Context: an optimization exercise on an open-source flow, tuned for small area, a short achievable clock period and few clock cycles per item. The choices shown serve that exercise and are no tape-out recipe.
At most, simulation tests tie the RTL to the original design; equivalence was not proved.
Not every run is shown, and edits may drop behaviour that the tests do not exercise.
No functional check of the RTL was part of runs 3, 5, 6 and 13.
With no activity given, the tool overestimates toggling in this design, so its power and IR-drop figures are unreliable.

Run 1, signal wires on met4:
Supply wires on this layer in gray.
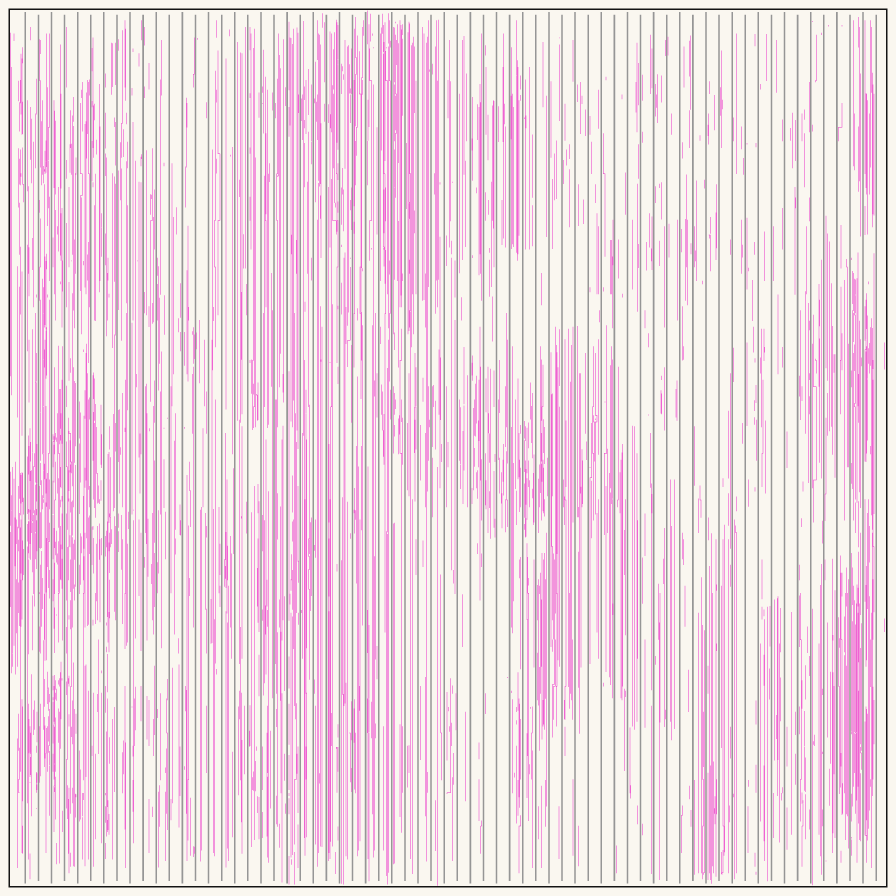
Run 1, IR drop map:
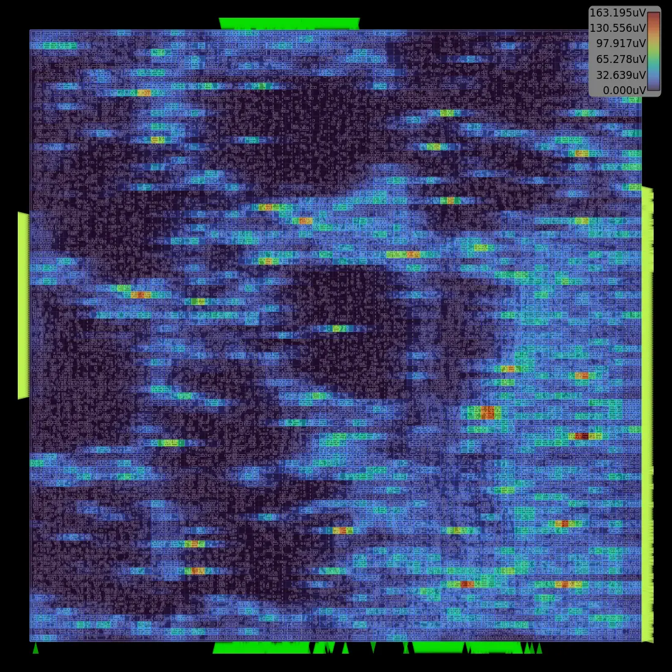
Run 1, flops by top-level scope:
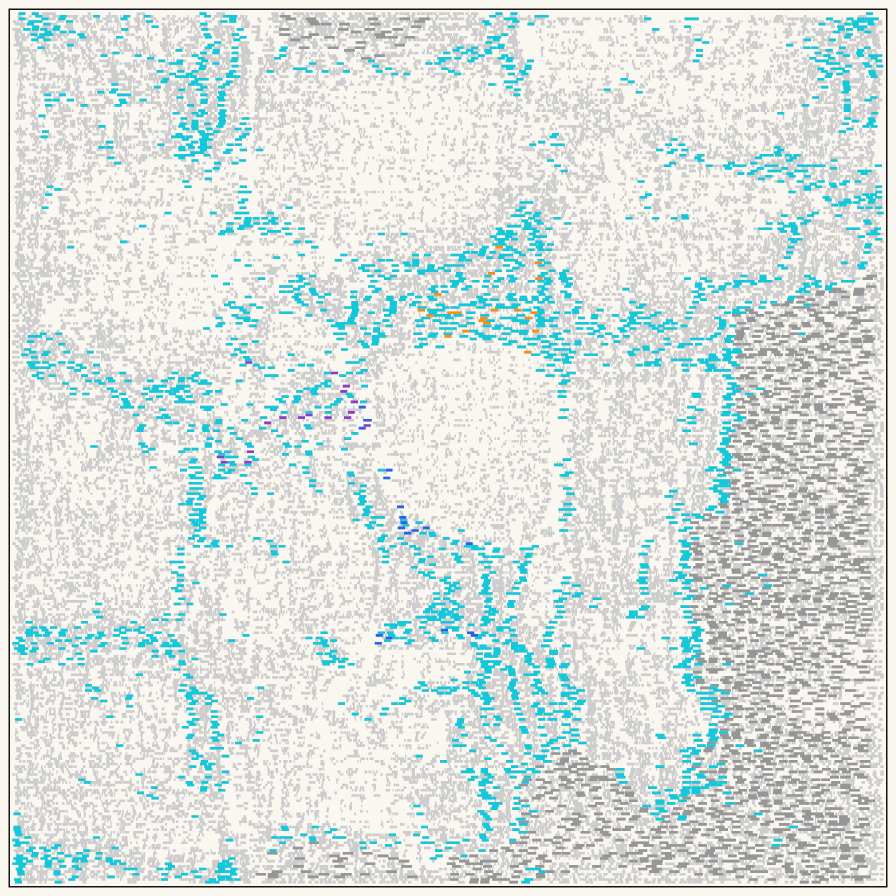
**design/flow/design.v**
```verilog
	module but64
(
input [63:0] Y0,Y1,Y2,Y3,
input [2:0] state,           
input [63:0] TF1,TF2,TF3,  
input clk,                   
input nrst,                    
output reg[63:0]  X0,X1,X2,X3 ,
input  enable,
output reg fft_available
);
reg enabled1;reg enabled2;reg enabled3;
wire [63:0] O1,O2,O3;         
reg  [63:0] Y0d1,Y0d2,Y0d3;
 booth64_cpx _m1(Y1,TF1,O1,clk);
     booth64_cpx _m2(Y2,TF2,O2,clk);
      booth64_cpx _m3(Y3,TF3,O3,clk);
wire signed[31:0]Y0R,Y0I,Y1R,Y1I,Y2R,Y2I,Y3R,Y3I;
assign Y0R=Y0d3[63:32];assign Y0I=Y0d3[31:0];assign Y1R=Y1[63:32];assign Y1I=Y1[31:0];
assign Y2R=Y2[63:32];assign Y2I=Y2[31:0];assign Y3R=Y3[63:32];assign Y3I=Y3[31:0];
wire signed[31:0] O1R,O2R,O3R,O1I,O2I,O3I;     
wire signed[23:0] O1RR,O2RR,O3RR,O1II,O2II,O3II;
assign O1RR=O1[63:40];assign O1II=O1[31:8];assign O2RR=O2[63:40];assign O2II=O2[31:8];assign O3RR=O3[63:40];assign O3II=O3[31:8];
assign O1R=O1RR;assign O1I=O1II;assign O2R=O2RR;assign O2I=O2II;assign O3R=O3RR;assign O3I=O3II;
wire signed[31:0] U0R,U1R,U0I,U1I;
assign U0R=Y0R+O2R; 
assign U0I=Y0I+O2I;
assign U1R=Y0R-O2R; 
assign U1I=Y0I-O2I;
wire signed[31:0] V0R,V1R,V0I,V1I;
assign V0R=O1R+O3R; 
assign V0I=O1I+O3I;
assign V1R=O1R-O3R; 
assign V1I=O1I-O3I;
wire signed[31:0] Z0R,Z1R,Z2R,Z3R,Z0I,Z1I,Z2I,Z3I;
assign Z0R=U0R+V0R;assign Z0I=U0I+V0I; 
assign Z1R=U1R+V1I;assign Z1I=U1I-V1R; 
assign Z2R=U0R-V0R;assign Z2I=U0I-V0I; 
assign Z3R=U1R-V1I;assign Z3I=U1I+V1R; 
always@(posedge clk or negedge nrst)begin
 if(!nrst)
  begin
  X0<=64'b0;X1<=64'b0;X2<=64'b0;X3<=64'b0;
  fft_available<=1'b0;
  enabled1<=1'b0;
  enabled2<=1'b0;
  enabled3<=1'b0;
  Y0d1<=64'b0;
  Y0d2<=64'b0;
  Y0d3<=64'b0;
  end
 else if(enable||enabled1||enabled2||enabled3)begin
  Y0d1<=Y0;
  Y0d2<=Y0d1;
  Y0d3<=Y0d2;
  X0<={Z0R,Z0I};
  X1<={Z1R,Z1I};
  X2<={Z2R,Z2I};
  X3<={Z3R,Z3I};
  enabled1<=enable;
  enabled2<=enabled1;
  enabled3<=enabled2;
  fft_available<=enabled3;
  end
     else begin
   enabled1<=enable;
      enabled2<=enabled1;
	  enabled3<=enabled2;
      fft_available<=enabled3;
        X0<=64'b0;
  X1<=64'b0;
  X2<=64'b0;
  X3<=64'b0;
 end
end
endmodule 
module booth64_cpx(
input signed [63:0]mult1,mult2, 
output reg signed [63:0]result, 
input clk
);  
wire signed [31:0]a,b,c,d;
assign a=mult1[63:32];
assign b=mult1[31:0];
assign c=mult2[63:32];
assign d=mult2[31:0];
wire signed [31:0]tmp_A,tmp_B,tmp_C;      
wire signed [31:0]prod_A,prod_B,prod_C; 
wire signed [31:0]result_high,result_low;
assign tmp_A=a+b;
assign tmp_B=c+d;
assign tmp_C=b-a;
booth64 _A(tmp_A,c,clk,prod_A);
booth64 _B(tmp_B,b,clk,prod_B);
booth64 _C(tmp_C,d,clk,prod_C);
assign result_high=prod_A-prod_B;
assign result_low=prod_B-prod_C;
always@(*)
begin
result<={result_high,result_low};
end
endmodule 
module booth64(
input signed  [31:0] mult1,mult2,
input clk,
output reg signed [31:0] part_prod
);
reg signed[31:0] part_prodA,part_prodB,part_prodC,part_prodD,part_prodE,part_prodF,part_prodG,part_prodH;
reg signed[31:0] part_prod1,part_prod2;
reg signed[32:0] part_A1,part_A2,part_A3,part_A4,part_A5,part_A6,part_A7,part_A8; 
reg signed[32:0] part_A9,part_AA,part_AB,part_AC,part_AD,part_AE,part_AF,part_A0; 
wire signed a0,a1,a2,a3,a4,a5,a6,a7,a8,a9,aa,ab,ac,ad,ae,af;
assign a0=part_A1[32];
assign a1=part_A2[32];
assign a2=part_A3[32];
assign a3=part_A4[32];
assign a4=part_A5[32];
assign a5=part_A6[32];
assign a6=part_A7[32];
assign a7=part_A8[32];
assign a8=part_A9[32];
assign a9=part_AA[32];
assign aa=part_AB[32];
assign ab=part_AC[32];
assign ac=part_AD[32];
assign ad=part_AE[32];
assign ae=part_AF[32];
assign af=part_A0[32];
always@(posedge clk)
begin        
part_prodA<=part_A1[31:0]+
          {part_A2[29:0],2'sb0};
part_prodE<={part_A3[27:0],4'sb0}+
          {part_A4[25:0],6'sb0};
part_prodB<={part_A5[23:0],8'sb0}+
          {part_A6[21:0],10'sb0};
part_prodF<={part_A7[19:0],12'sb0}+
          {part_A8[17:0],14'sb0};
part_prodC<={part_A9[15:0],16'sb0}+
          {part_AA[13:0],18'sb0};
part_prodG<={part_AB[11:0],20'sb0}+
          {part_AC[9:0],22'sb0};
part_prodD<={part_AD[7:0],24'sb0}+
          {part_AE[5:0],26'sb0};
part_prodH<={part_AF[3:0],28'sb0}+
          {part_A0[1:0],30'sb0};
part_prod1<=part_prodA+part_prodB+part_prodC+part_prodD;
part_prod2<=part_prodE+part_prodF+part_prodG+part_prodH;
part_prod<=part_prod1+part_prod2;
end
always@(*)
begin
case(mult1[1:0])
  2'b00:part_A1=33'b0;
  2'b01:part_A1={mult2[31],mult2};
  2'b10:part_A1=-{mult2,1'b0};
  2'b11:part_A1=-{mult2[31],mult2};
  default:part_A1=33'b0;
endcase
case(mult1[3:1])
  3'b000:part_A2= 33'b0;
  3'b001:part_A2= {mult2[31],mult2};
  3'b010:part_A2= {mult2[31],mult2};
  3'b011:part_A2= {mult2,1'b0};
  3'b100:part_A2=-{mult2,1'b0};
  3'b101:part_A2=-{mult2[31],mult2};
  3'b110:part_A2=-{mult2[31],mult2};
  3'b111:part_A2= 33'b0;
default:part_A2= 33'b0;
endcase
case(mult1[5:3])
  3'b000:part_A3= 33'b0;
  3'b001:part_A3= {mult2[31],mult2};
  3'b010:part_A3= {mult2[31],mult2};
  3'b011:part_A3= {mult2,1'b0};
  3'b100:part_A3=-{mult2,1'b0};
  3'b101:part_A3=-{mult2[31],mult2};
  3'b110:part_A3=-{mult2[31],mult2};
  3'b111:part_A3= 33'b0;
default:part_A3= 33'b0;
endcase
case(mult1[7:5])
  3'b000:part_A4= 33'b0;
  3'b001:part_A4= {mult2[31],mult2};
  3'b010:part_A4= {mult2[31],mult2};
  3'b011:part_A4= {mult2,1'b0};
  3'b100:part_A4=-{mult2,1'b0};
  3'b101:part_A4=-{mult2[31],mult2};
  3'b110:part_A4=-{mult2[31],mult2};
  3'b111:part_A4= 33'b0;
default:part_A4= 33'b0;
endcase
case(mult1[9:7])
  3'b000:part_A5= 33'b0;
  3'b001:part_A5= {mult2[31],mult2};
  3'b010:part_A5= {mult2[31],mult2};
  3'b011:part_A5= {mult2,1'b0};
  3'b100:part_A5=-{mult2,1'b0};
  3'b101:part_A5=-{mult2[31],mult2};
  3'b110:part_A5=-{mult2[31],mult2};
  3'b111:part_A5= 33'b0;
default:part_A5= 33'b0;
endcase
case(mult1[11:9])
  3'b000:part_A6= 33'b0;
  3'b001:part_A6= {mult2[31],mult2};
  3'b010:part_A6= {mult2[31],mult2};
  3'b011:part_A6= {mult2,1'b0};
  3'b100:part_A6=-{mult2,1'b0};
  3'b101:part_A6=-{mult2[31],mult2};
  3'b110:part_A6=-{mult2[31],mult2};
  3'b111:part_A6= 33'b0;
default:part_A6= 33'b0;
endcase
case(mult1[13:11])
  3'b000:part_A7= 33'b0;
  3'b001:part_A7= {mult2[31],mult2};
  3'b010:part_A7= {mult2[31],mult2};
  3'b011:part_A7= {mult2,1'b0};
  3'b100:part_A7=-{mult2,1'b0};
  3'b101:part_A7=-{mult2[31],mult2};
  3'b110:part_A7=-{mult2[31],mult2};
  3'b111:part_A7= 33'b0;
default:part_A7= 33'b0;
endcase
case(mult1[15:13])
  3'b000:part_A8= 33'b0;
  3'b001:part_A8= {mult2[31],mult2};
  3'b010:part_A8= {mult2[31],mult2};
  3'b011:part_A8= {mult2,1'b0};
  3'b100:part_A8=-{mult2,1'b0};
  3'b101:part_A8=-{mult2[31],mult2};
  3'b110:part_A8=-{mult2[31],mult2};
  3'b111:part_A8= 33'b0;
default:part_A8= 33'b0;
endcase
case(mult1[17:15])
  3'b000:part_A9= 33'b0;
  3'b001:part_A9= {mult2[31],mult2};
  3'b010:part_A9= {mult2[31],mult2};
  3'b011:part_A9= {mult2,1'b0};
  3'b100:part_A9=-{mult2,1'b0};
  3'b101:part_A9=-{mult2[31],mult2};
  3'b110:part_A9=-{mult2[31],mult2};
  3'b111:part_A9= 33'b0;
default:part_A9= 33'b0;
endcase
case(mult1[19:17])
  3'b000:part_AA= 33'b0;
  3'b001:part_AA= {mult2[31],mult2};
  3'b010:part_AA= {mult2[31],mult2};
  3'b011:part_AA= {mult2,1'b0};
  3'b100:part_AA=-{mult2,1'b0};
  3'b101:part_AA=-{mult2[31],mult2};
  3'b110:part_AA=-{mult2[31],mult2};
  3'b111:part_AA= 33'b0;
default:part_AA= 33'b0;
endcase
case(mult1[21:19])
  3'b000:part_AB= 33'b0;
  3'b001:part_AB= {mult2[31],mult2};
  3'b010:part_AB= {mult2[31],mult2};
  3'b011:part_AB= {mult2,1'b0};
  3'b100:part_AB=-{mult2,1'b0};
  3'b101:part_AB=-{mult2[31],mult2};
  3'b110:part_AB=-{mult2[31],mult2};
  3'b111:part_AB= 33'b0;
default:part_AB= 33'b0;
endcase
case(mult1[23:21])
  3'b000:part_AC= 33'b0;
  3'b001:part_AC= {mult2[31],mult2};
  3'b010:part_AC= {mult2[31],mult2};
  3'b011:part_AC= {mult2,1'b0};
  3'b100:part_AC=-{mult2,1'b0};
  3'b101:part_AC=-{mult2[31],mult2};
  3'b110:part_AC=-{mult2[31],mult2};
  3'b111:part_AC= 33'b0;
default:part_AC= 33'b0;
endcase
case(mult1[25:23])
  3'b000:part_AD= 33'b0;
  3'b001:part_AD= {mult2[31],mult2};
  3'b010:part_AD= {mult2[31],mult2};
  3'b011:part_AD= {mult2,1'b0};
  3'b100:part_AD=-{mult2,1'b0};
  3'b101:part_AD=-{mult2[31],mult2};
  3'b110:part_AD=-{mult2[31],mult2};
  3'b111:part_AD= 33'b0;
default:part_AD= 33'b0;
endcase
case(mult1[27:25])
  3'b000:part_AE= 33'b0;
  3'b001:part_AE= {mult2[31],mult2};
  3'b010:part_AE= {mult2[31],mult2};
  3'b011:part_AE= {mult2,1'b0};
  3'b100:part_AE=-{mult2,1'b0};
  3'b101:part_AE=-{mult2[31],mult2};
  3'b110:part_AE=-{mult2[31],mult2};
  3'b111:part_AE= 33'b0;
default:part_AE= 33'b0;
endcase
case(mult1[29:27])
  3'b000:part_AF= 33'b0;
  3'b001:part_AF= {mult2[31],mult2};
  3'b010:part_AF= {mult2[31],mult2};
  3'b011:part_AF= {mult2,1'b0};
  3'b100:part_AF=-{mult2,1'b0};
  3'b101:part_AF=-{mult2[31],mult2};
  3'b110:part_AF=-{mult2[31],mult2};
  3'b111:part_AF= 33'b0;
default:part_AF= 33'b0;
endcase
case(mult1[31:29])
  3'b000:part_A0= 33'b0;
3'b001:part_A0= {mult2[31],mult2};
3'b010:part_A0= {mult2[31],mult2};
3'b011:part_A0= {mult2,1'b0};
3'b100:part_A0=-{mult2,1'b0};
3'b101:part_A0=-{mult2[31],mult2};
3'b110:part_A0=-{mult2[31],mult2};
3'b111:part_A0= 33'b0;
default:part_A0= 33'b0;
endcase
end
endmodule 
module tf1(
input clka,
input ena,
input [7:0] addra,
output reg [63:0] douta
);
always @(posedge clka)
begin
if(ena)
case(addra)
8'd0: douta <= 64'h0000010000000000;
8'd1: douta <= 64'h00000100fffffffe;
8'd2: douta <= 64'h00000100fffffffd;
8'd3: douta <= 64'h00000100fffffffb;
8'd4: douta <= 64'h00000100fffffffa;
8'd5: douta <= 64'h00000100fffffff8;
8'd6: douta <= 64'h00000100fffffff7;
8'd7: douta <= 64'h00000100fffffff5;
8'd8: douta <= 64'h00000100fffffff3;
8'd9: douta <= 64'h00000100fffffff2;
8'd10: douta <= 64'h00000100fffffff0;
8'd11: douta <= 64'h000000ffffffffef;
8'd12: douta <= 64'h000000ffffffffed;
8'd13: douta <= 64'h000000ffffffffec;
8'd14: douta <= 64'h000000ffffffffea;
8'd15: douta <= 64'h000000ffffffffe8;
8'd16: douta <= 64'h000000ffffffffe7;
8'd17: douta <= 64'h000000ffffffffe5;
8'd18: douta <= 64'h000000feffffffe4;
8'd19: douta <= 64'h000000feffffffe2;
8'd20: douta <= 64'h000000feffffffe1;
8'd21: douta <= 64'h000000feffffffdf;
8'd22: douta <= 64'h000000feffffffde;
8'd23: douta <= 64'h000000fdffffffdc;
8'd24: douta <= 64'h000000fdffffffda;
8'd25: douta <= 64'h000000fdffffffd9;
8'd26: douta <= 64'h000000fdffffffd7;
8'd27: douta <= 64'h000000fcffffffd6;
8'd28: douta <= 64'h000000fcffffffd4;
8'd29: douta <= 64'h000000fcffffffd3;
8'd30: douta <= 64'h000000fcffffffd1;
8'd31: douta <= 64'h000000fbffffffd0;
8'd32: douta <= 64'h000000fbffffffce;
8'd33: douta <= 64'h000000fbffffffcd;
8'd34: douta <= 64'h000000faffffffcb;
8'd35: douta <= 64'h000000faffffffc9;
8'd36: douta <= 64'h000000faffffffc8;
8'd37: douta <= 64'h000000f9ffffffc6;
8'd38: douta <= 64'h000000f9ffffffc5;
8'd39: douta <= 64'h000000f9ffffffc3;
8'd40: douta <= 64'h000000f8ffffffc2;
8'd41: douta <= 64'h000000f8ffffffc0;
8'd42: douta <= 64'h000000f8ffffffbf;
8'd43: douta <= 64'h000000f7ffffffbd;
8'd44: douta <= 64'h000000f7ffffffbc;
8'd45: douta <= 64'h000000f6ffffffba;
8'd46: douta <= 64'h000000f6ffffffb9;
8'd47: douta <= 64'h000000f5ffffffb7;
8'd48: douta <= 64'h000000f5ffffffb6;
8'd49: douta <= 64'h000000f5ffffffb4;
8'd50: douta <= 64'h000000f4ffffffb3;
8'd51: douta <= 64'h000000f4ffffffb1;
8'd52: douta <= 64'h000000f3ffffffb0;
8'd53: douta <= 64'h000000f3ffffffae;
8'd54: douta <= 64'h000000f2ffffffad;
8'd55: douta <= 64'h000000f2ffffffab;
8'd56: douta <= 64'h000000f1ffffffaa;
8'd57: douta <= 64'h000000f1ffffffa8;
8'd58: douta <= 64'h000000f0ffffffa7;
8'd59: douta <= 64'h000000efffffffa5;
8'd60: douta <= 64'h000000efffffffa4;
8'd61: douta <= 64'h000000eeffffffa2;
8'd62: douta <= 64'h000000eeffffffa1;
8'd63: douta <= 64'h000000edffffff9f;
8'd64: douta <= 64'h000000edffffff9e;
8'd65: douta <= 64'h000000ecffffff9d;
8'd66: douta <= 64'h000000ebffffff9b;
8'd67: douta <= 64'h000000ebffffff9a;
8'd68: douta <= 64'h000000eaffffff98;
8'd69: douta <= 64'h000000e9ffffff97;
8'd70: douta <= 64'h000000e9ffffff95;
8'd71: douta <= 64'h000000e8ffffff94;
8'd72: douta <= 64'h000000e7ffffff93;
8'd73: douta <= 64'h000000e7ffffff91;
8'd74: douta <= 64'h000000e6ffffff90;
8'd75: douta <= 64'h000000e5ffffff8e;
8'd76: douta <= 64'h000000e5ffffff8d;
8'd77: douta <= 64'h000000e4ffffff8b;
8'd78: douta <= 64'h000000e3ffffff8a;
8'd79: douta <= 64'h000000e3ffffff89;
8'd80: douta <= 64'h000000e2ffffff87;
8'd81: douta <= 64'h000000e1ffffff86;
8'd82: douta <= 64'h000000e0ffffff85;
8'd83: douta <= 64'h000000e0ffffff83;
8'd84: douta <= 64'h000000dfffffff82;
8'd85: douta <= 64'h000000deffffff80;
8'd86: douta <= 64'h000000ddffffff7f;
8'd87: douta <= 64'h000000dcffffff7e;
8'd88: douta <= 64'h000000dcffffff7c;
8'd89: douta <= 64'h000000dbffffff7b;
8'd90: douta <= 64'h000000daffffff7a;
8'd91: douta <= 64'h000000d9ffffff78;
8'd92: douta <= 64'h000000d8ffffff77;
8'd93: douta <= 64'h000000d7ffffff76;
8'd94: douta <= 64'h000000d7ffffff74;
8'd95: douta <= 64'h000000d6ffffff73;
8'd96: douta <= 64'h000000d5ffffff72;
8'd97: douta <= 64'h000000d4ffffff70;
8'd98: douta <= 64'h000000d3ffffff6f;
8'd99: douta <= 64'h000000d2ffffff6e;
8'd100: douta <= 64'h000000d1ffffff6d;
8'd101: douta <= 64'h000000d0ffffff6b;
8'd102: douta <= 64'h000000cfffffff6a;
8'd103: douta <= 64'h000000cfffffff69;
8'd104: douta <= 64'h000000ceffffff68;
8'd105: douta <= 64'h000000cdffffff66;
8'd106: douta <= 64'h000000ccffffff65;
8'd107: douta <= 64'h000000cbffffff64;
8'd108: douta <= 64'h000000caffffff63;
8'd109: douta <= 64'h000000c9ffffff61;
8'd110: douta <= 64'h000000c8ffffff60;
8'd111: douta <= 64'h000000c7ffffff5f;
8'd112: douta <= 64'h000000c6ffffff5e;
8'd113: douta <= 64'h000000c5ffffff5c;
8'd114: douta <= 64'h000000c4ffffff5b;
8'd115: douta <= 64'h000000c3ffffff5a;
8'd116: douta <= 64'h000000c2ffffff59;
8'd117: douta <= 64'h000000c1ffffff58;
8'd118: douta <= 64'h000000c0ffffff56;
8'd119: douta <= 64'h000000bfffffff55;
8'd120: douta <= 64'h000000beffffff54;
8'd121: douta <= 64'h000000bdffffff53;
8'd122: douta <= 64'h000000bcffffff52;
8'd123: douta <= 64'h000000baffffff51;
8'd124: douta <= 64'h000000b9ffffff4f;
8'd125: douta <= 64'h000000b8ffffff4e;
8'd126: douta <= 64'h000000b7ffffff4d;
8'd127: douta <= 64'h000000b6ffffff4c;
8'd128: douta <= 64'h000000b5ffffff4b;
8'd129: douta <= 64'h000000b4ffffff4a;
8'd130: douta <= 64'h000000b3ffffff49;
8'd131: douta <= 64'h000000b2ffffff48;
8'd132: douta <= 64'h000000b1ffffff47;
8'd133: douta <= 64'h000000afffffff46;
8'd134: douta <= 64'h000000aeffffff44;
8'd135: douta <= 64'h000000adffffff43;
8'd136: douta <= 64'h000000acffffff42;
8'd137: douta <= 64'h000000abffffff41;
8'd138: douta <= 64'h000000aaffffff40;
8'd139: douta <= 64'h000000a8ffffff3f;
8'd140: douta <= 64'h000000a7ffffff3e;
8'd141: douta <= 64'h000000a6ffffff3d;
8'd142: douta <= 64'h000000a5ffffff3c;
8'd143: douta <= 64'h000000a4ffffff3b;
8'd144: douta <= 64'h000000a2ffffff3a;
8'd145: douta <= 64'h000000a1ffffff39;
8'd146: douta <= 64'h000000a0ffffff38;
8'd147: douta <= 64'h0000009fffffff37;
8'd148: douta <= 64'h0000009dffffff36;
8'd149: douta <= 64'h0000009cffffff35;
8'd150: douta <= 64'h0000009bffffff34;
8'd151: douta <= 64'h0000009affffff33;
8'd152: douta <= 64'h00000098ffffff32;
8'd153: douta <= 64'h00000097ffffff31;
8'd154: douta <= 64'h00000096ffffff31;
8'd155: douta <= 64'h00000095ffffff30;
8'd156: douta <= 64'h00000093ffffff2f;
8'd157: douta <= 64'h00000092ffffff2e;
8'd158: douta <= 64'h00000091ffffff2d;
8'd159: douta <= 64'h00000090ffffff2c;
8'd160: douta <= 64'h0000008effffff2b;
8'd161: douta <= 64'h0000008dffffff2a;
8'd162: douta <= 64'h0000008cffffff29;
8'd163: douta <= 64'h0000008affffff29;
8'd164: douta <= 64'h00000089ffffff28;
8'd165: douta <= 64'h00000088ffffff27;
8'd166: douta <= 64'h00000086ffffff26;
8'd167: douta <= 64'h00000085ffffff25;
8'd168: douta <= 64'h00000084ffffff24;
8'd169: douta <= 64'h00000082ffffff24;
8'd170: douta <= 64'h00000081ffffff23;
8'd171: douta <= 64'h00000080ffffff22;
8'd172: douta <= 64'h0000007effffff21;
8'd173: douta <= 64'h0000007dffffff20;
8'd174: douta <= 64'h0000007bffffff20;
8'd175: douta <= 64'h0000007affffff1f;
8'd176: douta <= 64'h00000079ffffff1e;
8'd177: douta <= 64'h00000077ffffff1d;
8'd178: douta <= 64'h00000076ffffff1d;
8'd179: douta <= 64'h00000075ffffff1c;
8'd180: douta <= 64'h00000073ffffff1b;
8'd181: douta <= 64'h00000072ffffff1b;
8'd182: douta <= 64'h00000070ffffff1a;
8'd183: douta <= 64'h0000006fffffff19;
8'd184: douta <= 64'h0000006dffffff19;
8'd185: douta <= 64'h0000006cffffff18;
8'd186: douta <= 64'h0000006bffffff17;
8'd187: douta <= 64'h00000069ffffff17;
8'd188: douta <= 64'h00000068ffffff16;
8'd189: douta <= 64'h00000066ffffff15;
8'd190: douta <= 64'h00000065ffffff15;
8'd191: douta <= 64'h00000063ffffff14;
8'd192: douta <= 64'h00000062ffffff13;
8'd193: douta <= 64'h00000061ffffff13;
8'd194: douta <= 64'h0000005fffffff12;
8'd195: douta <= 64'h0000005effffff12;
8'd196: douta <= 64'h0000005cffffff11;
8'd197: douta <= 64'h0000005bffffff11;
8'd198: douta <= 64'h00000059ffffff10;
8'd199: douta <= 64'h00000058ffffff0f;
8'd200: douta <= 64'h00000056ffffff0f;
8'd201: douta <= 64'h00000055ffffff0e;
8'd202: douta <= 64'h00000053ffffff0e;
8'd203: douta <= 64'h00000052ffffff0d;
8'd204: douta <= 64'h00000050ffffff0d;
8'd205: douta <= 64'h0000004fffffff0c;
8'd206: douta <= 64'h0000004dffffff0c;
8'd207: douta <= 64'h0000004cffffff0b;
8'd208: douta <= 64'h0000004affffff0b;
8'd209: douta <= 64'h00000049ffffff0b;
8'd210: douta <= 64'h00000047ffffff0a;
8'd211: douta <= 64'h00000046ffffff0a;
8'd212: douta <= 64'h00000044ffffff09;
8'd213: douta <= 64'h00000043ffffff09;
8'd214: douta <= 64'h00000041ffffff08;
8'd215: douta <= 64'h00000040ffffff08;
8'd216: douta <= 64'h0000003effffff08;
8'd217: douta <= 64'h0000003dffffff07;
8'd218: douta <= 64'h0000003bffffff07;
8'd219: douta <= 64'h0000003affffff07;
8'd220: douta <= 64'h00000038ffffff06;
8'd221: douta <= 64'h00000037ffffff06;
8'd222: douta <= 64'h00000035ffffff06;
8'd223: douta <= 64'h00000033ffffff05;
8'd224: douta <= 64'h00000032ffffff05;
8'd225: douta <= 64'h00000030ffffff05;
8'd226: douta <= 64'h0000002fffffff04;
8'd227: douta <= 64'h0000002dffffff04;
8'd228: douta <= 64'h0000002cffffff04;
8'd229: douta <= 64'h0000002affffff04;
8'd230: douta <= 64'h00000029ffffff03;
8'd231: douta <= 64'h00000027ffffff03;
8'd232: douta <= 64'h00000026ffffff03;
8'd233: douta <= 64'h00000024ffffff03;
8'd234: douta <= 64'h00000022ffffff02;
8'd235: douta <= 64'h00000021ffffff02;
8'd236: douta <= 64'h0000001fffffff02;
8'd237: douta <= 64'h0000001effffff02;
8'd238: douta <= 64'h0000001cffffff02;
8'd239: douta <= 64'h0000001bffffff01;
8'd240: douta <= 64'h00000019ffffff01;
8'd241: douta <= 64'h00000018ffffff01;
8'd242: douta <= 64'h00000016ffffff01;
8'd243: douta <= 64'h00000014ffffff01;
8'd244: douta <= 64'h00000013ffffff01;
8'd245: douta <= 64'h00000011ffffff01;
8'd246: douta <= 64'h00000010ffffff00;
8'd247: douta <= 64'h0000000effffff00;
8'd248: douta <= 64'h0000000dffffff00;
8'd249: douta <= 64'h0000000bffffff00;
8'd250: douta <= 64'h00000009ffffff00;
8'd251: douta <= 64'h00000008ffffff00;
8'd252: douta <= 64'h00000006ffffff00;
8'd253: douta <= 64'h00000005ffffff00;
8'd254: douta <= 64'h00000003ffffff00;
8'd255: douta <= 64'h00000002ffffff00;
default: douta <= 64'h0;
endcase
end
endmodule
module tf2(
input clka,
input ena,
input [7:0] addra,
output reg [63:0] douta
);
always @(posedge clka)
begin
if(ena)
case(addra)
8'd0: douta <= 64'h0000010000000000;
8'd1: douta <= 64'h00000100fffffffd;
8'd2: douta <= 64'h00000100fffffffa;
8'd3: douta <= 64'h00000100fffffff7;
8'd4: douta <= 64'h00000100fffffff3;
8'd5: douta <= 64'h00000100fffffff0;
8'd6: douta <= 64'h000000ffffffffed;
8'd7: douta <= 64'h000000ffffffffea;
8'd8: douta <= 64'h000000ffffffffe7;
8'd9: douta <= 64'h000000feffffffe4;
8'd10: douta <= 64'h000000feffffffe1;
8'd11: douta <= 64'h000000feffffffde;
8'd12: douta <= 64'h000000fdffffffda;
8'd13: douta <= 64'h000000fdffffffd7;
8'd14: douta <= 64'h000000fcffffffd4;
8'd15: douta <= 64'h000000fcffffffd1;
8'd16: douta <= 64'h000000fbffffffce;
8'd17: douta <= 64'h000000faffffffcb;
8'd18: douta <= 64'h000000faffffffc8;
8'd19: douta <= 64'h000000f9ffffffc5;
8'd20: douta <= 64'h000000f8ffffffc2;
8'd21: douta <= 64'h000000f8ffffffbf;
8'd22: douta <= 64'h000000f7ffffffbc;
8'd23: douta <= 64'h000000f6ffffffb9;
8'd24: douta <= 64'h000000f5ffffffb6;
8'd25: douta <= 64'h000000f4ffffffb3;
8'd26: douta <= 64'h000000f3ffffffb0;
8'd27: douta <= 64'h000000f2ffffffad;
8'd28: douta <= 64'h000000f1ffffffaa;
8'd29: douta <= 64'h000000f0ffffffa7;
8'd30: douta <= 64'h000000efffffffa4;
8'd31: douta <= 64'h000000eeffffffa1;
8'd32: douta <= 64'h000000edffffff9e;
8'd33: douta <= 64'h000000ebffffff9b;
8'd34: douta <= 64'h000000eaffffff98;
8'd35: douta <= 64'h000000e9ffffff95;
8'd36: douta <= 64'h000000e7ffffff93;
8'd37: douta <= 64'h000000e6ffffff90;
8'd38: douta <= 64'h000000e5ffffff8d;
8'd39: douta <= 64'h000000e3ffffff8a;
8'd40: douta <= 64'h000000e2ffffff87;
8'd41: douta <= 64'h000000e0ffffff85;
8'd42: douta <= 64'h000000dfffffff82;
8'd43: douta <= 64'h000000ddffffff7f;
8'd44: douta <= 64'h000000dcffffff7c;
8'd45: douta <= 64'h000000daffffff7a;
8'd46: douta <= 64'h000000d8ffffff77;
8'd47: douta <= 64'h000000d7ffffff74;
8'd48: douta <= 64'h000000d5ffffff72;
8'd49: douta <= 64'h000000d3ffffff6f;
8'd50: douta <= 64'h000000d1ffffff6d;
8'd51: douta <= 64'h000000cfffffff6a;
8'd52: douta <= 64'h000000ceffffff68;
8'd53: douta <= 64'h000000ccffffff65;
8'd54: douta <= 64'h000000caffffff63;
8'd55: douta <= 64'h000000c8ffffff60;
8'd56: douta <= 64'h000000c6ffffff5e;
8'd57: douta <= 64'h000000c4ffffff5b;
8'd58: douta <= 64'h000000c2ffffff59;
8'd59: douta <= 64'h000000c0ffffff56;
8'd60: douta <= 64'h000000beffffff54;
8'd61: douta <= 64'h000000bcffffff52;
8'd62: douta <= 64'h000000b9ffffff4f;
8'd63: douta <= 64'h000000b7ffffff4d;
8'd64: douta <= 64'h000000b5ffffff4b;
8'd65: douta <= 64'h000000b3ffffff49;
8'd66: douta <= 64'h000000b1ffffff47;
8'd67: douta <= 64'h000000aeffffff44;
8'd68: douta <= 64'h000000acffffff42;
8'd69: douta <= 64'h000000aaffffff40;
8'd70: douta <= 64'h000000a7ffffff3e;
8'd71: douta <= 64'h000000a5ffffff3c;
8'd72: douta <= 64'h000000a2ffffff3a;
8'd73: douta <= 64'h000000a0ffffff38;
8'd74: douta <= 64'h0000009dffffff36;
8'd75: douta <= 64'h0000009bffffff34;
8'd76: douta <= 64'h00000098ffffff32;
8'd77: douta <= 64'h00000096ffffff31;
8'd78: douta <= 64'h00000093ffffff2f;
8'd79: douta <= 64'h00000091ffffff2d;
8'd80: douta <= 64'h0000008effffff2b;
8'd81: douta <= 64'h0000008cffffff29;
8'd82: douta <= 64'h00000089ffffff28;
8'd83: douta <= 64'h00000086ffffff26;
8'd84: douta <= 64'h00000084ffffff24;
8'd85: douta <= 64'h00000081ffffff23;
8'd86: douta <= 64'h0000007effffff21;
8'd87: douta <= 64'h0000007bffffff20;
8'd88: douta <= 64'h00000079ffffff1e;
8'd89: douta <= 64'h00000076ffffff1d;
8'd90: douta <= 64'h00000073ffffff1b;
8'd91: douta <= 64'h00000070ffffff1a;
8'd92: douta <= 64'h0000006dffffff19;
8'd93: douta <= 64'h0000006bffffff17;
8'd94: douta <= 64'h00000068ffffff16;
8'd95: douta <= 64'h00000065ffffff15;
8'd96: douta <= 64'h00000062ffffff13;
8'd97: douta <= 64'h0000005fffffff12;
8'd98: douta <= 64'h0000005cffffff11;
8'd99: douta <= 64'h00000059ffffff10;
8'd100: douta <= 64'h00000056ffffff0f;
8'd101: douta <= 64'h00000053ffffff0e;
8'd102: douta <= 64'h00000050ffffff0d;
8'd103: douta <= 64'h0000004dffffff0c;
8'd104: douta <= 64'h0000004affffff0b;
8'd105: douta <= 64'h00000047ffffff0a;
8'd106: douta <= 64'h00000044ffffff09;
8'd107: douta <= 64'h00000041ffffff08;
8'd108: douta <= 64'h0000003effffff08;
8'd109: douta <= 64'h0000003bffffff07;
8'd110: douta <= 64'h00000038ffffff06;
8'd111: douta <= 64'h00000035ffffff06;
8'd112: douta <= 64'h00000032ffffff05;
8'd113: douta <= 64'h0000002fffffff04;
8'd114: douta <= 64'h0000002cffffff04;
8'd115: douta <= 64'h00000029ffffff03;
8'd116: douta <= 64'h00000026ffffff03;
8'd117: douta <= 64'h00000022ffffff02;
8'd118: douta <= 64'h0000001fffffff02;
8'd119: douta <= 64'h0000001cffffff02;
8'd120: douta <= 64'h00000019ffffff01;
8'd121: douta <= 64'h00000016ffffff01;
8'd122: douta <= 64'h00000013ffffff01;
8'd123: douta <= 64'h00000010ffffff00;
8'd124: douta <= 64'h0000000dffffff00;
8'd125: douta <= 64'h00000009ffffff00;
8'd126: douta <= 64'h00000006ffffff00;
8'd127: douta <= 64'h00000003ffffff00;
8'd128: douta <= 64'h00000000ffffff00;
8'd129: douta <= 64'hfffffffdffffff00;
8'd130: douta <= 64'hfffffffaffffff00;
8'd131: douta <= 64'hfffffff7ffffff00;
8'd132: douta <= 64'hfffffff3ffffff00;
8'd133: douta <= 64'hfffffff0ffffff00;
8'd134: douta <= 64'hffffffedffffff01;
8'd135: douta <= 64'hffffffeaffffff01;
8'd136: douta <= 64'hffffffe7ffffff01;
8'd137: douta <= 64'hffffffe4ffffff02;
8'd138: douta <= 64'hffffffe1ffffff02;
8'd139: douta <= 64'hffffffdeffffff02;
8'd140: douta <= 64'hffffffdaffffff03;
8'd141: douta <= 64'hffffffd7ffffff03;
8'd142: douta <= 64'hffffffd4ffffff04;
8'd143: douta <= 64'hffffffd1ffffff04;
8'd144: douta <= 64'hffffffceffffff05;
8'd145: douta <= 64'hffffffcbffffff06;
8'd146: douta <= 64'hffffffc8ffffff06;
8'd147: douta <= 64'hffffffc5ffffff07;
8'd148: douta <= 64'hffffffc2ffffff08;
8'd149: douta <= 64'hffffffbfffffff08;
8'd150: douta <= 64'hffffffbcffffff09;
8'd151: douta <= 64'hffffffb9ffffff0a;
8'd152: douta <= 64'hffffffb6ffffff0b;
8'd153: douta <= 64'hffffffb3ffffff0c;
8'd154: douta <= 64'hffffffb0ffffff0d;
8'd155: douta <= 64'hffffffadffffff0e;
8'd156: douta <= 64'hffffffaaffffff0f;
8'd157: douta <= 64'hffffffa7ffffff10;
8'd158: douta <= 64'hffffffa4ffffff11;
8'd159: douta <= 64'hffffffa1ffffff12;
8'd160: douta <= 64'hffffff9effffff13;
8'd161: douta <= 64'hffffff9bffffff15;
8'd162: douta <= 64'hffffff98ffffff16;
8'd163: douta <= 64'hffffff95ffffff17;
8'd164: douta <= 64'hffffff93ffffff19;
8'd165: douta <= 64'hffffff90ffffff1a;
8'd166: douta <= 64'hffffff8dffffff1b;
8'd167: douta <= 64'hffffff8affffff1d;
8'd168: douta <= 64'hffffff87ffffff1e;
8'd169: douta <= 64'hffffff85ffffff20;
8'd170: douta <= 64'hffffff82ffffff21;
8'd171: douta <= 64'hffffff7fffffff23;
8'd172: douta <= 64'hffffff7cffffff24;
8'd173: douta <= 64'hffffff7affffff26;
8'd174: douta <= 64'hffffff77ffffff28;
8'd175: douta <= 64'hffffff74ffffff29;
8'd176: douta <= 64'hffffff72ffffff2b;
8'd177: douta <= 64'hffffff6fffffff2d;
8'd178: douta <= 64'hffffff6dffffff2f;
8'd179: douta <= 64'hffffff6affffff31;
8'd180: douta <= 64'hffffff68ffffff32;
8'd181: douta <= 64'hffffff65ffffff34;
8'd182: douta <= 64'hffffff63ffffff36;
8'd183: douta <= 64'hffffff60ffffff38;
8'd184: douta <= 64'hffffff5effffff3a;
8'd185: douta <= 64'hffffff5bffffff3c;
8'd186: douta <= 64'hffffff59ffffff3e;
8'd187: douta <= 64'hffffff56ffffff40;
8'd188: douta <= 64'hffffff54ffffff42;
8'd189: douta <= 64'hffffff52ffffff44;
8'd190: douta <= 64'hffffff4fffffff47;
8'd191: douta <= 64'hffffff4dffffff49;
8'd192: douta <= 64'hffffff4bffffff4b;
8'd193: douta <= 64'hffffff49ffffff4d;
8'd194: douta <= 64'hffffff47ffffff4f;
8'd195: douta <= 64'hffffff44ffffff52;
8'd196: douta <= 64'hffffff42ffffff54;
8'd197: douta <= 64'hffffff40ffffff56;
8'd198: douta <= 64'hffffff3effffff59;
8'd199: douta <= 64'hffffff3cffffff5b;
8'd200: douta <= 64'hffffff3affffff5e;
8'd201: douta <= 64'hffffff38ffffff60;
8'd202: douta <= 64'hffffff36ffffff63;
8'd203: douta <= 64'hffffff34ffffff65;
8'd204: douta <= 64'hffffff32ffffff68;
8'd205: douta <= 64'hffffff31ffffff6a;
8'd206: douta <= 64'hffffff2fffffff6d;
8'd207: douta <= 64'hffffff2dffffff6f;
8'd208: douta <= 64'hffffff2bffffff72;
8'd209: douta <= 64'hffffff29ffffff74;
8'd210: douta <= 64'hffffff28ffffff77;
8'd211: douta <= 64'hffffff26ffffff7a;
8'd212: douta <= 64'hffffff24ffffff7c;
8'd213: douta <= 64'hffffff23ffffff7f;
8'd214: douta <= 64'hffffff21ffffff82;
8'd215: douta <= 64'hffffff20ffffff85;
8'd216: douta <= 64'hffffff1effffff87;
8'd217: douta <= 64'hffffff1dffffff8a;
8'd218: douta <= 64'hffffff1bffffff8d;
8'd219: douta <= 64'hffffff1affffff90;
8'd220: douta <= 64'hffffff19ffffff93;
8'd221: douta <= 64'hffffff17ffffff95;
8'd222: douta <= 64'hffffff16ffffff98;
8'd223: douta <= 64'hffffff15ffffff9b;
8'd224: douta <= 64'hffffff13ffffff9e;
8'd225: douta <= 64'hffffff12ffffffa1;
8'd226: douta <= 64'hffffff11ffffffa4;
8'd227: douta <= 64'hffffff10ffffffa7;
8'd228: douta <= 64'hffffff0fffffffaa;
8'd229: douta <= 64'hffffff0effffffad;
8'd230: douta <= 64'hffffff0dffffffb0;
8'd231: douta <= 64'hffffff0cffffffb3;
8'd232: douta <= 64'hffffff0bffffffb6;
8'd233: douta <= 64'hffffff0affffffb9;
8'd234: douta <= 64'hffffff09ffffffbc;
8'd235: douta <= 64'hffffff08ffffffbf;
8'd236: douta <= 64'hffffff08ffffffc2;
8'd237: douta <= 64'hffffff07ffffffc5;
8'd238: douta <= 64'hffffff06ffffffc8;
8'd239: douta <= 64'hffffff06ffffffcb;
8'd240: douta <= 64'hffffff05ffffffce;
8'd241: douta <= 64'hffffff04ffffffd1;
8'd242: douta <= 64'hffffff04ffffffd4;
8'd243: douta <= 64'hffffff03ffffffd7;
8'd244: douta <= 64'hffffff03ffffffda;
8'd245: douta <= 64'hffffff02ffffffde;
8'd246: douta <= 64'hffffff02ffffffe1;
8'd247: douta <= 64'hffffff02ffffffe4;
8'd248: douta <= 64'hffffff01ffffffe7;
8'd249: douta <= 64'hffffff01ffffffea;
8'd250: douta <= 64'hffffff01ffffffed;
8'd251: douta <= 64'hffffff00fffffff0;
8'd252: douta <= 64'hffffff00fffffff3;
8'd253: douta <= 64'hffffff00fffffff7;
8'd254: douta <= 64'hffffff00fffffffa;
8'd255: douta <= 64'hffffff00fffffffd;
default: douta <= 64'h0;
endcase
end
endmodule
module tf3(
input clka,
input ena,
input [7:0] addra,
output reg [63:0] douta
);
always @(posedge clka)
begin
if(ena)
case(addra)
8'd0: douta <= 64'h0000010000000000;
8'd1: douta <= 64'h00000100fffffffb;
8'd2: douta <= 64'h00000100fffffff7;
8'd3: douta <= 64'h00000100fffffff2;
8'd4: douta <= 64'h000000ffffffffed;
8'd5: douta <= 64'h000000ffffffffe8;
8'd6: douta <= 64'h000000feffffffe4;
8'd7: douta <= 64'h000000feffffffdf;
8'd8: douta <= 64'h000000fdffffffda;
8'd9: douta <= 64'h000000fcffffffd6;
8'd10: douta <= 64'h000000fcffffffd1;
8'd11: douta <= 64'h000000fbffffffcd;
8'd12: douta <= 64'h000000faffffffc8;
8'd13: douta <= 64'h000000f9ffffffc3;
8'd14: douta <= 64'h000000f8ffffffbf;
8'd15: douta <= 64'h000000f6ffffffba;
8'd16: douta <= 64'h000000f5ffffffb6;
8'd17: douta <= 64'h000000f4ffffffb1;
8'd18: douta <= 64'h000000f2ffffffad;
8'd19: douta <= 64'h000000f1ffffffa8;
8'd20: douta <= 64'h000000efffffffa4;
8'd21: douta <= 64'h000000edffffff9f;
8'd22: douta <= 64'h000000ebffffff9b;
8'd23: douta <= 64'h000000e9ffffff97;
8'd24: douta <= 64'h000000e7ffffff93;
8'd25: douta <= 64'h000000e5ffffff8e;
8'd26: douta <= 64'h000000e3ffffff8a;
8'd27: douta <= 64'h000000e1ffffff86;
8'd28: douta <= 64'h000000dfffffff82;
8'd29: douta <= 64'h000000dcffffff7e;
8'd30: douta <= 64'h000000daffffff7a;
8'd31: douta <= 64'h000000d7ffffff76;
8'd32: douta <= 64'h000000d5ffffff72;
8'd33: douta <= 64'h000000d2ffffff6e;
8'd34: douta <= 64'h000000cfffffff6a;
8'd35: douta <= 64'h000000cdffffff66;
8'd36: douta <= 64'h000000caffffff63;
8'd37: douta <= 64'h000000c7ffffff5f;
8'd38: douta <= 64'h000000c4ffffff5b;
8'd39: douta <= 64'h000000c1ffffff58;
8'd40: douta <= 64'h000000beffffff54;
8'd41: douta <= 64'h000000baffffff51;
8'd42: douta <= 64'h000000b7ffffff4d;
8'd43: douta <= 64'h000000b4ffffff4a;
8'd44: douta <= 64'h000000b1ffffff47;
8'd45: douta <= 64'h000000adffffff43;
8'd46: douta <= 64'h000000aaffffff40;
8'd47: douta <= 64'h000000a6ffffff3d;
8'd48: douta <= 64'h000000a2ffffff3a;
8'd49: douta <= 64'h0000009fffffff37;
8'd50: douta <= 64'h0000009bffffff34;
8'd51: douta <= 64'h00000097ffffff31;
8'd52: douta <= 64'h00000093ffffff2f;
8'd53: douta <= 64'h00000090ffffff2c;
8'd54: douta <= 64'h0000008cffffff29;
8'd55: douta <= 64'h00000088ffffff27;
8'd56: douta <= 64'h00000084ffffff24;
8'd57: douta <= 64'h00000080ffffff22;
8'd58: douta <= 64'h0000007bffffff20;
8'd59: douta <= 64'h00000077ffffff1d;
8'd60: douta <= 64'h00000073ffffff1b;
8'd61: douta <= 64'h0000006fffffff19;
8'd62: douta <= 64'h0000006bffffff17;
8'd63: douta <= 64'h00000066ffffff15;
8'd64: douta <= 64'h00000062ffffff13;
8'd65: douta <= 64'h0000005effffff12;
8'd66: douta <= 64'h00000059ffffff10;
8'd67: douta <= 64'h00000055ffffff0e;
8'd68: douta <= 64'h00000050ffffff0d;
8'd69: douta <= 64'h0000004cffffff0b;
8'd70: douta <= 64'h00000047ffffff0a;
8'd71: douta <= 64'h00000043ffffff09;
8'd72: douta <= 64'h0000003effffff08;
8'd73: douta <= 64'h0000003affffff07;
8'd74: douta <= 64'h00000035ffffff06;
8'd75: douta <= 64'h00000030ffffff05;
8'd76: douta <= 64'h0000002cffffff04;
8'd77: douta <= 64'h00000027ffffff03;
8'd78: douta <= 64'h00000022ffffff02;
8'd79: douta <= 64'h0000001effffff02;
8'd80: douta <= 64'h00000019ffffff01;
8'd81: douta <= 64'h00000014ffffff01;
8'd82: douta <= 64'h00000010ffffff00;
8'd83: douta <= 64'h0000000bffffff00;
8'd84: douta <= 64'h00000006ffffff00;
8'd85: douta <= 64'h00000002ffffff00;
8'd86: douta <= 64'hfffffffdffffff00;
8'd87: douta <= 64'hfffffff8ffffff00;
8'd88: douta <= 64'hfffffff3ffffff00;
8'd89: douta <= 64'hffffffefffffff01;
8'd90: douta <= 64'hffffffeaffffff01;
8'd91: douta <= 64'hffffffe5ffffff01;
8'd92: douta <= 64'hffffffe1ffffff02;
8'd93: douta <= 64'hffffffdcffffff03;
8'd94: douta <= 64'hffffffd7ffffff03;
8'd95: douta <= 64'hffffffd3ffffff04;
8'd96: douta <= 64'hffffffceffffff05;
8'd97: douta <= 64'hffffffc9ffffff06;
8'd98: douta <= 64'hffffffc5ffffff07;
8'd99: douta <= 64'hffffffc0ffffff08;
8'd100: douta <= 64'hffffffbcffffff09;
8'd101: douta <= 64'hffffffb7ffffff0b;
8'd102: douta <= 64'hffffffb3ffffff0c;
8'd103: douta <= 64'hffffffaeffffff0d;
8'd104: douta <= 64'hffffffaaffffff0f;
8'd105: douta <= 64'hffffffa5ffffff11;
8'd106: douta <= 64'hffffffa1ffffff12;
8'd107: douta <= 64'hffffff9dffffff14;
8'd108: douta <= 64'hffffff98ffffff16;
8'd109: douta <= 64'hffffff94ffffff18;
8'd110: douta <= 64'hffffff90ffffff1a;
8'd111: douta <= 64'hffffff8bffffff1c;
8'd112: douta <= 64'hffffff87ffffff1e;
8'd113: douta <= 64'hffffff83ffffff20;
8'd114: douta <= 64'hffffff7fffffff23;
8'd115: douta <= 64'hffffff7bffffff25;
8'd116: douta <= 64'hffffff77ffffff28;
8'd117: douta <= 64'hffffff73ffffff2a;
8'd118: douta <= 64'hffffff6fffffff2d;
8'd119: douta <= 64'hffffff6bffffff30;
8'd120: douta <= 64'hffffff68ffffff32;
8'd121: douta <= 64'hffffff64ffffff35;
8'd122: douta <= 64'hffffff60ffffff38;
8'd123: douta <= 64'hffffff5cffffff3b;
8'd124: douta <= 64'hffffff59ffffff3e;
8'd125: douta <= 64'hffffff55ffffff41;
8'd126: douta <= 64'hffffff52ffffff44;
8'd127: douta <= 64'hffffff4effffff48;
8'd128: douta <= 64'hffffff4bffffff4b;
8'd129: douta <= 64'hffffff48ffffff4e;
8'd130: douta <= 64'hffffff44ffffff52;
8'd131: douta <= 64'hffffff41ffffff55;
8'd132: douta <= 64'hffffff3effffff59;
8'd133: douta <= 64'hffffff3bffffff5c;
8'd134: douta <= 64'hffffff38ffffff60;
8'd135: douta <= 64'hffffff35ffffff64;
8'd136: douta <= 64'hffffff32ffffff68;
8'd137: douta <= 64'hffffff30ffffff6b;
8'd138: douta <= 64'hffffff2dffffff6f;
8'd139: douta <= 64'hffffff2affffff73;
8'd140: douta <= 64'hffffff28ffffff77;
8'd141: douta <= 64'hffffff25ffffff7b;
8'd142: douta <= 64'hffffff23ffffff7f;
8'd143: douta <= 64'hffffff20ffffff83;
8'd144: douta <= 64'hffffff1effffff87;
8'd145: douta <= 64'hffffff1cffffff8b;
8'd146: douta <= 64'hffffff1affffff90;
8'd147: douta <= 64'hffffff18ffffff94;
8'd148: douta <= 64'hffffff16ffffff98;
8'd149: douta <= 64'hffffff14ffffff9d;
8'd150: douta <= 64'hffffff12ffffffa1;
8'd151: douta <= 64'hffffff11ffffffa5;
8'd152: douta <= 64'hffffff0fffffffaa;
8'd153: douta <= 64'hffffff0dffffffae;
8'd154: douta <= 64'hffffff0cffffffb3;
8'd155: douta <= 64'hffffff0bffffffb7;
8'd156: douta <= 64'hffffff09ffffffbc;
8'd157: douta <= 64'hffffff08ffffffc0;
8'd158: douta <= 64'hffffff07ffffffc5;
8'd159: douta <= 64'hffffff06ffffffc9;
8'd160: douta <= 64'hffffff05ffffffce;
8'd161: douta <= 64'hffffff04ffffffd3;
8'd162: douta <= 64'hffffff03ffffffd7;
8'd163: douta <= 64'hffffff03ffffffdc;
8'd164: douta <= 64'hffffff02ffffffe1;
8'd165: douta <= 64'hffffff01ffffffe5;
8'd166: douta <= 64'hffffff01ffffffea;
8'd167: douta <= 64'hffffff01ffffffef;
8'd168: douta <= 64'hffffff00fffffff3;
8'd169: douta <= 64'hffffff00fffffff8;
8'd170: douta <= 64'hffffff00fffffffd;
8'd171: douta <= 64'hffffff0000000002;
8'd172: douta <= 64'hffffff0000000006;
8'd173: douta <= 64'hffffff000000000b;
8'd174: douta <= 64'hffffff0000000010;
8'd175: douta <= 64'hffffff0100000014;
8'd176: douta <= 64'hffffff0100000019;
8'd177: douta <= 64'hffffff020000001e;
8'd178: douta <= 64'hffffff0200000022;
8'd179: douta <= 64'hffffff0300000027;
8'd180: douta <= 64'hffffff040000002c;
8'd181: douta <= 64'hffffff0500000030;
8'd182: douta <= 64'hffffff0600000035;
8'd183: douta <= 64'hffffff070000003a;
8'd184: douta <= 64'hffffff080000003e;
8'd185: douta <= 64'hffffff0900000043;
8'd186: douta <= 64'hffffff0a00000047;
8'd187: douta <= 64'hffffff0b0000004c;
8'd188: douta <= 64'hffffff0d00000050;
8'd189: douta <= 64'hffffff0e00000055;
8'd190: douta <= 64'hffffff1000000059;
8'd191: douta <= 64'hffffff120000005e;
8'd192: douta <= 64'hffffff1300000062;
8'd193: douta <= 64'hffffff1500000066;
8'd194: douta <= 64'hffffff170000006b;
8'd195: douta <= 64'hffffff190000006f;
8'd196: douta <= 64'hffffff1b00000073;
8'd197: douta <= 64'hffffff1d00000077;
8'd198: douta <= 64'hffffff200000007b;
8'd199: douta <= 64'hffffff2200000080;
8'd200: douta <= 64'hffffff2400000084;
8'd201: douta <= 64'hffffff2700000088;
8'd202: douta <= 64'hffffff290000008c;
8'd203: douta <= 64'hffffff2c00000090;
8'd204: douta <= 64'hffffff2f00000093;
8'd205: douta <= 64'hffffff3100000097;
8'd206: douta <= 64'hffffff340000009b;
8'd207: douta <= 64'hffffff370000009f;
8'd208: douta <= 64'hffffff3a000000a2;
8'd209: douta <= 64'hffffff3d000000a6;
8'd210: douta <= 64'hffffff40000000aa;
8'd211: douta <= 64'hffffff43000000ad;
8'd212: douta <= 64'hffffff47000000b1;
8'd213: douta <= 64'hffffff4a000000b4;
8'd214: douta <= 64'hffffff4d000000b7;
8'd215: douta <= 64'hffffff51000000ba;
8'd216: douta <= 64'hffffff54000000be;
8'd217: douta <= 64'hffffff58000000c1;
8'd218: douta <= 64'hffffff5b000000c4;
8'd219: douta <= 64'hffffff5f000000c7;
8'd220: douta <= 64'hffffff63000000ca;
8'd221: douta <= 64'hffffff66000000cd;
8'd222: douta <= 64'hffffff6a000000cf;
8'd223: douta <= 64'hffffff6e000000d2;
8'd224: douta <= 64'hffffff72000000d5;
8'd225: douta <= 64'hffffff76000000d7;
8'd226: douta <= 64'hffffff7a000000da;
8'd227: douta <= 64'hffffff7e000000dc;
8'd228: douta <= 64'hffffff82000000df;
8'd229: douta <= 64'hffffff86000000e1;
8'd230: douta <= 64'hffffff8a000000e3;
8'd231: douta <= 64'hffffff8e000000e5;
8'd232: douta <= 64'hffffff93000000e7;
8'd233: douta <= 64'hffffff97000000e9;
8'd234: douta <= 64'hffffff9b000000eb;
8'd235: douta <= 64'hffffff9f000000ed;
8'd236: douta <= 64'hffffffa4000000ef;
8'd237: douta <= 64'hffffffa8000000f1;
8'd238: douta <= 64'hffffffad000000f2;
8'd239: douta <= 64'hffffffb1000000f4;
8'd240: douta <= 64'hffffffb6000000f5;
8'd241: douta <= 64'hffffffba000000f6;
8'd242: douta <= 64'hffffffbf000000f8;
8'd243: douta <= 64'hffffffc3000000f9;
8'd244: douta <= 64'hffffffc8000000fa;
8'd245: douta <= 64'hffffffcd000000fb;
8'd246: douta <= 64'hffffffd1000000fc;
8'd247: douta <= 64'hffffffd6000000fc;
8'd248: douta <= 64'hffffffda000000fd;
8'd249: douta <= 64'hffffffdf000000fe;
8'd250: douta <= 64'hffffffe4000000fe;
8'd251: douta <= 64'hffffffe8000000ff;
8'd252: douta <= 64'hffffffed000000ff;
8'd253: douta <= 64'hfffffff200000100;
8'd254: douta <= 64'hfffffff700000100;
8'd255: douta <= 64'hfffffffb00000100;
default: douta <= 64'h0;
endcase
end
endmodule
module fft
(
input clk,
input nrst,
input data_ok, 
input [63:0] serialin,
output wire in_ready, 
output wire [31:0] serialout_RE,
output wire [31:0] serialout_IM,
output reg [9:0] out_cnt,
output out_avail, 
output reg ram00en,ram01en,ram02en,ram03en,ram10en,ram11en,ram12en,ram13en,
output reg ram00we,ram01we,ram02we,ram03we,ram10we,ram11we,ram12we,ram13we,
output reg [7:0]addr00,addr01,addr02,addr03,addr10,addr11,addr12,addr13,
output reg [63:0]ram00_wdata,ram01_wdata,ram02_wdata,ram03_wdata,ram10_wdata,ram11_wdata,ram12_wdata,ram13_wdata,
input [63:0]ram00_rdata,ram01_rdata,ram02_rdata,ram03_rdata,ram10_rdata,ram11_rdata,ram12_rdata,ram13_rdata
);
wire enable=1'b1; 
localparam IDLE=3'b0;
localparam CT0=3'b1;
localparam CT1=3'd2;
localparam CT2=3'd3;
localparam CT3=3'd4;
localparam CT4=3'd5;
localparam OUT=3'd6;
reg [63:0] serialout;
reg out_delayen;
reg out_available;
assign serialout_RE=serialout[63:32];
assign serialout_IM=serialout[31:0];
assign out_avail=out_available|out_delayen;
assign in_ready=(state==IDLE)&&!input_ok;
reg input_ok;    
reg out_ok;   
reg out_do;         
reg buten;  
(* fsm_encoding = "none" *) reg [2:0] state; 
reg [63:0] buf_wdata0;      
reg [7:0]  buf_waddr0;     
reg [63:0] buf_0[2:0];     
reg [1:0]  buf_cnt0;     
reg        buf_full0;     
reg           buf_we0;
reg [63:0] buf_wdata1;
reg [7:0]  buf_waddr1;
reg [63:0] buf_1[2:0];
reg [1:0]  buf_cnt1;
reg        buf_full1;
reg           buf_we1;
reg [63:0] buf_wdata2;
reg [7:0]  buf_waddr2;
reg [63:0] buf_2[2:0];
reg [1:0]  buf_cnt2;
reg        buf_full2;
reg           buf_we2;
reg [63:0] buf_wdata3;
reg [7:0]  buf_waddr3;
reg [63:0] buf_3[2:0];
reg [1:0]  buf_cnt3;
reg        buf_full3;
reg           buf_we3;
wire        buf_clear;
assign        buf_clear=(!buf_full0)&&(!buf_full1)&&(!buf_full2)&&(!buf_full3);
reg ram0we;             
reg [7:0]  ram0_waddr;  
reg [7:0]  ram0_raddr;  
reg [63:0] ram0_wdata;  
wire[63:0] ram0_rdata;  
reg ram1we;    
reg [7:0]  ram1_waddr;
reg [7:0]  ram1_raddr;
reg [63:0] ram1_wdata;
wire[63:0] ram1_rdata; 
reg ram2we;    
reg [7:0]  ram2_waddr;
reg [7:0]  ram2_raddr;
reg [63:0] ram2_wdata;
wire[63:0] ram2_rdata;
reg ram3we;    
reg [7:0]  ram3_waddr;
reg [7:0]  ram3_raddr;
reg [63:0] ram3_wdata;
wire[63:0] ram3_rdata;
reg [7:0]rom_addr;
wire [63:0]TF1,TF2,TF3;
reg  [63:0]Y0,Y1,Y2,Y3;
wire [63:0] X0,X1,X2,X3;
wire fft_available; 
reg [7:0] cnt;    
reg [7:0] cntd1;  
reg [7:0] cntd2;  
reg [7:0] cntd3;  
reg [7:0] cntd4;  
reg [7:0] cntd5; 
reg [9:0] outcnt; 
reg [9:0] outcntd1; 
reg [9:0] outcntd2; 
reg [9:0] incnt; 
always@(posedge clk or negedge nrst)begin
if(!nrst)
begin
ram0_waddr<=8'b0;ram1_waddr<=8'b0;ram2_waddr<=8'b0;ram3_waddr<=8'b0;
ram0we<=1'b0;ram1we<=1'b0;ram2we<=1'b0;ram3we<=1'b0;
incnt<=10'b0;
input_ok<=1'b0;
end
else begin 
case(state)
IDLE:
begin
if(data_ok&&!input_ok&&enable)
begin
incnt<=incnt+1;
ram0_waddr<=incnt[7:0];ram1_waddr<=incnt[7:0];ram2_waddr<=incnt[7:0];ram3_waddr<=incnt[7:0];
case(incnt[9:8])
2'b00:begin ram0we<=1'b1;ram1we<=1'b0;ram2we<=1'b0;ram3we<=1'b0;ram0_wdata<=serialin; end
2'b01:begin ram0we<=1'b0;ram1we<=1'b1;ram2we<=1'b0;ram3we<=1'b0;ram1_wdata<=serialin; end
2'b10:begin ram0we<=1'b0;ram1we<=1'b0;ram2we<=1'b1;ram3we<=1'b0;ram2_wdata<=serialin; end
2'b11:begin ram0we<=1'b0;ram1we<=1'b0;ram2we<=1'b0;ram3we<=1'b1;ram3_wdata<=serialin; end
default:begin ram0we<=1'b0;ram1we<=1'b0;ram2we<=1'b0;ram3we<=1'b0; end
endcase
if(incnt==10'd1023)
begin
input_ok<=1'b1;         
end
else input_ok<=1'b0;
end
end
CT0:
begin
ram0we<=fft_available;ram1we<=ram0we;ram2we<=ram1we;ram3we<=ram2we;    
ram0_waddr<={cntd2[1:0],cntd2[7:2]};ram1_waddr<=ram0_waddr;ram2_waddr<=ram1_waddr;
end
CT1,CT2,CT3: 
begin
ram0we<=fft_available;ram1we<=ram0we;ram2we<=ram1we;ram3we<=ram2we;  
ram0_waddr<={cntd5[1:0],cntd5[7:2]};ram1_waddr<=ram0_waddr;ram2_waddr<=ram1_waddr;
end
OUT: 
begin
ram0we<=1'b0;ram1we<=1'b0;ram2we<=1'b0;ram3we<=1'b0;
input_ok<=1'b0;
end
endcase
end
end
always@(*)
begin
rom_addr=8'b0;
begin
case(state)
IDLE:
begin
end
CT0:
begin
rom_addr=8'b0;
end
CT1:
begin
rom_addr={cnt[7:6],6'b0};
end
CT2:
begin
rom_addr={cnt[7:4],4'b0};
end
CT3:
begin
rom_addr={cnt[7:2],2'b0};
end
CT4:
begin
rom_addr=cnt;
end
default:
begin
rom_addr=8'b0;
end
endcase 
end
end
always@(posedge clk or negedge nrst)
begin
if(!nrst)
begin
out_cnt<=10'b0;
outcnt<=10'b0;
outcntd1<=10'b0;
outcntd2<=10'b0;
out_available<=1'b0;
out_delayen<=1'b0;
out_do<=1'b0;
ram0_raddr<=8'b0;ram1_raddr<=8'b0;ram2_raddr<=8'b0;ram3_raddr<=8'b0;
end
else 
case(state)
OUT:
begin
if(!out_do)
begin
if(out_ok==1)
begin
out_do<=1'b1;
ram0_raddr<=8'b0;ram1_raddr<=8'b0;ram2_raddr<=8'b0;ram3_raddr<=8'b0;
end
else 
begin
ram0_raddr<=8'b0;ram1_raddr<=8'b0;ram2_raddr<=8'b0;ram3_raddr<=8'b0;
end
end
else if(out_do)
begin
outcnt<=outcnt+1'b1;
ram0_raddr<=outcnt[7:0];ram1_raddr<=outcnt[7:0];ram2_raddr<=outcnt[7:0];ram3_raddr<=outcnt[7:0];
if(outcnt==10'd1023)
begin
outcnt<=10'b0;
out_do<=1'b0;
end
end
outcntd1<=outcnt;
outcntd2<=outcntd1;
out_delayen<=out_available;
out_cnt<=outcntd1;
if(outcntd1==10'b1)
begin out_available<=1'b1; end
else if(outcntd2==10'd1023)
begin out_available<=1'b0; end
case(outcntd2[9:8])
2'b00:begin serialout<=ram10_rdata; end
2'b01:begin serialout<=ram11_rdata; end
2'b10:begin serialout<=ram12_rdata; end
2'b11:begin serialout<=ram13_rdata; end
default:serialout<=64'b0;
endcase
end
endcase
end
always@(posedge clk or negedge nrst)
begin
if(!nrst)
begin
state<=IDLE;
out_ok<=1'b0;
cnt<=0;
cntd1<=0;
cntd2<=0;
cntd3<=0;
cntd4<=0;
cntd5<=0;
end
else case(state)
IDLE: 
begin
if(enable&&input_ok&&(incnt==10'b0))
begin
cnt<=0;
state<=CT0;
end
else begin
cnt<=8'b0;
cntd1<=8'b0;
cntd2<=8'b0;
cntd3<=8'b0;
cntd4<=8'b0;
cntd5<=8'b0;
buten<=1'b0;
end
end
CT0:
begin
if(cnt==8'b0&&cntd5==8'b0)
begin
buten<=1'b1;
end
if(cntd1==8'd255)
begin
buten<=1'b0;
end
if(cntd5==8'd255)
begin
cnt<=8'd0;
cntd1<=8'd0;
cntd2<=8'd0;
cntd3<=8'd0;
cntd4<=8'b0;
if(buf_clear&&(!ram13we))
begin
state<=CT1;
cntd5<=8'd0;
end
end
else 
begin
cnt<=cnt+1'b1;
cntd1<=cnt;
cntd2<=cntd1;
cntd3<=cntd2;
cntd4<=cntd3;
cntd5<=cntd4;
end
end
CT1:    
begin
if(cnt==8'b0&&cntd5==8'b0)
begin
buten<=1'b1;
end
if(cntd1==8'd255)
begin
buten<=1'b0;
end
if(cntd5==8'd255)
begin
cnt<=8'd0;
cntd1<=8'd0;
cntd2<=8'd0;
cntd3<=8'd0;
cntd4<=8'd0;
if(buf_clear&&(!ram13we))
begin
state<=CT2;
cntd5<=8'd0;
end
end
else 
begin
cnt<=cnt+1'b1;
cntd1<=cnt;
cntd2<=cntd1;
cntd3<=cntd2;
cntd4<=cntd3;
cntd5<=cntd4;
end
end
CT2:    
begin
if(cnt==8'b0&&cntd5==8'b0)
begin
buten<=1'b1;
end
if(cntd1==8'd255)
begin
buten<=1'b0;
end
if(cntd5==8'd255)
begin
cnt<=8'd0;
cntd1<=8'd0;
cntd2<=8'd0;
cntd3<=8'd0;
cntd4<=8'd0;
if(buf_clear&&(!ram13we))
begin
state<=CT3;
cntd5<=8'd0;
end
end
else 
begin
cnt<=cnt+1'b1;
cntd1<=cnt;
cntd2<=cntd1;
cntd3<=cntd2;
cntd4<=cntd3;
cntd5<=cntd4;
end
end
CT3:    
begin
if(cnt==8'b0&&cntd5==8'b0)
begin
buten<=1'b1;
end
if(cntd1==8'd255)
begin
buten<=1'b0;
end
if(cntd5==8'd255)
begin
cnt<=8'd0;
cntd1<=8'd0;
cntd2<=8'b0;
cntd3<=8'b0;
cntd4<=8'b0;
if(buf_clear&&(!ram13we))
begin
state<=CT4;
cntd5<=8'd0;
end
end
else 
begin
cnt<=cnt+1'b1;
cntd1<=cnt;
cntd2<=cntd1;
cntd3<=cntd2;
cntd4<=cntd3;
cntd5<=cntd4;
end
end
CT4:    
begin
if(cnt==8'b0&&cntd5==8'b0)
begin
buten<=1'b1;
end
if(cntd1==8'd255)
begin
buten<=1'b0;
end
if(cntd5==8'd255)
begin
cnt<=8'd0;
cntd1<=8'd0;
cntd2<=8'b0;
cntd3<=8'b0;
cntd4<=8'b0;
if(buf_clear&&!fft_available)
begin
state<=OUT;
out_ok<=1'b1;
end
end
else 
begin
cnt<=cnt+1'b1;
cntd1<=cnt;
cntd2<=cntd1;
cntd3<=cntd2;
cntd4<=cntd3;
cntd5<=cntd4;
end
end
OUT:
begin
out_ok<=1'b0;
if(!out_ok&&!out_do&&!out_available&&!out_delayen) 
state<=IDLE;
end
endcase
end  
always@(posedge clk or negedge nrst)
begin
if(!nrst)
begin
buf_wdata0<=64'b0;
buf_waddr0<=8'b0;
buf_0[0]<=64'b0;
buf_0[1]<=64'b0;
buf_0[2]<=64'b0;
buf_cnt0<=2'b0;
buf_full0<=1'b0;
buf_we0<=1'b0;
buf_wdata1<=64'b0;
buf_waddr1<=8'b0;
buf_1[0]<=64'b0;
buf_1[1]<=64'b0;
buf_1[2]<=64'b0;
buf_cnt1<=2'b0;
buf_full1<=1'b0;
buf_we1<=1'b0;
buf_wdata2<=64'b0;
buf_waddr2<=8'b0;
buf_2[0]<=64'b0;
buf_2[1]<=64'b0;
buf_2[2]<=64'b0;
buf_cnt2<=2'b0;
buf_full2<=1'b0;
buf_we2<=1'b0;
buf_wdata3<=64'b0;
buf_waddr3<=8'b0;
buf_3[0]<=64'b0;
buf_3[1]<=64'b0;
buf_3[2]<=64'b0;
buf_cnt3<=2'b0;
buf_full3<=1'b0;
buf_we3<=1'b0;
end
else 
begin 
if(buf_full0) 
begin
case(state)
CT0:
begin
buf_wdata0<=buf_0[buf_cnt0];
buf_waddr0<={cntd5[1:0],cntd5[7:2]};
buf_we0<=1'b1;
if(buf_cnt0==2'd2)
begin
buf_cnt0<=2'b0;
buf_full0<=1'b0;
end
else buf_cnt0<=buf_cnt0+1'b1;
end
CT1,CT2,CT3: 
begin
buf_wdata0<=buf_0[buf_cnt0];
buf_waddr0<={cntd5[1:0],cntd5[7:2]};
buf_we0<=1'b1;
if(buf_cnt0==2'd2)
begin
buf_cnt0<=2'b0;
buf_full0<=1'b0;
end
else buf_cnt0<=buf_cnt0+1'b1;
end
default:
begin
buf_wdata0<=64'b0;
buf_waddr0<=8'b0;
buf_we0<=1'b0;
buf_cnt0<=2'b0;
buf_full0<=1'b0;
end
endcase
end
else 
begin
case(state)
CT0:if(cntd5[1:0]==2'b0&&fft_available)
begin
buf_wdata0<=X0;
buf_waddr0<={cntd5[1:0],cntd5[7:2]};
buf_we0<=1'b1;
buf_0[0]<=X1;
buf_0[1]<=X2;
buf_0[2]<=X3;
buf_full0<=1'b1;
end
CT1,CT2,CT3:if(cntd5[1:0]==2'b0&&fft_available)
begin
buf_wdata0<=X0;
buf_waddr0<={cntd5[1:0],cntd5[7:2]};
buf_we0<=1'b1;
buf_0[0]<=X1;
buf_0[1]<=X2;
buf_0[2]<=X3;
buf_full0<=1'b1;
end
default:
begin
buf_wdata0<=64'b0;
buf_waddr0<=8'b0;
buf_we0<=1'b0;
buf_0[0]<=64'b0;
buf_0[1]<=64'b0;
buf_0[2]<=64'b0;
buf_full0<=1'b0;
end
endcase
end    
if(buf_full1) 
begin
case(state)
CT0:
begin
buf_wdata1<=buf_1[buf_cnt1];
buf_waddr1<=buf_waddr0;
buf_we1<=1'b1;
if(buf_cnt1==2'd2)
begin
buf_cnt1<=2'b0;
buf_full1<=1'b0;
end
else buf_cnt1<=buf_cnt1+1'b1;
end
CT1,CT2,CT3:
begin
buf_wdata1<=buf_1[buf_cnt1];
buf_waddr1<=buf_waddr0;
buf_we1<=1'b1;
if(buf_cnt1==2'd2)
begin
buf_cnt1<=2'b0;
buf_full1<=1'b0;
end
else buf_cnt1<=buf_cnt1+1'b1;
end
default:
begin
buf_wdata1<=64'b0;
buf_waddr1<=8'b0;
buf_we1<=1'b0;
buf_cnt1<=2'b0;
buf_full1<=1'b0;
end
endcase
end
else begin
case(state)
CT0:if(cntd5[1:0]==2'b1&&fft_available)
begin
buf_wdata1<=X0;
buf_waddr1<=buf_waddr0;
buf_we1<=1'b1;
buf_1[0]<=X1;
buf_1[1]<=X2;
buf_1[2]<=X3;
buf_full1<=1'b1;
end
CT1,CT2,CT3:
begin
if(cntd5[1:0]==2'b1&&fft_available)
begin
buf_wdata1<=X0;
buf_waddr1<=buf_waddr0;
buf_we1<=1'b1;
buf_1[0]<=X1;
buf_1[1]<=X2;
buf_1[2]<=X3;
buf_full1<=1'b1;
end
end
default:
begin
buf_wdata1<=64'b0;
buf_waddr1<=8'b0;
buf_we1<=1'b0;
buf_1[0]<=64'b0;
buf_1[1]<=64'b0;
buf_1[2]<=64'b0;
buf_full1<=1'b0;
end
endcase
end    
if(buf_full2) 
begin
case(state)
CT0:
begin
buf_wdata2<=buf_2[buf_cnt2];
buf_waddr2<=buf_waddr1;
buf_we2<=1'b1;
if(buf_cnt2==2'd2)
begin
buf_cnt2<=2'b0;
buf_full2<=1'b0;
end
else buf_cnt2<=buf_cnt2+1'b1;
end
CT1,CT2,CT3:
begin
buf_wdata2<=buf_2[buf_cnt2];
buf_waddr2<=buf_waddr1;
buf_we2<=1'b1;
if(buf_cnt2==2'd2)
begin
buf_cnt2<=2'b0;
buf_full2<=1'b0;
end
else buf_cnt2<=buf_cnt2+1'b1;
end
default:
begin
        buf_wdata2<=64'b0;
        buf_waddr2<=8'b0;
        buf_we2<=1'b0;
        buf_cnt2<=2'b0;
        buf_full2<=1'b0;
end
endcase
end
else 
begin
case(state)
CT0:if(cntd5[1:0]==2'b10&&fft_available)
begin
buf_wdata2<=X0;
buf_waddr2<=buf_waddr1;
buf_we2<=1'b1;
buf_2[0]<=X1;
buf_2[1]<=X2;
buf_2[2]<=X3;
buf_full2<=1'b1;
end
CT1,CT2,CT3:if(cntd5[1:0]==2'b10&&fft_available)
begin
buf_wdata2<=X0;
buf_waddr2<=buf_waddr1;
buf_we2<=1'b1;
buf_2[0]<=X1;
buf_2[1]<=X2;
buf_2[2]<=X3;
buf_full2<=1'b1;
end
default:
begin
buf_wdata2<=64'b0;
buf_waddr2<=8'b0;
buf_we2<=1'b0;
buf_2[0]<=64'b0;
buf_2[1]<=64'b0;
buf_2[2]<=64'b0;
buf_full2<=1'b0;
end
endcase
end    
if(buf_full3) 
begin
case(state)
CT0:
begin
buf_wdata3<=buf_3[buf_cnt3];
buf_waddr3<=buf_waddr2;
buf_we3<=1'b1;
if(buf_cnt3==2'd2)
begin
buf_cnt3<=2'b0;
buf_full3<=1'b0;
end
else buf_cnt3<=buf_cnt3+1'b1;
end
CT1,CT2,CT3:
begin
buf_wdata3<=buf_3[buf_cnt3];
buf_waddr3<=buf_waddr2;
buf_we3<=1'b1;
if(buf_cnt3==2'd2)
begin
buf_cnt3<=2'b0;
buf_full3<=1'b0;
end
else buf_cnt3<=buf_cnt3+1'b1;
end
default:
begin
buf_wdata3<=64'b0;
buf_waddr3<=64'b0;
buf_we3<=1'b0;
buf_cnt3<=2'b0;
buf_full3<=1'b0;
end
endcase
end
else 
begin
case(state)
CT0:if(cntd5[1:0]==2'd3&&fft_available)
begin
buf_wdata3<=X0;
buf_waddr3<=buf_waddr2;
buf_we3<=1'b1;
buf_3[0]<=X1;
buf_3[1]<=X2;
buf_3[2]<=X3;
buf_full3<=1'b1;
end
CT1,CT2,CT3:if(cntd5[1:0]==2'd3&&fft_available)
begin
buf_wdata3<=X0;
buf_waddr3<=buf_waddr2;
buf_we3<=1'b1;
buf_3[0]<=X1;
buf_3[1]<=X2;
buf_3[2]<=X3;
buf_full3<=1'b1;
end
default:
begin
buf_wdata3<=64'b0;
buf_waddr3<=64'b0;
buf_we3<=1'b0;
buf_3[0]<=64'b0;
buf_3[1]<=64'b0;
buf_3[2]<=64'b0;
buf_full3<=1'b0;
end
endcase
end    
end
end
always@(*)
begin
ram00en=1'b0;ram01en=1'b0;ram02en=1'b0;ram03en=1'b0;ram10en=1'b0;ram11en=1'b0;ram12en=1'b0;ram13en=1'b0;
ram00we=1'b0;ram01we=1'b0;ram02we=1'b0;ram03we=1'b0;ram10we=1'b0;ram11we=1'b0;ram12we=1'b0;ram13we=1'b0;
addr00=8'b0;addr01=8'b0;addr02=8'b0;addr03=8'b0;addr10=8'b0;addr11=8'b0;addr12=8'b0;addr13=8'b0;
ram00_wdata=64'b0;ram01_wdata=64'b0;ram02_wdata=64'b0;ram03_wdata=64'b0;ram10_wdata=64'b0;ram11_wdata=64'b0;ram12_wdata=64'b0;ram13_wdata=64'b0;
case(state)
IDLE:
begin
ram00en=1'b1;ram01en=1'b1;ram02en=1'b1;ram03en=1'b1;ram10en=1'b0;ram11en=1'b0;ram12en=1'b0;ram13en=1'b0;
ram00we=ram0we; ram01we=ram1we; ram02we=ram2we; ram03we=ram3we;ram10we=0;ram11we=0;ram12we=0;ram13we=0;
addr00=ram0_waddr; addr01=ram1_waddr; addr02=ram2_waddr; addr03=ram3_waddr;
ram00_wdata=ram0_wdata; ram01_wdata=ram1_wdata; ram02_wdata=ram2_wdata; ram03_wdata=ram3_wdata;
end
CT0:
begin
ram00en=1'b1;ram01en=1'b1;ram02en=1'b1;ram03en=1'b1;ram10en=1'b1;ram11en=1'b1;ram12en=1'b1;ram13en=1'b1;
ram00we=1'b0;ram01we=1'b0;ram02we=1'b0;ram03we=1'b0;ram10we=ram0we;ram11we=ram1we;ram12we=ram2we;ram13we=ram3we;
addr00={cnt[1:0],cnt[7:2]};addr01={cnt[1:0],cnt[7:2]};addr02={cnt[1:0],cnt[7:2]};addr03={cnt[1:0],cnt[7:2]};addr10=buf_waddr0;addr11=buf_waddr1;addr12=buf_waddr2;addr13=buf_waddr3;
ram10_wdata=buf_wdata0;ram11_wdata=buf_wdata1;ram12_wdata=buf_wdata2;ram13_wdata=buf_wdata3;
end
CT1:
begin
ram00en=1'b1;ram01en=1'b1;ram02en=1'b1;ram03en=1'b1;ram10en=1'b1;ram11en=1'b1;ram12en=1'b1;ram13en=1'b1;
ram00we=ram0we;ram01we=ram1we;ram02we=ram2we;ram03we=ram3we;ram10we=1'b0;ram11we=1'b0;ram12we=1'b0;ram13we=1'b0;
addr00=buf_waddr0;addr01=buf_waddr1;addr02=buf_waddr2;addr03=buf_waddr3;addr10={cnt[7:6],cnt[1:0],cnt[5:2]};addr11=addr10;addr12=addr11;addr13=addr12;
ram00_wdata=buf_wdata0;ram01_wdata=buf_wdata1;ram02_wdata=buf_wdata2;ram03_wdata=buf_wdata3;
end
CT2:
begin
ram00en=1'b1;ram01en=1'b1;ram02en=1'b1;ram03en=1'b1;ram10en=1'b1;ram11en=1'b1;ram12en=1'b1;ram13en=1'b1;
ram00we=1'b0;ram01we=1'b0;ram02we=1'b0;ram03we=1'b0;ram10we=ram0we;ram11we=ram1we;ram12we=ram2we;ram13we=ram3we;
addr00={cnt[7:4],cnt[1:0],cnt[3:2]};addr01=addr00;addr02=addr00;addr03=addr00;addr10=buf_waddr0;addr11=buf_waddr1;addr12=buf_waddr2;addr13=buf_waddr3;
ram10_wdata=buf_wdata0;ram11_wdata=buf_wdata1;ram12_wdata=buf_wdata2;ram13_wdata=buf_wdata3;
end
CT3:
begin
ram00en=1'b1;ram01en=1'b1;ram02en=1'b1;ram03en=1'b1;ram10en=1'b1;ram11en=1'b1;ram12en=1'b1;ram13en=1'b1;
ram00we=ram0we;ram01we=ram1we;ram02we=ram2we;ram03we=ram3we;ram10we=1'b0;ram11we=1'b0;ram12we=1'b0;ram13we=1'b0;
addr00=buf_waddr0;addr01=buf_waddr1;addr02=buf_waddr2;addr03=buf_waddr3;addr10=cnt;addr11=addr10;addr12=addr11;addr13=addr12;
ram00_wdata=buf_wdata0;ram01_wdata=buf_wdata1;ram02_wdata=buf_wdata2;ram03_wdata=buf_wdata3;
end
CT4:
begin
ram00en=1'b1;ram01en=1'b1;ram02en=1'b1;ram03en=1'b1;ram10en=1'b1;ram11en=1'b1;ram12en=1'b1;ram13en=1'b1;
ram00we=1'b0;ram01we=1'b0;ram02we=1'b0;ram03we=1'b0;ram10we=fft_available;ram11we=ram10we;ram12we=ram10we;ram13we=ram10we;
addr00=cnt;addr01=addr00;addr02=addr00;addr03=addr00;addr10=cntd5;addr11=addr10;addr12=addr10;addr13=addr10;
ram10_wdata=X0;ram11_wdata=X1;ram12_wdata=X2;ram13_wdata=X3;
end                
OUT:
begin
ram00en=1'b0;ram01en=1'b0;ram02en=1'b0;ram03en=1'b0;ram10en=1'b1;ram11en=1'b1;ram12en=1'b1;ram13en=1'b1;
ram00we=0; ram01we=0; ram02we=0; ram03we=0;
ram10we=0; ram11we=0; ram12we=0; ram13we=0;
addr10=ram0_raddr; addr11=ram1_raddr; addr12=ram2_raddr; addr13=ram3_raddr; 
end
endcase 
end
tf1 _tf1(clk,1'b1,rom_addr,TF1);
tf2 _tf2(clk,1'b1,rom_addr,TF2);
tf3 _tf3(clk,1'b1,rom_addr,TF3);  
always@(*)
begin
Y0=64'b0;Y1=64'b0;Y2=64'b0;Y3=64'b0;
case(state)
IDLE:
begin
end
CT0,CT2,CT4:
begin
Y0=ram00_rdata;Y1=ram01_rdata;Y2=ram02_rdata;Y3=ram03_rdata;  
end
CT1,CT3:
begin
Y0=ram10_rdata;Y1=ram11_rdata;Y2=ram12_rdata;Y3=ram13_rdata;  
end
default:
begin
Y0=64'b0;Y1=64'b0;Y2=64'b0;Y3=64'b0;
end
endcase
end
but64 _but
(
Y0,Y1,Y2,Y3,
state,           
TF1,TF2,TF3,  
clk,                   
nrst,                    
X0,X1,X2,X3,
buten,
fft_available
);
endmodule 
```
**design/flow/run.sh**
```bash
#!/bin/bash
# synth_recipe.tcl (not shown) runs the flow's synth.tcl, then flattens the netlist and writes it again
# the make line also repeats each setting of config.mk as NAME=value (left out here)
make -C /OpenROAD-flow-scripts/flow DESIGN_CONFIG=/design/flow/config.mk WORK_HOME=/design/flow/orfs CLKGATE_MAP_FILE= SYNTH_SCRIPT=/design/flow/synth_recipe.tcl finish
```
**design/flow/config.mk**
```make
export PLATFORM = sky130hd
export DESIGN_NAME = fft
export DESIGN_NICKNAME = fft
export VERILOG_FILES = /design/flow/design.v
export SDC_FILE = /design/flow/constraint.sdc
export NUM_CORES = 8
export LEC_CHECK = 0
export CAP_MARGIN = 20
export CORE_MARGIN = 2
export CORE_UTILIZATION = 40
export SLEW_MARGIN = 20
export SYNTH_MEMORY_MAX_BITS = 65536
```
**design/flow/constraint.sdc**
```tcl
create_clock -name core_clock -period 12.0 [get_ports {clk}]
set_input_delay 2.4000 -clock core_clock [delete_from_list [all_inputs] [get_ports {clk}]]
set_output_delay 2.4000 -clock core_clock [all_outputs]
set_load 0.01 [all_outputs]
```
==> flow_metrics.py, run 1 <==
metrics = {
    "synth": {
        "synth_warnings": 11,
        "ys_types": 123,
        "syn_area_per_cell_um2": 8.203,
        "synthArstFlopShare_pct": 39.72,
        "synth_cells": 39860,
        "synth-xor-area-share_pct": 7.351,
        "ys_seq_elements": 4149,
        "synth_fa_ha_area_share_pct": 14.55,
        "netlist_area_um2": 327000,
        "synth_top_cells_by_count": "a21oi_1, nor2_1, ha_1",
        "synth_edf_count": 321,
        "synth_top_area_cell": "dfxtp_1",
        "synthMuxAreaShare_pct": 1.590,
        "synth_ff_type": "dfxtp_1",
        "synth_nets": 43910,
        "ys_seq_area_share_pct": 28.91,
        "synthSimpleGateAreaFrac_pct": 13.77,
        "synth_top_family_by_area": "compound AO/OA/AOI/OAI gates",
    },
    "status": {
        "run_status": "finished clean",
    },
    "floorplan": {
        "io_pins": 1247,
        "taps": 10860,
        "core-area_um2": 815800,
        "die_w_um": 908.1,
        "core.rowCount": 332,
        "die_h_um": 908.1,
        "initial_core_util_pct": 40.08,
    },
    "final_layout": {
        "clkCellAreaFrac_pct": 4.445,
        "layout.nets": 44310,
        "seq_share_pct": 25.34,
        "nonClkBufAreaFrac_pct": 6.388,
        "nClkBuffers": 670,
        "nMultiInputCombCells": 31250,
        "synthToLayoutAreaGrowth_pct": 14.14,
        "antenna_cells": 313,
        "final_cell_area_um2": 373200,
        "multi_input_area_share_pct": 58.28,
        "inv_count": 1684,
        "final_cells": 51840,
        "multi_input_area_um2": 217500,
        "drive_gt1_share_pct": 7.425,
        "seq_area_um2": 94570,
        "final_common_cell": "a21oi_1",
        "fillCellCount": 80330,
        "largest_class": "multi-input gates",
    },
    "critical_path": {
        "critPathArrivalTime_ns": 11.89,
        "timing.critical_path.to": "_but.X0[62]$_DFF_PN0_",
        "crit_start": "_but._m1._B.part_prod[4]$_DFF_P_",
        "path_delay_family": "compound AO/OA/AOI/OAI gates",
        "critPathLaunchType": "flop",
        "cpPeakStageDelay_ns": 0.97,
        "r2r-start": "_but._m1._B.part_prod[4]$_DFF_P_",
        "crit_cells": 33,
        "critPathBufInv": 2,
        "end_kind": "flop",
        "rrSetupSlack_ns": 1.18,
        "crit_fanout": 9,
        "timing_worst_setup_path_type": "reg2reg",
        "cp.required_ns": 13.07,
    },
    "placed_design": {
        "hpwl_mm": 1460,
        "place_inst": 50640,
        "port_buffers": 1246,
        "placed_area_um2": 355600,
        "preCtsSetupSlack_ns": 0.8078,
    },
    "sta": {
        "worstMarginPinSlew_ns": 1.394,
        "fin_crit_ns": 10.82,
        "min_period_over_period_pct": 90.18,
        "hold_viol": 0,
        "relSlewSlack_pct": 5.592,
        "setup-tns-final_ns": 0,
        "clock_skew_ns": 0.1744,
        "fin_hold_ws_ns": 0.3133,
        "fin_ws_ns": 1.178,
        "fmax_mhz": 92.40,
        "report.final.slew_viol_count": 0,
        "setup_violations": 0,
        "rsz0062_at_grt": "false",
    },
    "routing": {
        "wl_per_cell_um": 35.44,
        "met1_length_mm": 737.3,
        "firstDrtPassIters": 13,
        "viasPerCell": 6.406,
        "met2_length_mm": 734.3,
        "route.detailed.drc": 0,
        "ant_nets": 0,
        "highest_layer": "met5",
    },
    "hold_path": {
        "hp-start": "_but._m2._B.part_prodE[7]$_DFF_P_",
        "worstHoldEndpoint": "_but._m2._B.part_prod2[7]$_DFF_P_",
        "hp-class": "reg2reg",
    },
    "clock_tree": {
        "clock-root-buffer": "clkbuf_16",
        "cts_buffer_depth": 4,
        "ctsResizeCount": 0,
        "holdBufCountCts": 0,
        "worstSkewPairLatency_ns": 1.22,
        "path_clk_slew_ns": 0.06,
        "cts_setup_buffers": 0,
        "clkSinkCount": 4149,
        "cts_tree": "done",
        "htreeDepth": 5,
    },
    "grt": {
        "antenna_found_initial": 345,
        "grt_use_total_pct": 42.37,
        "grt_max_degree": 159,
        "use_met2_pct": 59.46,
        "grt_busiest_layer": "met2",
        "met3_usage_pct": 11.99,
        "grt_pass1_vias": 303000,
    },
    "job": {
        "maxCapViolCount": 0,
    },
}
Testbench counts for the RTL of run 1, summed over its fixed seeds: cycles 108,088, items 32.
About 'signal wires on met4':
nets with wire on the layer: 1308
longest straight run: 849 µm
share of all routed wire: 9.0%
final wirelength: 1837 mm
via count: 332100

About 'IR drop map':

About 'flops by top-level scope':
[`_tf1`] purple | placed flops: 17
[`_tf3`] orange | placed flops: 20
[`_but`] cyan | placed flops: 2572 | where: spread over the die
[`_tf2`] blue | placed flops: 19 | where: center

==> run 2: a larger rewrite; changed files in full <==
==> design/flow/design.v <==
module bmul_rows(input [31:0] x, input [14:0] dg, output [159:0] rows, output [31:0] negs);
genvar i;
generate for (i=0;i<5;i=i+1) begin : g
  wire one = dg[3*i], two = dg[3*i+1], neg = dg[3*i+2];
  wire [31:0] sel = ({32{one}} & x) | ({32{two}} & {x[30:0],1'b0});
  wire [31:0] sh = (sel ^ {32{neg}}) << (2*i);
  assign rows[32*i+31:32*i] = sh;
end endgenerate
assign negs = {23'b0, dg[14], 1'b0, dg[11], 1'b0, dg[8], 1'b0, dg[5], 1'b0, dg[2]};
endmodule
module cmul(input clk, input [63:0] y, input [29:0] tw, output reg [63:0] o);
wire [31:0] a = y[63:32], b = y[31:0];
wire [14:0] dc = tw[29:15], dd = tw[14:0];
wire [14:0] dnd;
booth_neg nd(.a(dd), .n(1'b1), .y(dnd));
wire [159:0] ac, bnd, ad, bc;
wire [31:0] nac, nbnd, nad, nbc;
bmul_rows m0(.x(a), .dg(dc),  .rows(ac),  .negs(nac));
bmul_rows m1(.x(b), .dg(dnd), .rows(bnd), .negs(nbnd));
bmul_rows m2(.x(a), .dg(dd),  .rows(ad),  .negs(nad));
bmul_rows m3(.x(b), .dg(dc),  .rows(bc),  .negs(nbc));
wire [31:0] re = ac[31:0] + ac[63:32] + ac[95:64] + ac[127:96] + ac[159:128]
               + bnd[31:0] + bnd[63:32] + bnd[95:64] + bnd[127:96] + bnd[159:128]
               + nac + nbnd;
wire [31:0] im = ad[31:0] + ad[63:32] + ad[95:64] + ad[127:96] + ad[159:128]
               + bc[31:0] + bc[63:32] + bc[95:64] + bc[127:96] + bc[159:128]
               + nad + nbc;
always @(posedge clk) o <= {{8{re[31]}}, re[31:8], {8{im[31]}}, im[31:8]};
endmodule
module bfly(input [63:0] y0, o1, o2, o3, output [63:0] z0, z1, z2, z3);
wire [31:0] y0r = y0[63:32], y0i = y0[31:0];
wire [31:0] o1r = o1[63:32], o1i = o1[31:0], o2r = o2[63:32], o2i = o2[31:0], o3r = o3[63:32], o3i = o3[31:0];
wire [31:0] u0r = y0r + o2r, u0i = y0i + o2i, u1r = y0r - o2r, u1i = y0i - o2i;
wire [31:0] v0r = o1r + o3r, v0i = o1i + o3i, v1r = o1r - o3r, v1i = o1i - o3i;
assign z0 = {u0r + v0r, u0i + v0i};
assign z1 = {u1r + v1i, u1i - v1r};
assign z2 = {u0r - v0r, u0i - v0i};
assign z3 = {u1r - v1i, u1i + v1r};
endmodule
module tw_oct(input [7:0] r, output reg [29:0] q);  
always @(*) begin
  case (r)
  8'd0: q = 30'h08000000;
  8'd1: q = 30'h0800000e;
  8'd2: q = 30'h0800000d;
  8'd3: q = 30'h08000009;
  8'd4: q = 30'h08000016;
  8'd5: q = 30'h08000070;
  8'd6: q = 30'h08000071;
  8'd7: q = 30'h0800006d;
  8'd8: q = 30'h08000069;
  8'd9: q = 30'h08000046;
  8'd10: q = 30'h08000040;
  8'd11: q = 30'h08028041;
  8'd12: q = 30'h0802804d;
  8'd13: q = 30'h08028048;
  8'd14: q = 30'h08028056;
  8'd15: q = 30'h080280b0;
  8'd16: q = 30'h080280b1;
  8'd17: q = 30'h080280ad;
  8'd18: q = 30'h080300a8;
  8'd19: q = 30'h08030086;
  8'd20: q = 30'h08030085;
  8'd21: q = 30'h08030381;
  8'd22: q = 30'h0803038e;
  8'd23: q = 30'h08148388;
  8'd24: q = 30'h08148396;
  8'd25: q = 30'h08148395;
  8'd26: q = 30'h08148371;
  8'd27: q = 30'h0814036e;
  8'd28: q = 30'h08140368;
  8'd29: q = 30'h08140369;
  8'd30: q = 30'h08140345;
  8'd31: q = 30'h08168340;
  8'd32: q = 30'h0816834e;
  8'd33: q = 30'h0816834d;
  8'd34: q = 30'h08170349;
  8'd35: q = 30'h08170355;
  8'd36: q = 30'h08170230;
  8'd37: q = 30'h0818822e;
  8'd38: q = 30'h0818822d;
  8'd39: q = 30'h08188229;
  8'd40: q = 30'h08180206;
  8'd41: q = 30'h08180200;
  8'd42: q = 30'h08180201;
  8'd43: q = 30'h08aa820d;
  8'd44: q = 30'h08aa8208;
  8'd45: q = 30'h08ab0216;
  8'd46: q = 30'h08ab0215;
  8'd47: q = 30'h08a48271;
  8'd48: q = 30'h08a4826e;
  8'd49: q = 30'h08a48268;
  8'd50: q = 30'h08a40269;
  8'd51: q = 30'h08a40245;
  8'd52: q = 30'h08a68240;
  8'd53: q = 30'h08a6824e;
  8'd54: q = 30'h08a7024d;
  8'd55: q = 30'h08a70249;
  8'd56: q = 30'h08a08256;
  8'd57: q = 30'h08a082b0;
  8'd58: q = 30'h08a002b1;
  8'd59: q = 30'h08a282ad;
  8'd60: q = 30'h08a282a8;
  8'd61: q = 30'h08a30286;
  8'd62: q = 30'h08a30285;
  8'd63: q = 30'h08b48581;
  8'd64: q = 30'h08b4858e;
  8'd65: q = 30'h08b4058d;
  8'd66: q = 30'h08b68589;
  8'd67: q = 30'h08b68596;
  8'd68: q = 30'h08b70570;
  8'd69: q = 30'h08b88571;
  8'd70: q = 30'h08b8856d;
  8'd71: q = 30'h08b80568;
  8'd72: q = 30'h08ca8569;
  8'd73: q = 30'h08ca8545;
  8'd74: q = 30'h08cb0540;
  8'd75: q = 30'h08c4854e;
  8'd76: q = 30'h08c4854d;
  8'd77: q = 30'h08c40549;
  8'd78: q = 30'h08c68556;
  8'd79: q = 30'h08c68555;
  8'd80: q = 30'h08c70431;
  8'd81: q = 30'h08c0842e;
  8'd82: q = 30'h08c0042d;
  8'd83: q = 30'h08c00429;
  8'd84: q = 30'h0d428406;
  8'd85: q = 30'h0d431c00;
  8'd86: q = 30'h0d549c01;
  8'd87: q = 30'h0d541c0e;
  8'd88: q = 30'h0d541c08;
  8'd89: q = 30'h0d569c09;
  8'd90: q = 30'h0d571c16;
  8'd91: q = 30'h0d589c70;
  8'd92: q = 30'h0d581c71;
  8'd93: q = 30'h0d2a9c6e;
  8'd94: q = 30'h0d2a9c68;
  8'd95: q = 30'h0d2b1c69;
  8'd96: q = 30'h0d249c46;
  8'd97: q = 30'h0d241c40;
  8'd98: q = 30'h0d269c41;
  8'd99: q = 30'h0d271c4e;
  8'd100: q = 30'h0d209c4d;
  8'd101: q = 30'h0d201c49;
  8'd102: q = 30'h0d229c56;
  8'd103: q = 30'h0d229c55;
  8'd104: q = 30'h0d231cb0;
  8'd105: q = 30'h0d349cae;
  8'd106: q = 30'h0d341cad;
  8'd107: q = 30'h0d369ca8;
  8'd108: q = 30'h0d371ca9;
  8'd109: q = 30'h0d389c85;
  8'd110: q = 30'h0d381b80;
  8'd111: q = 30'h0d0a9b81;
  8'd112: q = 30'h0d0b1b8e;
  8'd113: q = 30'h0d049b88;
  8'd114: q = 30'h0d041b89;
  8'd115: q = 30'h0d069b96;
  8'd116: q = 30'h0d071b95;
  8'd117: q = 30'h0d009b70;
  8'd118: q = 30'h0d001b6e;
  8'd119: q = 30'h0d029b6d;
  8'd120: q = 30'h0d031b68;
  8'd121: q = 30'h0d149b69;
  8'd122: q = 30'h0d141b46;
  8'd123: q = 30'h0d171b45;
  8'd124: q = 30'h0d189b41;
  8'd125: q = 30'h0d181b4e;
  8'd126: q = 30'h0daa9b4d;
  8'd127: q = 30'h0dab1b48;
  8'd128: q = 30'h0da49b49;
  default: q = 30'h0;
  endcase
end
endmodule
module booth_neg(input [14:0] a, input n, output [14:0] y);
genvar i;
generate for (i=0;i<5;i=i+1) begin : g
  assign y[3*i+1:3*i] = a[3*i+1:3*i];
  assign y[3*i+2] = a[3*i+2] ^ (n & (a[3*i] | a[3*i+1]));
end endgenerate
endmodule
module tw_gen(input [9:0] e, output [29:0] tw);
wire [2:0] o = e[9:7];
wire [7:0] r = o[0] ? (8'd128 - {1'b0,e[6:0]}) : {1'b0,e[6:0]};
wire [29:0] q;
tw_oct t(.r(r), .q(q));
wire swap = o[0] ^ o[1];
wire negc = o[2] ^ o[1];
wire negd = ~o[2];
wire [14:0] c0 = swap ? q[14:0] : q[29:15];
wire [14:0] d0 = swap ? q[29:15] : q[14:0];
booth_neg nc(.a(c0), .n(negc), .y(tw[29:15]));
booth_neg nd(.a(d0), .n(negd), .y(tw[14:0]));
endmodule
module fft
(
input clk,
input nrst,
input data_ok,
input [63:0] serialin,
output wire in_ready,
output wire [31:0] serialout_RE,
output wire [31:0] serialout_IM,
output reg [9:0] out_cnt,
output reg out_avail,
output wire ram00en,ram01en,ram02en,ram03en,ram10en,ram11en,ram12en,ram13en,
output wire ram00we,ram01we,ram02we,ram03we,ram10we,ram11we,ram12we,ram13we,
output wire [7:0]addr00,addr01,addr02,addr03,addr10,addr11,addr12,addr13,
output wire [63:0]ram00_wdata,ram01_wdata,ram02_wdata,ram03_wdata,ram10_wdata,ram11_wdata,ram12_wdata,ram13_wdata,
input [63:0]ram00_rdata,ram01_rdata,ram02_rdata,ram03_rdata,ram10_rdata,ram11_rdata,ram12_rdata,ram13_rdata
);
localparam D0 = 8;           
localparam C_IDLE = 2'd0, C_PEND = 2'd1, C_RUN = 2'd2;
localparam O_IDLE = 2'd0, O_PEND = 2'd1, O_RUN = 2'd2;
reg        in_act;           
reg  [9:0] in_cnt;           
reg        Qi;               
reg        in_ready_r;
reg [63:0] in_reg;           
reg  [1:0] cst;              
reg  [2:0] cs;
reg  [7:0] cb;
reg  [2:0] cgap;
reg        cbub;
reg        Qc;
reg  [1:0] ost;              
reg  [9:0] ocnt;
reg  [1:0] ogap;
reg p1v, p2v, p3v, p4v;
reg [2:0] p1s, p2s, p3s, p4s;
reg [7:0] p1b, p2b, p3b, p4b;
reg p1q, p2q, p3q, p4q;
reg o1v, o2v;
reg [9:0] o1k, o2k;
reg [7:0] men, mwe;
reg [7:0] maddr [0:7];
reg [3:0] rsel, rsel_d;      
reg [63:0] X0, X1, X2, X3;
reg [63:0] Y0, Y1, Y2, Y3;
reg [29:0] TW1, TW2, TW3;
wire [63:0] O1, O2, O3;
reg [63:0] serialout;
assign in_ready = in_ready_r;
assign serialout_RE = serialout[63:32];
assign serialout_IM = serialout[31:0];
wire take = data_ok & in_ready_r;
function rside(input [2:0] s, input q, input [1:0] p);
  rside = (p == 2'd0 || p == 2'd3) ? (s[0] ? q : ~q) : s[0];
endfunction
wire s4busy   = (cst == C_RUN && cs == 3'd4) || ost == O_PEND;
wire obusy12  = (cst == C_RUN && cs == 3'd4) || ost == O_PEND || (ost == O_RUN && ocnt < 10'd768);
wire start_in = !in_act && (cst == C_IDLE || (cst == C_RUN && cs == 3'd4 && cb >= D0));
reg        in_act_n, Qi_n, handover;
reg  [9:0] in_cnt_n;
reg        in_ready_n;
always @(*) begin
  in_act_n = in_act; in_cnt_n = in_cnt; Qi_n = Qi; handover = 1'b0;
  if (take) begin
    in_cnt_n = in_cnt + 10'd1;
    if (in_cnt == 10'd1023) begin in_act_n = 1'b0; handover = 1'b1; Qi_n = ~Qi; end
  end
  if (start_in) in_act_n = 1'b1;
  case (in_cnt_n[9:8])
    2'd0: in_ready_n = in_act_n;
    2'd1, 2'd2: in_ready_n = in_act_n && !s4busy;
    default: in_ready_n = in_act_n && !obusy12 && !(take && in_cnt[9:8] == 2'd2);  
  endcase
end
reg  [1:0] cst_n; reg [2:0] cs_n; reg [7:0] cb_n; reg [2:0] cgap_n; reg cbub_n, Qc_n, issc, s4last;
always @(*) begin
  cst_n = cst; cs_n = cs; cb_n = cb; cgap_n = cgap; cbub_n = 1'b0; Qc_n = Qc; issc = 1'b0; s4last = 1'b0;
  case (cst)
    C_PEND: if (cgap != 3'd0) cgap_n = cgap - 3'd1;
            else if (ost == O_IDLE) begin cst_n = C_RUN; cs_n = 3'd1; cb_n = 8'd0; end
    C_RUN:  if (cgap != 3'd0) cgap_n = cgap - 3'd1;
            else if (!cbub) begin
              issc = 1'b1; cb_n = cb + 8'd1;
              if (cb[5:0] == 6'd63 && cb != 8'd255) cbub_n = 1'b1;
              if (cb == 8'd255) begin
                if (cs == 3'd4) begin cst_n = C_IDLE; s4last = 1'b1; end
                else begin cs_n = cs + 3'd1; cgap_n = 3'd4; end
              end
            end
    default: ;
  endcase
  if (handover) begin cst_n = C_PEND; cgap_n = 3'd2; Qc_n = Qi; end
end
reg [1:0] ost_n; reg [9:0] ocnt_n; reg [1:0] ogap_n; reg oiss;
always @(*) begin
  ost_n = ost; ocnt_n = ocnt; ogap_n = ogap; oiss = 1'b0;
  case (ost)
    O_PEND: if (ogap != 2'd0) ogap_n = ogap - 2'd1; else begin ost_n = O_RUN; ocnt_n = 10'd256; end
    O_RUN:  begin oiss = 1'b1; ocnt_n = ocnt + 10'd1; if (ocnt == 10'd1023) ost_n = O_IDLE; end
    default: ;
  endcase
  if (s4last) begin ost_n = O_PEND; ogap_n = 2'd3; end
end
wire       iss0  = in_ready_n && in_cnt_n[9:8] == 2'd3;
wire       iss_v = issc | iss0;
wire [2:0] iss_s = issc ? cs : 3'd0;
wire [7:0] iss_b = issc ? cb : in_cnt_n[7:0];
wire       iss_q = issc ? Qc : Qi;
wire [1:0] iss_r = (iss_s == 3'd0) ? 2'd0 : iss_b[7:6];
wire [1:0] p1r   = (p1s == 3'd0) ? 2'd0 : p1b[7:6];
wire [1:0] p2r   = (p2s == 3'd0) ? 2'd0 : p2b[7:6];
wire [1:0] p3r   = (p3s == 3'd0) ? 2'd0 : p3b[7:6];
reg [1:0] w4;
always @(*) case (p4s)
  3'd0: w4 = p4b[7:6]; 3'd1: w4 = p4b[5:4]; 3'd2: w4 = p4b[3:2]; 3'd3: w4 = p4b[1:0]; default: w4 = 2'd0;
endcase
function [7:0] waddr(input [2:0] s, input [7:0] b, input [1:0] j);
  case (s)
    3'd0: waddr = {j, b[5:0]};
    3'd1: waddr = {j, b[7:6], b[3:0]};
    3'd2: waddr = {j, b[7:4], b[1:0]};
    3'd3: waddr = {j, b[7:2]};
    default: waddr = b;
  endcase
endfunction
reg [7:0] men_n, mwe_n;
reg [7:0] maddr_n [0:7];
reg [3:0] rsel_n;
integer k, p;
always @(*) begin
  men_n = 8'd0; mwe_n = 8'd0; rsel_n = rsel;
  for (k = 0; k < 8; k = k + 1) maddr_n[k] = 8'd0;
  if (iss_v) for (k = 1; k < 4; k = k + 1) if (iss_s != 3'd0 || k != 3) begin
    p = (k + iss_r) & 3;
    men_n[{rside(iss_s, iss_q, p[1:0]), p[1:0]}] = 1'b1;
    maddr_n[{rside(iss_s, iss_q, p[1:0]), p[1:0]}] = iss_b;
    rsel_n[p] = rside(iss_s, iss_q, p[1:0]);
  end
  if (p1v) begin
    men_n[{rside(p1s, p1q, p1r), p1r}] = 1'b1;
    maddr_n[{rside(p1s, p1q, p1r), p1r}] = p1b;
    rsel_n[p1r] = rside(p1s, p1q, p1r);
  end
  if (p4v) for (k = 0; k < 4; k = k + 1) if (p4s != 3'd4 || k != 0) begin
    men_n[{~rside(p4s, p4q, k[1:0]), k[1:0]}] = 1'b1;
    mwe_n[{~rside(p4s, p4q, k[1:0]), k[1:0]}] = 1'b1;
    maddr_n[{~rside(p4s, p4q, k[1:0]), k[1:0]}] = waddr(p4s, p4b, k[1:0] - w4);
  end
  if (take && in_cnt[9:8] != 2'd3) begin
    men_n[{in_cnt[9:8] == 2'd0 ? ~Qi : 1'b0, in_cnt[9:8]}] = 1'b1;
    mwe_n[{in_cnt[9:8] == 2'd0 ? ~Qi : 1'b0, in_cnt[9:8]}] = 1'b1;
    maddr_n[{in_cnt[9:8] == 2'd0 ? ~Qi : 1'b0, in_cnt[9:8]}] = in_cnt[7:0];
  end
  if (oiss) begin
    men_n[{ocnt[9:8] == 2'd3 ? Qc : 1'b1, ocnt[9:8]}] = 1'b1;
    maddr_n[{ocnt[9:8] == 2'd3 ? Qc : 1'b1, ocnt[9:8]}] = ocnt[7:0];
    rsel_n[ocnt[9:8]] = (ocnt[9:8] == 2'd3) ? Qc : 1'b1;
  end
end
always @(posedge clk or negedge nrst) begin
  if (!nrst) begin
    in_act <= 1'b0; in_cnt <= 10'd0; Qi <= 1'b1; in_ready_r <= 1'b0;
    cst <= C_IDLE; cs <= 3'd0; cb <= 8'd0; cgap <= 3'd0; cbub <= 1'b0; Qc <= 1'b0;
    ost <= O_IDLE; ocnt <= 10'd0; ogap <= 2'd0;
    p1v <= 1'b0; p2v <= 1'b0; p3v <= 1'b0; p4v <= 1'b0;
    o1v <= 1'b0; o2v <= 1'b0;
    men <= 8'd0; mwe <= 8'd0;
    out_avail <= 1'b0;
  end else begin
    in_act <= in_act_n; in_cnt <= in_cnt_n; Qi <= Qi_n; in_ready_r <= in_ready_n;
    cst <= cst_n; cs <= cs_n; cb <= cb_n; cgap <= cgap_n; cbub <= cbub_n; Qc <= Qc_n;
    ost <= ost_n; ocnt <= ocnt_n; ogap <= ogap_n;
    p1v <= iss_v;
    p2v <= p1v && (p1s != 3'd0 || take);
    p3v <= p2v; p4v <= p3v;
    o1v <= oiss; o2v <= o1v;
    men <= men_n; mwe <= mwe_n;
    out_avail <= (p4v && p4s == 3'd4) || o2v;
  end
end
integer m;
always @(posedge clk) begin
  in_reg <= serialin;
  p1s <= iss_s; p1b <= iss_b; p1q <= iss_q;
  p2s <= p1s; p2b <= p1b; p2q <= p1q;
  p3s <= p2s; p3b <= p2b; p3q <= p2q;
  p4s <= p3s; p4b <= p3b; p4q <= p3q;
  o1k <= ocnt; o2k <= o1k;
  for (m = 0; m < 8; m = m + 1) maddr[m] <= maddr_n[m];
  rsel <= rsel_n; rsel_d <= rsel;
end
wire [63:0] rdp0 = rsel_d[0] ? ram10_rdata : ram00_rdata;
wire [63:0] rdp1 = rsel_d[1] ? ram11_rdata : ram01_rdata;
wire [63:0] rdp2 = rsel_d[2] ? ram12_rdata : ram02_rdata;
wire [63:0] rdp3 = rsel_d[3] ? ram13_rdata : ram03_rdata;
function [63:0] pick(input [1:0] i, input [63:0] a0, a1, a2, a3);
  case (i) 2'd0: pick = a0; 2'd1: pick = a1; 2'd2: pick = a2; default: pick = a3; endcase
endfunction
reg [7:0] idx2;
always @(*) case (p2s)
  3'd1: idx2 = {p2b[7:6], 6'd0};
  3'd2: idx2 = {p2b[7:4], 4'd0};
  3'd3: idx2 = {p2b[7:2], 2'd0};
  3'd4: idx2 = p2b;
  default: idx2 = 8'd0;
endcase
wire [9:0] e1 = {2'd0, idx2}, e2 = {1'b0, idx2, 1'b0}, e3 = e1 + e2;
wire [29:0] tw1, tw2, tw3;
tw_gen g1(.e(e1), .tw(tw1));
tw_gen g2(.e(e2), .tw(tw2));
tw_gen g3(.e(e3), .tw(tw3));
always @(posedge clk) begin
  Y1 <= pick(p2r + 2'd1, rdp0, rdp1, rdp2, rdp3);
  Y2 <= pick(p2r + 2'd2, rdp0, rdp1, rdp2, rdp3);
  Y3 <= (p2s == 3'd0) ? in_reg : pick(p2r + 2'd3, rdp0, rdp1, rdp2, rdp3);
  Y0 <= pick(p3r, rdp0, rdp1, rdp2, rdp3);
  TW1 <= tw1; TW2 <= tw2; TW3 <= tw3;
end
cmul c1(.clk(clk), .y(Y1), .tw(TW1), .o(O1));
cmul c2(.clk(clk), .y(Y2), .tw(TW2), .o(O2));
cmul c3(.clk(clk), .y(Y3), .tw(TW3), .o(O3));
wire [63:0] Z0, Z1, Z2, Z3;
bfly bf(.y0(Y0), .o1(O1), .o2(O2), .o3(O3), .z0(Z0), .z1(Z1), .z2(Z2), .z3(Z3));
wire tk0 = take && in_cnt[9:8] == 2'd0;
wire tk1 = take && in_cnt[9:8] == 2'd1;
wire tk2 = take && in_cnt[9:8] == 2'd2;
always @(posedge clk) begin
  X0 <= tk0 ? serialin : pick(2'd0 - w4, Z0, Z1, Z2, Z3);
  X1 <= tk1 ? serialin : pick(2'd1 - w4, Z0, Z1, Z2, Z3);
  X2 <= tk2 ? serialin : pick(2'd2 - w4, Z0, Z1, Z2, Z3);
  X3 <= pick(2'd3 - w4, Z0, Z1, Z2, Z3);
  if (o2v) begin
    serialout <= pick(o2k[9:8], rdp0, rdp1, rdp2, rdp3);
    out_cnt <= o2k + 10'd1;
  end else begin
    serialout <= Z0;
    out_cnt <= {2'd0, p4b} + 10'd1;
  end
end
assign {ram13en,ram12en,ram11en,ram10en,ram03en,ram02en,ram01en,ram00en} = men;
assign {ram13we,ram12we,ram11we,ram10we,ram03we,ram02we,ram01we,ram00we} = mwe;
assign addr00 = maddr[0]; assign addr01 = maddr[1]; assign addr02 = maddr[2]; assign addr03 = maddr[3];
assign addr10 = maddr[4]; assign addr11 = maddr[5]; assign addr12 = maddr[6]; assign addr13 = maddr[7];
assign ram00_wdata = X0; assign ram10_wdata = X0;
assign ram01_wdata = X1; assign ram11_wdata = X1;
assign ram02_wdata = X2; assign ram12_wdata = X2;
assign ram03_wdata = X3; assign ram13_wdata = X3;
endmodule
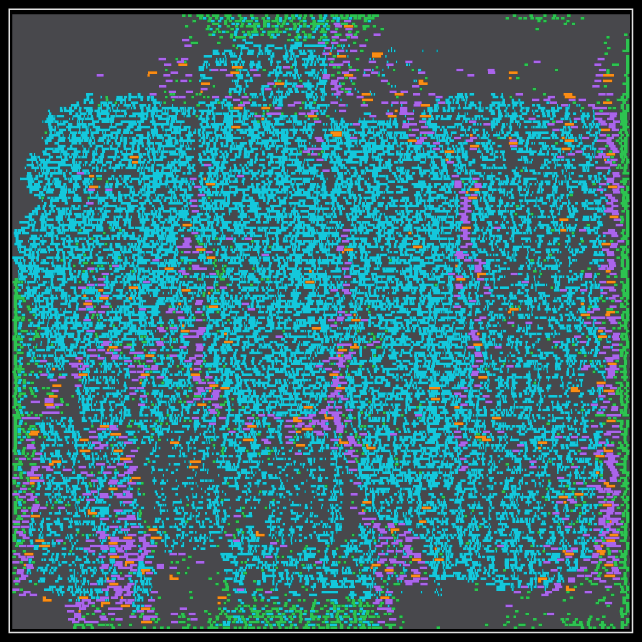
Run 2: cells colored by class
Drawn at 1 px/µm. Fill, decap, tap and diode cells in gray.
[all other logic] cyan | cells: 15683 | share of their area: 74%
[flip-flops] purple | cells: 1083 | share of their area: 13%
[other buffers and delay cells] green | cells: 1738 | share of their area: 9.7%
[clock drivers and dummy loads] orange | cells: 253 | share of their area: 3.0%

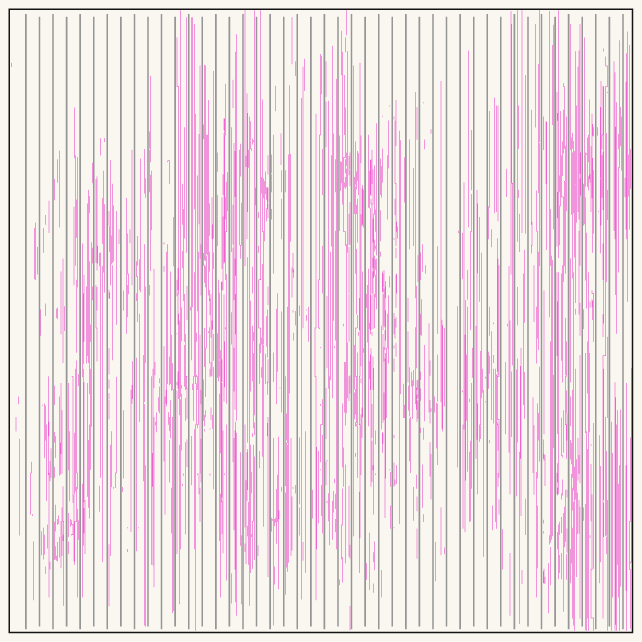
Run 2: signal wires on met4
Drawn at 1 px/µm. Supply wires on this layer in gray.
longest straight run: 501 µm
nets with wire on the layer: 745
main direction: vertical

==> run 2 against run 1 <==
  * Critical path type unchanged
  * Register-to-register slack better by 2.5 ns
  * Maximum frequency is 31% higher
  * Clock-buffer cell count is 488 lower
  * Highest routed layer unchanged
  * Still clean
  * Largest cell class unchanged
  * Sequential share of layout area is 13 points lower
==> flow_metrics.py, run 2 <==
metrics = {
    "status": {
        "run_status": "finished clean",
    },
    "synth": {
        "synth_cells": 18680,
        "ys_seq_area_share_pct": 14.43,
        "synth-xor-area-share_pct": 12.93,
        "synthSimpleGateAreaFrac_pct": 11.01,
        "syn_area_per_cell_um2": 8.169,
        "synth_nets": 21510,
        "synth_edf_count": 0,
        "synthArstFlopShare_pct": 6.279,
        "netlist_area_um2": 152600,
        "synth_ff_type": "dfxtp_1",
        "synth_top_area_cell": "fa_1",
        "synth_warnings": 5,
        "synthMuxAreaShare_pct": 4.281,
        "synth_fa_ha_area_share_pct": 24.73,
    },
    "clock_tree": {
        "cts_buffer_depth": 4,
        "holdBufCountCts": 0,
        "worstSkewPairLatency_ns": 0.95,
        "path_clk_slew_ns": 0.07,
        "cts_tree": "done",
        "htreeDepth": 4,
        "clock-root-buffer": "clkbuf_16",
        "clkSinkCount": 1083,
        "cts_setup_buffers": 0,
    },
    "critical_path": {
        "cpPeakStageDelay_ns": 0.76,
        "end_kind": "flop",
        "path_delay_family": "compound AO/OA/AOI/OAI gates",
        "crit_cells": 22,
        "critPathArrivalTime_ns": 9.06,
        "crit_start": "TW1[26]$_DFF_P_",
        "timing_worst_setup_path_type": "reg2reg",
        "critPathBufInv": 4,
    },
    "sta": {
        "clock_skew_ns": 0.08549,
        "hold_viol": 0,
        "fin_crit_ns": 8.278,
        "rsz0062_at_grt": "false",
        "min_period_over_period_pct": 68.98,
        "worstMarginPinSlew_ns": 1.367,
        "fin_ws_ns": 3.722,
        "fin_hold_ws_ns": 0.3239,
    },
    "floorplan": {
        "die_w_um": 621.7,
        "core-area_um2": 379500,
        "io_pins": 1247,
        "core.rowCount": 226,
        "initial_core_util_pct": 40.22,
        "taps": 5016,
    },
    "routing": {
        "wl_mm": 797.0,
        "route.detailed.drc": 0,
        "firstDrtPassIters": 9,
        "viasPerCell": 6.201,
        "ant_nets": 0,
        "via_count": 148800,
        "wl_per_cell_um": 33.22,
        "met2_length_mm": 336.6,
        "highest_layer": "met5",
    },
    "grt": {
        "met3_usage_pct": 13.74,
        "use_met2_pct": 59.06,
        "grt_max_degree": 163,
        "antenna_found_initial": 168,
        "grt_pass1_vias": 139100,
    },
    "final_layout": {
        "multi_input_area_share_pct": 67.15,
        "final_cell_area_um2": 173300,
        "nonClkBufAreaFrac_pct": 9.344,
        "antenna_cells": 221,
        "clkCellAreaFrac_pct": 2.896,
        "final_cells": 23990,
        "fillCellCount": 37460,
        "nMultiInputCombCells": 13900,
        "layout.nets": 21480,
        "synthToLayoutAreaGrowth_pct": 13.52,
        "seq_area_um2": 22170,
    },
    "placed_design": {
        "place_inst": 23520,
        "port_buffers": 1246,
        "placed_area_um2": 167600,
    },
    "hold_path": {
        "worstHoldEndpoint": "p4b[1]$_DFF_P_",
        "hp-class": "reg2reg",
    },
}
Testbench counts for the RTL of run 2, summed over its fixed seeds: cycles 66,632, items 32.
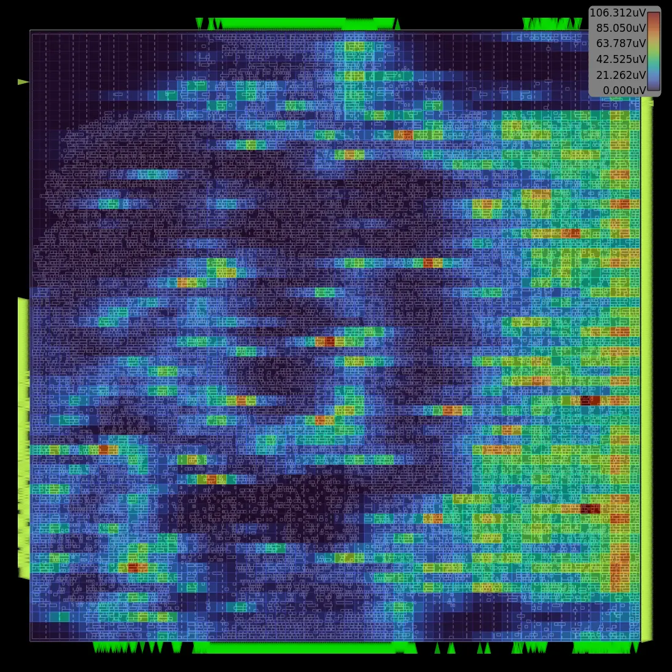
Run 2: IR drop map

--- run 3: outline of the changes from run 2 ---
design/flow/design.v: 443 -> 2129 lines; modules unchanged: 3
  cmul: edited, 19 -> 9 lines
  bfly: edited, 10 -> 8 lines
  cm_pp: new, 1690 lines
  fft: edited, 248 -> 266 lines
  removed: bmul_rows
==> module bfly as of run 3 <==
module bfly(input [63:0] y0, o1, o2, o3, output [63:0] z0, z1, z2, z3);
wire [31:0] yr = y0[63:32], yi = y0[31:0];
wire [31:0] ar = o1[63:32], ai = o1[31:0], br = o2[63:32], bi = o2[31:0], cr = o3[63:32], ci = o3[31:0];
assign z0 = {yr + ar + br + cr, yi + ai + bi + ci};
assign z1 = {yr + ai - br - ci, yi - ar - bi + cr};
assign z2 = {yr - ar + br - cr, yi - ai + bi - ci};
assign z3 = {yr - ai - br + ci, yi + ar - bi - cr};
endmodule
==> module fft as of run 3 <==
module fft
(
input clk,
input nrst,
input data_ok,
input [63:0] serialin,
output wire in_ready,
output wire [31:0] serialout_RE,
output wire [31:0] serialout_IM,
output reg [9:0] out_cnt,
output reg out_avail,
output wire ram00en,ram01en,ram02en,ram03en,ram10en,ram11en,ram12en,ram13en,
output wire ram00we,ram01we,ram02we,ram03we,ram10we,ram11we,ram12we,ram13we,
output wire [7:0]addr00,addr01,addr02,addr03,addr10,addr11,addr12,addr13,
output wire [63:0]ram00_wdata,ram01_wdata,ram02_wdata,ram03_wdata,ram10_wdata,ram11_wdata,ram12_wdata,ram13_wdata,
input [63:0]ram00_rdata,ram01_rdata,ram02_rdata,ram03_rdata,ram10_rdata,ram11_rdata,ram12_rdata,ram13_rdata
);
localparam D0 = 10;           
localparam C_IDLE = 2'd0, C_PEND = 2'd1, C_RUN = 2'd2;
localparam O_IDLE = 2'd0, O_PEND = 2'd1, O_RUN = 2'd2;
reg        in_act;           
reg  [9:0] in_cnt;           
reg        Qi;               
reg        in_ready_r;
reg [63:0] in_reg;           
reg  [1:0] cst;              
reg  [2:0] cs;
reg  [7:0] cb;
reg  [2:0] cgap;
reg        go;               
reg        cbub;
reg        Qc;
reg  [1:0] ost;              
reg  [9:0] ocnt;
reg  [2:0] ogap;
reg p1v, p2v, p3v, p4v, p5v;
reg [2:0] p1s, p2s, p3s, p4s, p5s;
reg [7:0] p1b, p2b, p3b, p4b, p5b;
reg p1q, p2q, p3q, p4q, p5q;
reg o1v, o2v;
reg [9:0] o1k, o2k;
reg [7:0] men, mwe;
reg [7:0] maddr [0:7];
reg [3:0] rsel, rsel_d;      
reg [63:0] X0, X1, X2, X3;
reg [63:0] Y0, Y1, Y2, Y3;
reg [29:0] TW1, TW2, TW3;
wire [63:0] O1, O2, O3;
reg [63:0] serialout;
assign in_ready = in_ready_r;
assign serialout_RE = serialout[63:32];
assign serialout_IM = serialout[31:0];
wire take = data_ok & in_ready_r;
function rside(input [2:0] s, input q, input [1:0] p);
  rside = (p == 2'd0 || p == 2'd3) ? (s[0] ? q : ~q) : s[0];
endfunction
wire s4busy   = (cst == C_RUN && cs == 3'd4) || ost == O_PEND;
wire obusy12  = (cst == C_RUN && cs == 3'd4) || ost == O_PEND || (ost == O_RUN && ocnt < 10'd768);
wire start_in = !in_act && (cst == C_IDLE || (cst == C_RUN && cs == 3'd4 && cb >= D0));
wire [9:0] in_inc = in_cnt + 10'd1;
wire in_last = (in_cnt == 10'd1023);
wire act_nt = in_act | start_in;        
wire act_t  = ~in_last;                 
function rdy(input act, input [1:0] q, input blk);
  case (q)
    2'd0: rdy = act;
    2'd1, 2'd2: rdy = act && !s4busy;
    default: rdy = act && !obusy12 && !blk;
  endcase
endfunction
wire rdy_nt = rdy(act_nt, in_cnt[9:8], 1'b0);
wire rdy_t  = rdy(act_t, in_inc[9:8], in_cnt[9:8] == 2'd2);    
wire s0_nt  = rdy_nt && in_cnt[9:8] == 2'd3;
wire s0_t   = rdy_t && in_inc[9:8] == 2'd3;
wire handover = take & in_last;
wire [9:0] in_cnt_n   = take ? in_inc : in_cnt;
wire       in_act_n   = take ? act_t : act_nt;
wire       in_ready_n = take ? rdy_t : rdy_nt;
wire       Qi_n       = handover ? ~Qi : Qi;
wire       q3  = in_act && in_cnt[9:8] == 2'd3;
wire       s0rd_en   = q3 && (in_ready_r ? (take && !in_last) : 1'b1);
wire [7:0] s0rd_addr = in_ready_r ? in_inc[7:0] : in_cnt[7:0];
reg  [1:0] cst_n; reg [2:0] cs_n; reg [7:0] cb_n; reg [2:0] cgap_n; reg Qc_n, issc, s4last;
always @(*) begin
  cst_n = cst; cs_n = cs; cb_n = cb; cgap_n = cgap; Qc_n = Qc; issc = 1'b0; s4last = 1'b0;
  case (cst)
    C_PEND: if (cgap != 3'd0) cgap_n = cgap - 3'd1;
            else if (ost == O_IDLE) begin cst_n = C_RUN; cs_n = 3'd1; cb_n = 8'd0; end
    C_RUN:  if (!go) begin if (cgap != 3'd0) cgap_n = cgap - 3'd1; end
            else begin
              issc = 1'b1; cb_n = cb + 8'd1;
              if (cb[5:0] == 6'd63) cgap_n = 3'd2;           
              if (cb == 8'd255) begin
                if (cs == 3'd4) begin cst_n = C_IDLE; s4last = 1'b1; end
                else begin cs_n = cs + 3'd1; cgap_n = 3'd5; end
              end
            end
    default: ;
  endcase
end
wire [1:0] cst_nn = handover ? C_PEND : cst_n;
wire [2:0] cgap_nn = handover ? 3'd3 : cgap_n;
wire       Qc_nn = handover ? Qi : Qc_n;
wire       go_n = (cst_n == C_RUN) && (cgap_n == 3'd0);    
reg [1:0] ost_n; reg [9:0] ocnt_n; reg [2:0] ogap_n; reg oiss;
always @(*) begin
  ost_n = ost; ocnt_n = ocnt; ogap_n = ogap; oiss = 1'b0;
  case (ost)
    O_PEND: if (ogap != 3'd0) ogap_n = ogap - 3'd1; else begin ost_n = O_RUN; ocnt_n = 10'd256; end
    O_RUN:  begin oiss = 1'b1; ocnt_n = ocnt + 10'd1; if (ocnt == 10'd1023) ost_n = O_IDLE; end
    default: ;
  endcase
  if (s4last) begin ost_n = O_PEND; ogap_n = 3'd4; end
end
wire       p1v_n = issc | (take ? s0_t : s0_nt);
wire [2:0] iss_s = issc ? cs : 3'd0;
wire [7:0] iss_b = issc ? cb : in_cnt_n[7:0];
wire       iss_q = issc ? Qc : Qi;
wire [1:0] iss_r = issc ? cb[7:6] : 2'd0;
wire [1:0] p2r   = (p2s == 3'd0) ? 2'd0 : p2b[7:6];
wire [1:0] p4r   = (p4s == 3'd0) ? 2'd0 : p4b[7:6];
reg [1:0] w5;
always @(*) case (p5s)
  3'd0: w5 = p5b[7:6]; 3'd1: w5 = p5b[5:4]; 3'd2: w5 = p5b[3:2]; 3'd3: w5 = p5b[1:0]; default: w5 = 2'd0;
endcase
function [7:0] waddr(input [2:0] s, input [7:0] b, input [1:0] j);
  case (s)
    3'd0: waddr = {j, b[5:0]};
    3'd1: waddr = {j, b[7:6], b[3:0]};
    3'd2: waddr = {j, b[7:4], b[1:0]};
    3'd3: waddr = {j, b[7:2]};
    default: waddr = b;
  endcase
endfunction
reg [7:0] men_n, mwe_n;
reg [7:0] maddr_n [0:7];
reg [3:0] rsel_n;
integer k, p;
always @(*) begin
  men_n = 8'd0; mwe_n = 8'd0; rsel_n = rsel;
  for (k = 0; k < 8; k = k + 1) maddr_n[k] = 8'd0;
  if (in_cnt[9:8] != 2'd3) maddr_n[{in_cnt[9:8] == 2'd0 ? ~Qi : 1'b0, in_cnt[9:8]}] = in_cnt[7:0];
  else begin maddr_n[1] = s0rd_addr; maddr_n[2] = s0rd_addr; end
  if (issc) for (k = 1; k < 4; k = k + 1) begin
    p = (k + iss_r) & 3;
    men_n[{rside(iss_s, iss_q, p[1:0]), p[1:0]}] = 1'b1;
    maddr_n[{rside(iss_s, iss_q, p[1:0]), p[1:0]}] = iss_b;
    rsel_n[p] = rside(iss_s, iss_q, p[1:0]);
  end
  if (s0rd_en) begin
    men_n[1] = 1'b1; rsel_n[1] = 1'b0;
    men_n[2] = 1'b1; rsel_n[2] = 1'b0;
  end
  if (p2v) begin
    men_n[{rside(p2s, p2q, p2r), p2r}] = 1'b1;
    maddr_n[{rside(p2s, p2q, p2r), p2r}] = p2b;
    rsel_n[p2r] = rside(p2s, p2q, p2r);
  end
  if (p5v) for (k = 0; k < 4; k = k + 1) if (p5s != 3'd4 || k != 0) begin
    men_n[{~rside(p5s, p5q, k[1:0]), k[1:0]}] = 1'b1;
    mwe_n[{~rside(p5s, p5q, k[1:0]), k[1:0]}] = 1'b1;
    maddr_n[{~rside(p5s, p5q, k[1:0]), k[1:0]}] = waddr(p5s, p5b, k[1:0] - w5);
  end
  if (take && in_cnt[9:8] != 2'd3) begin
    men_n[{in_cnt[9:8] == 2'd0 ? ~Qi : 1'b0, in_cnt[9:8]}] = 1'b1;
    mwe_n[{in_cnt[9:8] == 2'd0 ? ~Qi : 1'b0, in_cnt[9:8]}] = 1'b1;
  end
  if (oiss) begin
    men_n[{ocnt[9:8] == 2'd3 ? Qc : 1'b1, ocnt[9:8]}] = 1'b1;
    maddr_n[{ocnt[9:8] == 2'd3 ? Qc : 1'b1, ocnt[9:8]}] = ocnt[7:0];
    rsel_n[ocnt[9:8]] = (ocnt[9:8] == 2'd3) ? Qc : 1'b1;
  end
end
always @(posedge clk or negedge nrst) begin
  if (!nrst) begin
    in_act <= 1'b0; in_cnt <= 10'd0; Qi <= 1'b1; in_ready_r <= 1'b0;
    cst <= C_IDLE; cs <= 3'd0; cb <= 8'd0; cgap <= 3'd0; Qc <= 1'b0; go <= 1'b0;
    ost <= O_IDLE; ocnt <= 10'd0; ogap <= 3'd0;
    p1v <= 1'b0; p2v <= 1'b0; p3v <= 1'b0; p4v <= 1'b0; p5v <= 1'b0;
    o1v <= 1'b0; o2v <= 1'b0;
    men <= 8'd0; mwe <= 8'd0;
    out_avail <= 1'b0;
  end else begin
    in_act <= in_act_n; in_cnt <= in_cnt_n; Qi <= Qi_n; in_ready_r <= in_ready_n;
    cst <= cst_nn; cs <= cs_n; cb <= cb_n; cgap <= cgap_nn; Qc <= Qc_nn; go <= go_n;
    ost <= ost_n; ocnt <= ocnt_n; ogap <= ogap_n;
    p1v <= p1v_n;
    p2v <= p1v && (p1s != 3'd0 || take);
    p3v <= p2v; p4v <= p3v; p5v <= p4v;
    o1v <= oiss; o2v <= o1v;
    men <= men_n; mwe <= mwe_n;
    out_avail <= (p5v && p5s == 3'd4) || o2v;
  end
end
integer m;
always @(posedge clk) begin
  in_reg <= serialin;
  p1s <= iss_s; p1b <= iss_b; p1q <= iss_q;
  p2s <= p1s; p2b <= p1b; p2q <= p1q;
  p3s <= p2s; p3b <= p2b; p3q <= p2q;
  p4s <= p3s; p4b <= p3b; p4q <= p3q;
  p5s <= p4s; p5b <= p4b; p5q <= p4q;
  o1k <= ocnt; o2k <= o1k;
  for (m = 0; m < 8; m = m + 1) maddr[m] <= maddr_n[m];
  rsel <= rsel_n; rsel_d <= rsel;
end
wire [63:0] rdp0 = rsel_d[0] ? ram10_rdata : ram00_rdata;
wire [63:0] rdp1 = rsel_d[1] ? ram11_rdata : ram01_rdata;
wire [63:0] rdp2 = rsel_d[2] ? ram12_rdata : ram02_rdata;
wire [63:0] rdp3 = rsel_d[3] ? ram13_rdata : ram03_rdata;
function [63:0] pick(input [1:0] i, input [63:0] a0, a1, a2, a3);
  case (i) 2'd0: pick = a0; 2'd1: pick = a1; 2'd2: pick = a2; default: pick = a3; endcase
endfunction
reg [7:0] idx1;
always @(*) case (p1s)
  3'd1: idx1 = {p1b[7:6], 6'd0};
  3'd2: idx1 = {p1b[7:4], 4'd0};
  3'd3: idx1 = {p1b[7:2], 2'd0};
  3'd4: idx1 = p1b;
  default: idx1 = 8'd0;
endcase
reg [9:0] e1, e2, e3;
always @(posedge clk) begin
  e1 <= {2'd0, idx1}; e2 <= {1'b0, idx1, 1'b0}; e3 <= {2'd0, idx1} + {1'b0, idx1, 1'b0};
end
wire [29:0] tw1, tw2, tw3;
tw_gen g1(.e(e1), .tw(tw1));
tw_gen g2(.e(e2), .tw(tw2));
tw_gen g3(.e(e3), .tw(tw3));
always @(posedge clk) begin
  Y1 <= pick(p2r + 2'd1, rdp0, rdp1, rdp2, rdp3);
  Y2 <= pick(p2r + 2'd2, rdp0, rdp1, rdp2, rdp3);
  Y3 <= (p2s == 3'd0) ? in_reg : pick(p2r + 2'd3, rdp0, rdp1, rdp2, rdp3);
  Y0 <= pick(p4r, rdp0, rdp1, rdp2, rdp3);
  TW1 <= tw1; TW2 <= tw2; TW3 <= tw3;
end
cmul c1(.clk(clk), .y(Y1), .tw(TW1), .o(O1));
cmul c2(.clk(clk), .y(Y2), .tw(TW2), .o(O2));
cmul c3(.clk(clk), .y(Y3), .tw(TW3), .o(O3));
wire [63:0] Z0, Z1, Z2, Z3;
bfly bf(.y0(Y0), .o1(O1), .o2(O2), .o3(O3), .z0(Z0), .z1(Z1), .z2(Z2), .z3(Z3));
wire tk0 = take && in_cnt[9:8] == 2'd0;
wire tk1 = take && in_cnt[9:8] == 2'd1;
wire tk2 = take && in_cnt[9:8] == 2'd2;
always @(posedge clk) begin
  X0 <= tk0 ? serialin : pick(2'd0 - w5, Z0, Z1, Z2, Z3);
  X1 <= tk1 ? serialin : pick(2'd1 - w5, Z0, Z1, Z2, Z3);
  X2 <= tk2 ? serialin : pick(2'd2 - w5, Z0, Z1, Z2, Z3);
  X3 <= pick(2'd3 - w5, Z0, Z1, Z2, Z3);
  if (o2v) begin
    serialout <= pick(o2k[9:8], rdp0, rdp1, rdp2, rdp3);
    out_cnt <= o2k + 10'd1;
  end else begin
    serialout <= Z0;
    out_cnt <= {2'd0, p5b} + 10'd1;
  end
end
assign {ram13en,ram12en,ram11en,ram10en,ram03en,ram02en,ram01en,ram00en} = men;
assign {ram13we,ram12we,ram11we,ram10we,ram03we,ram02we,ram01we,ram00we} = mwe;
assign addr00 = maddr[0]; assign addr01 = maddr[1]; assign addr02 = maddr[2]; assign addr03 = maddr[3];
assign addr10 = maddr[4]; assign addr11 = maddr[5]; assign addr12 = maddr[6]; assign addr13 = maddr[7];
assign ram00_wdata = X0; assign ram10_wdata = X0;
assign ram01_wdata = X1; assign ram11_wdata = X1;
assign ram02_wdata = X2; assign ram12_wdata = X2;
assign ram03_wdata = X3; assign ram13_wdata = X3;
endmodule
==> module cmul as of run 3 <==
module cmul(input clk, input [63:0] y, input [29:0] tw, output reg [63:0] o);
wire [31:0] re_s, re_c, im_s, im_c;
cm_pp pp(.y(y), .tw(tw), .re_s(re_s), .re_c(re_c), .im_s(im_s), .im_c(im_c));
reg [31:0] rs, rc, is, ic;
always @(posedge clk) begin rs <= re_s; rc <= re_c; is <= im_s; ic <= im_c; end
wire [31:0] re = rs + rc;
wire [31:0] im = is + ic;
always @(posedge clk) o <= {{8{re[31]}}, re[31:8], {8{im[31]}}, im[31:8]};
endmodule
==> design/flow/flow/run.sh (new file) <==
#!/bin/bash
set -euo pipefail
MARGIN=${FLOW_SETUP_MARGIN:-8.0}
bash standard.sh SETUP_SLACK_MARGIN=$MARGIN finish > make_finish.log 2>&1
==> design/flow/standard.sh (new file) <==
#!/bin/bash
# synth_recipe.tcl (not shown) runs the flow's synth.tcl, then flattens the netlist and writes it again
# the make line also repeats each setting of config.mk as NAME=value (left out here)
make -C /OpenROAD-flow-scripts/flow DESIGN_CONFIG=/design/flow/config.mk WORK_HOME=/design/flow/orfs CLKGATE_MAP_FILE= SYNTH_SCRIPT=/design/flow/synth_recipe.tcl "${@:-finish}"
removed: design/flow/run.sh
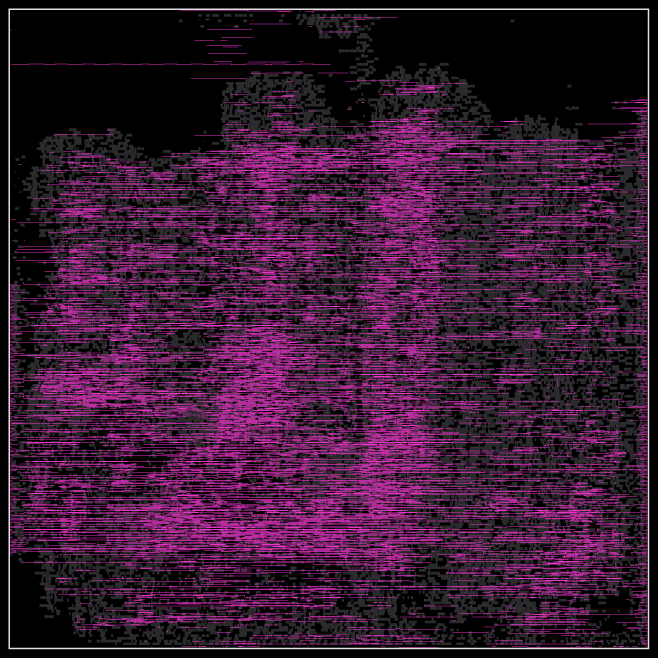
Run 3: met3 routing
Drawn at 1 px/µm.
share of all routed wire: 16%
longest straight run: 378 µm
nets with wire on the layer: 3553
wire length on this layer: 142 mm
main direction: horizontal
final wirelength: 900.1 mm
GRT met3 Usage: 21.05%
via count: 157800

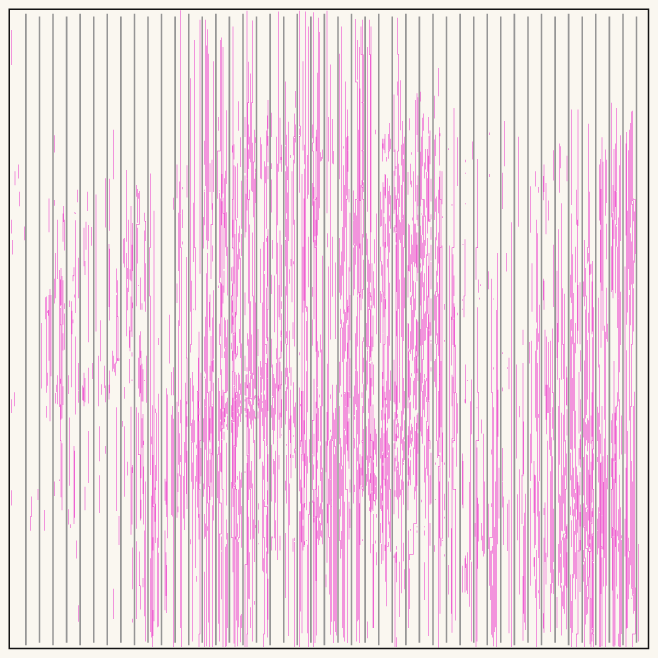
Run 3: signal wires on met4
Drawn at 1 px/µm. Supply wires on this layer in gray.
main direction: vertical
nets with wire on the layer: 1004
longest straight run: 424 µm
wire length on this layer: 92.2 mm
share of all routed wire: 10%

==> run 3 against run 2 <==
  * Critical path type unchanged
  * Non-clock buffer count is 542 higher
  * Global-route usage increased by 2.3 points
  * Still clean
  * Maximum frequency rose by 71%
  * Final area up 15%
  * Area after synthesis is 5.3% higher
  * Register-to-register slack gained 3.4 ns
==> flow_metrics.py, run 3 <==
metrics = {
    "status": {
        "run_status": "finished clean",
    },
    "sta": {
        "setup_violations": 0,
        "fin_hold_ws_ns": 0.3255,
        "fin_ws_ns": 7.153,
        "worstMarginPinSlew_ns": 1.430,
        "rsz0062_at_grt": "true",
        "report.final.slew_viol_count": 0,
        "clock_skew_ns": 0.1070,
        "fmax_mhz": 206.3,
        "setup-tns-final_ns": 0,
        "fin_crit_ns": 4.847,
        "relSlewSlack_pct": 4.650,
        "hold_viol": 0,
        "min_period_over_period_pct": 40.39,
    },
    "critical_path": {
        "cp.required_ns": 12.82,
        "crit_start": "c3.o[45]$_DFF_P_",
        "reg2regPathDepth": 14,
        "rr_endpoint": "X0[62]$_DFF_P_",
        "cp_slowest_cell": "a311oi_4",
        "critPathBufInv": 1,
        "path_delay_family": "compound AO/OA/AOI/OAI gates",
        "critPathArrivalTime_ns": 5.67,
        "crit_cells": 14,
        "r2r-start": "c3.o[45]$_DFF_P_",
        "timing_worst_setup_path_type": "reg2reg",
        "rrSetupSlack_ns": 7.15,
        "cpPeakStageDelay_ns": 0.58,
        "end_kind": "flop",
        "crit_path_cell_trace": "fa_1 > fa_1 > inv_2 > ha_4 > a21o_1 > a221oi_4 > or4b_4 > a311oi_4 > o21bai_4 > a221oi_4 > xnor2_2 > a221o_1 > a221oi_2 > a311oi_1",
    },
    "final_layout": {
        "layout_common_cells": "inv_1, fa_1, a22oi_1, nand2_1, xor2_1",
        "finish.utilization_pct": 49.93,
        "nMultiInputCombCells": 13070,
        "seq_area_um2": 31540,
        "seq_share_pct": 15.81,
        "seq_cells": 1498,
        "final_cell_area_um2": 199600,
        "final_common_cell": "inv_1",
        "multi_input_area_share_pct": 61.80,
        "multi_input_area_um2": 123300,
        "synthToLayoutAreaGrowth_pct": 24.19,
        "num-nonclk-buffers": 2280,
        "layout.nets": 21980,
        "final_cells": 24740,
        "nonClkBufAreaFrac_pct": 11.71,
        "clkCellAreaFrac_pct": 3.262,
        "antenna_cells": 383,
        "fillCellCount": 37140,
    },
    "grt": {
        "antenna_found_initial": 303,
        "grt_use_total_pct": 41.72,
        "grt_busiest_layer": "met2",
        "grt_max_degree": 88,
        "gr-total-overflow": 0,
        "grt_use_met1_pct": 48.06,
        "grt_pass1_vias": 147300,
        "grt_pass1_wl_mm": 1196,
        "use_met2_pct": 58.07,
    },
    "synth": {
        "synth_top_area_cell": "fa_1",
        "synth-xor-area-share_pct": 11.39,
        "synth_ff_type": "dfxtp_1",
        "netlist_area_um2": 160700,
        "synth_top_family_by_area": "adder cells",
        "synth_warnings": 5,
        "synth-compound-area-share_pct": 20.10,
        "ys_seq_area_share_pct": 18.88,
        "synth_nets": 21280,
        "synthSimpleGateAreaFrac_pct": 8.782,
        "yosys.area.top_type_share_pct": 21.50,
        "ys_top_cells_by_area": "fa_1, dfxtp_1, a22oi_1",
        "ys_types": 110,
        "synth_edf_count": 0,
        "synthArstFlopShare_pct": 4.673,
        "synth_fa_ha_area_share_pct": 27.24,
        "syn_area_per_cell_um2": 8.809,
        "synthMuxAreaShare_pct": 4.341,
        "ys_seq_elements": 1498,
        "synth_cells": 18240,
    },
    "routing": {
        "highest_layer": "met5",
        "firstDrtPassIters": 15,
        "ant_nets": 0,
        "viasPerCell": 6.378,
        "route.detailed.drc": 0,
        "met2_length_mm": 355.8,
        "wl_per_cell_um": 36.38,
        "wl_met3_mm": 141.8,
        "dr.first_iter.drc_count": 24140,
    },
    "floorplan": {
        "taps": 5265,
        "initial_core_util_pct": 40.20,
        "core.rowCount": 232,
        "io_pins": 1247,
        "core-area_um2": 399700,
        "die_w_um": 637.8,
    },
    "clock_tree": {
        "clock-root-buffer": "clkbuf_16",
        "path_clk_slew_ns": 0.06,
        "htreeDepth": 4,
        "cts_setup_buffers": 377,
        "worstSkewPairLatency_ns": 1.03,
        "cts_tree": "done",
        "cts_buffer_depth": 4,
        "clkSinkCount": 1498,
        "holdBufCountCts": 0,
    },
    "placed_design": {
        "placed_area_um2": 175700,
        "place_inst": 23310,
        "preCtsSetupSlack_ns": 6.175,
        "port_buffers": 1246,
    },
    "hold_path": {
        "worstHoldEndpoint": "o2k[1]$_DFF_P_",
        "hp-class": "reg2reg",
        "hold_depth": 0,
    },
    "job": {
        "maxCapViolCount": 0,
    },
}
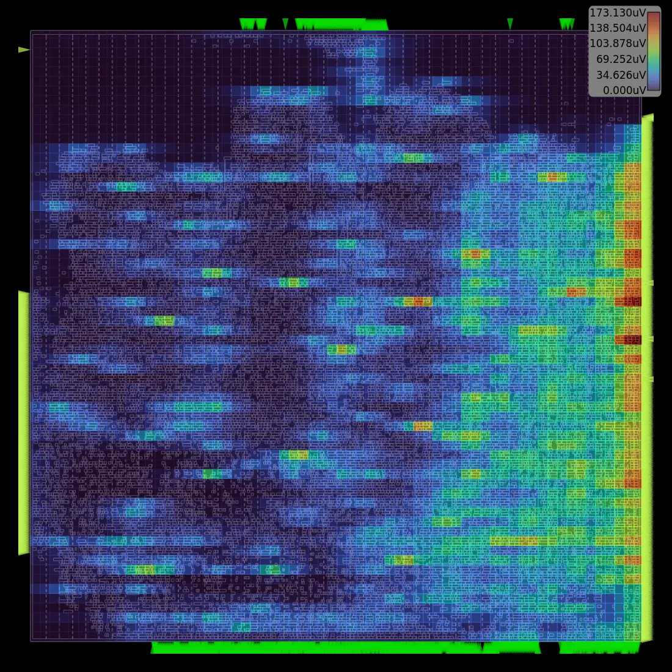
Run 3: IR drop map

==> run 4: changes to the inputs <==
--- a/design/flow/design.v
+++ b/design/flow/design.v
@@ -1890,7 +1890,6 @@
 reg  [2:0] cs;
 reg  [7:0] cb;
 reg  [2:0] cgap;
-reg        go;               
 reg        cbub;
 reg        Qc;
 reg  [1:0] ost;              
@@ -1949,7 +1948,7 @@
   case (cst)
     C_PEND: if (cgap != 3'd0) cgap_n = cgap - 3'd1;
             else if (ost == O_IDLE) begin cst_n = C_RUN; cs_n = 3'd1; cb_n = 8'd0; end
-    C_RUN:  if (!go) begin if (cgap != 3'd0) cgap_n = cgap - 3'd1; end
+    C_RUN:  if (cgap != 3'd0) cgap_n = cgap - 3'd1;
             else begin
               issc = 1'b1; cb_n = cb + 8'd1;
               if (cb[5:0] == 6'd63) cgap_n = 3'd2;           
@@ -1964,7 +1963,6 @@
 wire [1:0] cst_nn = handover ? C_PEND : cst_n;
 wire [2:0] cgap_nn = handover ? 3'd3 : cgap_n;
 wire       Qc_nn = handover ? Qi : Qc_n;
-wire       go_n = (cst_n == C_RUN) && (cgap_n == 3'd0);    
 reg [1:0] ost_n; reg [9:0] ocnt_n; reg [2:0] ogap_n; reg oiss;
 always @(*) begin
   ost_n = ost; ocnt_n = ocnt; ogap_n = ogap; oiss = 1'b0;
@@ -2002,8 +2000,6 @@
 always @(*) begin
   men_n = 8'd0; mwe_n = 8'd0; rsel_n = rsel;
   for (k = 0; k < 8; k = k + 1) maddr_n[k] = 8'd0;
-  if (in_cnt[9:8] != 2'd3) maddr_n[{in_cnt[9:8] == 2'd0 ? ~Qi : 1'b0, in_cnt[9:8]}] = in_cnt[7:0];
-  else begin maddr_n[1] = s0rd_addr; maddr_n[2] = s0rd_addr; end
   if (issc) for (k = 1; k < 4; k = k + 1) begin
     p = (k + iss_r) & 3;
     men_n[{rside(iss_s, iss_q, p[1:0]), p[1:0]}] = 1'b1;
@@ -2011,8 +2007,8 @@
     rsel_n[p] = rside(iss_s, iss_q, p[1:0]);
   end
   if (s0rd_en) begin
-    men_n[1] = 1'b1; rsel_n[1] = 1'b0;
-    men_n[2] = 1'b1; rsel_n[2] = 1'b0;
+    men_n[1] = 1'b1; maddr_n[1] = s0rd_addr; rsel_n[1] = 1'b0;
+    men_n[2] = 1'b1; maddr_n[2] = s0rd_addr; rsel_n[2] = 1'b0;
   end
   if (p2v) begin
     men_n[{rside(p2s, p2q, p2r), p2r}] = 1'b1;
@@ -2027,6 +2023,7 @@
   if (take && in_cnt[9:8] != 2'd3) begin
     men_n[{in_cnt[9:8] == 2'd0 ? ~Qi : 1'b0, in_cnt[9:8]}] = 1'b1;
     mwe_n[{in_cnt[9:8] == 2'd0 ? ~Qi : 1'b0, in_cnt[9:8]}] = 1'b1;
+    maddr_n[{in_cnt[9:8] == 2'd0 ? ~Qi : 1'b0, in_cnt[9:8]}] = in_cnt[7:0];
   end
   if (oiss) begin
     men_n[{ocnt[9:8] == 2'd3 ? Qc : 1'b1, ocnt[9:8]}] = 1'b1;
@@ -2037,7 +2034,7 @@
 always @(posedge clk or negedge nrst) begin
   if (!nrst) begin
     in_act <= 1'b0; in_cnt <= 10'd0; Qi <= 1'b1; in_ready_r <= 1'b0;
-    cst <= C_IDLE; cs <= 3'd0; cb <= 8'd0; cgap <= 3'd0; Qc <= 1'b0; go <= 1'b0;
+    cst <= C_IDLE; cs <= 3'd0; cb <= 8'd0; cgap <= 3'd0; Qc <= 1'b0;
     ost <= O_IDLE; ocnt <= 10'd0; ogap <= 3'd0;
     p1v <= 1'b0; p2v <= 1'b0; p3v <= 1'b0; p4v <= 1'b0; p5v <= 1'b0;
     o1v <= 1'b0; o2v <= 1'b0;
@@ -2045,7 +2042,7 @@
     out_avail <= 1'b0;
   end else begin
     in_act <= in_act_n; in_cnt <= in_cnt_n; Qi <= Qi_n; in_ready_r <= in_ready_n;
-    cst <= cst_nn; cs <= cs_n; cb <= cb_n; cgap <= cgap_nn; Qc <= Qc_nn; go <= go_n;
+    cst <= cst_nn; cs <= cs_n; cb <= cb_n; cgap <= cgap_nn; Qc <= Qc_nn;
     ost <= ost_n; ocnt <= ocnt_n; ogap <= ogap_n;
     p1v <= p1v_n;
     p2v <= p1v && (p1s != 3'd0 || take);
@@ -2074,18 +2071,15 @@
 function [63:0] pick(input [1:0] i, input [63:0] a0, a1, a2, a3);
   case (i) 2'd0: pick = a0; 2'd1: pick = a1; 2'd2: pick = a2; default: pick = a3; endcase
 endfunction
-reg [7:0] idx1;
-always @(*) case (p1s)
-  3'd1: idx1 = {p1b[7:6], 6'd0};
-  3'd2: idx1 = {p1b[7:4], 4'd0};
-  3'd3: idx1 = {p1b[7:2], 2'd0};
-  3'd4: idx1 = p1b;
-  default: idx1 = 8'd0;
+reg [7:0] idx2;
+always @(*) case (p2s)
+  3'd1: idx2 = {p2b[7:6], 6'd0};
+  3'd2: idx2 = {p2b[7:4], 4'd0};
+  3'd3: idx2 = {p2b[7:2], 2'd0};
+  3'd4: idx2 = p2b;
+  default: idx2 = 8'd0;
 endcase
-reg [9:0] e1, e2, e3;
-always @(posedge clk) begin
-  e1 <= {2'd0, idx1}; e2 <= {1'b0, idx1, 1'b0}; e3 <= {2'd0, idx1} + {1'b0, idx1, 1'b0};
-end
+wire [9:0] e1 = {2'd0, idx2}, e2 = {1'b0, idx2, 1'b0}, e3 = e1 + e2;
 wire [29:0] tw1, tw2, tw3;
 tw_gen g1(.e(e1), .tw(tw1));
 tw_gen g2(.e(e2), .tw(tw2));
==> design/flow/run.sh (new file) <==
#!/bin/bash
# synth_recipe.tcl (not shown) runs the flow's synth.tcl, then flattens the netlist and writes it again
# the make line also repeats each setting of config.mk as NAME=value (left out here)
make -C /OpenROAD-flow-scripts/flow DESIGN_CONFIG=/design/flow/config.mk WORK_HOME=/design/flow/orfs CLKGATE_MAP_FILE= SYNTH_SCRIPT=/design/flow/synth_recipe.tcl finish
removed: design/flow/flow/run.sh
removed: design/flow/standard.sh
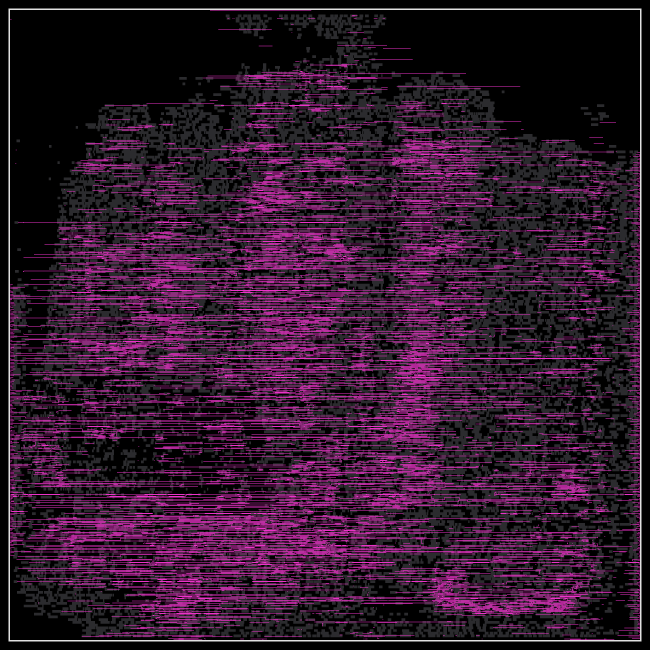
Run 4: met3 routing
Drawn at 1 px/µm.
share of all routed wire: 14%
nets with wire on the layer: 2966
longest straight run: 322 µm

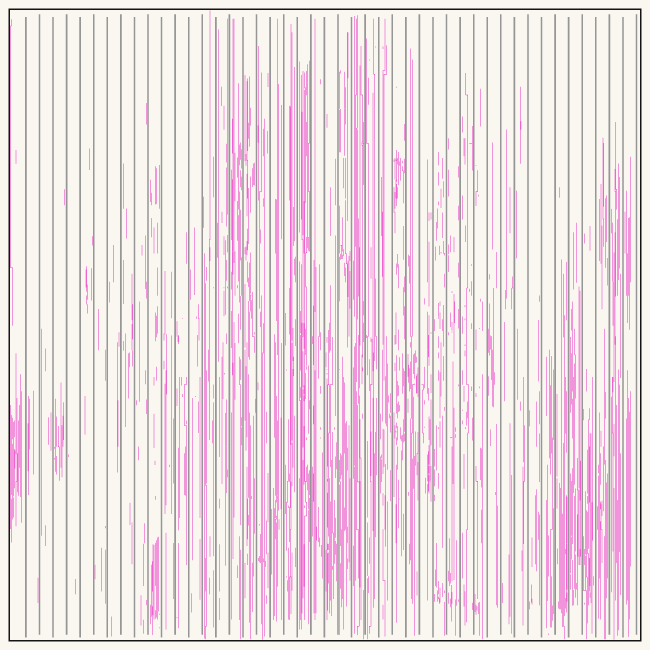
Run 4: signal wires on met4
Drawn at 1 px/µm. Supply wires on this layer in gray.
main direction: vertical
nets with wire on the layer: 690
longest straight run: 518 µm
wire length on this layer: 62.9 mm

==> run 4 against run 3 <==
  * Now fails the layout checks on max-capacitance violations, max-slew violations
  * Largest cell class unchanged
  * Via count is 7.2% lower
  * Maximum frequency down 31%
  * Core utilization fell by 4.1 points
  * Final area shrank 10%
  * Cell count fell by 5.8%
  * Highest routed layer unchanged
  * Critical path type unchanged
  * Non-clock buffer count is 688 lower
  * Sequential cell count shrank 18
  * Die area down 2.4%
==> flow_metrics.py, run 4 <==
metrics = {
    "sta": {
        "setup_violations": 0,
        "report.final.slew_viol_count": 13,
        "fmax_mhz": 143.0,
        "fin_hold_ws_ns": 0.3248,
        "fin_ws_ns": 5.009,
        "relSlewSlack_pct": -0.5100,
        "worstMarginPinSlew_ns": 1.502,
        "min_period_over_period_pct": 58.26,
        "setup-tns-final_ns": 0,
        "fin_crit_ns": 6.991,
        "hold_viol": 0,
        "clock_skew_ns": 0.08753,
    },
    "clock_tree": {
        "cts_setup_buffers": 0,
        "htreeDepth": 4,
        "cts_buffer_depth": 4,
        "clock-root-buffer": "clkbuf_16",
        "path_clk_slew_ns": 0.06,
        "cts_tree": "done",
        "holdBufCountCts": 0,
        "clkSinkCount": 1480,
    },
    "routing": {
        "route.detailed.drc": 0,
        "firstDrtPassIters": 14,
        "via_count": 146400,
        "ant_nets": 0,
        "wl_per_cell_um": 34.73,
        "dr.first_iter.drc_count": 22800,
        "met2_length_mm": 334.0,
        "wl_mm": 809.1,
        "wl_met3_mm": 116.1,
    },
    "synth": {
        "synth_top_area_cell": "fa_1",
        "synthArstFlopShare_pct": 4.662,
        "synth_top_family_by_area": "adder cells",
        "synth-xor-area-share_pct": 11.60,
        "ys_seq_elements": 1480,
        "synth_nets": 20580,
        "synth-compound-area-share_pct": 20.13,
        "synth_edf_count": 0,
        "synth_ff_type": "dfxtp_1",
        "netlist_area_um2": 156800,
        "synth_fa_ha_area_share_pct": 27.96,
        "ys_seq_area_share_pct": 19.12,
        "synth_warnings": 5,
        "synth_cells": 17540,
        "yosys.area.top_type_share_pct": 22.04,
        "ys_types": 110,
    },
    "floorplan": {
        "core.rowCount": 229,
        "die_w_um": 630.0,
        "io_pins": 1247,
        "initial_core_util_pct": 40.23,
        "taps": 5197,
        "core-area_um2": 389700,
    },
    "final_layout": {
        "seq_cells": 1480,
        "final_common_cell": "fa_1",
        "fillCellCount": 38040,
        "multi_input_area_share_pct": 63.89,
        "final_cells": 23300,
        "layout_common_cells": "fa_1, nand2_1, inv_1, a22oi_1, dfxtp_1",
        "multi_input_area_um2": 114200,
        "final_cell_area_um2": 178700,
        "antenna_cells": 414,
        "layout.nets": 20580,
        "nMultiInputCombCells": 12830,
        "seq_share_pct": 16.91,
    },
    "critical_path": {
        "cp_slowest_cell": "or3_4",
        "end_kind": "flop",
        "timing_worst_setup_path_type": "reg2reg",
        "cp.required_ns": 12.84,
        "path_delay_family": "buffers and inverters",
        "reg2regPathDepth": 20,
        "crit_path_cell_trace": "or3_4 > nand3_1 > buf_4 > inv_1 > ha_1 > buf_4 > inv_4 > or4_4 > o211ai_4 > xnor2_4 > buf_4 > inv_2 > ha_1 > a2111oi_0 > a2111oi_0 > a211o_1 > a32o_1 > mux2_2 > o21ai_2 > xnor2_1",
        "r2r-start": "p2s[0]$_DFF_P_",
        "crit_cells": 20,
        "critPathArrivalTime_ns": 7.83,
        "crit_start": "p2s[0]$_DFF_P_",
        "rr_endpoint": "TW3[2]$_DFF_P_",
        "critPathBufInv": 6,
        "rrSetupSlack_ns": 5.01,
        "cpPeakStageDelay_ns": 0.68,
    },
    "placed_design": {
        "preCtsSetupSlack_ns": 5.127,
        "placed_area_um2": 171300,
        "place_inst": 22540,
        "port_buffers": 1246,
    },
    "hold_path": {
        "hold_depth": 0,
        "hp-class": "reg2reg",
        "worstHoldEndpoint": "p4q$_DFF_P_",
    },
    "status": {
        "so.violations": "max-capacitance violations, max-slew violations",
        "run_status": "failed layout checks",
    },
    "grt": {
        "grt_pass1_vias": 137500,
        "grt_pass1_wl_mm": 1105,
        "use_met2_pct": 56.34,
        "grt_max_degree": 118,
        "grt_busiest_layer": "met2",
        "gr-total-overflow": 0,
        "antenna_found_initial": 274,
        "grt_use_met1_pct": 47.79,
    },
    "job": {
        "maxCapViolCount": 1,
    },
}
Testbench counts for the RTL of run 4, summed over its fixed seeds: cycles 67,152, items 32.
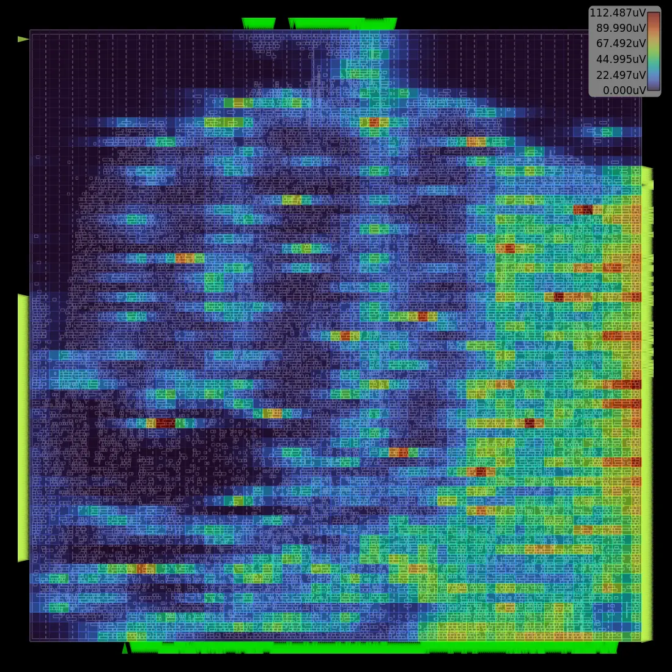
Run 4: IR drop map

==> run 5: changes to the inputs <==
--- a/design/flow/design.v
+++ b/design/flow/design.v
@@ -7,13 +7,18 @@
 wire [31:0] im = is + ic;
 always @(posedge clk) o <= {{8{re[31]}}, re[31:8], {8{im[31]}}, im[31:8]};
 endmodule
-module bfly(input [63:0] y0, o1, o2, o3, output [63:0] z0, z1, z2, z3);
-wire [31:0] yr = y0[63:32], yi = y0[31:0];
-wire [31:0] ar = o1[63:32], ai = o1[31:0], br = o2[63:32], bi = o2[31:0], cr = o3[63:32], ci = o3[31:0];
-assign z0 = {yr + ar + br + cr, yi + ai + bi + ci};
-assign z1 = {yr + ai - br - ci, yi - ar - bi + cr};
-assign z2 = {yr - ar + br - cr, yi - ai + bi - ci};
-assign z3 = {yr - ai - br + ci, yi + ar - bi - cr};
+module bfly(input clk, input [63:0] y0, o1, o2, o3, output [63:0] z0, z1, z2, z3);
+reg [31:0] u0r, u0i, u1r, u1i, v0r, v0i, v1r, v1i;
+always @(posedge clk) begin
+  u0r <= y0[63:32] + o2[63:32]; u0i <= y0[31:0] + o2[31:0];
+  u1r <= y0[63:32] - o2[63:32]; u1i <= y0[31:0] - o2[31:0];
+  v0r <= o1[63:32] + o3[63:32]; v0i <= o1[31:0] + o3[31:0];
+  v1r <= o1[63:32] - o3[63:32]; v1i <= o1[31:0] - o3[31:0];
+end
+assign z0 = {u0r + v0r, u0i + v0i};
+assign z1 = {u1r + v1i, u1i - v1r};
+assign z2 = {u0r - v0r, u0i - v0i};
+assign z3 = {u1r - v1i, u1i + v1r};
 endmodule
 module cm_pp(input [63:0] y, input [29:0] tw, output [31:0] re_s, re_c, im_s, im_c);
 wire [31:0] a = y[63:32], b = y[31:0];
@@ -1848,16 +1853,20 @@
   assign y[3*i+2] = a[3*i+2] ^ (n & (a[3*i] | a[3*i+1]));
 end endgenerate
 endmodule
-module tw_gen(input [9:0] e, output [29:0] tw);
+module tw_idx(input [9:0] e, output [10:0] q);
 wire [2:0] o = e[9:7];
 wire [7:0] r = o[0] ? (8'd128 - {1'b0,e[6:0]}) : {1'b0,e[6:0]};
-wire [29:0] q;
-tw_oct t(.r(r), .q(q));
+assign q = {o, r};
+endmodule
+module tw_gen(input [10:0] q, output [29:0] tw);
+wire [2:0] o = q[10:8];
+wire [29:0] t;
+tw_oct u(.r(q[7:0]), .q(t));
 wire swap = o[0] ^ o[1];
 wire negc = o[2] ^ o[1];
 wire negd = ~o[2];
-wire [14:0] c0 = swap ? q[14:0] : q[29:15];
-wire [14:0] d0 = swap ? q[29:15] : q[14:0];
+wire [14:0] c0 = swap ? t[14:0] : t[29:15];
+wire [14:0] d0 = swap ? t[29:15] : t[14:0];
 booth_neg nc(.a(c0), .n(negc), .y(tw[29:15]));
 booth_neg nd(.a(d0), .n(negd), .y(tw[14:0]));
 endmodule
@@ -1890,15 +1899,16 @@
 reg  [2:0] cs;
 reg  [7:0] cb;
 reg  [2:0] cgap;
+reg        go;               
 reg        cbub;
 reg        Qc;
 reg  [1:0] ost;              
 reg  [9:0] ocnt;
 reg  [2:0] ogap;
-reg p1v, p2v, p3v, p4v, p5v;
-reg [2:0] p1s, p2s, p3s, p4s, p5s;
-reg [7:0] p1b, p2b, p3b, p4b, p5b;
-reg p1q, p2q, p3q, p4q, p5q;
+reg p1v, p2v, p3v, p4v, p5v, p6v;
+reg [2:0] p1s, p2s, p3s, p4s, p5s, p6s;
+reg [7:0] p1b, p2b, p3b, p4b, p5b, p6b;
+reg p1q, p2q, p3q, p4q, p5q, p6q;
 reg o1v, o2v;
 reg [9:0] o1k, o2k;
 reg [7:0] men, mwe;
@@ -1948,21 +1958,22 @@
   case (cst)
     C_PEND: if (cgap != 3'd0) cgap_n = cgap - 3'd1;
             else if (ost == O_IDLE) begin cst_n = C_RUN; cs_n = 3'd1; cb_n = 8'd0; end
-    C_RUN:  if (cgap != 3'd0) cgap_n = cgap - 3'd1;
+    C_RUN:  if (!go) begin if (cgap != 3'd0) cgap_n = cgap - 3'd1; end
             else begin
               issc = 1'b1; cb_n = cb + 8'd1;
               if (cb[5:0] == 6'd63) cgap_n = 3'd2;           
               if (cb == 8'd255) begin
                 if (cs == 3'd4) begin cst_n = C_IDLE; s4last = 1'b1; end
-                else begin cs_n = cs + 3'd1; cgap_n = 3'd5; end
+                else begin cs_n = cs + 3'd1; cgap_n = 3'd6; end
               end
             end
     default: ;
   endcase
 end
 wire [1:0] cst_nn = handover ? C_PEND : cst_n;
-wire [2:0] cgap_nn = handover ? 3'd3 : cgap_n;
+wire [2:0] cgap_nn = handover ? 3'd4 : cgap_n;
 wire       Qc_nn = handover ? Qi : Qc_n;
+wire       go_n = (cst_n == C_RUN) && (cgap_n == 3'd0);    
 reg [1:0] ost_n; reg [9:0] ocnt_n; reg [2:0] ogap_n; reg oiss;
 always @(*) begin
   ost_n = ost; ocnt_n = ocnt; ogap_n = ogap; oiss = 1'b0;
@@ -1971,7 +1982,7 @@
     O_RUN:  begin oiss = 1'b1; ocnt_n = ocnt + 10'd1; if (ocnt == 10'd1023) ost_n = O_IDLE; end
     default: ;
   endcase
-  if (s4last) begin ost_n = O_PEND; ogap_n = 3'd4; end
+  if (s4last) begin ost_n = O_PEND; ogap_n = 3'd5; end
 end
 wire       p1v_n = issc | (take ? s0_t : s0_nt);
 wire [2:0] iss_s = issc ? cs : 3'd0;
@@ -1981,8 +1992,8 @@
 wire [1:0] p2r   = (p2s == 3'd0) ? 2'd0 : p2b[7:6];
 wire [1:0] p4r   = (p4s == 3'd0) ? 2'd0 : p4b[7:6];
 reg [1:0] w5;
-always @(*) case (p5s)
-  3'd0: w5 = p5b[7:6]; 3'd1: w5 = p5b[5:4]; 3'd2: w5 = p5b[3:2]; 3'd3: w5 = p5b[1:0]; default: w5 = 2'd0;
+always @(*) case (p6s)
+  3'd0: w5 = p6b[7:6]; 3'd1: w5 = p6b[5:4]; 3'd2: w5 = p6b[3:2]; 3'd3: w5 = p6b[1:0]; default: w5 = 2'd0;
 endcase
 function [7:0] waddr(input [2:0] s, input [7:0] b, input [1:0] j);
   case (s)
@@ -2000,6 +2011,8 @@
 always @(*) begin
   men_n = 8'd0; mwe_n = 8'd0; rsel_n = rsel;
   for (k = 0; k < 8; k = k + 1) maddr_n[k] = 8'd0;
+  if (in_cnt[9:8] != 2'd3) maddr_n[{in_cnt[9:8] == 2'd0 ? ~Qi : 1'b0, in_cnt[9:8]}] = in_cnt[7:0];
+  else begin maddr_n[1] = s0rd_addr; maddr_n[2] = s0rd_addr; end
   if (issc) for (k = 1; k < 4; k = k + 1) begin
     p = (k + iss_r) & 3;
     men_n[{rside(iss_s, iss_q, p[1:0]), p[1:0]}] = 1'b1;
@@ -2007,23 +2020,22 @@
     rsel_n[p] = rside(iss_s, iss_q, p[1:0]);
   end
   if (s0rd_en) begin
-    men_n[1] = 1'b1; maddr_n[1] = s0rd_addr; rsel_n[1] = 1'b0;
-    men_n[2] = 1'b1; maddr_n[2] = s0rd_addr; rsel_n[2] = 1'b0;
+    men_n[1] = 1'b1; rsel_n[1] = 1'b0;
+    men_n[2] = 1'b1; rsel_n[2] = 1'b0;
   end
   if (p2v) begin
     men_n[{rside(p2s, p2q, p2r), p2r}] = 1'b1;
     maddr_n[{rside(p2s, p2q, p2r), p2r}] = p2b;
     rsel_n[p2r] = rside(p2s, p2q, p2r);
   end
-  if (p5v) for (k = 0; k < 4; k = k + 1) if (p5s != 3'd4 || k != 0) begin
-    men_n[{~rside(p5s, p5q, k[1:0]), k[1:0]}] = 1'b1;
-    mwe_n[{~rside(p5s, p5q, k[1:0]), k[1:0]}] = 1'b1;
-    maddr_n[{~rside(p5s, p5q, k[1:0]), k[1:0]}] = waddr(p5s, p5b, k[1:0] - w5);
+  if (p6v) for (k = 0; k < 4; k = k + 1) if (p6s != 3'd4 || k != 0) begin
+    men_n[{~rside(p6s, p6q, k[1:0]), k[1:0]}] = 1'b1;
+    mwe_n[{~rside(p6s, p6q, k[1:0]), k[1:0]}] = 1'b1;
+    maddr_n[{~rside(p6s, p6q, k[1:0]), k[1:0]}] = waddr(p6s, p6b, k[1:0] - w5);
   end
   if (take && in_cnt[9:8] != 2'd3) begin
     men_n[{in_cnt[9:8] == 2'd0 ? ~Qi : 1'b0, in_cnt[9:8]}] = 1'b1;
     mwe_n[{in_cnt[9:8] == 2'd0 ? ~Qi : 1'b0, in_cnt[9:8]}] = 1'b1;
-    maddr_n[{in_cnt[9:8] == 2'd0 ? ~Qi : 1'b0, in_cnt[9:8]}] = in_cnt[7:0];
   end
   if (oiss) begin
     men_n[{ocnt[9:8] == 2'd3 ? Qc : 1'b1, ocnt[9:8]}] = 1'b1;
@@ -2034,22 +2046,22 @@
 always @(posedge clk or negedge nrst) begin
   if (!nrst) begin
     in_act <= 1'b0; in_cnt <= 10'd0; Qi <= 1'b1; in_ready_r <= 1'b0;
-    cst <= C_IDLE; cs <= 3'd0; cb <= 8'd0; cgap <= 3'd0; Qc <= 1'b0;
+    cst <= C_IDLE; cs <= 3'd0; cb <= 8'd0; cgap <= 3'd0; Qc <= 1'b0; go <= 1'b0;
     ost <= O_IDLE; ocnt <= 10'd0; ogap <= 3'd0;
-    p1v <= 1'b0; p2v <= 1'b0; p3v <= 1'b0; p4v <= 1'b0; p5v <= 1'b0;
+    p1v <= 1'b0; p2v <= 1'b0; p3v <= 1'b0; p4v <= 1'b0; p5v <= 1'b0; p6v <= 1'b0;
     o1v <= 1'b0; o2v <= 1'b0;
     men <= 8'd0; mwe <= 8'd0;
     out_avail <= 1'b0;
   end else begin
     in_act <= in_act_n; in_cnt <= in_cnt_n; Qi <= Qi_n; in_ready_r <= in_ready_n;
-    cst <= cst_nn; cs <= cs_n; cb <= cb_n; cgap <= cgap_nn; Qc <= Qc_nn;
+    cst <= cst_nn; cs <= cs_n; cb <= cb_n; cgap <= cgap_nn; Qc <= Qc_nn; go <= go_n;
     ost <= ost_n; ocnt <= ocnt_n; ogap <= ogap_n;
     p1v <= p1v_n;
     p2v <= p1v && (p1s != 3'd0 || take);
-    p3v <= p2v; p4v <= p3v; p5v <= p4v;
+    p3v <= p2v; p4v <= p3v; p5v <= p4v; p6v <= p5v;
     o1v <= oiss; o2v <= o1v;
     men <= men_n; mwe <= mwe_n;
-    out_avail <= (p5v && p5s == 3'd4) || o2v;
+    out_avail <= (p6v && p6s == 3'd4) || o2v;
   end
 end
 integer m;
@@ -2060,6 +2072,7 @@
   p3s <= p2s; p3b <= p2b; p3q <= p2q;
   p4s <= p3s; p4b <= p3b; p4q <= p3q;
   p5s <= p4s; p5b <= p4b; p5q <= p4q;
+  p6s <= p5s; p6b <= p5b; p6q <= p5q;
   o1k <= ocnt; o2k <= o1k;
   for (m = 0; m < 8; m = m + 1) maddr[m] <= maddr_n[m];
   rsel <= rsel_n; rsel_d <= rsel;
@@ -2071,19 +2084,25 @@
 function [63:0] pick(input [1:0] i, input [63:0] a0, a1, a2, a3);
   case (i) 2'd0: pick = a0; 2'd1: pick = a1; 2'd2: pick = a2; default: pick = a3; endcase
 endfunction
-reg [7:0] idx2;
-always @(*) case (p2s)
-  3'd1: idx2 = {p2b[7:6], 6'd0};
-  3'd2: idx2 = {p2b[7:4], 4'd0};
-  3'd3: idx2 = {p2b[7:2], 2'd0};
-  3'd4: idx2 = p2b;
-  default: idx2 = 8'd0;
+reg [7:0] idx1;
+always @(*) case (p1s)
+  3'd1: idx1 = {p1b[7:6], 6'd0};
+  3'd2: idx1 = {p1b[7:4], 4'd0};
+  3'd3: idx1 = {p1b[7:2], 2'd0};
+  3'd4: idx1 = p1b;
+  default: idx1 = 8'd0;
 endcase
-wire [9:0] e1 = {2'd0, idx2}, e2 = {1'b0, idx2, 1'b0}, e3 = e1 + e2;
+wire [9:0] x1 = {2'd0, idx1}, x2 = {1'b0, idx1, 1'b0}, x3 = x1 + x2;
+wire [10:0] tq1, tq2, tq3;
+tw_idx i1(.e(x1), .q(tq1));
+tw_idx i2(.e(x2), .q(tq2));
+tw_idx i3(.e(x3), .q(tq3));
+reg [10:0] e1, e2, e3;
+always @(posedge clk) begin e1 <= tq1; e2 <= tq2; e3 <= tq3; end
 wire [29:0] tw1, tw2, tw3;
-tw_gen g1(.e(e1), .tw(tw1));
-tw_gen g2(.e(e2), .tw(tw2));
-tw_gen g3(.e(e3), .tw(tw3));
+tw_gen g1(.q(e1), .tw(tw1));
+tw_gen g2(.q(e2), .tw(tw2));
+tw_gen g3(.q(e3), .tw(tw3));
 always @(posedge clk) begin
   Y1 <= pick(p2r + 2'd1, rdp0, rdp1, rdp2, rdp3);
   Y2 <= pick(p2r + 2'd2, rdp0, rdp1, rdp2, rdp3);
@@ -2095,7 +2114,7 @@
 cmul c2(.clk(clk), .y(Y2), .tw(TW2), .o(O2));
 cmul c3(.clk(clk), .y(Y3), .tw(TW3), .o(O3));
 wire [63:0] Z0, Z1, Z2, Z3;
-bfly bf(.y0(Y0), .o1(O1), .o2(O2), .o3(O3), .z0(Z0), .z1(Z1), .z2(Z2), .z3(Z3));
+bfly bf(.clk(clk), .y0(Y0), .o1(O1), .o2(O2), .o3(O3), .z0(Z0), .z1(Z1), .z2(Z2), .z3(Z3));
 wire tk0 = take && in_cnt[9:8] == 2'd0;
 wire tk1 = take && in_cnt[9:8] == 2'd1;
 wire tk2 = take && in_cnt[9:8] == 2'd2;
@@ -2109,7 +2128,7 @@
     out_cnt <= o2k + 10'd1;
   end else begin
     serialout <= Z0;
-    out_cnt <= {2'd0, p5b} + 10'd1;
+    out_cnt <= {2'd0, p6b} + 10'd1;
   end
 end
 assign {ram13en,ram12en,ram11en,ram10en,ram03en,ram02en,ram01en,ram00en} = men;
==> design/flow/flow/run.sh (new file) <==
#!/bin/bash
set -euo pipefail
MARGIN=${FLOW_SETUP_MARGIN:-8.0}
bash standard.sh SETUP_SLACK_MARGIN=$MARGIN finish > make_finish.log 2>&1
==> design/flow/standard.sh (new file) <==
#!/bin/bash
# synth_recipe.tcl (not shown) runs the flow's synth.tcl, then flattens the netlist and writes it again
# the make line also repeats each setting of config.mk as NAME=value (left out here)
make -C /OpenROAD-flow-scripts/flow DESIGN_CONFIG=/design/flow/config.mk WORK_HOME=/design/flow/orfs CLKGATE_MAP_FILE= SYNTH_SCRIPT=/design/flow/synth_recipe.tcl "${@:-finish}"
==> design/flow/config.mk (replaced) <==
export PLATFORM = sky130hd
export DESIGN_NAME = fft
export DESIGN_NICKNAME = fft
export VERILOG_FILES = /design/flow/design.v
export SDC_FILE = /design/flow/constraint.sdc
export NUM_CORES = 8
export LEC_CHECK = 0
export CAP_MARGIN = 35
export CORE_MARGIN = 2
export CORE_UTILIZATION = 40
export SLEW_MARGIN = 35
export SYNTH_MEMORY_MAX_BITS = 65536
removed: design/flow/run.sh
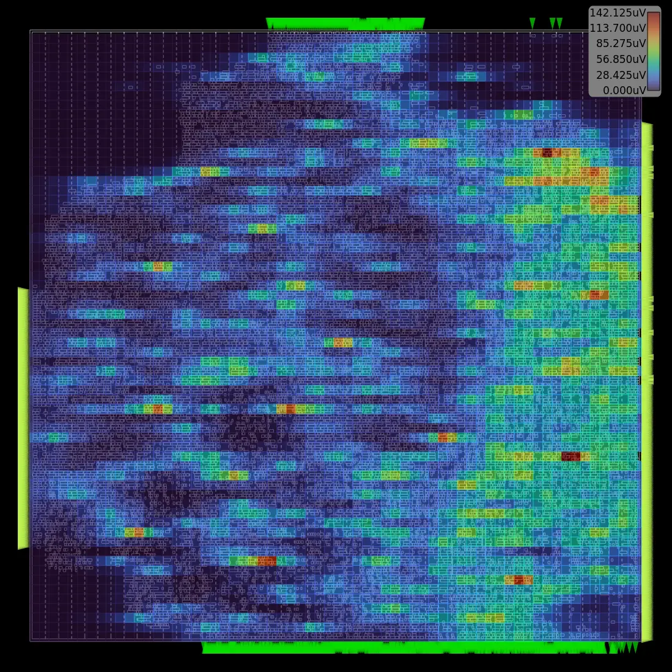
Run 5: IR drop map

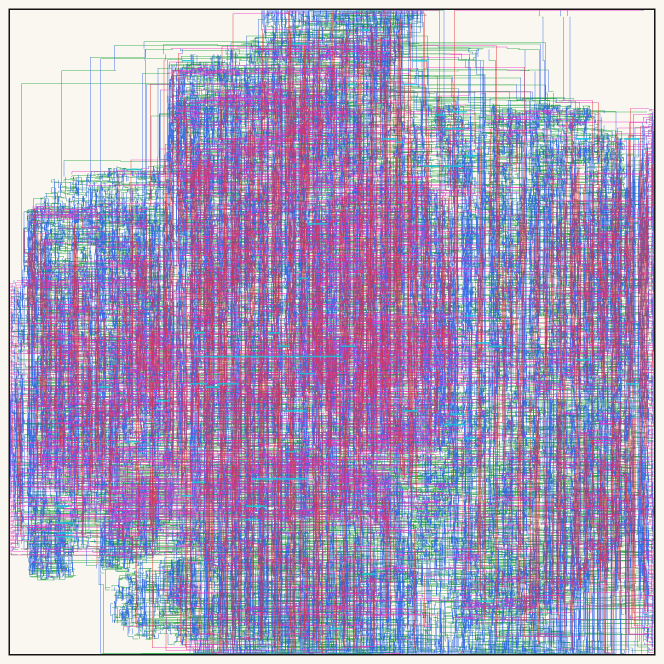
Run 5: metal layers overlaid
Drawn at 1 px/µm.
[met2] blue | wire length: 369 mm
[met3] magenta | wire length: 138 mm
[met5] cyan | wire length: 895 µm
[met1] green | wire length: 317 mm
[met4] red | wire length: 110 mm

==> run 5 against run 4 <==
  * Now clean on timing, DRC and antenna
  * Non-clock buffer count up 414
  * Routed wire length up 16%
  * Highest routed layer unchanged
  * Synthesized cell count up 8.9%
  * Critical path type is now reg2out
  * Via count up 9.2%
  * Register-to-register slack better by 2.8 ns
  * Setup slack better by 2.8 ns
==> flow_metrics.py, run 5 <==
metrics = {
    "routing": {
        "wl_met3_mm": 138.2,
        "via_count": 159800,
        "ant_nets": 0,
        "wl_per_cell_um": 36.88,
        "wl_mm": 934.9,
        "dr.first_iter.drc_count": 23460,
        "firstDrtPassIters": 14,
        "route.detailed.drc": 0,
        "met2_length_mm": 368.6,
    },
    "hold_path": {
        "hold_depth": 0,
        "hp-class": "reg2reg",
    },
    "final_layout": {
        "multi_input_area_um2": 116700,
        "inv_count": 1676,
        "multi_input_area_share_pct": 59.84,
        "final_common_cell": "inv_1",
        "final_cells": 25350,
        "seq_share_pct": 18.87,
        "antenna_cells": 280,
        "clkCellAreaFrac_pct": 3.903,
        "seq_cells": 1758,
        "layout.nets": 22230,
        "synthToLayoutAreaGrowth_pct": 18.98,
        "nMultiInputCombCells": 13780,
        "layout_common_cells": "inv_1, nand2_1, a22oi_1, fa_1, dfxtp_1",
        "final_cell_area_um2": 194900,
        "fillCellCount": 39340,
    },
    "critical_path": {
        "cp_slowest_cell": "dfxtp_4",
        "rrSetupSlack_ns": 7.84,
        "cpPeakStageDelay_ns": 0.56,
        "crit_start": "X2[23]$_DFF_P_",
        "reg2regPathDepth": 10,
        "critPathBufInv": 1,
        "end_kind": "primary output",
        "path_delay_family": "flip-flops",
        "cp.required_ns": 9.60,
        "timing_worst_setup_path_type": "reg2out",
        "rr_endpoint": "Y3[5]$_DFF_P_",
        "critPathArrivalTime_ns": 1.77,
        "r2r-start": "p2s[1]$_DFF_P_",
        "crit_cells": 1,
        "crit_path_cell_trace": "buf_6",
    },
    "grt": {
        "antenna_found_initial": 266,
        "grt_use_met1_pct": 47.72,
        "gr-total-overflow": 0,
        "grt_pass1_wl_mm": 1239,
        "use_met2_pct": 59.18,
        "grt_busiest_layer": "met2",
        "grt_pass1_vias": 148400,
        "grt_max_degree": 137,
    },
    "clock_tree": {
        "cts_buffer_depth": 4,
        "clkSinkCount": 1758,
        "htreeDepth": 4,
        "path_clk_slew_ns": 0.06,
        "cts_setup_buffers": 149,
        "cts_tree": "done",
        "clock-root-buffer": "clkbuf_16",
        "holdBufCountCts": 0,
    },
    "placed_design": {
        "place_inst": 24320,
        "placed_area_um2": 179400,
        "port_buffers": 1246,
        "preCtsSetupSlack_ns": 6.592,
    },
    "sta": {
        "setup-tns-final_ns": 0,
        "min_period_over_period_pct": 34.78,
        "worstMarginPinSlew_ns": 1.444,
        "hold_viol": 0,
        "fin_crit_ns": 4.174,
        "setup_violations": 0,
        "relSlewSlack_pct": 3.064,
        "clock_skew_ns": 0.1039,
        "report.final.slew_viol_count": 0,
        "fin_hold_ws_ns": 0.3231,
        "fin_ws_ns": 7.826,
        "rsz0062_at_grt": "true",
        "fmax_mhz": 239.6,
    },
    "status": {
        "run_status": "finished clean",
    },
    "synth": {
        "synth_edf_count": 0,
        "yosys.area.top_type_share_pct": 20.61,
        "synth_top_family_by_area": "adder cells",
        "synth_fa_ha_area_share_pct": 22.59,
        "synthArstFlopShare_pct": 4.039,
        "netlist_area_um2": 163800,
        "synth_top_area_cell": "dfxtp_1",
        "synth_warnings": 6,
        "synth_cells": 19090,
        "ys_types": 96,
        "synth_nets": 21880,
        "synth-xor-area-share_pct": 11.99,
        "ys_seq_area_share_pct": 21.70,
        "synth-compound-area-share_pct": 20.62,
        "synth_top_cells_by_count": "dfxtp_1, inv_1, nand2_1",
        "ys_top_cells_by_area": "dfxtp_1, fa_1, ha_1",
        "synth_ff_type": "dfxtp_1",
        "ys_seq_elements": 1758,
        "synthSimpleGateAreaFrac_pct": 10.14,
    },
    "floorplan": {
        "io_pins": 1247,
        "initial_core_util_pct": 40.09,
        "die_w_um": 644.0,
        "core.rowCount": 235,
        "taps": 5451,
        "core-area_um2": 408700,
    },
    "job": {
        "maxCapViolCount": 0,
    },
}
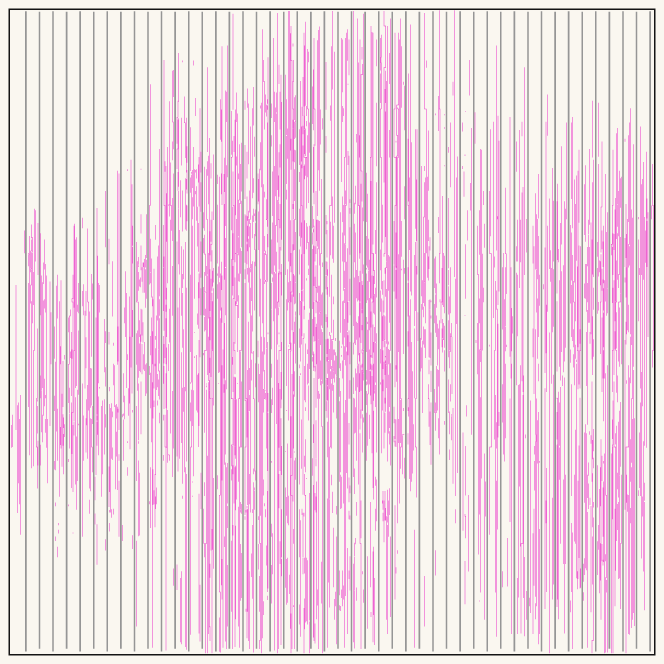
Run 5: signal wires on met4
Drawn at 1 px/µm. Supply wires on this layer in gray.
longest straight run: 464 µm
nets with wire on the layer: 1066
share of all routed wire: 12%
wire length on this layer: 110 mm

==> run 6: changes to the inputs <==
==> design/flow/flow/run.sh (replaced) <==
#!/bin/bash
set -euo pipefail
MARGIN=${FLOW_SETUP_MARGIN:-8.0}
bash standard.sh SETUP_SLACK_MARGIN=$MARGIN "BUFFER_PORTS_ARGS=-buffer_cell sky130_fd_sc_hd__buf_1" finish > make_finish.log 2>&1
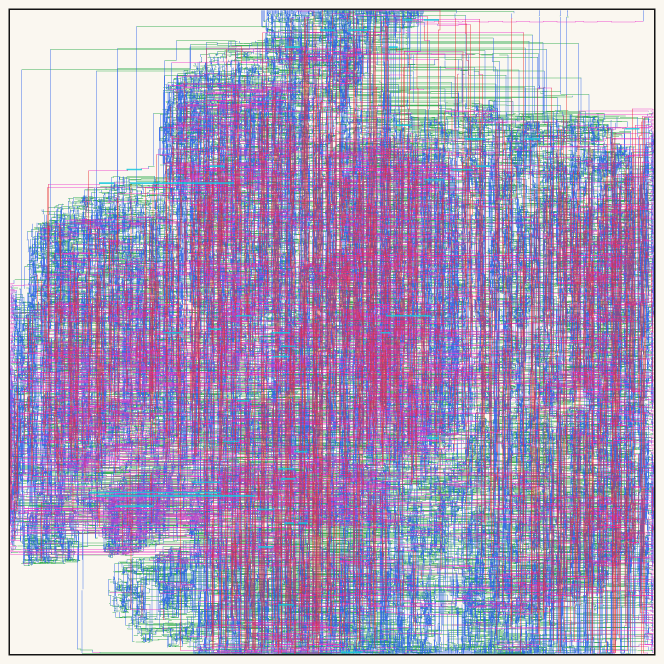
Run 6: metal layers overlaid
Drawn at 1 px/µm.
[met2] blue | wire length: 367 mm
[met1] green | wire length: 317 mm
[met5] cyan | wire length: 969 µm
[met3] magenta | wire length: 138 mm
[met4] red | wire length: 112 mm
final wirelength: 934.2 mm
via count: 160500
Tot GR Track Use: 42.55%
DR WL/cell: 36.75 µm

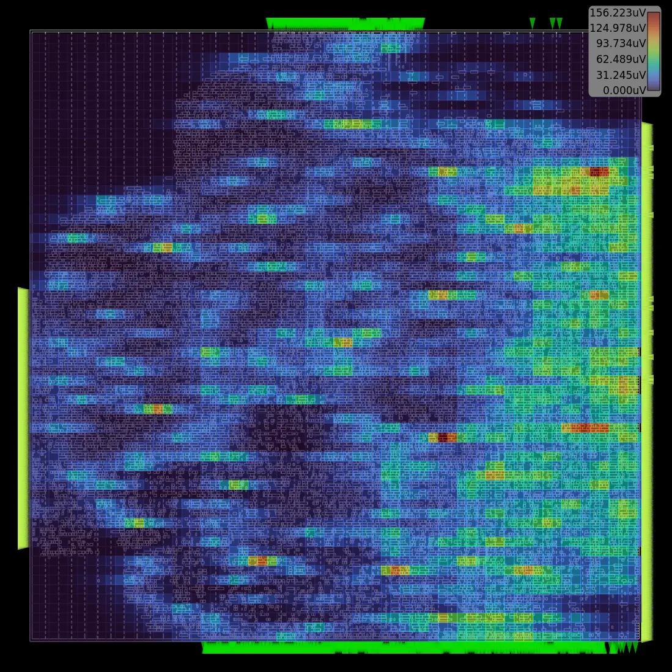
Run 6: IR drop map

==> run 6 against run 5 <==
  * Critical path depth unchanged
  * Maximum frequency is 0.19% higher
  * Routed wire length about the same
  * Cell count rose by 0.29%
  * Global-route usage is 0.11 points lower
  * Largest cell class unchanged
==> flow_metrics.py, run 6 <==
metrics = {
    "status": {
        "run_status": "finished clean",
    },
    "synth": {
        "yosys.area.top_type_share_pct": 20.61,
        "synth_cells": 19090,
        "synth_ff_type": "dfxtp_1",
        "ys_top_cells_by_area": "dfxtp_1, fa_1, ha_1",
        "synth_top_cells_by_count": "dfxtp_1, inv_1, nand2_1",
        "synth_edf_count": 0,
        "netlist_area_um2": 163800,
        "ys_types": 96,
        "ys_seq_elements": 1758,
        "synthSimpleGateAreaFrac_pct": 10.14,
        "synth_top_area_cell": "dfxtp_1",
        "synth_fa_ha_area_share_pct": 22.59,
        "synth-compound-area-share_pct": 20.62,
        "synth_warnings": 6,
    },
    "floorplan": {
        "io_pins": 1247,
        "core-area_um2": 408700,
        "core.rowCount": 235,
        "initial_core_util_pct": 40.09,
        "die_w_um": 644.0,
    },
    "grt": {
        "gr-total-overflow": 0,
        "antenna_found_initial": 286,
        "grt_pass1_wl_mm": 1235,
    },
    "critical_path": {
        "cp.required_ns": 9.60,
        "cp_slowest_cell": "dfxtp_4",
        "rrSetupSlack_ns": 7.90,
        "r2r-start": "p2s[1]$_DFF_P_",
        "crit_cells": 1,
        "rr_endpoint": "Y1[59]$_DFF_P_",
        "crit_start": "X3[32]$_DFF_P_",
        "reg2regPathDepth": 7,
        "timing_worst_setup_path_type": "reg2out",
        "critPathArrivalTime_ns": 1.77,
        "critPathBufInv": 1,
    },
    "sta": {
        "relSlewSlack_pct": 14.13,
        "fin_hold_ws_ns": 0.3180,
        "report.final.slew_viol_count": 0,
        "fin_crit_ns": 4.166,
        "worstMarginPinSlew_ns": 1.288,
        "fin_ws_ns": 7.834,
        "clock_skew_ns": 0.09881,
        "hold_viol": 0,
        "setup-tns-final_ns": 0,
        "fmax_mhz": 240.0,
    },
    "final_layout": {
        "nMultiInputCombCells": 13780,
        "layout_common_cells": "inv_1, nand2_1, dfxtp_1, a22oi_1, fa_1",
        "inv_count": 1676,
        "fillCellCount": 39870,
        "seq_cells": 1758,
        "final_common_cell": "inv_1",
        "multi_input_area_um2": 116600,
        "seq_share_pct": 19.24,
        "layout.nets": 22200,
        "final_cell_area_um2": 189800,
        "clkCellAreaFrac_pct": 4.015,
        "synthToLayoutAreaGrowth_pct": 15.81,
    },
    "hold_path": {
        "hp-class": "reg2reg",
        "hold_depth": 0,
    },
    "clock_tree": {
        "htreeDepth": 4,
        "holdBufCountCts": 0,
        "clock-root-buffer": "clkbuf_16",
        "clkSinkCount": 1758,
        "path_clk_slew_ns": 0.06,
        "cts_setup_buffers": 139,
        "cts_tree": "done",
    },
    "routing": {
        "firstDrtPassIters": 12,
        "met2_length_mm": 366.9,
        "route.detailed.drc": 0,
    },
    "placed_design": {
        "place_inst": 24310,
        "placed_area_um2": 171400,
    },
}
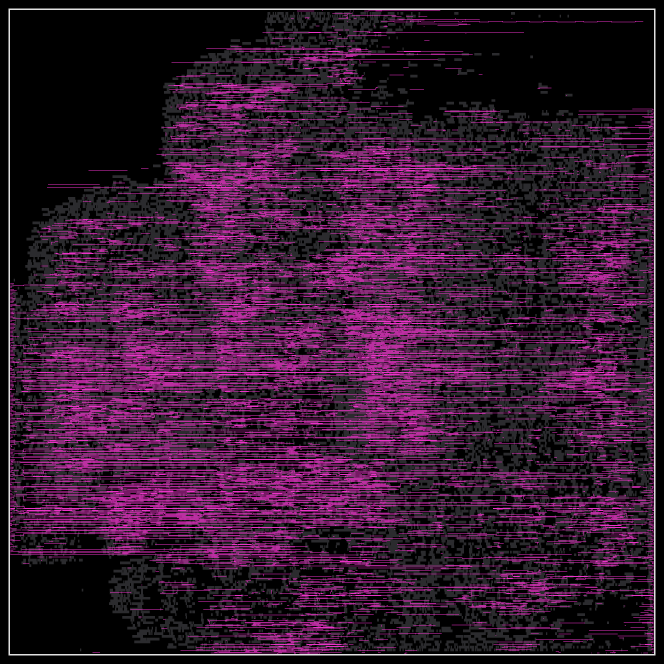
Run 6: met3 routing
Drawn at 1 px/µm.
longest straight run: 407 µm
share of all routed wire: 15%
main direction: horizontal
GRT met3 Usage: 20.42%

==> run 7: changes to the inputs <==
--- a/design/flow/design.v
+++ b/design/flow/design.v
@@ -1991,10 +1991,12 @@
 wire [1:0] iss_r = issc ? cb[7:6] : 2'd0;
 wire [1:0] p2r   = (p2s == 3'd0) ? 2'd0 : p2b[7:6];
 wire [1:0] p4r   = (p4s == 3'd0) ? 2'd0 : p4b[7:6];
-reg [1:0] w5;
-always @(*) case (p6s)
-  3'd0: w5 = p6b[7:6]; 3'd1: w5 = p6b[5:4]; 3'd2: w5 = p6b[3:2]; 3'd3: w5 = p6b[1:0]; default: w5 = 2'd0;
-endcase
+function [1:0] wrot(input [2:0] s, input [7:0] b);
+  case (s) 3'd0: wrot = b[7:6]; 3'd1: wrot = b[5:4]; 3'd2: wrot = b[3:2]; 3'd3: wrot = b[1:0]; default: wrot = 2'd0; endcase
+endfunction
+wire [1:0] w5 = wrot(p6s, p6b);
+reg [3:0] wsel;
+always @(posedge clk) wsel <= 4'b0001 << wrot(p5s, p5b);
 function [7:0] waddr(input [2:0] s, input [7:0] b, input [1:0] j);
   case (s)
     3'd0: waddr = {j, b[5:0]};
@@ -2103,11 +2105,20 @@
 tw_gen g1(.q(e1), .tw(tw1));
 tw_gen g2(.q(e2), .tw(tw2));
 tw_gen g3(.q(e3), .tw(tw3));
+wire [1:0] p1r = (p1s == 3'd0) ? 2'd0 : p1b[7:6];
+wire [1:0] p3r = (p3s == 3'd0) ? 2'd0 : p3b[7:6];
+reg [3:0] ysel, y0sel; reg ys0;
+always @(posedge clk) begin
+  ysel <= 4'b0001 << p1r; ys0 <= (p1s == 3'd0); y0sel <= 4'b0001 << p3r;
+end
+function [63:0] pick1(input [3:0] s, input [63:0] a0, a1, a2, a3);
+  pick1 = ({64{s[0]}} & a0) | ({64{s[1]}} & a1) | ({64{s[2]}} & a2) | ({64{s[3]}} & a3);
+endfunction
 always @(posedge clk) begin
-  Y1 <= pick(p2r + 2'd1, rdp0, rdp1, rdp2, rdp3);
-  Y2 <= pick(p2r + 2'd2, rdp0, rdp1, rdp2, rdp3);
-  Y3 <= (p2s == 3'd0) ? in_reg : pick(p2r + 2'd3, rdp0, rdp1, rdp2, rdp3);
-  Y0 <= pick(p4r, rdp0, rdp1, rdp2, rdp3);
+  Y1 <= pick1(ysel, rdp1, rdp2, rdp3, rdp0);
+  Y2 <= pick1(ysel, rdp2, rdp3, rdp0, rdp1);
+  Y3 <= ys0 ? in_reg : pick1(ysel, rdp3, rdp0, rdp1, rdp2);
+  Y0 <= pick1(y0sel, rdp0, rdp1, rdp2, rdp3);
   TW1 <= tw1; TW2 <= tw2; TW3 <= tw3;
 end
 cmul c1(.clk(clk), .y(Y1), .tw(TW1), .o(O1));
@@ -2119,10 +2130,10 @@
 wire tk1 = take && in_cnt[9:8] == 2'd1;
 wire tk2 = take && in_cnt[9:8] == 2'd2;
 always @(posedge clk) begin
-  X0 <= tk0 ? serialin : pick(2'd0 - w5, Z0, Z1, Z2, Z3);
-  X1 <= tk1 ? serialin : pick(2'd1 - w5, Z0, Z1, Z2, Z3);
-  X2 <= tk2 ? serialin : pick(2'd2 - w5, Z0, Z1, Z2, Z3);
-  X3 <= pick(2'd3 - w5, Z0, Z1, Z2, Z3);
+  X0 <= tk0 ? serialin : pick1(wsel, Z0, Z3, Z2, Z1);
+  X1 <= tk1 ? serialin : pick1(wsel, Z1, Z0, Z3, Z2);
+  X2 <= tk2 ? serialin : pick1(wsel, Z2, Z1, Z0, Z3);
+  X3 <= pick1(wsel, Z3, Z2, Z1, Z0);
   if (o2v) begin
     serialout <= pick(o2k[9:8], rdp0, rdp1, rdp2, rdp3);
     out_cnt <= o2k + 10'd1;
==> design/flow/flow/run.sh (replaced) <==
#!/bin/bash
set -euo pipefail
MARGIN=${FLOW_SETUP_MARGIN:-7.7}
bash standard.sh SETUP_SLACK_MARGIN=$MARGIN "BUFFER_PORTS_ARGS=-buffer_cell sky130_fd_sc_hd__buf_1" finish > make_finish.log 2>&1
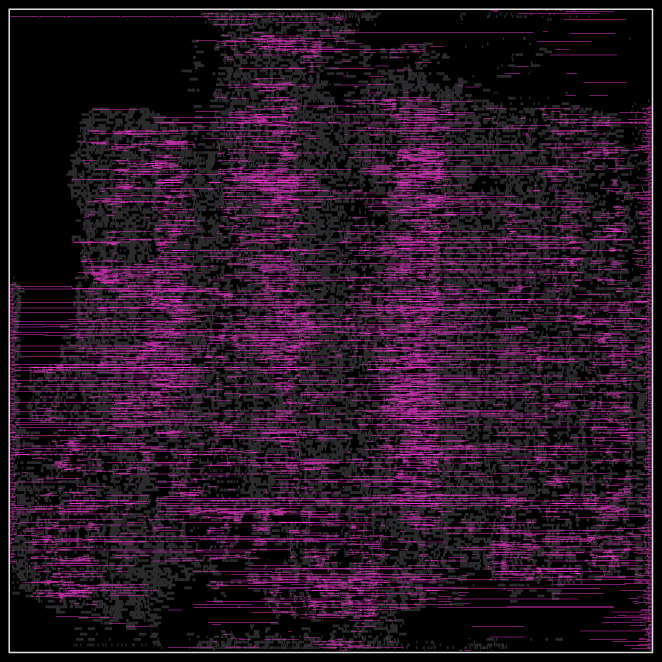
Run 7: met3 routing
Drawn at 1 px/µm.
wire length on this layer: 90.1 mm
longest straight run: 369 µm
nets with wire on the layer: 2783
share of all routed wire: 12%
main direction: horizontal
GRT met3 Usage: 11.43%
final wirelength: 783.5 mm
via count: 147800

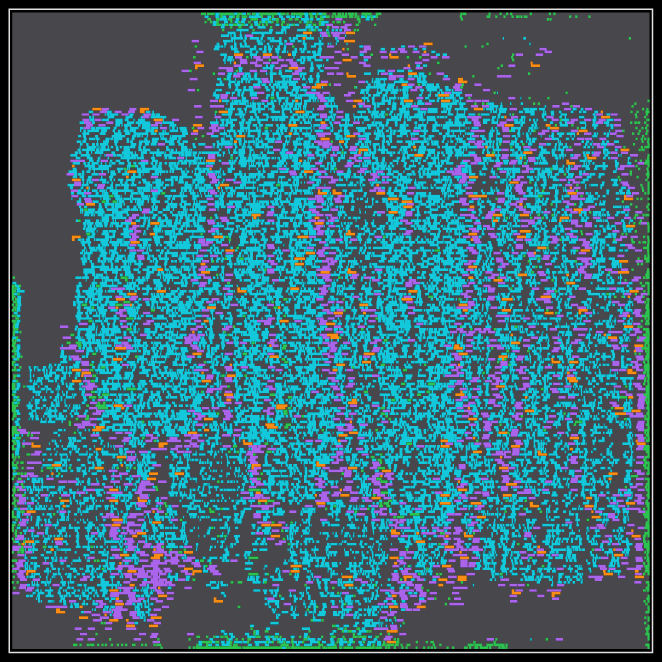
Run 7: cells colored by class
Drawn at 1 px/µm. Fill, decap, tap and diode cells in gray.
[flip-flops] purple | cells: 1771 | share of their area: 21%
[all other logic] cyan | cells: 15116 | share of their area: 70%
[other buffers and delay cells] green | cells: 1512 | share of their area: 4.3%
[clock drivers and dummy loads] orange | cells: 405 | share of their area: 4.5%

==> run 7 against run 6 <==
  * Still clean
  * Hold slack improved by 0.0015 ns
  * Setup slack got worse by 0.15 ns
  * Routed wire length fell by 16%
  * Sequential share of layout area rose by 1.1 points
==> flow_metrics.py, run 7 <==
metrics = {
    "final_layout": {
        "multi_input_area_um2": 113400,
        "drive_gt1_share_pct": 8.466,
        "fillCellCount": 39880,
        "seq_cells": 1771,
        "layout.nets": 21390,
        "final_cell_area_um2": 178400,
        "seq_share_pct": 20.33,
        "antenna_cells": 276,
        "layout_common_cells": "a22oi_1, inv_1, nand2_1, dfxtp_1, fa_1",
        "final_common_cell": "a22oi_1",
        "clkCellAreaFrac_pct": 4.292,
        "nMultiInputCombCells": 13470,
        "inv_count": 1649,
        "multi_input_area_share_pct": 63.56,
        "synthToLayoutAreaGrowth_pct": 9.653,
    },
    "synth": {
        "ys_types": 110,
        "synth_ff_type": "dfxtp_1",
        "netlist_area_um2": 162700,
        "synth_top_cells_by_count": "a22oi_1, dfxtp_1, inv_1",
        "ys_seq_elements": 1771,
        "synth_top_area_cell": "dfxtp_1",
        "ys_top_cells_by_area": "dfxtp_1, fa_1, a22oi_1",
        "synth-compound-area-share_pct": 20.18,
        "synth.most_common_cell": "a22oi_1",
        "synth_edf_count": 0,
        "synth_fa_ha_area_share_pct": 22.60,
        "synth_warnings": 6,
        "synthSimpleGateAreaFrac_pct": 10.23,
        "yosys.area.top_type_share_pct": 20.92,
        "synth_cells": 18730,
    },
    "critical_path": {
        "cp.required_ns": 12.86,
        "rr_endpoint": "bf.v1i[27]$_DFF_P_",
        "critPathBufInv": 0,
        "cp_slowest_cell": "a311oi_1",
        "crit_cells": 11,
        "critPathArrivalTime_ns": 5.18,
        "path_delay_family": "compound AO/OA/AOI/OAI gates",
        "rrSetupSlack_ns": 7.68,
        "timing_worst_setup_path_type": "reg2reg",
        "crit_start": "c1.o[8]$_DFF_P_",
        "r2r-start": "c1.o[8]$_DFF_P_",
    },
    "grt": {
        "grt_use_total_pct": 36.28,
        "grt_pass1_vias": 139600,
        "gr-total-overflow": 0,
        "antenna_found_initial": 190,
        "grt_pass1_wl_mm": 1077,
    },
    "sta": {
        "setup-tns-final_ns": 0,
        "report.final.slew_viol_count": 0,
        "relSlewSlack_pct": 21.16,
        "fmax_mhz": 231.5,
        "clock_skew_ns": 0.06494,
        "min_period_over_period_pct": 36.00,
        "hold_viol": 0,
        "fin_crit_ns": 4.320,
    },
    "clock_tree": {
        "clkSinkCount": 1771,
        "path_clk_slew_ns": 0.07,
        "cts_setup_buffers": 6,
        "htreeDepth": 4,
        "holdBufCountCts": 0,
        "clock-root-buffer": "clkbuf_16",
    },
    "routing": {
        "wl_met3_mm": 90.14,
        "wl_per_cell_um": 31.97,
        "firstDrtPassIters": 12,
        "met2_length_mm": 336.8,
        "route.detailed.drc": 0,
        "highest_layer": "met5",
    },
    "hold_path": {
        "hold_depth": 0,
        "hp-class": "reg2reg",
    },
    "floorplan": {
        "die_w_um": 641.7,
        "core-area_um2": 405500,
        "core.rowCount": 234,
        "io_pins": 1247,
        "initial_core_util_pct": 40.12,
    },
    "placed_design": {
        "place_inst": 23810,
        "placed_area_um2": 168700,
    },
    "status": {
        "run_status": "finished clean",
    },
}
Testbench counts for the RTL of run 7, summed over its fixed seeds: cycles 67,312, items 32.
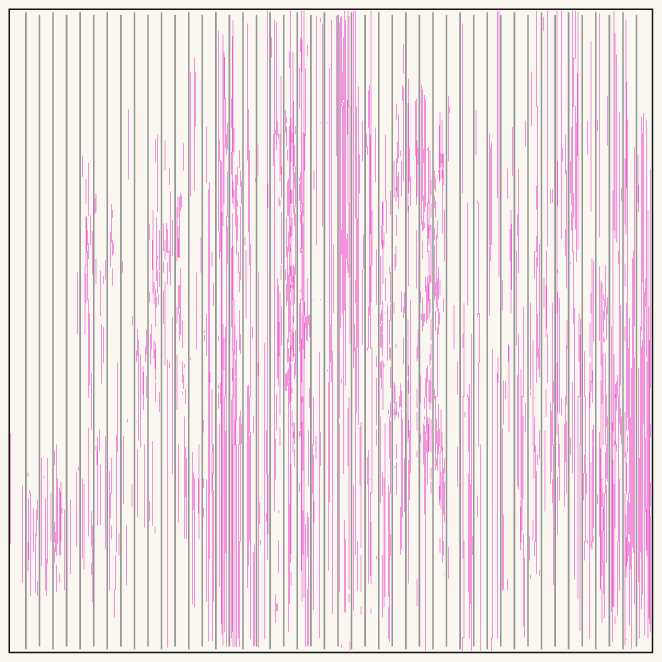
Run 7: signal wires on met4
Drawn at 1 px/µm. Supply wires on this layer in gray.
wire length on this layer: 68.2 mm
longest straight run: 587 µm
nets with wire on the layer: 586

==> run 8: changes to the inputs <==
==> design/flow/flow/run.sh (replaced) <==
#!/bin/bash
set -euo pipefail
MARGIN=${FLOW_SETUP_MARGIN:-8.0}
bash standard.sh SETUP_SLACK_MARGIN=$MARGIN "BUFFER_PORTS_ARGS=-buffer_cell sky130_fd_sc_hd__buf_1" finish > make_finish.log 2>&1
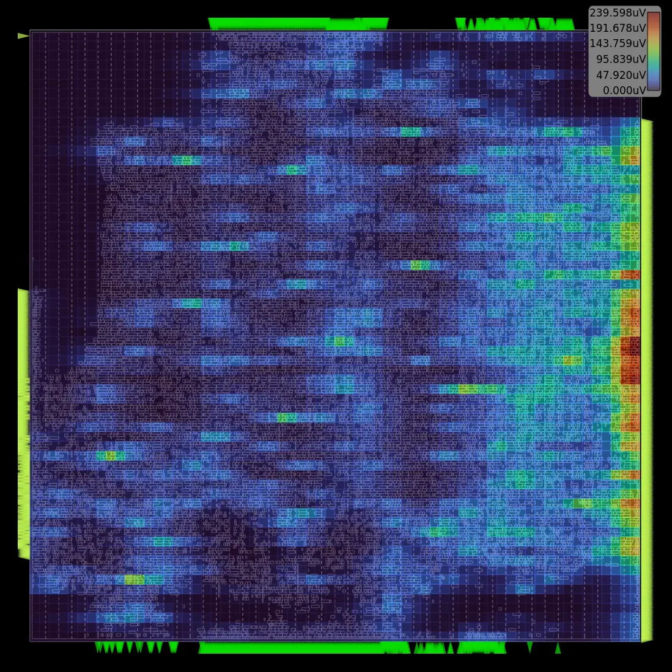
Run 8: IR drop map

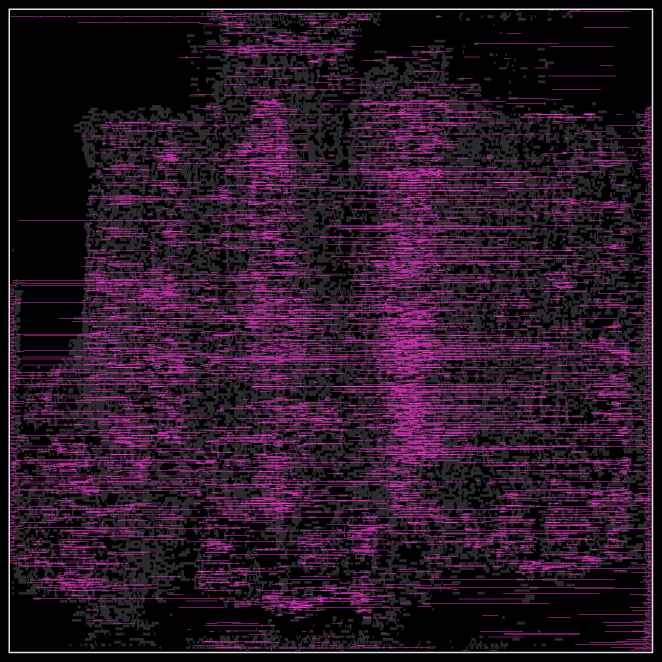
Run 8: met3 routing
Drawn at 1 px/µm.
wire length on this layer: 94.3 mm
nets with wire on the layer: 2990
main direction: horizontal
share of all routed wire: 12%

==> run 8 against run 7 <==
  * Final area rose by 3.2%
  * Sequential cell count did not move
  * Via count rose by 1.9%
  * Setup slack improved by 0.20 ns
  * Core utilization rose by 1.4 points
  * Hold slack improved by 0.0053 ns
  * Die area did not move
  * Non-clock buffer count rose by 210
  * Register-to-register slack improved by 0.28 ns
  * Critical path depth fell by 10
  * Critical path type is now reg2out
  * Critical endpoint is now ram12_wdata[49]
  * Largest cell class unchanged
  * Highest routed layer unchanged
==> flow_metrics.py, run 8 <==
metrics = {
    "sta": {
        "clock_skew_ns": 0.09942,
        "fin_crit_ns": 4.122,
        "hold_viol": 0,
        "setup-tns-final_ns": 0,
        "report.final.slew_viol_count": 0,
        "fmax_mhz": 242.6,
    },
    "final_layout": {
        "inv_count": 1649,
        "layout.nets": 21610,
        "antenna_cells": 161,
        "multi_input_area_um2": 114200,
        "drive_gt1_share_pct": 12.16,
        "final_common_cell": "a22oi_1",
        "final_cell_area_um2": 184100,
        "nMultiInputCombCells": 13480,
        "clkCellAreaFrac_pct": 4.209,
        "seq_share_pct": 20.00,
        "seq_cells": 1771,
        "multi_input_area_share_pct": 62.03,
        "synthToLayoutAreaGrowth_pct": 13.18,
    },
    "placed_design": {
        "place_inst": 23800,
    },
    "clock_tree": {
        "htreeDepth": 4,
        "cts_setup_buffers": 77,
        "clkSinkCount": 1771,
        "path_clk_slew_ns": 0.06,
        "holdBufCountCts": 0,
    },
    "synth": {
        "synth_fa_ha_area_share_pct": 22.60,
        "synth_top_area_cell": "dfxtp_1",
        "synth_warnings": 6,
        "synth_edf_count": 0,
        "ys_types": 110,
        "synth_top_cells_by_count": "a22oi_1, dfxtp_1, inv_1",
        "synth_ff_type": "dfxtp_1",
        "netlist_area_um2": 162700,
        "synthSimpleGateAreaFrac_pct": 10.23,
    },
    "routing": {
        "wl_mm": 807.9,
        "wl_per_cell_um": 32.83,
        "firstDrtPassIters": 13,
        "via_count": 150600,
        "route.detailed.drc": 0,
        "met2_length_mm": 349.3,
        "highest_layer": "met5",
    },
    "critical_path": {
        "rr_endpoint": "X1[57]$_DFF_P_",
        "r2r-start": "bf.v0r[2]$_DFF_P_",
        "crit_cells": 1,
        "critPathArrivalTime_ns": 1.72,
        "crit_start": "X2[49]$_DFF_P_",
        "timing_worst_setup_path_type": "reg2out",
        "path_delay_family": "flip-flops",
        "cp.required_ns": 9.60,
        "rrSetupSlack_ns": 7.96,
        "critPathBufInv": 1,
        "cp_slowest_cell": "dfxtp_4",
    },
    "hold_path": {
        "hold_depth": 0,
        "hp-class": "reg2reg",
    },
    "grt": {
        "gr-total-overflow": 0,
        "grt_use_total_pct": 36.92,
        "antenna_found_initial": 161,
        "grt_pass1_wl_mm": 1092,
        "grt_pass1_vias": 140600,
    },
    "floorplan": {
        "io_pins": 1247,
    },
    "status": {
        "run_status": "finished clean",
    },
}
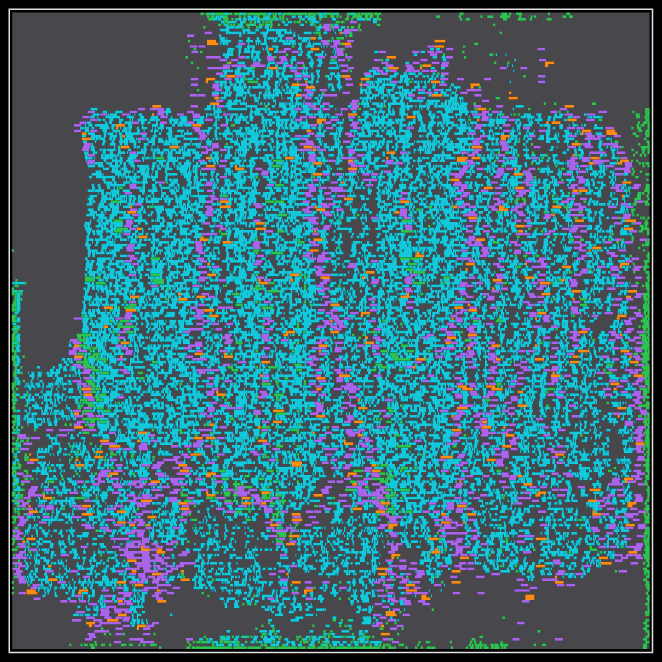
Run 8: cells colored by class
Drawn at 1 px/µm. Fill, decap, tap and diode cells in gray.
[other buffers and delay cells] green | cells: 1722 | share of their area: 6.7%
[all other logic] cyan | cells: 15125 | share of their area: 68%
[flip-flops] purple | cells: 1771 | share of their area: 21%
[clock drivers and dummy loads] orange | cells: 401 | share of their area: 4.4%

==> run 9: changes to the inputs <==
--- a/design/flow/config.mk
+++ b/design/flow/config.mk
@@ -7,6 +7,6 @@
 export LEC_CHECK = 0
 export CAP_MARGIN = 35
 export CORE_MARGIN = 2
-export CORE_UTILIZATION = 40
+export CORE_UTILIZATION = 55
 export SLEW_MARGIN = 35
 export SYNTH_MEMORY_MAX_BITS = 65536
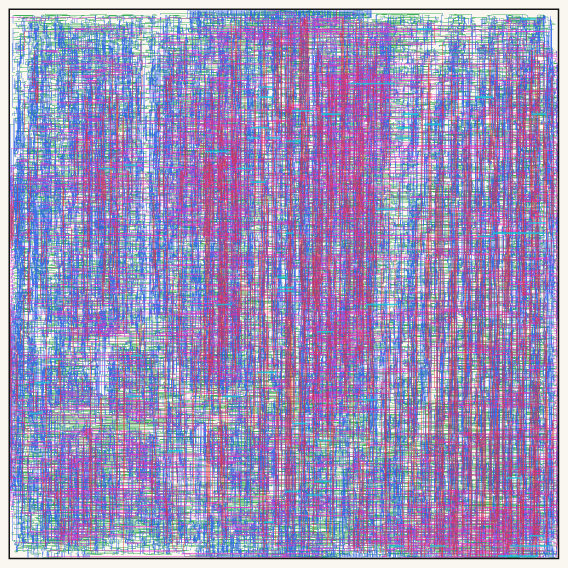
Run 9: metal layers overlaid
Drawn at 1 px/µm.
[met4] red | wire length: 75.9 mm
[met2] blue | wire length: 314 mm
[met1] green | wire length: 264 mm
[met3] magenta | wire length: 116 mm
[met5] cyan | wire length: 875 µm

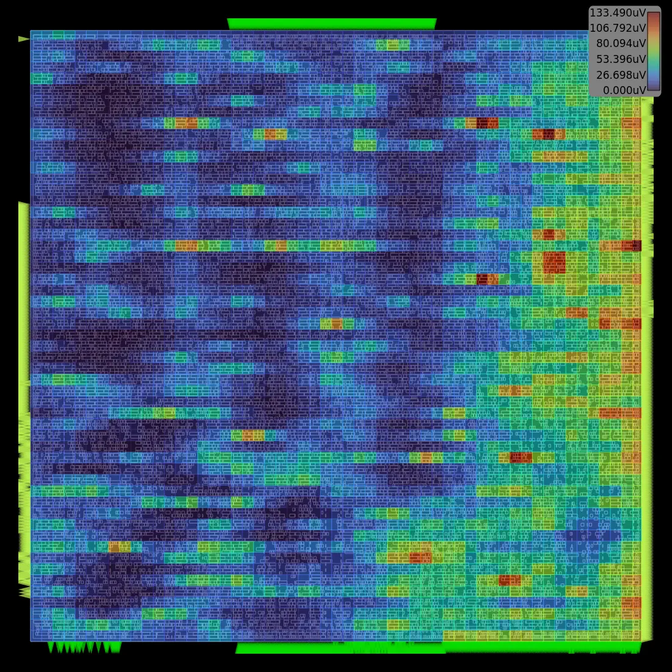
Run 9: IR drop map

==> run 9 against run 8 <==
  * Critical endpoint is now serialout[53]$_DFF_P_
  * Routed wire length shrank 4.6%
  * Still clean
  * Sequential cell count is the same
  * Sequential share of layout area rose by 0.32 points
  * Non-clock buffer count down 47
  * Clock skew down 0.047 ns
  * Core utilization rose by 16 points
  * Register-to-register slack lost 0.11 ns
  * Setup slack lost 0.025 ns
  * Cell count decreased by 6.5%
==> flow_metrics.py, run 9 <==
metrics = {
    "status": {
        "run_status": "finished clean",
    },
    "synth": {
        "synth_top_area_cell": "dfxtp_1",
        "synthSimpleGateAreaFrac_pct": 10.23,
        "ys_top_cells_by_area": "dfxtp_1, fa_1, a22oi_1",
        "synth_cells": 18730,
        "synth_top_cells_by_count": "a22oi_1, dfxtp_1, inv_1",
        "synth_ff_type": "dfxtp_1",
        "synth-compound-area-share_pct": 20.18,
        "synth_edf_count": 0,
        "synth-xor-area-share_pct": 12.17,
        "synth_fa_ha_area_share_pct": 22.60,
        "ys_types": 110,
        "netlist_area_um2": 162700,
        "synthMuxAreaShare_pct": 4.124,
        "synth_warnings": 6,
    },
    "routing": {
        "firstDrtPassIters": 12,
        "route.detailed.drc": 0,
        "met2_length_mm": 314.3,
        "wl_per_cell_um": 33.52,
        "dr.first_iter.drc_count": 20510,
        "highest_layer": "met5",
        "met1_length_mm": 264.1,
        "ant_nets": 0,
    },
    "clock_tree": {
        "path_clk_slew_ns": 0.07,
        "cts_setup_buffers": 37,
        "holdBufCountCts": 0,
        "cts_buffer_depth": 4,
        "worstSkewPairLatency_ns": 0.94,
        "clkSinkCount": 1771,
        "htreeDepth": 4,
    },
    "final_layout": {
        "final_cell_area_um2": 180300,
        "multi_input_area_um2": 114500,
        "nMultiInputCombCells": 13480,
        "antenna_cells": 137,
        "seq_share_pct": 20.32,
        "seq_cells": 1771,
        "clkCellAreaFrac_pct": 4.049,
        "nClkBuffers": 273,
        "inv_count": 1649,
        "final_common_cell": "a22oi_1",
        "synthToLayoutAreaGrowth_pct": 10.81,
        "drive_gt1_share_pct": 10.93,
        "num-nonclk-buffers": 1675,
        "layout.nets": 21550,
        "multi_input_area_share_pct": 63.53,
    },
    "critical_path": {
        "path_delay_family": "simple AND/OR/NAND/NOR gates",
        "crit_cells": 9,
        "end_kind": "flop",
        "rr_endpoint": "serialout[53]$_DFF_P_",
        "critPathArrivalTime_ns": 4.92,
        "reg2regPathDepth": 9,
        "r2r-start": "bf.v0r[15]$_DFF_P_",
        "cp.required_ns": 12.77,
        "rrSetupSlack_ns": 7.85,
        "cpPeakStageDelay_ns": 0.83,
        "crit_path_cell_trace": "inv_1 > ha_1 > or3_1 > o31ai_1 > and4_1 > a221oi_4 > xnor2_2 > nor2_1 > nor2_2",
        "timing_worst_setup_path_type": "reg2reg",
        "cp_slowest_cell": "o31ai_1",
        "crit_start": "bf.v0r[15]$_DFF_P_",
        "critPathBufInv": 1,
    },
    "sta": {
        "fin_hold_ws_ns": 0.3117,
        "hold_viol": 0,
        "setup-tns-final_ns": 0,
        "setup_violations": 0,
        "worstMarginPinSlew_ns": 1.211,
        "fmax_mhz": 241.1,
        "fin_crit_ns": 4.147,
        "clock_skew_ns": 0.05272,
        "report.final.slew_viol_count": 0,
    },
    "grt": {
        "grt_pass1_vias": 139300,
        "antenna_found_initial": 170,
        "grt_pass1_wl_mm": 1058,
        "gr-total-overflow": 0,
        "grt_use_total_pct": 49.00,
        "grt_max_degree": 137,
    },
    "placed_design": {
        "gp_congestion": 1.057,
        "place_inst": 22290,
    },
    "floorplan": {
        "die_w_um": 547.8,
        "dieArea_um2": 300100,
        "io_pins": 1247,
        "core-area_um2": 294100,
    },
    "hold_path": {
        "hp-class": "reg2reg",
        "hp-start": "p3b[0]$_DFF_P_",
        "hold_depth": 0,
        "worstHoldEndpoint": "p4b[0]$_DFF_P_",
    },
}
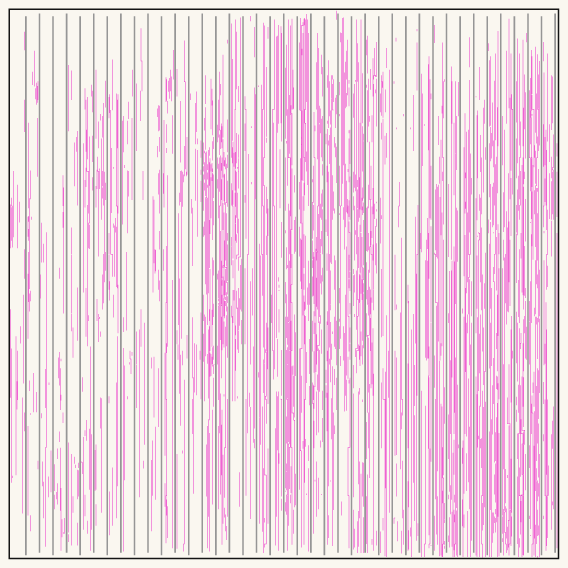
Run 9: signal wires on met4
Drawn at 1 px/µm. Supply wires on this layer in gray.
wire length on this layer: 75.9 mm
nets with wire on the layer: 848
share of all routed wire: 9.8%
main direction: vertical
longest straight run: 443 µm
final wirelength: 771.1 mm
via count: 151000

==> run 10: changes to the inputs <==
==> design/flow/flow/run.sh (replaced) <==
#!/bin/bash
set -euo pipefail
MARGIN=${FLOW_SETUP_MARGIN:-8.3}
bash standard.sh SETUP_SLACK_MARGIN=$MARGIN "BUFFER_PORTS_ARGS=-buffer_cell sky130_fd_sc_hd__buf_1" finish > make_finish.log 2>&1
--- a/design/flow/config.mk
+++ b/design/flow/config.mk
@@ -7,6 +7,6 @@
 export LEC_CHECK = 0
 export CAP_MARGIN = 35
 export CORE_MARGIN = 2
-export CORE_UTILIZATION = 55
+export CORE_UTILIZATION = 40
 export SLEW_MARGIN = 35
 export SYNTH_MEMORY_MAX_BITS = 65536
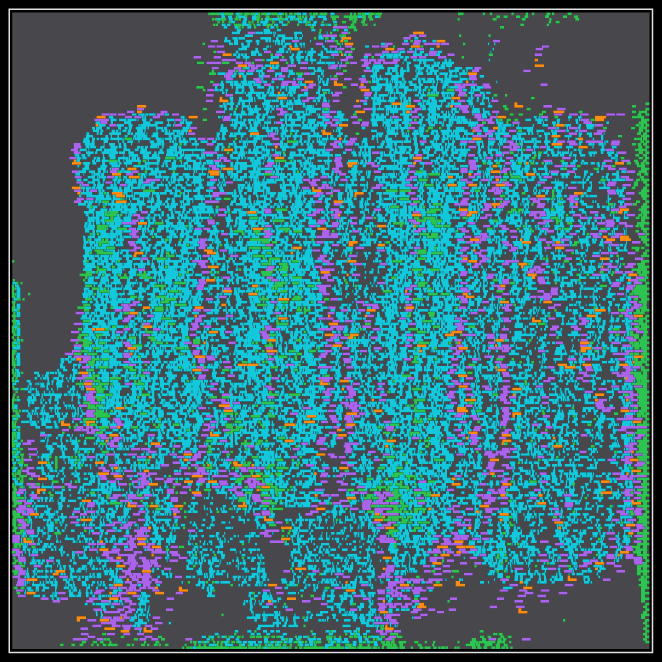
Run 10: cells colored by class
Drawn at 1 px/µm. Fill, decap, tap and diode cells in gray.
[flip-flops] purple | cells: 1771 | share of their area: 20%
[other buffers and delay cells] green | cells: 2113 | share of their area: 11%
[clock drivers and dummy loads] orange | cells: 410 | share of their area: 4.1%
[all other logic] cyan | cells: 15127 | share of their area: 65%

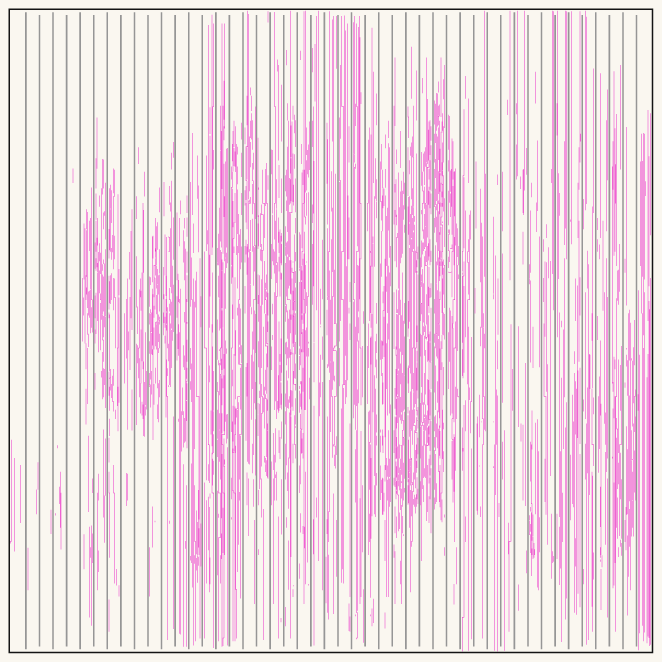
Run 10: signal wires on met4
Drawn at 1 px/µm. Supply wires on this layer in gray.
wire length on this layer: 94.4 mm
longest straight run: 550 µm
share of all routed wire: 11%
main direction: vertical
nets with wire on the layer: 882

==> run 10 against run 9 <==
  * Routed wire length grew 11%
  * Clock-buffer cell count shrank 3
  * Sequential share of layout area shrank 1.5 points
  * Synthesized cell count is the same
  * Critical path type is now reg2out
  * Highest routed layer unchanged
  * Hold slack gained 0.014 ns
  * Setup slack gained 0.048 ns
==> flow_metrics.py, run 10 <==
metrics = {
    "final_layout": {
        "layout.nets": 22000,
        "seq_cells": 1771,
        "finish.utilization_pct": 49.03,
        "largest_class": "multi-input gates",
        "inv_count": 1650,
        "seq_share_pct": 18.87,
        "nMultiInputCombCells": 13480,
        "layout_common_cells": "a22oi_1, inv_1, nand2_1, nor2_1, dfxtp_1",
        "multi_input_area_share_pct": 59.46,
        "seq_area_um2": 37520,
        "drive_gt1_share_pct": 21.39,
        "final_cells": 25090,
        "num-nonclk-buffers": 2113,
        "multi_input_area_um2": 118200,
        "final_common_cell": "a22oi_1",
        "clkCellAreaFrac_pct": 3.981,
        "nonClkBufAreaFrac_pct": 10.83,
        "nClkBuffers": 270,
        "antenna_cells": 238,
        "synthToLayoutAreaGrowth_pct": 22.23,
        "final_cell_area_um2": 198800,
        "fillCellCount": 37560,
    },
    "floorplan": {
        "dieArea_um2": 411800,
        "die_w_um": 641.7,
        "core.rowCount": 234,
        "die_h_um": 641.7,
        "initial_core_util_pct": 40.12,
        "io_pins": 1247,
        "core-area_um2": 405500,
        "taps": 5428,
    },
    "critical_path": {
        "critPathArrivalTime_ns": 1.70,
        "cp.required_ns": 9.60,
        "r2r-start": "TW3[7]$_DFF_P_",
        "crit_start": "X1[9]$_DFF_P_",
        "critPathLaunchType": "flop",
        "crit_cells": 2,
        "timing_worst_setup_path_type": "reg2out",
        "critPathBufInv": 2,
        "timing.critical_path.to": "ram11_wdata[9]",
        "rr_endpoint": "c3.rs[7]$_DFF_P_",
        "crit_path_cell_trace": "buf_12 > buf_6",
        "reg2regPathDepth": 18,
        "cpPeakStageDelay_ns": 0.38,
        "path_delay_family": "flip-flops",
        "crit_fanout": 2,
        "rrSetupSlack_ns": 8.02,
        "end_kind": "primary output",
        "cp_slowest_cell": "dfxtp_4",
    },
    "synth": {
        "synthArstFlopShare_pct": 4.009,
        "syn_area_per_cell_um2": 8.684,
        "synth_top_area_cell": "dfxtp_1",
        "synthSimpleGateAreaFrac_pct": 10.23,
        "synth_warnings": 6,
        "synth_top_cells_by_count": "a22oi_1, dfxtp_1, inv_1",
        "synth_ff_type": "dfxtp_1",
        "ys_seq_area_share_pct": 22.01,
        "ys_types": 110,
        "synth-xor-area-share_pct": 12.17,
        "netlist_area_um2": 162700,
        "yosys.area.top_type_share_pct": 20.92,
        "ys_seq_elements": 1771,
        "synth_fa_ha_area_share_pct": 22.60,
        "synth_edf_count": 0,
        "synth_top_family_by_area": "adder cells",
        "ys_top_cells_by_area": "dfxtp_1, fa_1, a22oi_1",
        "synth_cells": 18730,
        "synth-compound-area-share_pct": 20.18,
        "synth_nets": 21500,
        "synth.most_common_cell": "a22oi_1",
        "synthMuxAreaShare_pct": 4.124,
    },
    "clock_tree": {
        "holdBufCountCts": 0,
        "path_clk_slew_ns": 0.07,
        "cts-buffers-inserted": 219,
        "htreeDepth": 4,
        "clkSinkCount": 1771,
        "ctsResizeCount": 2771,
        "cts_tree": "done",
        "worstSkewPairLatency_ns": 1.04,
        "cts_buffer_depth": 4,
        "cts_setup_buffers": 273,
    },
    "grt": {
        "grt_use_met1_pct": 43.93,
        "grt_pass1_wl_mm": 1135,
        "grt_max_degree": 105,
        "grt_use_total_pct": 38.51,
        "grt_busiest_layer": "met2",
        "met3_usage_pct": 12.71,
        "gr-total-overflow": 0,
        "antenna_found_initial": 167,
        "grt_pass1_vias": 145200,
        "use_met2_pct": 58.59,
    },
    "sta": {
        "fin_crit_ns": 4.100,
        "fin_ws_ns": 7.900,
        "worstMarginPinSlew_ns": 1.083,
        "hold_viol": 0,
        "min_period_over_period_pct": 34.16,
        "rsz0062_at_grt": "true",
        "clock_skew_ns": 0.1366,
        "setup-tns-final_ns": 0,
        "setup_violations": 0,
        "fmax_mhz": 243.9,
        "fin_hold_ws_ns": 0.3254,
        "report.final.slew_viol_count": 0,
        "relSlewSlack_pct": 27.26,
    },
    "placed_design": {
        "placed_area_um2": 168800,
        "preCtsSetupSlack_ns": 7.228,
        "port_buffers": 1246,
        "gp_congestion": 1.029,
        "hpwl_mm": 598.1,
        "place_inst": 23810,
    },
    "hold_path": {
        "worstHoldEndpoint": "p4b[5]$_DFF_P_",
        "hp-class": "reg2reg",
        "hold_depth": 0,
        "hp-start": "p3b[5]$_DFF_P_",
    },
    "routing": {
        "met1_length_mm": 291.8,
        "route.detailed.drc": 0,
        "dr.first_iter.drc_count": 21180,
        "wl_mm": 854.6,
        "met2_length_mm": 363.6,
        "via_count": 155800,
        "viasPerCell": 6.210,
        "ant_nets": 0,
        "wl_per_cell_um": 34.06,
        "highest_layer": "met5",
        "firstDrtPassIters": 11,
        "wl_met3_mm": 104.5,
    },
    "status": {
        "run_status": "finished clean",
    },
    "job": {
        "maxCapViolCount": 0,
    },
}
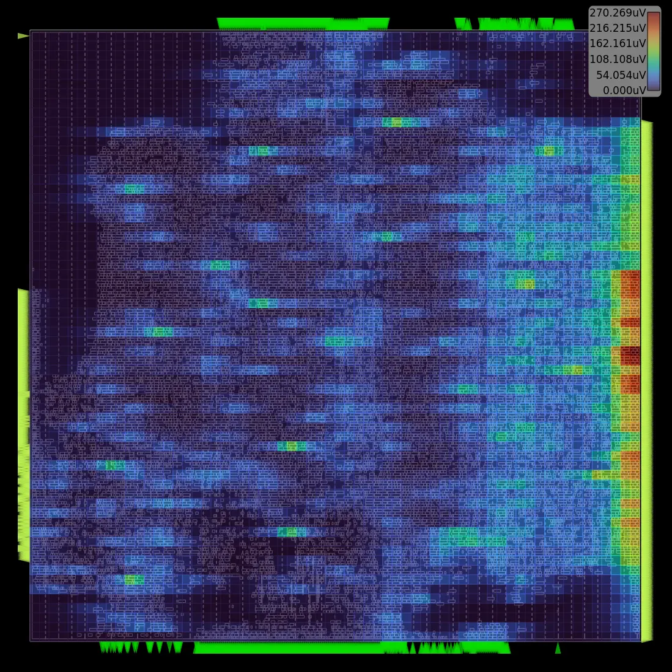
Run 10: IR drop map

==> run 11: changes to the inputs <==
==> design/flow/flow/run.sh (replaced) <==
#!/bin/bash
set -euo pipefail
MARGIN=${FLOW_SETUP_MARGIN:-8.0}
bash standard.sh SETUP_SLACK_MARGIN=$MARGIN "BUFFER_PORTS_ARGS=-buffer_cell sky130_fd_sc_hd__buf_1" "CTS_ARGS=-sink_clustering_enable -repair_clock_nets -dont_use_dummy_load" finish > make_finish.log 2>&1
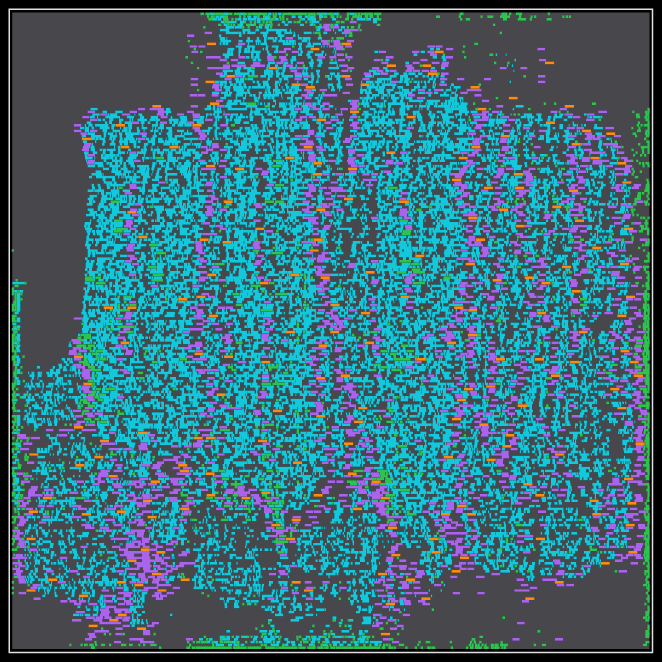
Run 11: cells colored by class
Drawn at 1 px/µm. Fill, decap, tap and diode cells in gray.
[flip-flops] purple | cells: 1771 | share of their area: 21%
[all other logic] cyan | cells: 15125 | share of their area: 69%
[cells driving clock nets] orange | cells: 217 | share of their area: 3.1%
[other buffers and delay cells] green | cells: 1744 | share of their area: 6.8%

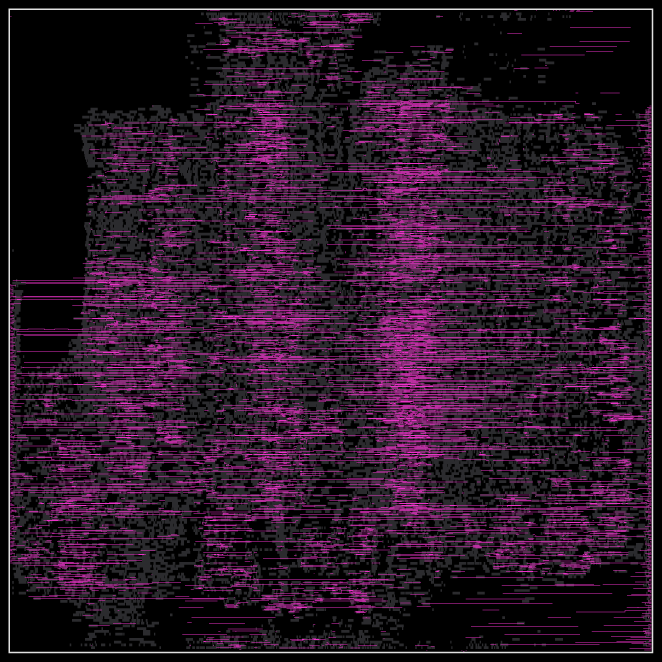
Run 11: met3 routing
Drawn at 1 px/µm.
nets with wire on the layer: 3005
main direction: horizontal
longest straight run: 339 µm

==> run 11 against run 10 <==
  * Setup slack improved by 0.074 ns
  * Hold slack worse by 0.0025 ns
  * Clock skew decreased by 0.030 ns
  * Register-to-register slack got worse by 0.02 ns
==> flow_metrics.py, run 11 <==
metrics = {
    "status": {
        "run_status": "finished clean",
    },
    "routing": {
        "firstDrtPassIters": 10,
        "dr.first_iter.drc_count": 20380,
        "highest_layer": "met5",
        "met1_length_mm": 286.7,
        "viasPerCell": 6.125,
        "route.detailed.drc": 0,
        "met2_length_mm": 345.9,
        "ant_nets": 0,
        "wl_met3_mm": 95.31,
    },
    "critical_path": {
        "end_kind": "primary output",
        "critPathBufInv": 1,
        "crit_start": "X2[42]$_DFF_P_",
        "cpPeakStageDelay_ns": 0.53,
        "crit_cells": 1,
        "cp_slowest_cell": "dfxtp_4",
        "rr_endpoint": "c3.is[13]$_DFF_P_",
        "critPathArrivalTime_ns": 1.63,
        "cp.required_ns": 9.60,
        "rrSetupSlack_ns": 8.00,
        "timing_worst_setup_path_type": "reg2out",
        "reg2regPathDepth": 11,
        "timing.critical_path.to": "ram12_wdata[42]",
        "crit_fanout": 2,
        "crit_path_cell_trace": "buf_6",
        "critPathLaunchType": "flop",
        "path_delay_family": "flip-flops",
        "r2r-start": "TW3[1]$_DFF_P_",
    },
    "final_layout": {
        "antenna_cells": 208,
        "nClkBuffers": 217,
        "layout_common_cells": "a22oi_1, inv_1, nand2_1, dfxtp_1, fa_1",
        "synthToLayoutAreaGrowth_pct": 11.72,
        "num-nonclk-buffers": 1744,
        "inv_count": 1649,
        "seq_area_um2": 36730,
        "finish.utilization_pct": 44.82,
        "nMultiInputCombCells": 13480,
        "final_common_cell": "a22oi_1",
        "seq_share_pct": 20.21,
        "largest_class": "multi-input gates",
        "layout.nets": 21630,
        "drive_gt1_share_pct": 11.18,
        "final_cells": 24490,
        "multi_input_area_share_pct": 62.84,
        "seq_cells": 1771,
        "nonClkBufAreaFrac_pct": 6.522,
        "fillCellCount": 39740,
        "final_cell_area_um2": 181700,
        "clkCellAreaFrac_pct": 2.988,
        "multi_input_area_um2": 114200,
    },
    "floorplan": {
        "die_w_um": 641.7,
        "taps": 5428,
        "io_pins": 1247,
        "initial_core_util_pct": 40.12,
        "core.rowCount": 234,
        "die_h_um": 641.7,
        "core-area_um2": 405500,
        "dieArea_um2": 411800,
    },
    "sta": {
        "fin_crit_ns": 4.026,
        "hold_viol": 0,
        "setup-tns-final_ns": 0,
        "setup_violations": 0,
        "clock_skew_ns": 0.1069,
        "min_period_over_period_pct": 33.55,
        "report.final.slew_viol_count": 0,
        "fin_ws_ns": 7.974,
        "worstMarginPinSlew_ns": 1.324,
        "fin_hold_ws_ns": 0.3229,
        "rsz0062_at_grt": "true",
        "fmax_mhz": 248.4,
        "relSlewSlack_pct": 11.71,
    },
    "synth": {
        "synth_top_family_by_area": "adder cells",
        "synth_cells": 18730,
        "synthMuxAreaShare_pct": 4.124,
        "synthSimpleGateAreaFrac_pct": 10.23,
        "synth_fa_ha_area_share_pct": 22.60,
        "ys_seq_area_share_pct": 22.01,
        "synth-compound-area-share_pct": 20.18,
        "ys_seq_elements": 1771,
        "synth-xor-area-share_pct": 12.17,
        "netlist_area_um2": 162700,
        "synth_edf_count": 0,
        "synth_top_cells_by_count": "a22oi_1, dfxtp_1, inv_1",
        "synthArstFlopShare_pct": 4.009,
        "ys_top_cells_by_area": "dfxtp_1, fa_1, a22oi_1",
        "synth.most_common_cell": "a22oi_1",
        "synth_top_area_cell": "dfxtp_1",
        "syn_area_per_cell_um2": 8.684,
        "synth_ff_type": "dfxtp_1",
        "synth_warnings": 6,
        "synth_nets": 21500,
        "ys_types": 110,
        "yosys.area.top_type_share_pct": 20.92,
    },
    "grt": {
        "grt_pass1_vias": 140100,
        "grt_use_met1_pct": 43.72,
        "grt_busiest_layer": "met2",
        "use_met2_pct": 56.22,
        "grt_max_degree": 143,
        "grt_pass1_wl_mm": 1087,
        "gr-total-overflow": 0,
        "antenna_found_initial": 156,
        "met3_usage_pct": 11.09,
    },
    "placed_design": {
        "placed_area_um2": 168700,
        "port_buffers": 1246,
        "hpwl_mm": 595.0,
        "place_inst": 23800,
        "preCtsSetupSlack_ns": 6.832,
        "gp_congestion": 1.038,
    },
    "hold_path": {
        "hp-start": "p4q$_DFF_P_",
        "hold_depth": 0,
        "hp-class": "reg2reg",
        "worstHoldEndpoint": "p5q$_DFF_P_",
    },
    "clock_tree": {
        "htreeDepth": 4,
        "holdBufCountCts": 0,
        "cts_tree": "done",
        "cts-buffers-inserted": 217,
        "ctsResizeCount": 975,
        "path_clk_slew_ns": 0.06,
        "worstSkewPairLatency_ns": 0.99,
        "clkSinkCount": 1771,
        "cts_buffer_depth": 4,
        "cts_setup_buffers": 67,
    },
    "job": {
        "maxCapViolCount": 0,
    },
}
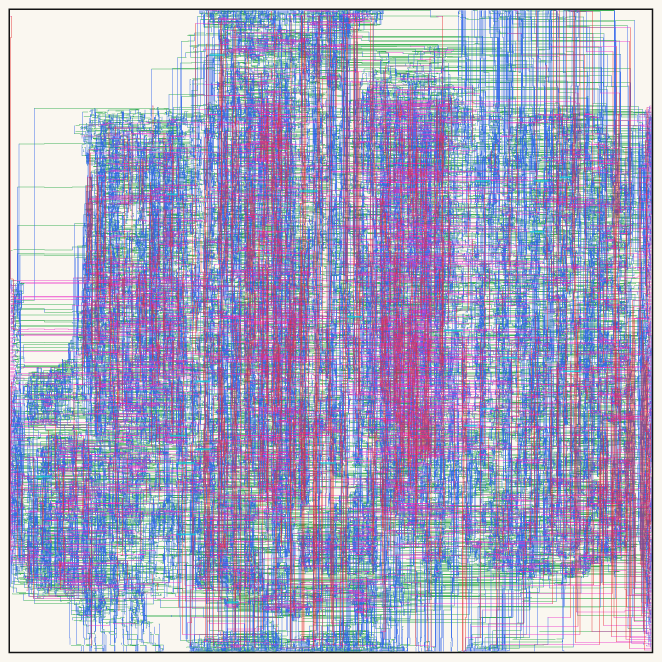
Run 11: metal layers overlaid
Drawn at 1 px/µm.
[met5] cyan | wire length: 291 µm
[met2] blue | wire length: 346 mm
[met3] magenta | wire length: 95.3 mm
[met4] red | wire length: 77.6 mm
[met1] green | wire length: 287 mm
Tot GR Track Use: 36.76%
DR WL/cell: 32.90 µm
via count: 150000
final wirelength: 805.8 mm

==> run 12: changes to the inputs <==
==> design/flow/flow/run.sh (replaced) <==
#!/bin/bash
set -euo pipefail
MARGIN=${FLOW_SETUP_MARGIN:-8.0}
bash standard.sh SETUP_SLACK_MARGIN=$MARGIN "BUFFER_PORTS_ARGS=-buffer_cell sky130_fd_sc_hd__buf_1" "CTS_ARGS=-sink_clustering_enable -repair_clock_nets -dont_use_dummy_load -sink_clustering_size 30 -sink_clustering_max_diameter 100" finish > make_finish.log 2>&1
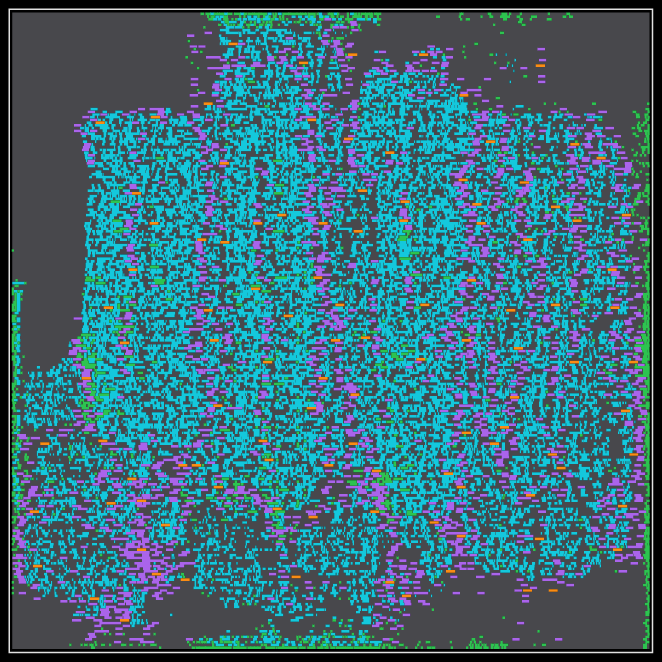
Run 12: cells colored by class
Drawn at 1 px/µm. Fill, decap, tap and diode cells in gray.
[all other logic] cyan | cells: 15126 | share of their area: 70%
[other buffers and delay cells] green | cells: 1736 | share of their area: 6.9%
[cells driving clock nets] orange | cells: 109 | share of their area: 1.6%
[flip-flops] purple | cells: 1771 | share of their area: 21%
design area: 179200 µm²
Core Region: 405500 µm²

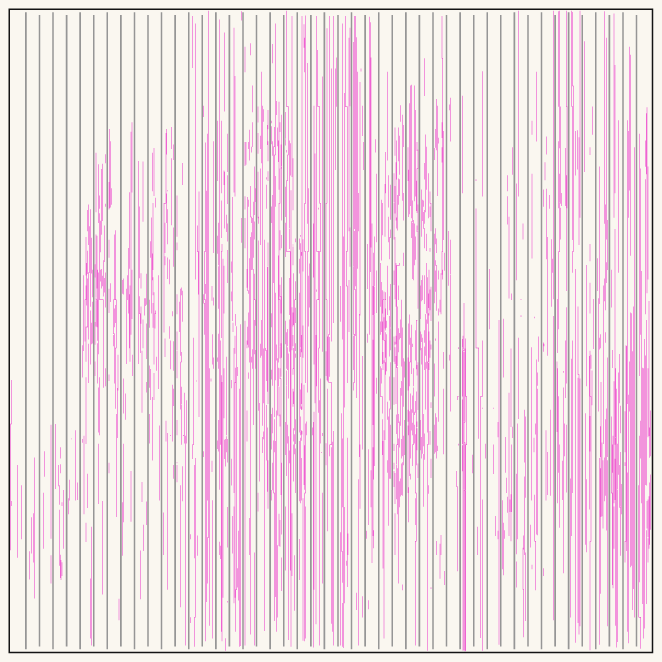
Run 12: signal wires on met4
Drawn at 1 px/µm. Supply wires on this layer in gray.
main direction: vertical
longest straight run: 527 µm
wire length on this layer: 73.6 mm
nets with wire on the layer: 669

==> run 12 against run 11 <==
  * Maximum frequency down 1.3%
  * First-iteration DRC count about the same
  * Area after synthesis unchanged
  * Highest routed layer unchanged
  * Hold slack better by 0.00093 ns
  * Clock skew up 0.047 ns
  * Die area unchanged
  * Cell count down 0.47%
  * Non-clock buffer count down 8
  * Setup slack worse by 0.051 ns
  * Still clean
==> flow_metrics.py, run 12 <==
metrics = {
    "status": {
        "run_status": "finished clean",
    },
    "clock_tree": {
        "cts-buffers-inserted": 109,
        "path_clk_slew_ns": 0.11,
        "clkSinkCount": 1771,
        "cts_buffer_depth": 4,
        "ctsResizeCount": 1110,
    },
    "routing": {
        "wl_per_cell_um": 32.84,
        "highest_layer": "met5",
        "wl_met3_mm": 93.53,
        "wl_mm": 800.7,
        "viasPerCell": 6.126,
        "ant_nets": 0,
        "route.detailed.drc": 0,
        "met1_length_mm": 287.4,
    },
    "grt": {
        "grt_use_total_pct": 36.60,
        "met3_usage_pct": 11.24,
        "grt_use_met1_pct": 43.51,
        "antenna_found_initial": 160,
        "grt_pass1_wl_mm": 1082,
        "use_met2_pct": 56.10,
    },
    "floorplan": {
        "io_pins": 1247,
        "taps": 5428,
        "die_w_um": 641.7,
        "dieArea_um2": 411800,
        "initial_core_util_pct": 40.12,
        "core.rowCount": 234,
    },
    "final_layout": {
        "final_common_cell": "a22oi_1",
        "synthToLayoutAreaGrowth_pct": 10.19,
        "nonClkBufAreaFrac_pct": 6.625,
        "final_cells": 24380,
        "finish.utilization_pct": 44.20,
        "multi_input_area_share_pct": 63.77,
        "fillCellCount": 39910,
        "antenna_cells": 208,
        "num-nonclk-buffers": 1736,
        "seq_share_pct": 20.54,
        "clkCellAreaFrac_pct": 1.522,
        "inv_count": 1649,
        "layout.nets": 21510,
    },
    "hold_path": {
        "hp-start": "p3b[1]$_DFF_P_",
    },
    "critical_path": {
        "crit_path_cell_trace": "ha_1 > a211oi_1 > o21ai_1 > a2111oi_1 > buf_4 > o21ai_1 > o21bai_1 > a31oi_1 > a21o_1 > a21oi_1 > xnor2_1",
        "cp_slowest_cell": "a211oi_1",
        "path_delay_family": "compound AO/OA/AOI/OAI gates",
        "crit_fanout": 5,
        "crit_cells": 11,
        "critPathArrivalTime_ns": 4.90,
        "r2r-start": "c3.ic[16]$_DFF_P_",
        "timing_worst_setup_path_type": "reg2reg",
        "rr_endpoint": "c3.o[31]$_DFF_P_",
        "crit_start": "c3.ic[16]$_DFF_P_",
    },
    "synth": {
        "ys_seq_elements": 1771,
        "netlist_area_um2": 162700,
        "synth.most_common_cell": "a22oi_1",
        "synthArstFlopShare_pct": 4.009,
        "ys_types": 110,
        "yosys.area.top_type_share_pct": 20.92,
        "synth_fa_ha_area_share_pct": 22.60,
        "synthSimpleGateAreaFrac_pct": 10.23,
        "synth_warnings": 6,
        "synth_top_area_cell": "dfxtp_1",
    },
    "placed_design": {
        "preCtsSetupSlack_ns": 6.832,
        "hpwl_mm": 595.0,
        "place_inst": 23800,
        "port_buffers": 1246,
        "placed_area_um2": 168700,
    },
    "sta": {
        "fmax_mhz": 245.3,
        "fin_hold_ws_ns": 0.3238,
        "rsz0062_at_grt": "true",
        "report.final.slew_viol_count": 0,
    },
}
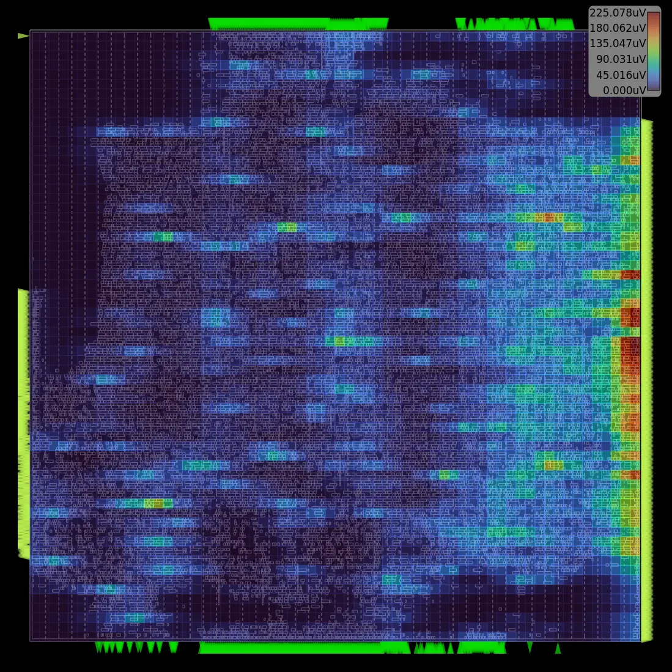
Run 12: IR drop map

## Run 13: large edit since run 12, in outline
design/flow/design.v: 2153 -> 2160 lines; modules unchanged: 5
  cmul: edited, 9 -> 15 lines
  cm_pp: edited, 1690 -> 1694 lines
  fft: edited, 281 -> 278 lines
==> module cmul as of run 13 <==
module cmul(input clk, input [63:0] y, input [29:0] tw, output reg [63:0] o);
wire [31:0] re_s, re_c, im_s, im_c;
wire re_c6, im_c6;
cm_pp pp(.y(y), .tw(tw), .re_s(re_s), .re_c(re_c), .im_s(im_s), .im_c(im_c), .re_c6(re_c6), .im_c6(im_c6));
reg [25:0] rs, rc, is, ic;
reg rk, ik;
always @(posedge clk) begin
  rs <= re_s[31:6]; rc <= re_c[31:6]; rk <= re_c6;
  is <= im_s[31:6]; ic <= im_c[31:6]; ik <= im_c6;
end
wire [26:0] re1 = {rs, 1'b1} + {rc, rk};    
wire [26:0] im1 = {is, 1'b1} + {ic, ik};
wire [23:0] re = re1[26:3], im = im1[26:3];   
always @(posedge clk) o <= {{8{re[23]}}, re, {8{im[23]}}, im};
endmodule
changed, not shown: design/flow/flow/run.sh
new, not shown: design/flow/flow/pins.tcl
--- a/design/flow/config.mk
+++ b/design/flow/config.mk
@@ -8,5 +8,6 @@
 export CAP_MARGIN = 35
 export CORE_MARGIN = 2
-export CORE_UTILIZATION = 40
+export CORE_UTILIZATION = 50
+export GPL_ROUTABILITY_DRIVEN = 0
 export SLEW_MARGIN = 35
 export SYNTH_MEMORY_MAX_BITS = 65536
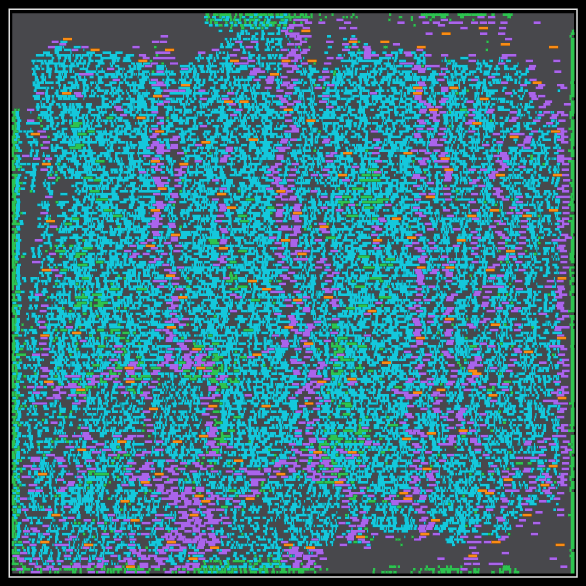
Run 13: cells colored by class
Drawn at 1 px/µm. Fill, decap, tap and diode cells in gray.
[flip-flops] purple | cells: 1646 | share of their area: 20%
[all other logic] cyan | cells: 14947 | share of their area: 71%
[other buffers and delay cells] green | cells: 1796 | share of their area: 6.8%
[cells driving clock nets] orange | cells: 157 | share of their area: 2.3%
Core Util, Final: 55.16%
sequential share of cell area: 19.54%
row count: 206
Core Region: 314700 µm²
design area: 173600 µm²

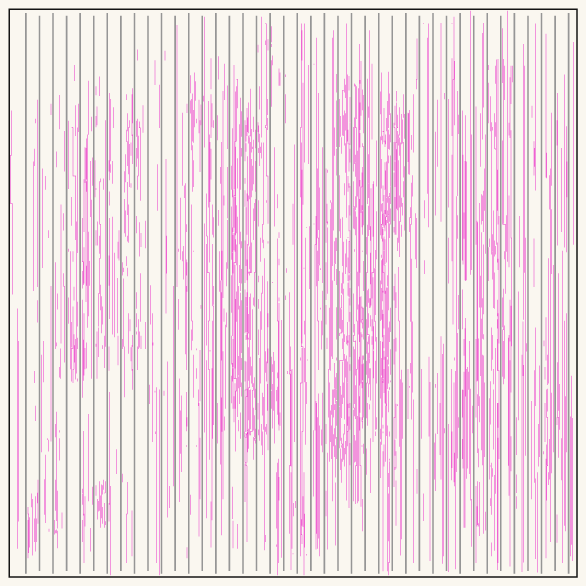
Run 13: signal wires on met4
Drawn at 1 px/µm. Supply wires on this layer in gray.
share of all routed wire: 8.6%
nets with wire on the layer: 744

==> run 13 against run 12 <==
  * The layout now fails its checks (antenna violations)
  * Register-to-register slack gained 0.03 ns
  * Sequential cell count shrank 125
  * Non-clock buffer count grew 60
  * First-iteration DRC count grew 0.26%
  * Largest cell class unchanged
  * Final area shrank 3.1%
  * Clock-buffer cell count grew 48
  * Maximum frequency grew 0.84%
==> flow_metrics.py, run 13 <==
metrics = {
    "grt": {
        "grt_use_met1_pct": 50.10,
        "use_met2_pct": 61.48,
        "grt_pass1_wl_mm": 988.4,
        "grt_busiest_layer": "met2",
        "grt_max_degree": 145,
        "antenna_found_initial": 173,
        "grt_use_total_pct": 42.36,
        "grt_pass1_vias": 136200,
        "met3_usage_pct": 19.41,
    },
    "final_layout": {
        "synthToLayoutAreaGrowth_pct": 9.847,
        "nMultiInputCombCells": 13270,
        "layout.nets": 21330,
        "multi_input_area_share_pct": 64.73,
        "clkCellAreaFrac_pct": 2.263,
        "antenna_cells": 135,
        "largest_class": "multi-input gates",
        "num-nonclk-buffers": 1796,
        "final_common_cell": "a22oi_1",
        "final_cells": 22840,
        "inv_count": 1681,
        "seq_area_um2": 33920,
        "fillCellCount": 28980,
        "nonClkBufAreaFrac_pct": 6.630,
    },
    "clock_tree": {
        "cts_buffer_depth": 4,
        "htreeDepth": 4,
        "cts_tree": "done",
        "clkSinkCount": 1646,
        "cts-buffers-inserted": 157,
        "ctsResizeCount": 476,
        "holdBufCountCts": 0,
        "path_clk_slew_ns": 0.10,
    },
    "routing": {
        "route.detailed.drc": 0,
        "highest_layer": "met5",
        "firstDrtPassIters": 12,
        "wl_per_cell_um": 31.73,
        "dr.first_iter.drc_count": 20440,
        "ant_nets": 1,
        "via_count": 146800,
        "wl_met3_mm": 110.6,
        "wl_mm": 724.8,
        "met1_length_mm": 253.2,
        "viasPerCell": 6.427,
    },
    "floorplan": {
        "initial_core_util_pct": 50.22,
        "taps": 4160,
        "dieArea_um2": 320600,
        "die_w_um": 566.2,
        "io_pins": 1247,
    },
    "synth": {
        "ys_seq_elements": 1646,
        "synth_warnings": 6,
        "netlist_area_um2": 158000,
        "synthArstFlopShare_pct": 4.374,
        "synth_fa_ha_area_share_pct": 23.32,
        "synth.most_common_cell": "a22oi_1",
        "synth_top_area_cell": "dfxtp_1",
        "synth-compound-area-share_pct": 20.93,
        "ys_types": 100,
        "ys_seq_area_share_pct": 21.08,
        "synthSimpleGateAreaFrac_pct": 10.07,
        "synth_ff_type": "dfxtp_1",
        "synth_edf_count": 0,
        "synthMuxAreaShare_pct": 3.197,
        "ys_top_cells_by_area": "dfxtp_1, fa_1, a22oi_1",
        "yosys.area.top_type_share_pct": 19.94,
    },
    "critical_path": {
        "cpPeakStageDelay_ns": 0.54,
        "critPathArrivalTime_ns": 4.77,
        "timing_worst_setup_path_type": "reg2reg",
        "crit_fanout": 10,
        "r2r-start": "TW3[4]$_DFF_P_",
        "end_kind": "flop",
        "cp_slowest_cell": "fa_1",
        "crit_cells": 10,
        "crit_path_cell_trace": "buf_4 > clkbuf_16 > a22oi_1 > xor2_1 > fa_1 > fa_1 > fa_1 > inv_1 > fa_1 > fa_1",
        "timing.critical_path.to": "c3.is[2]$_DFF_P_",
        "rr_endpoint": "c3.is[2]$_DFF_P_",
        "crit_start": "TW3[4]$_DFF_P_",
        "path_delay_family": "adder cells",
        "critPathLaunchType": "flop",
        "rrSetupSlack_ns": 7.96,
        "reg2regPathDepth": 10,
    },
    "sta": {
        "rsz0062_at_grt": "true",
        "fin_ws_ns": 7.957,
        "relSlewSlack_pct": 24.73,
        "min_period_over_period_pct": 33.69,
        "report.final.slew_viol_count": 0,
        "clock_skew_ns": 0.1090,
        "fin_hold_ws_ns": 0.3019,
        "fmax_mhz": 247.3,
    },
    "placed_design": {
        "hpwl_mm": 523.7,
        "port_buffers": 1246,
        "place_inst": 22260,
        "placed_area_um2": 162700,
        "preCtsSetupSlack_ns": 6.873,
    },
    "hold_path": {
        "hp-start": "p3v$_DFF_PN0_",
        "worstHoldEndpoint": "p4v$_DFF_PN0_",
    },
    "status": {
        "so.violations": "antenna violations",
        "run_status": "failed layout checks",
    },
}
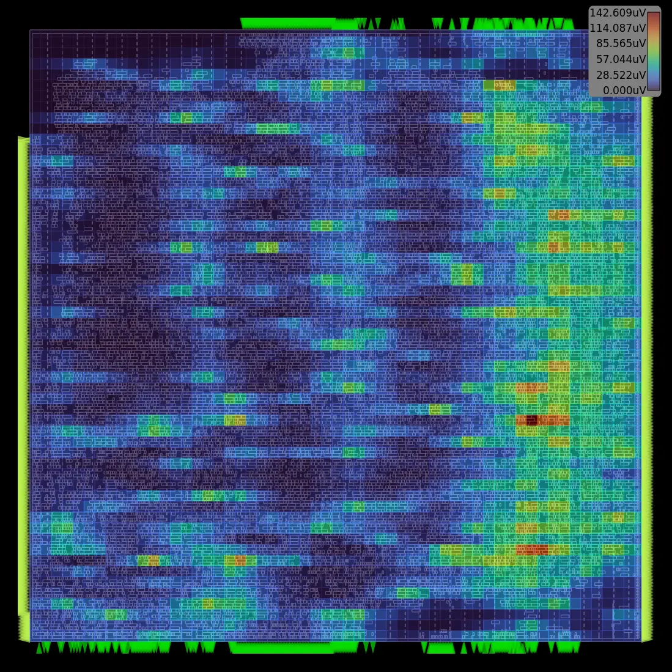
Run 13: IR drop map

[separate check: timing with driven ports]
Ports are ideal in the flow. The routed layouts listed here were re-timed in OpenROAD.
Step 1, drivers: a clkbuf_16 drives clk and a buf_2 each remaining input, both assumed.
Step 2 moves the port delays by t, midway between the first and last clock arrival at a register: inputs arrive t later, outputs are due t later. That takes back most of the time a late clock gives input paths.
Slacks: ideal ports / drivers / drivers and shift; pairs: ideal ports / drivers.
run	t, ns	setup WS [ns]	worst register clock-pin slew, ns
run 1	1.291	1.178 / 1.178 / 0.426	0.09 / 0.09
run 2	1.028	3.722 / 3.722 / 3.722	0.08 / 0.08
run 3	1.097	7.153 / 7.153 / 6.560	0.08 / 0.08
run 4	1.056	5.009 / 5.009 / 5.009	0.08 / 0.08
run 5	1.130	7.826 / 7.700 / 6.885	0.07 / 0.07
run 6	1.126	7.834 / 7.710 / 7.143	0.08 / 0.08
run 7	1.099	7.680 / 7.567 / 7.092	0.07 / 0.07
run 8	1.088	7.878 / 7.752 / 7.167	0.08 / 0.08
run 9	1.034	7.853 / 7.783 / 7.167	0.07 / 0.07
run 10	1.093	7.900 / 7.778 / 7.414	0.08 / 0.08
run 11	1.061	7.974 / 7.856 / 7.192	0.06 / 0.06
run 12	1.044	7.923 / 7.840 / 7.203	0.12 / 0.12
run 13	0.986	7.957 / 7.914 / 7.155	0.10 / 0.10
For run 5, which loses most, drivers alone change the setup slack by -0.126 ns; drivers and shift together by -0.941 ns.
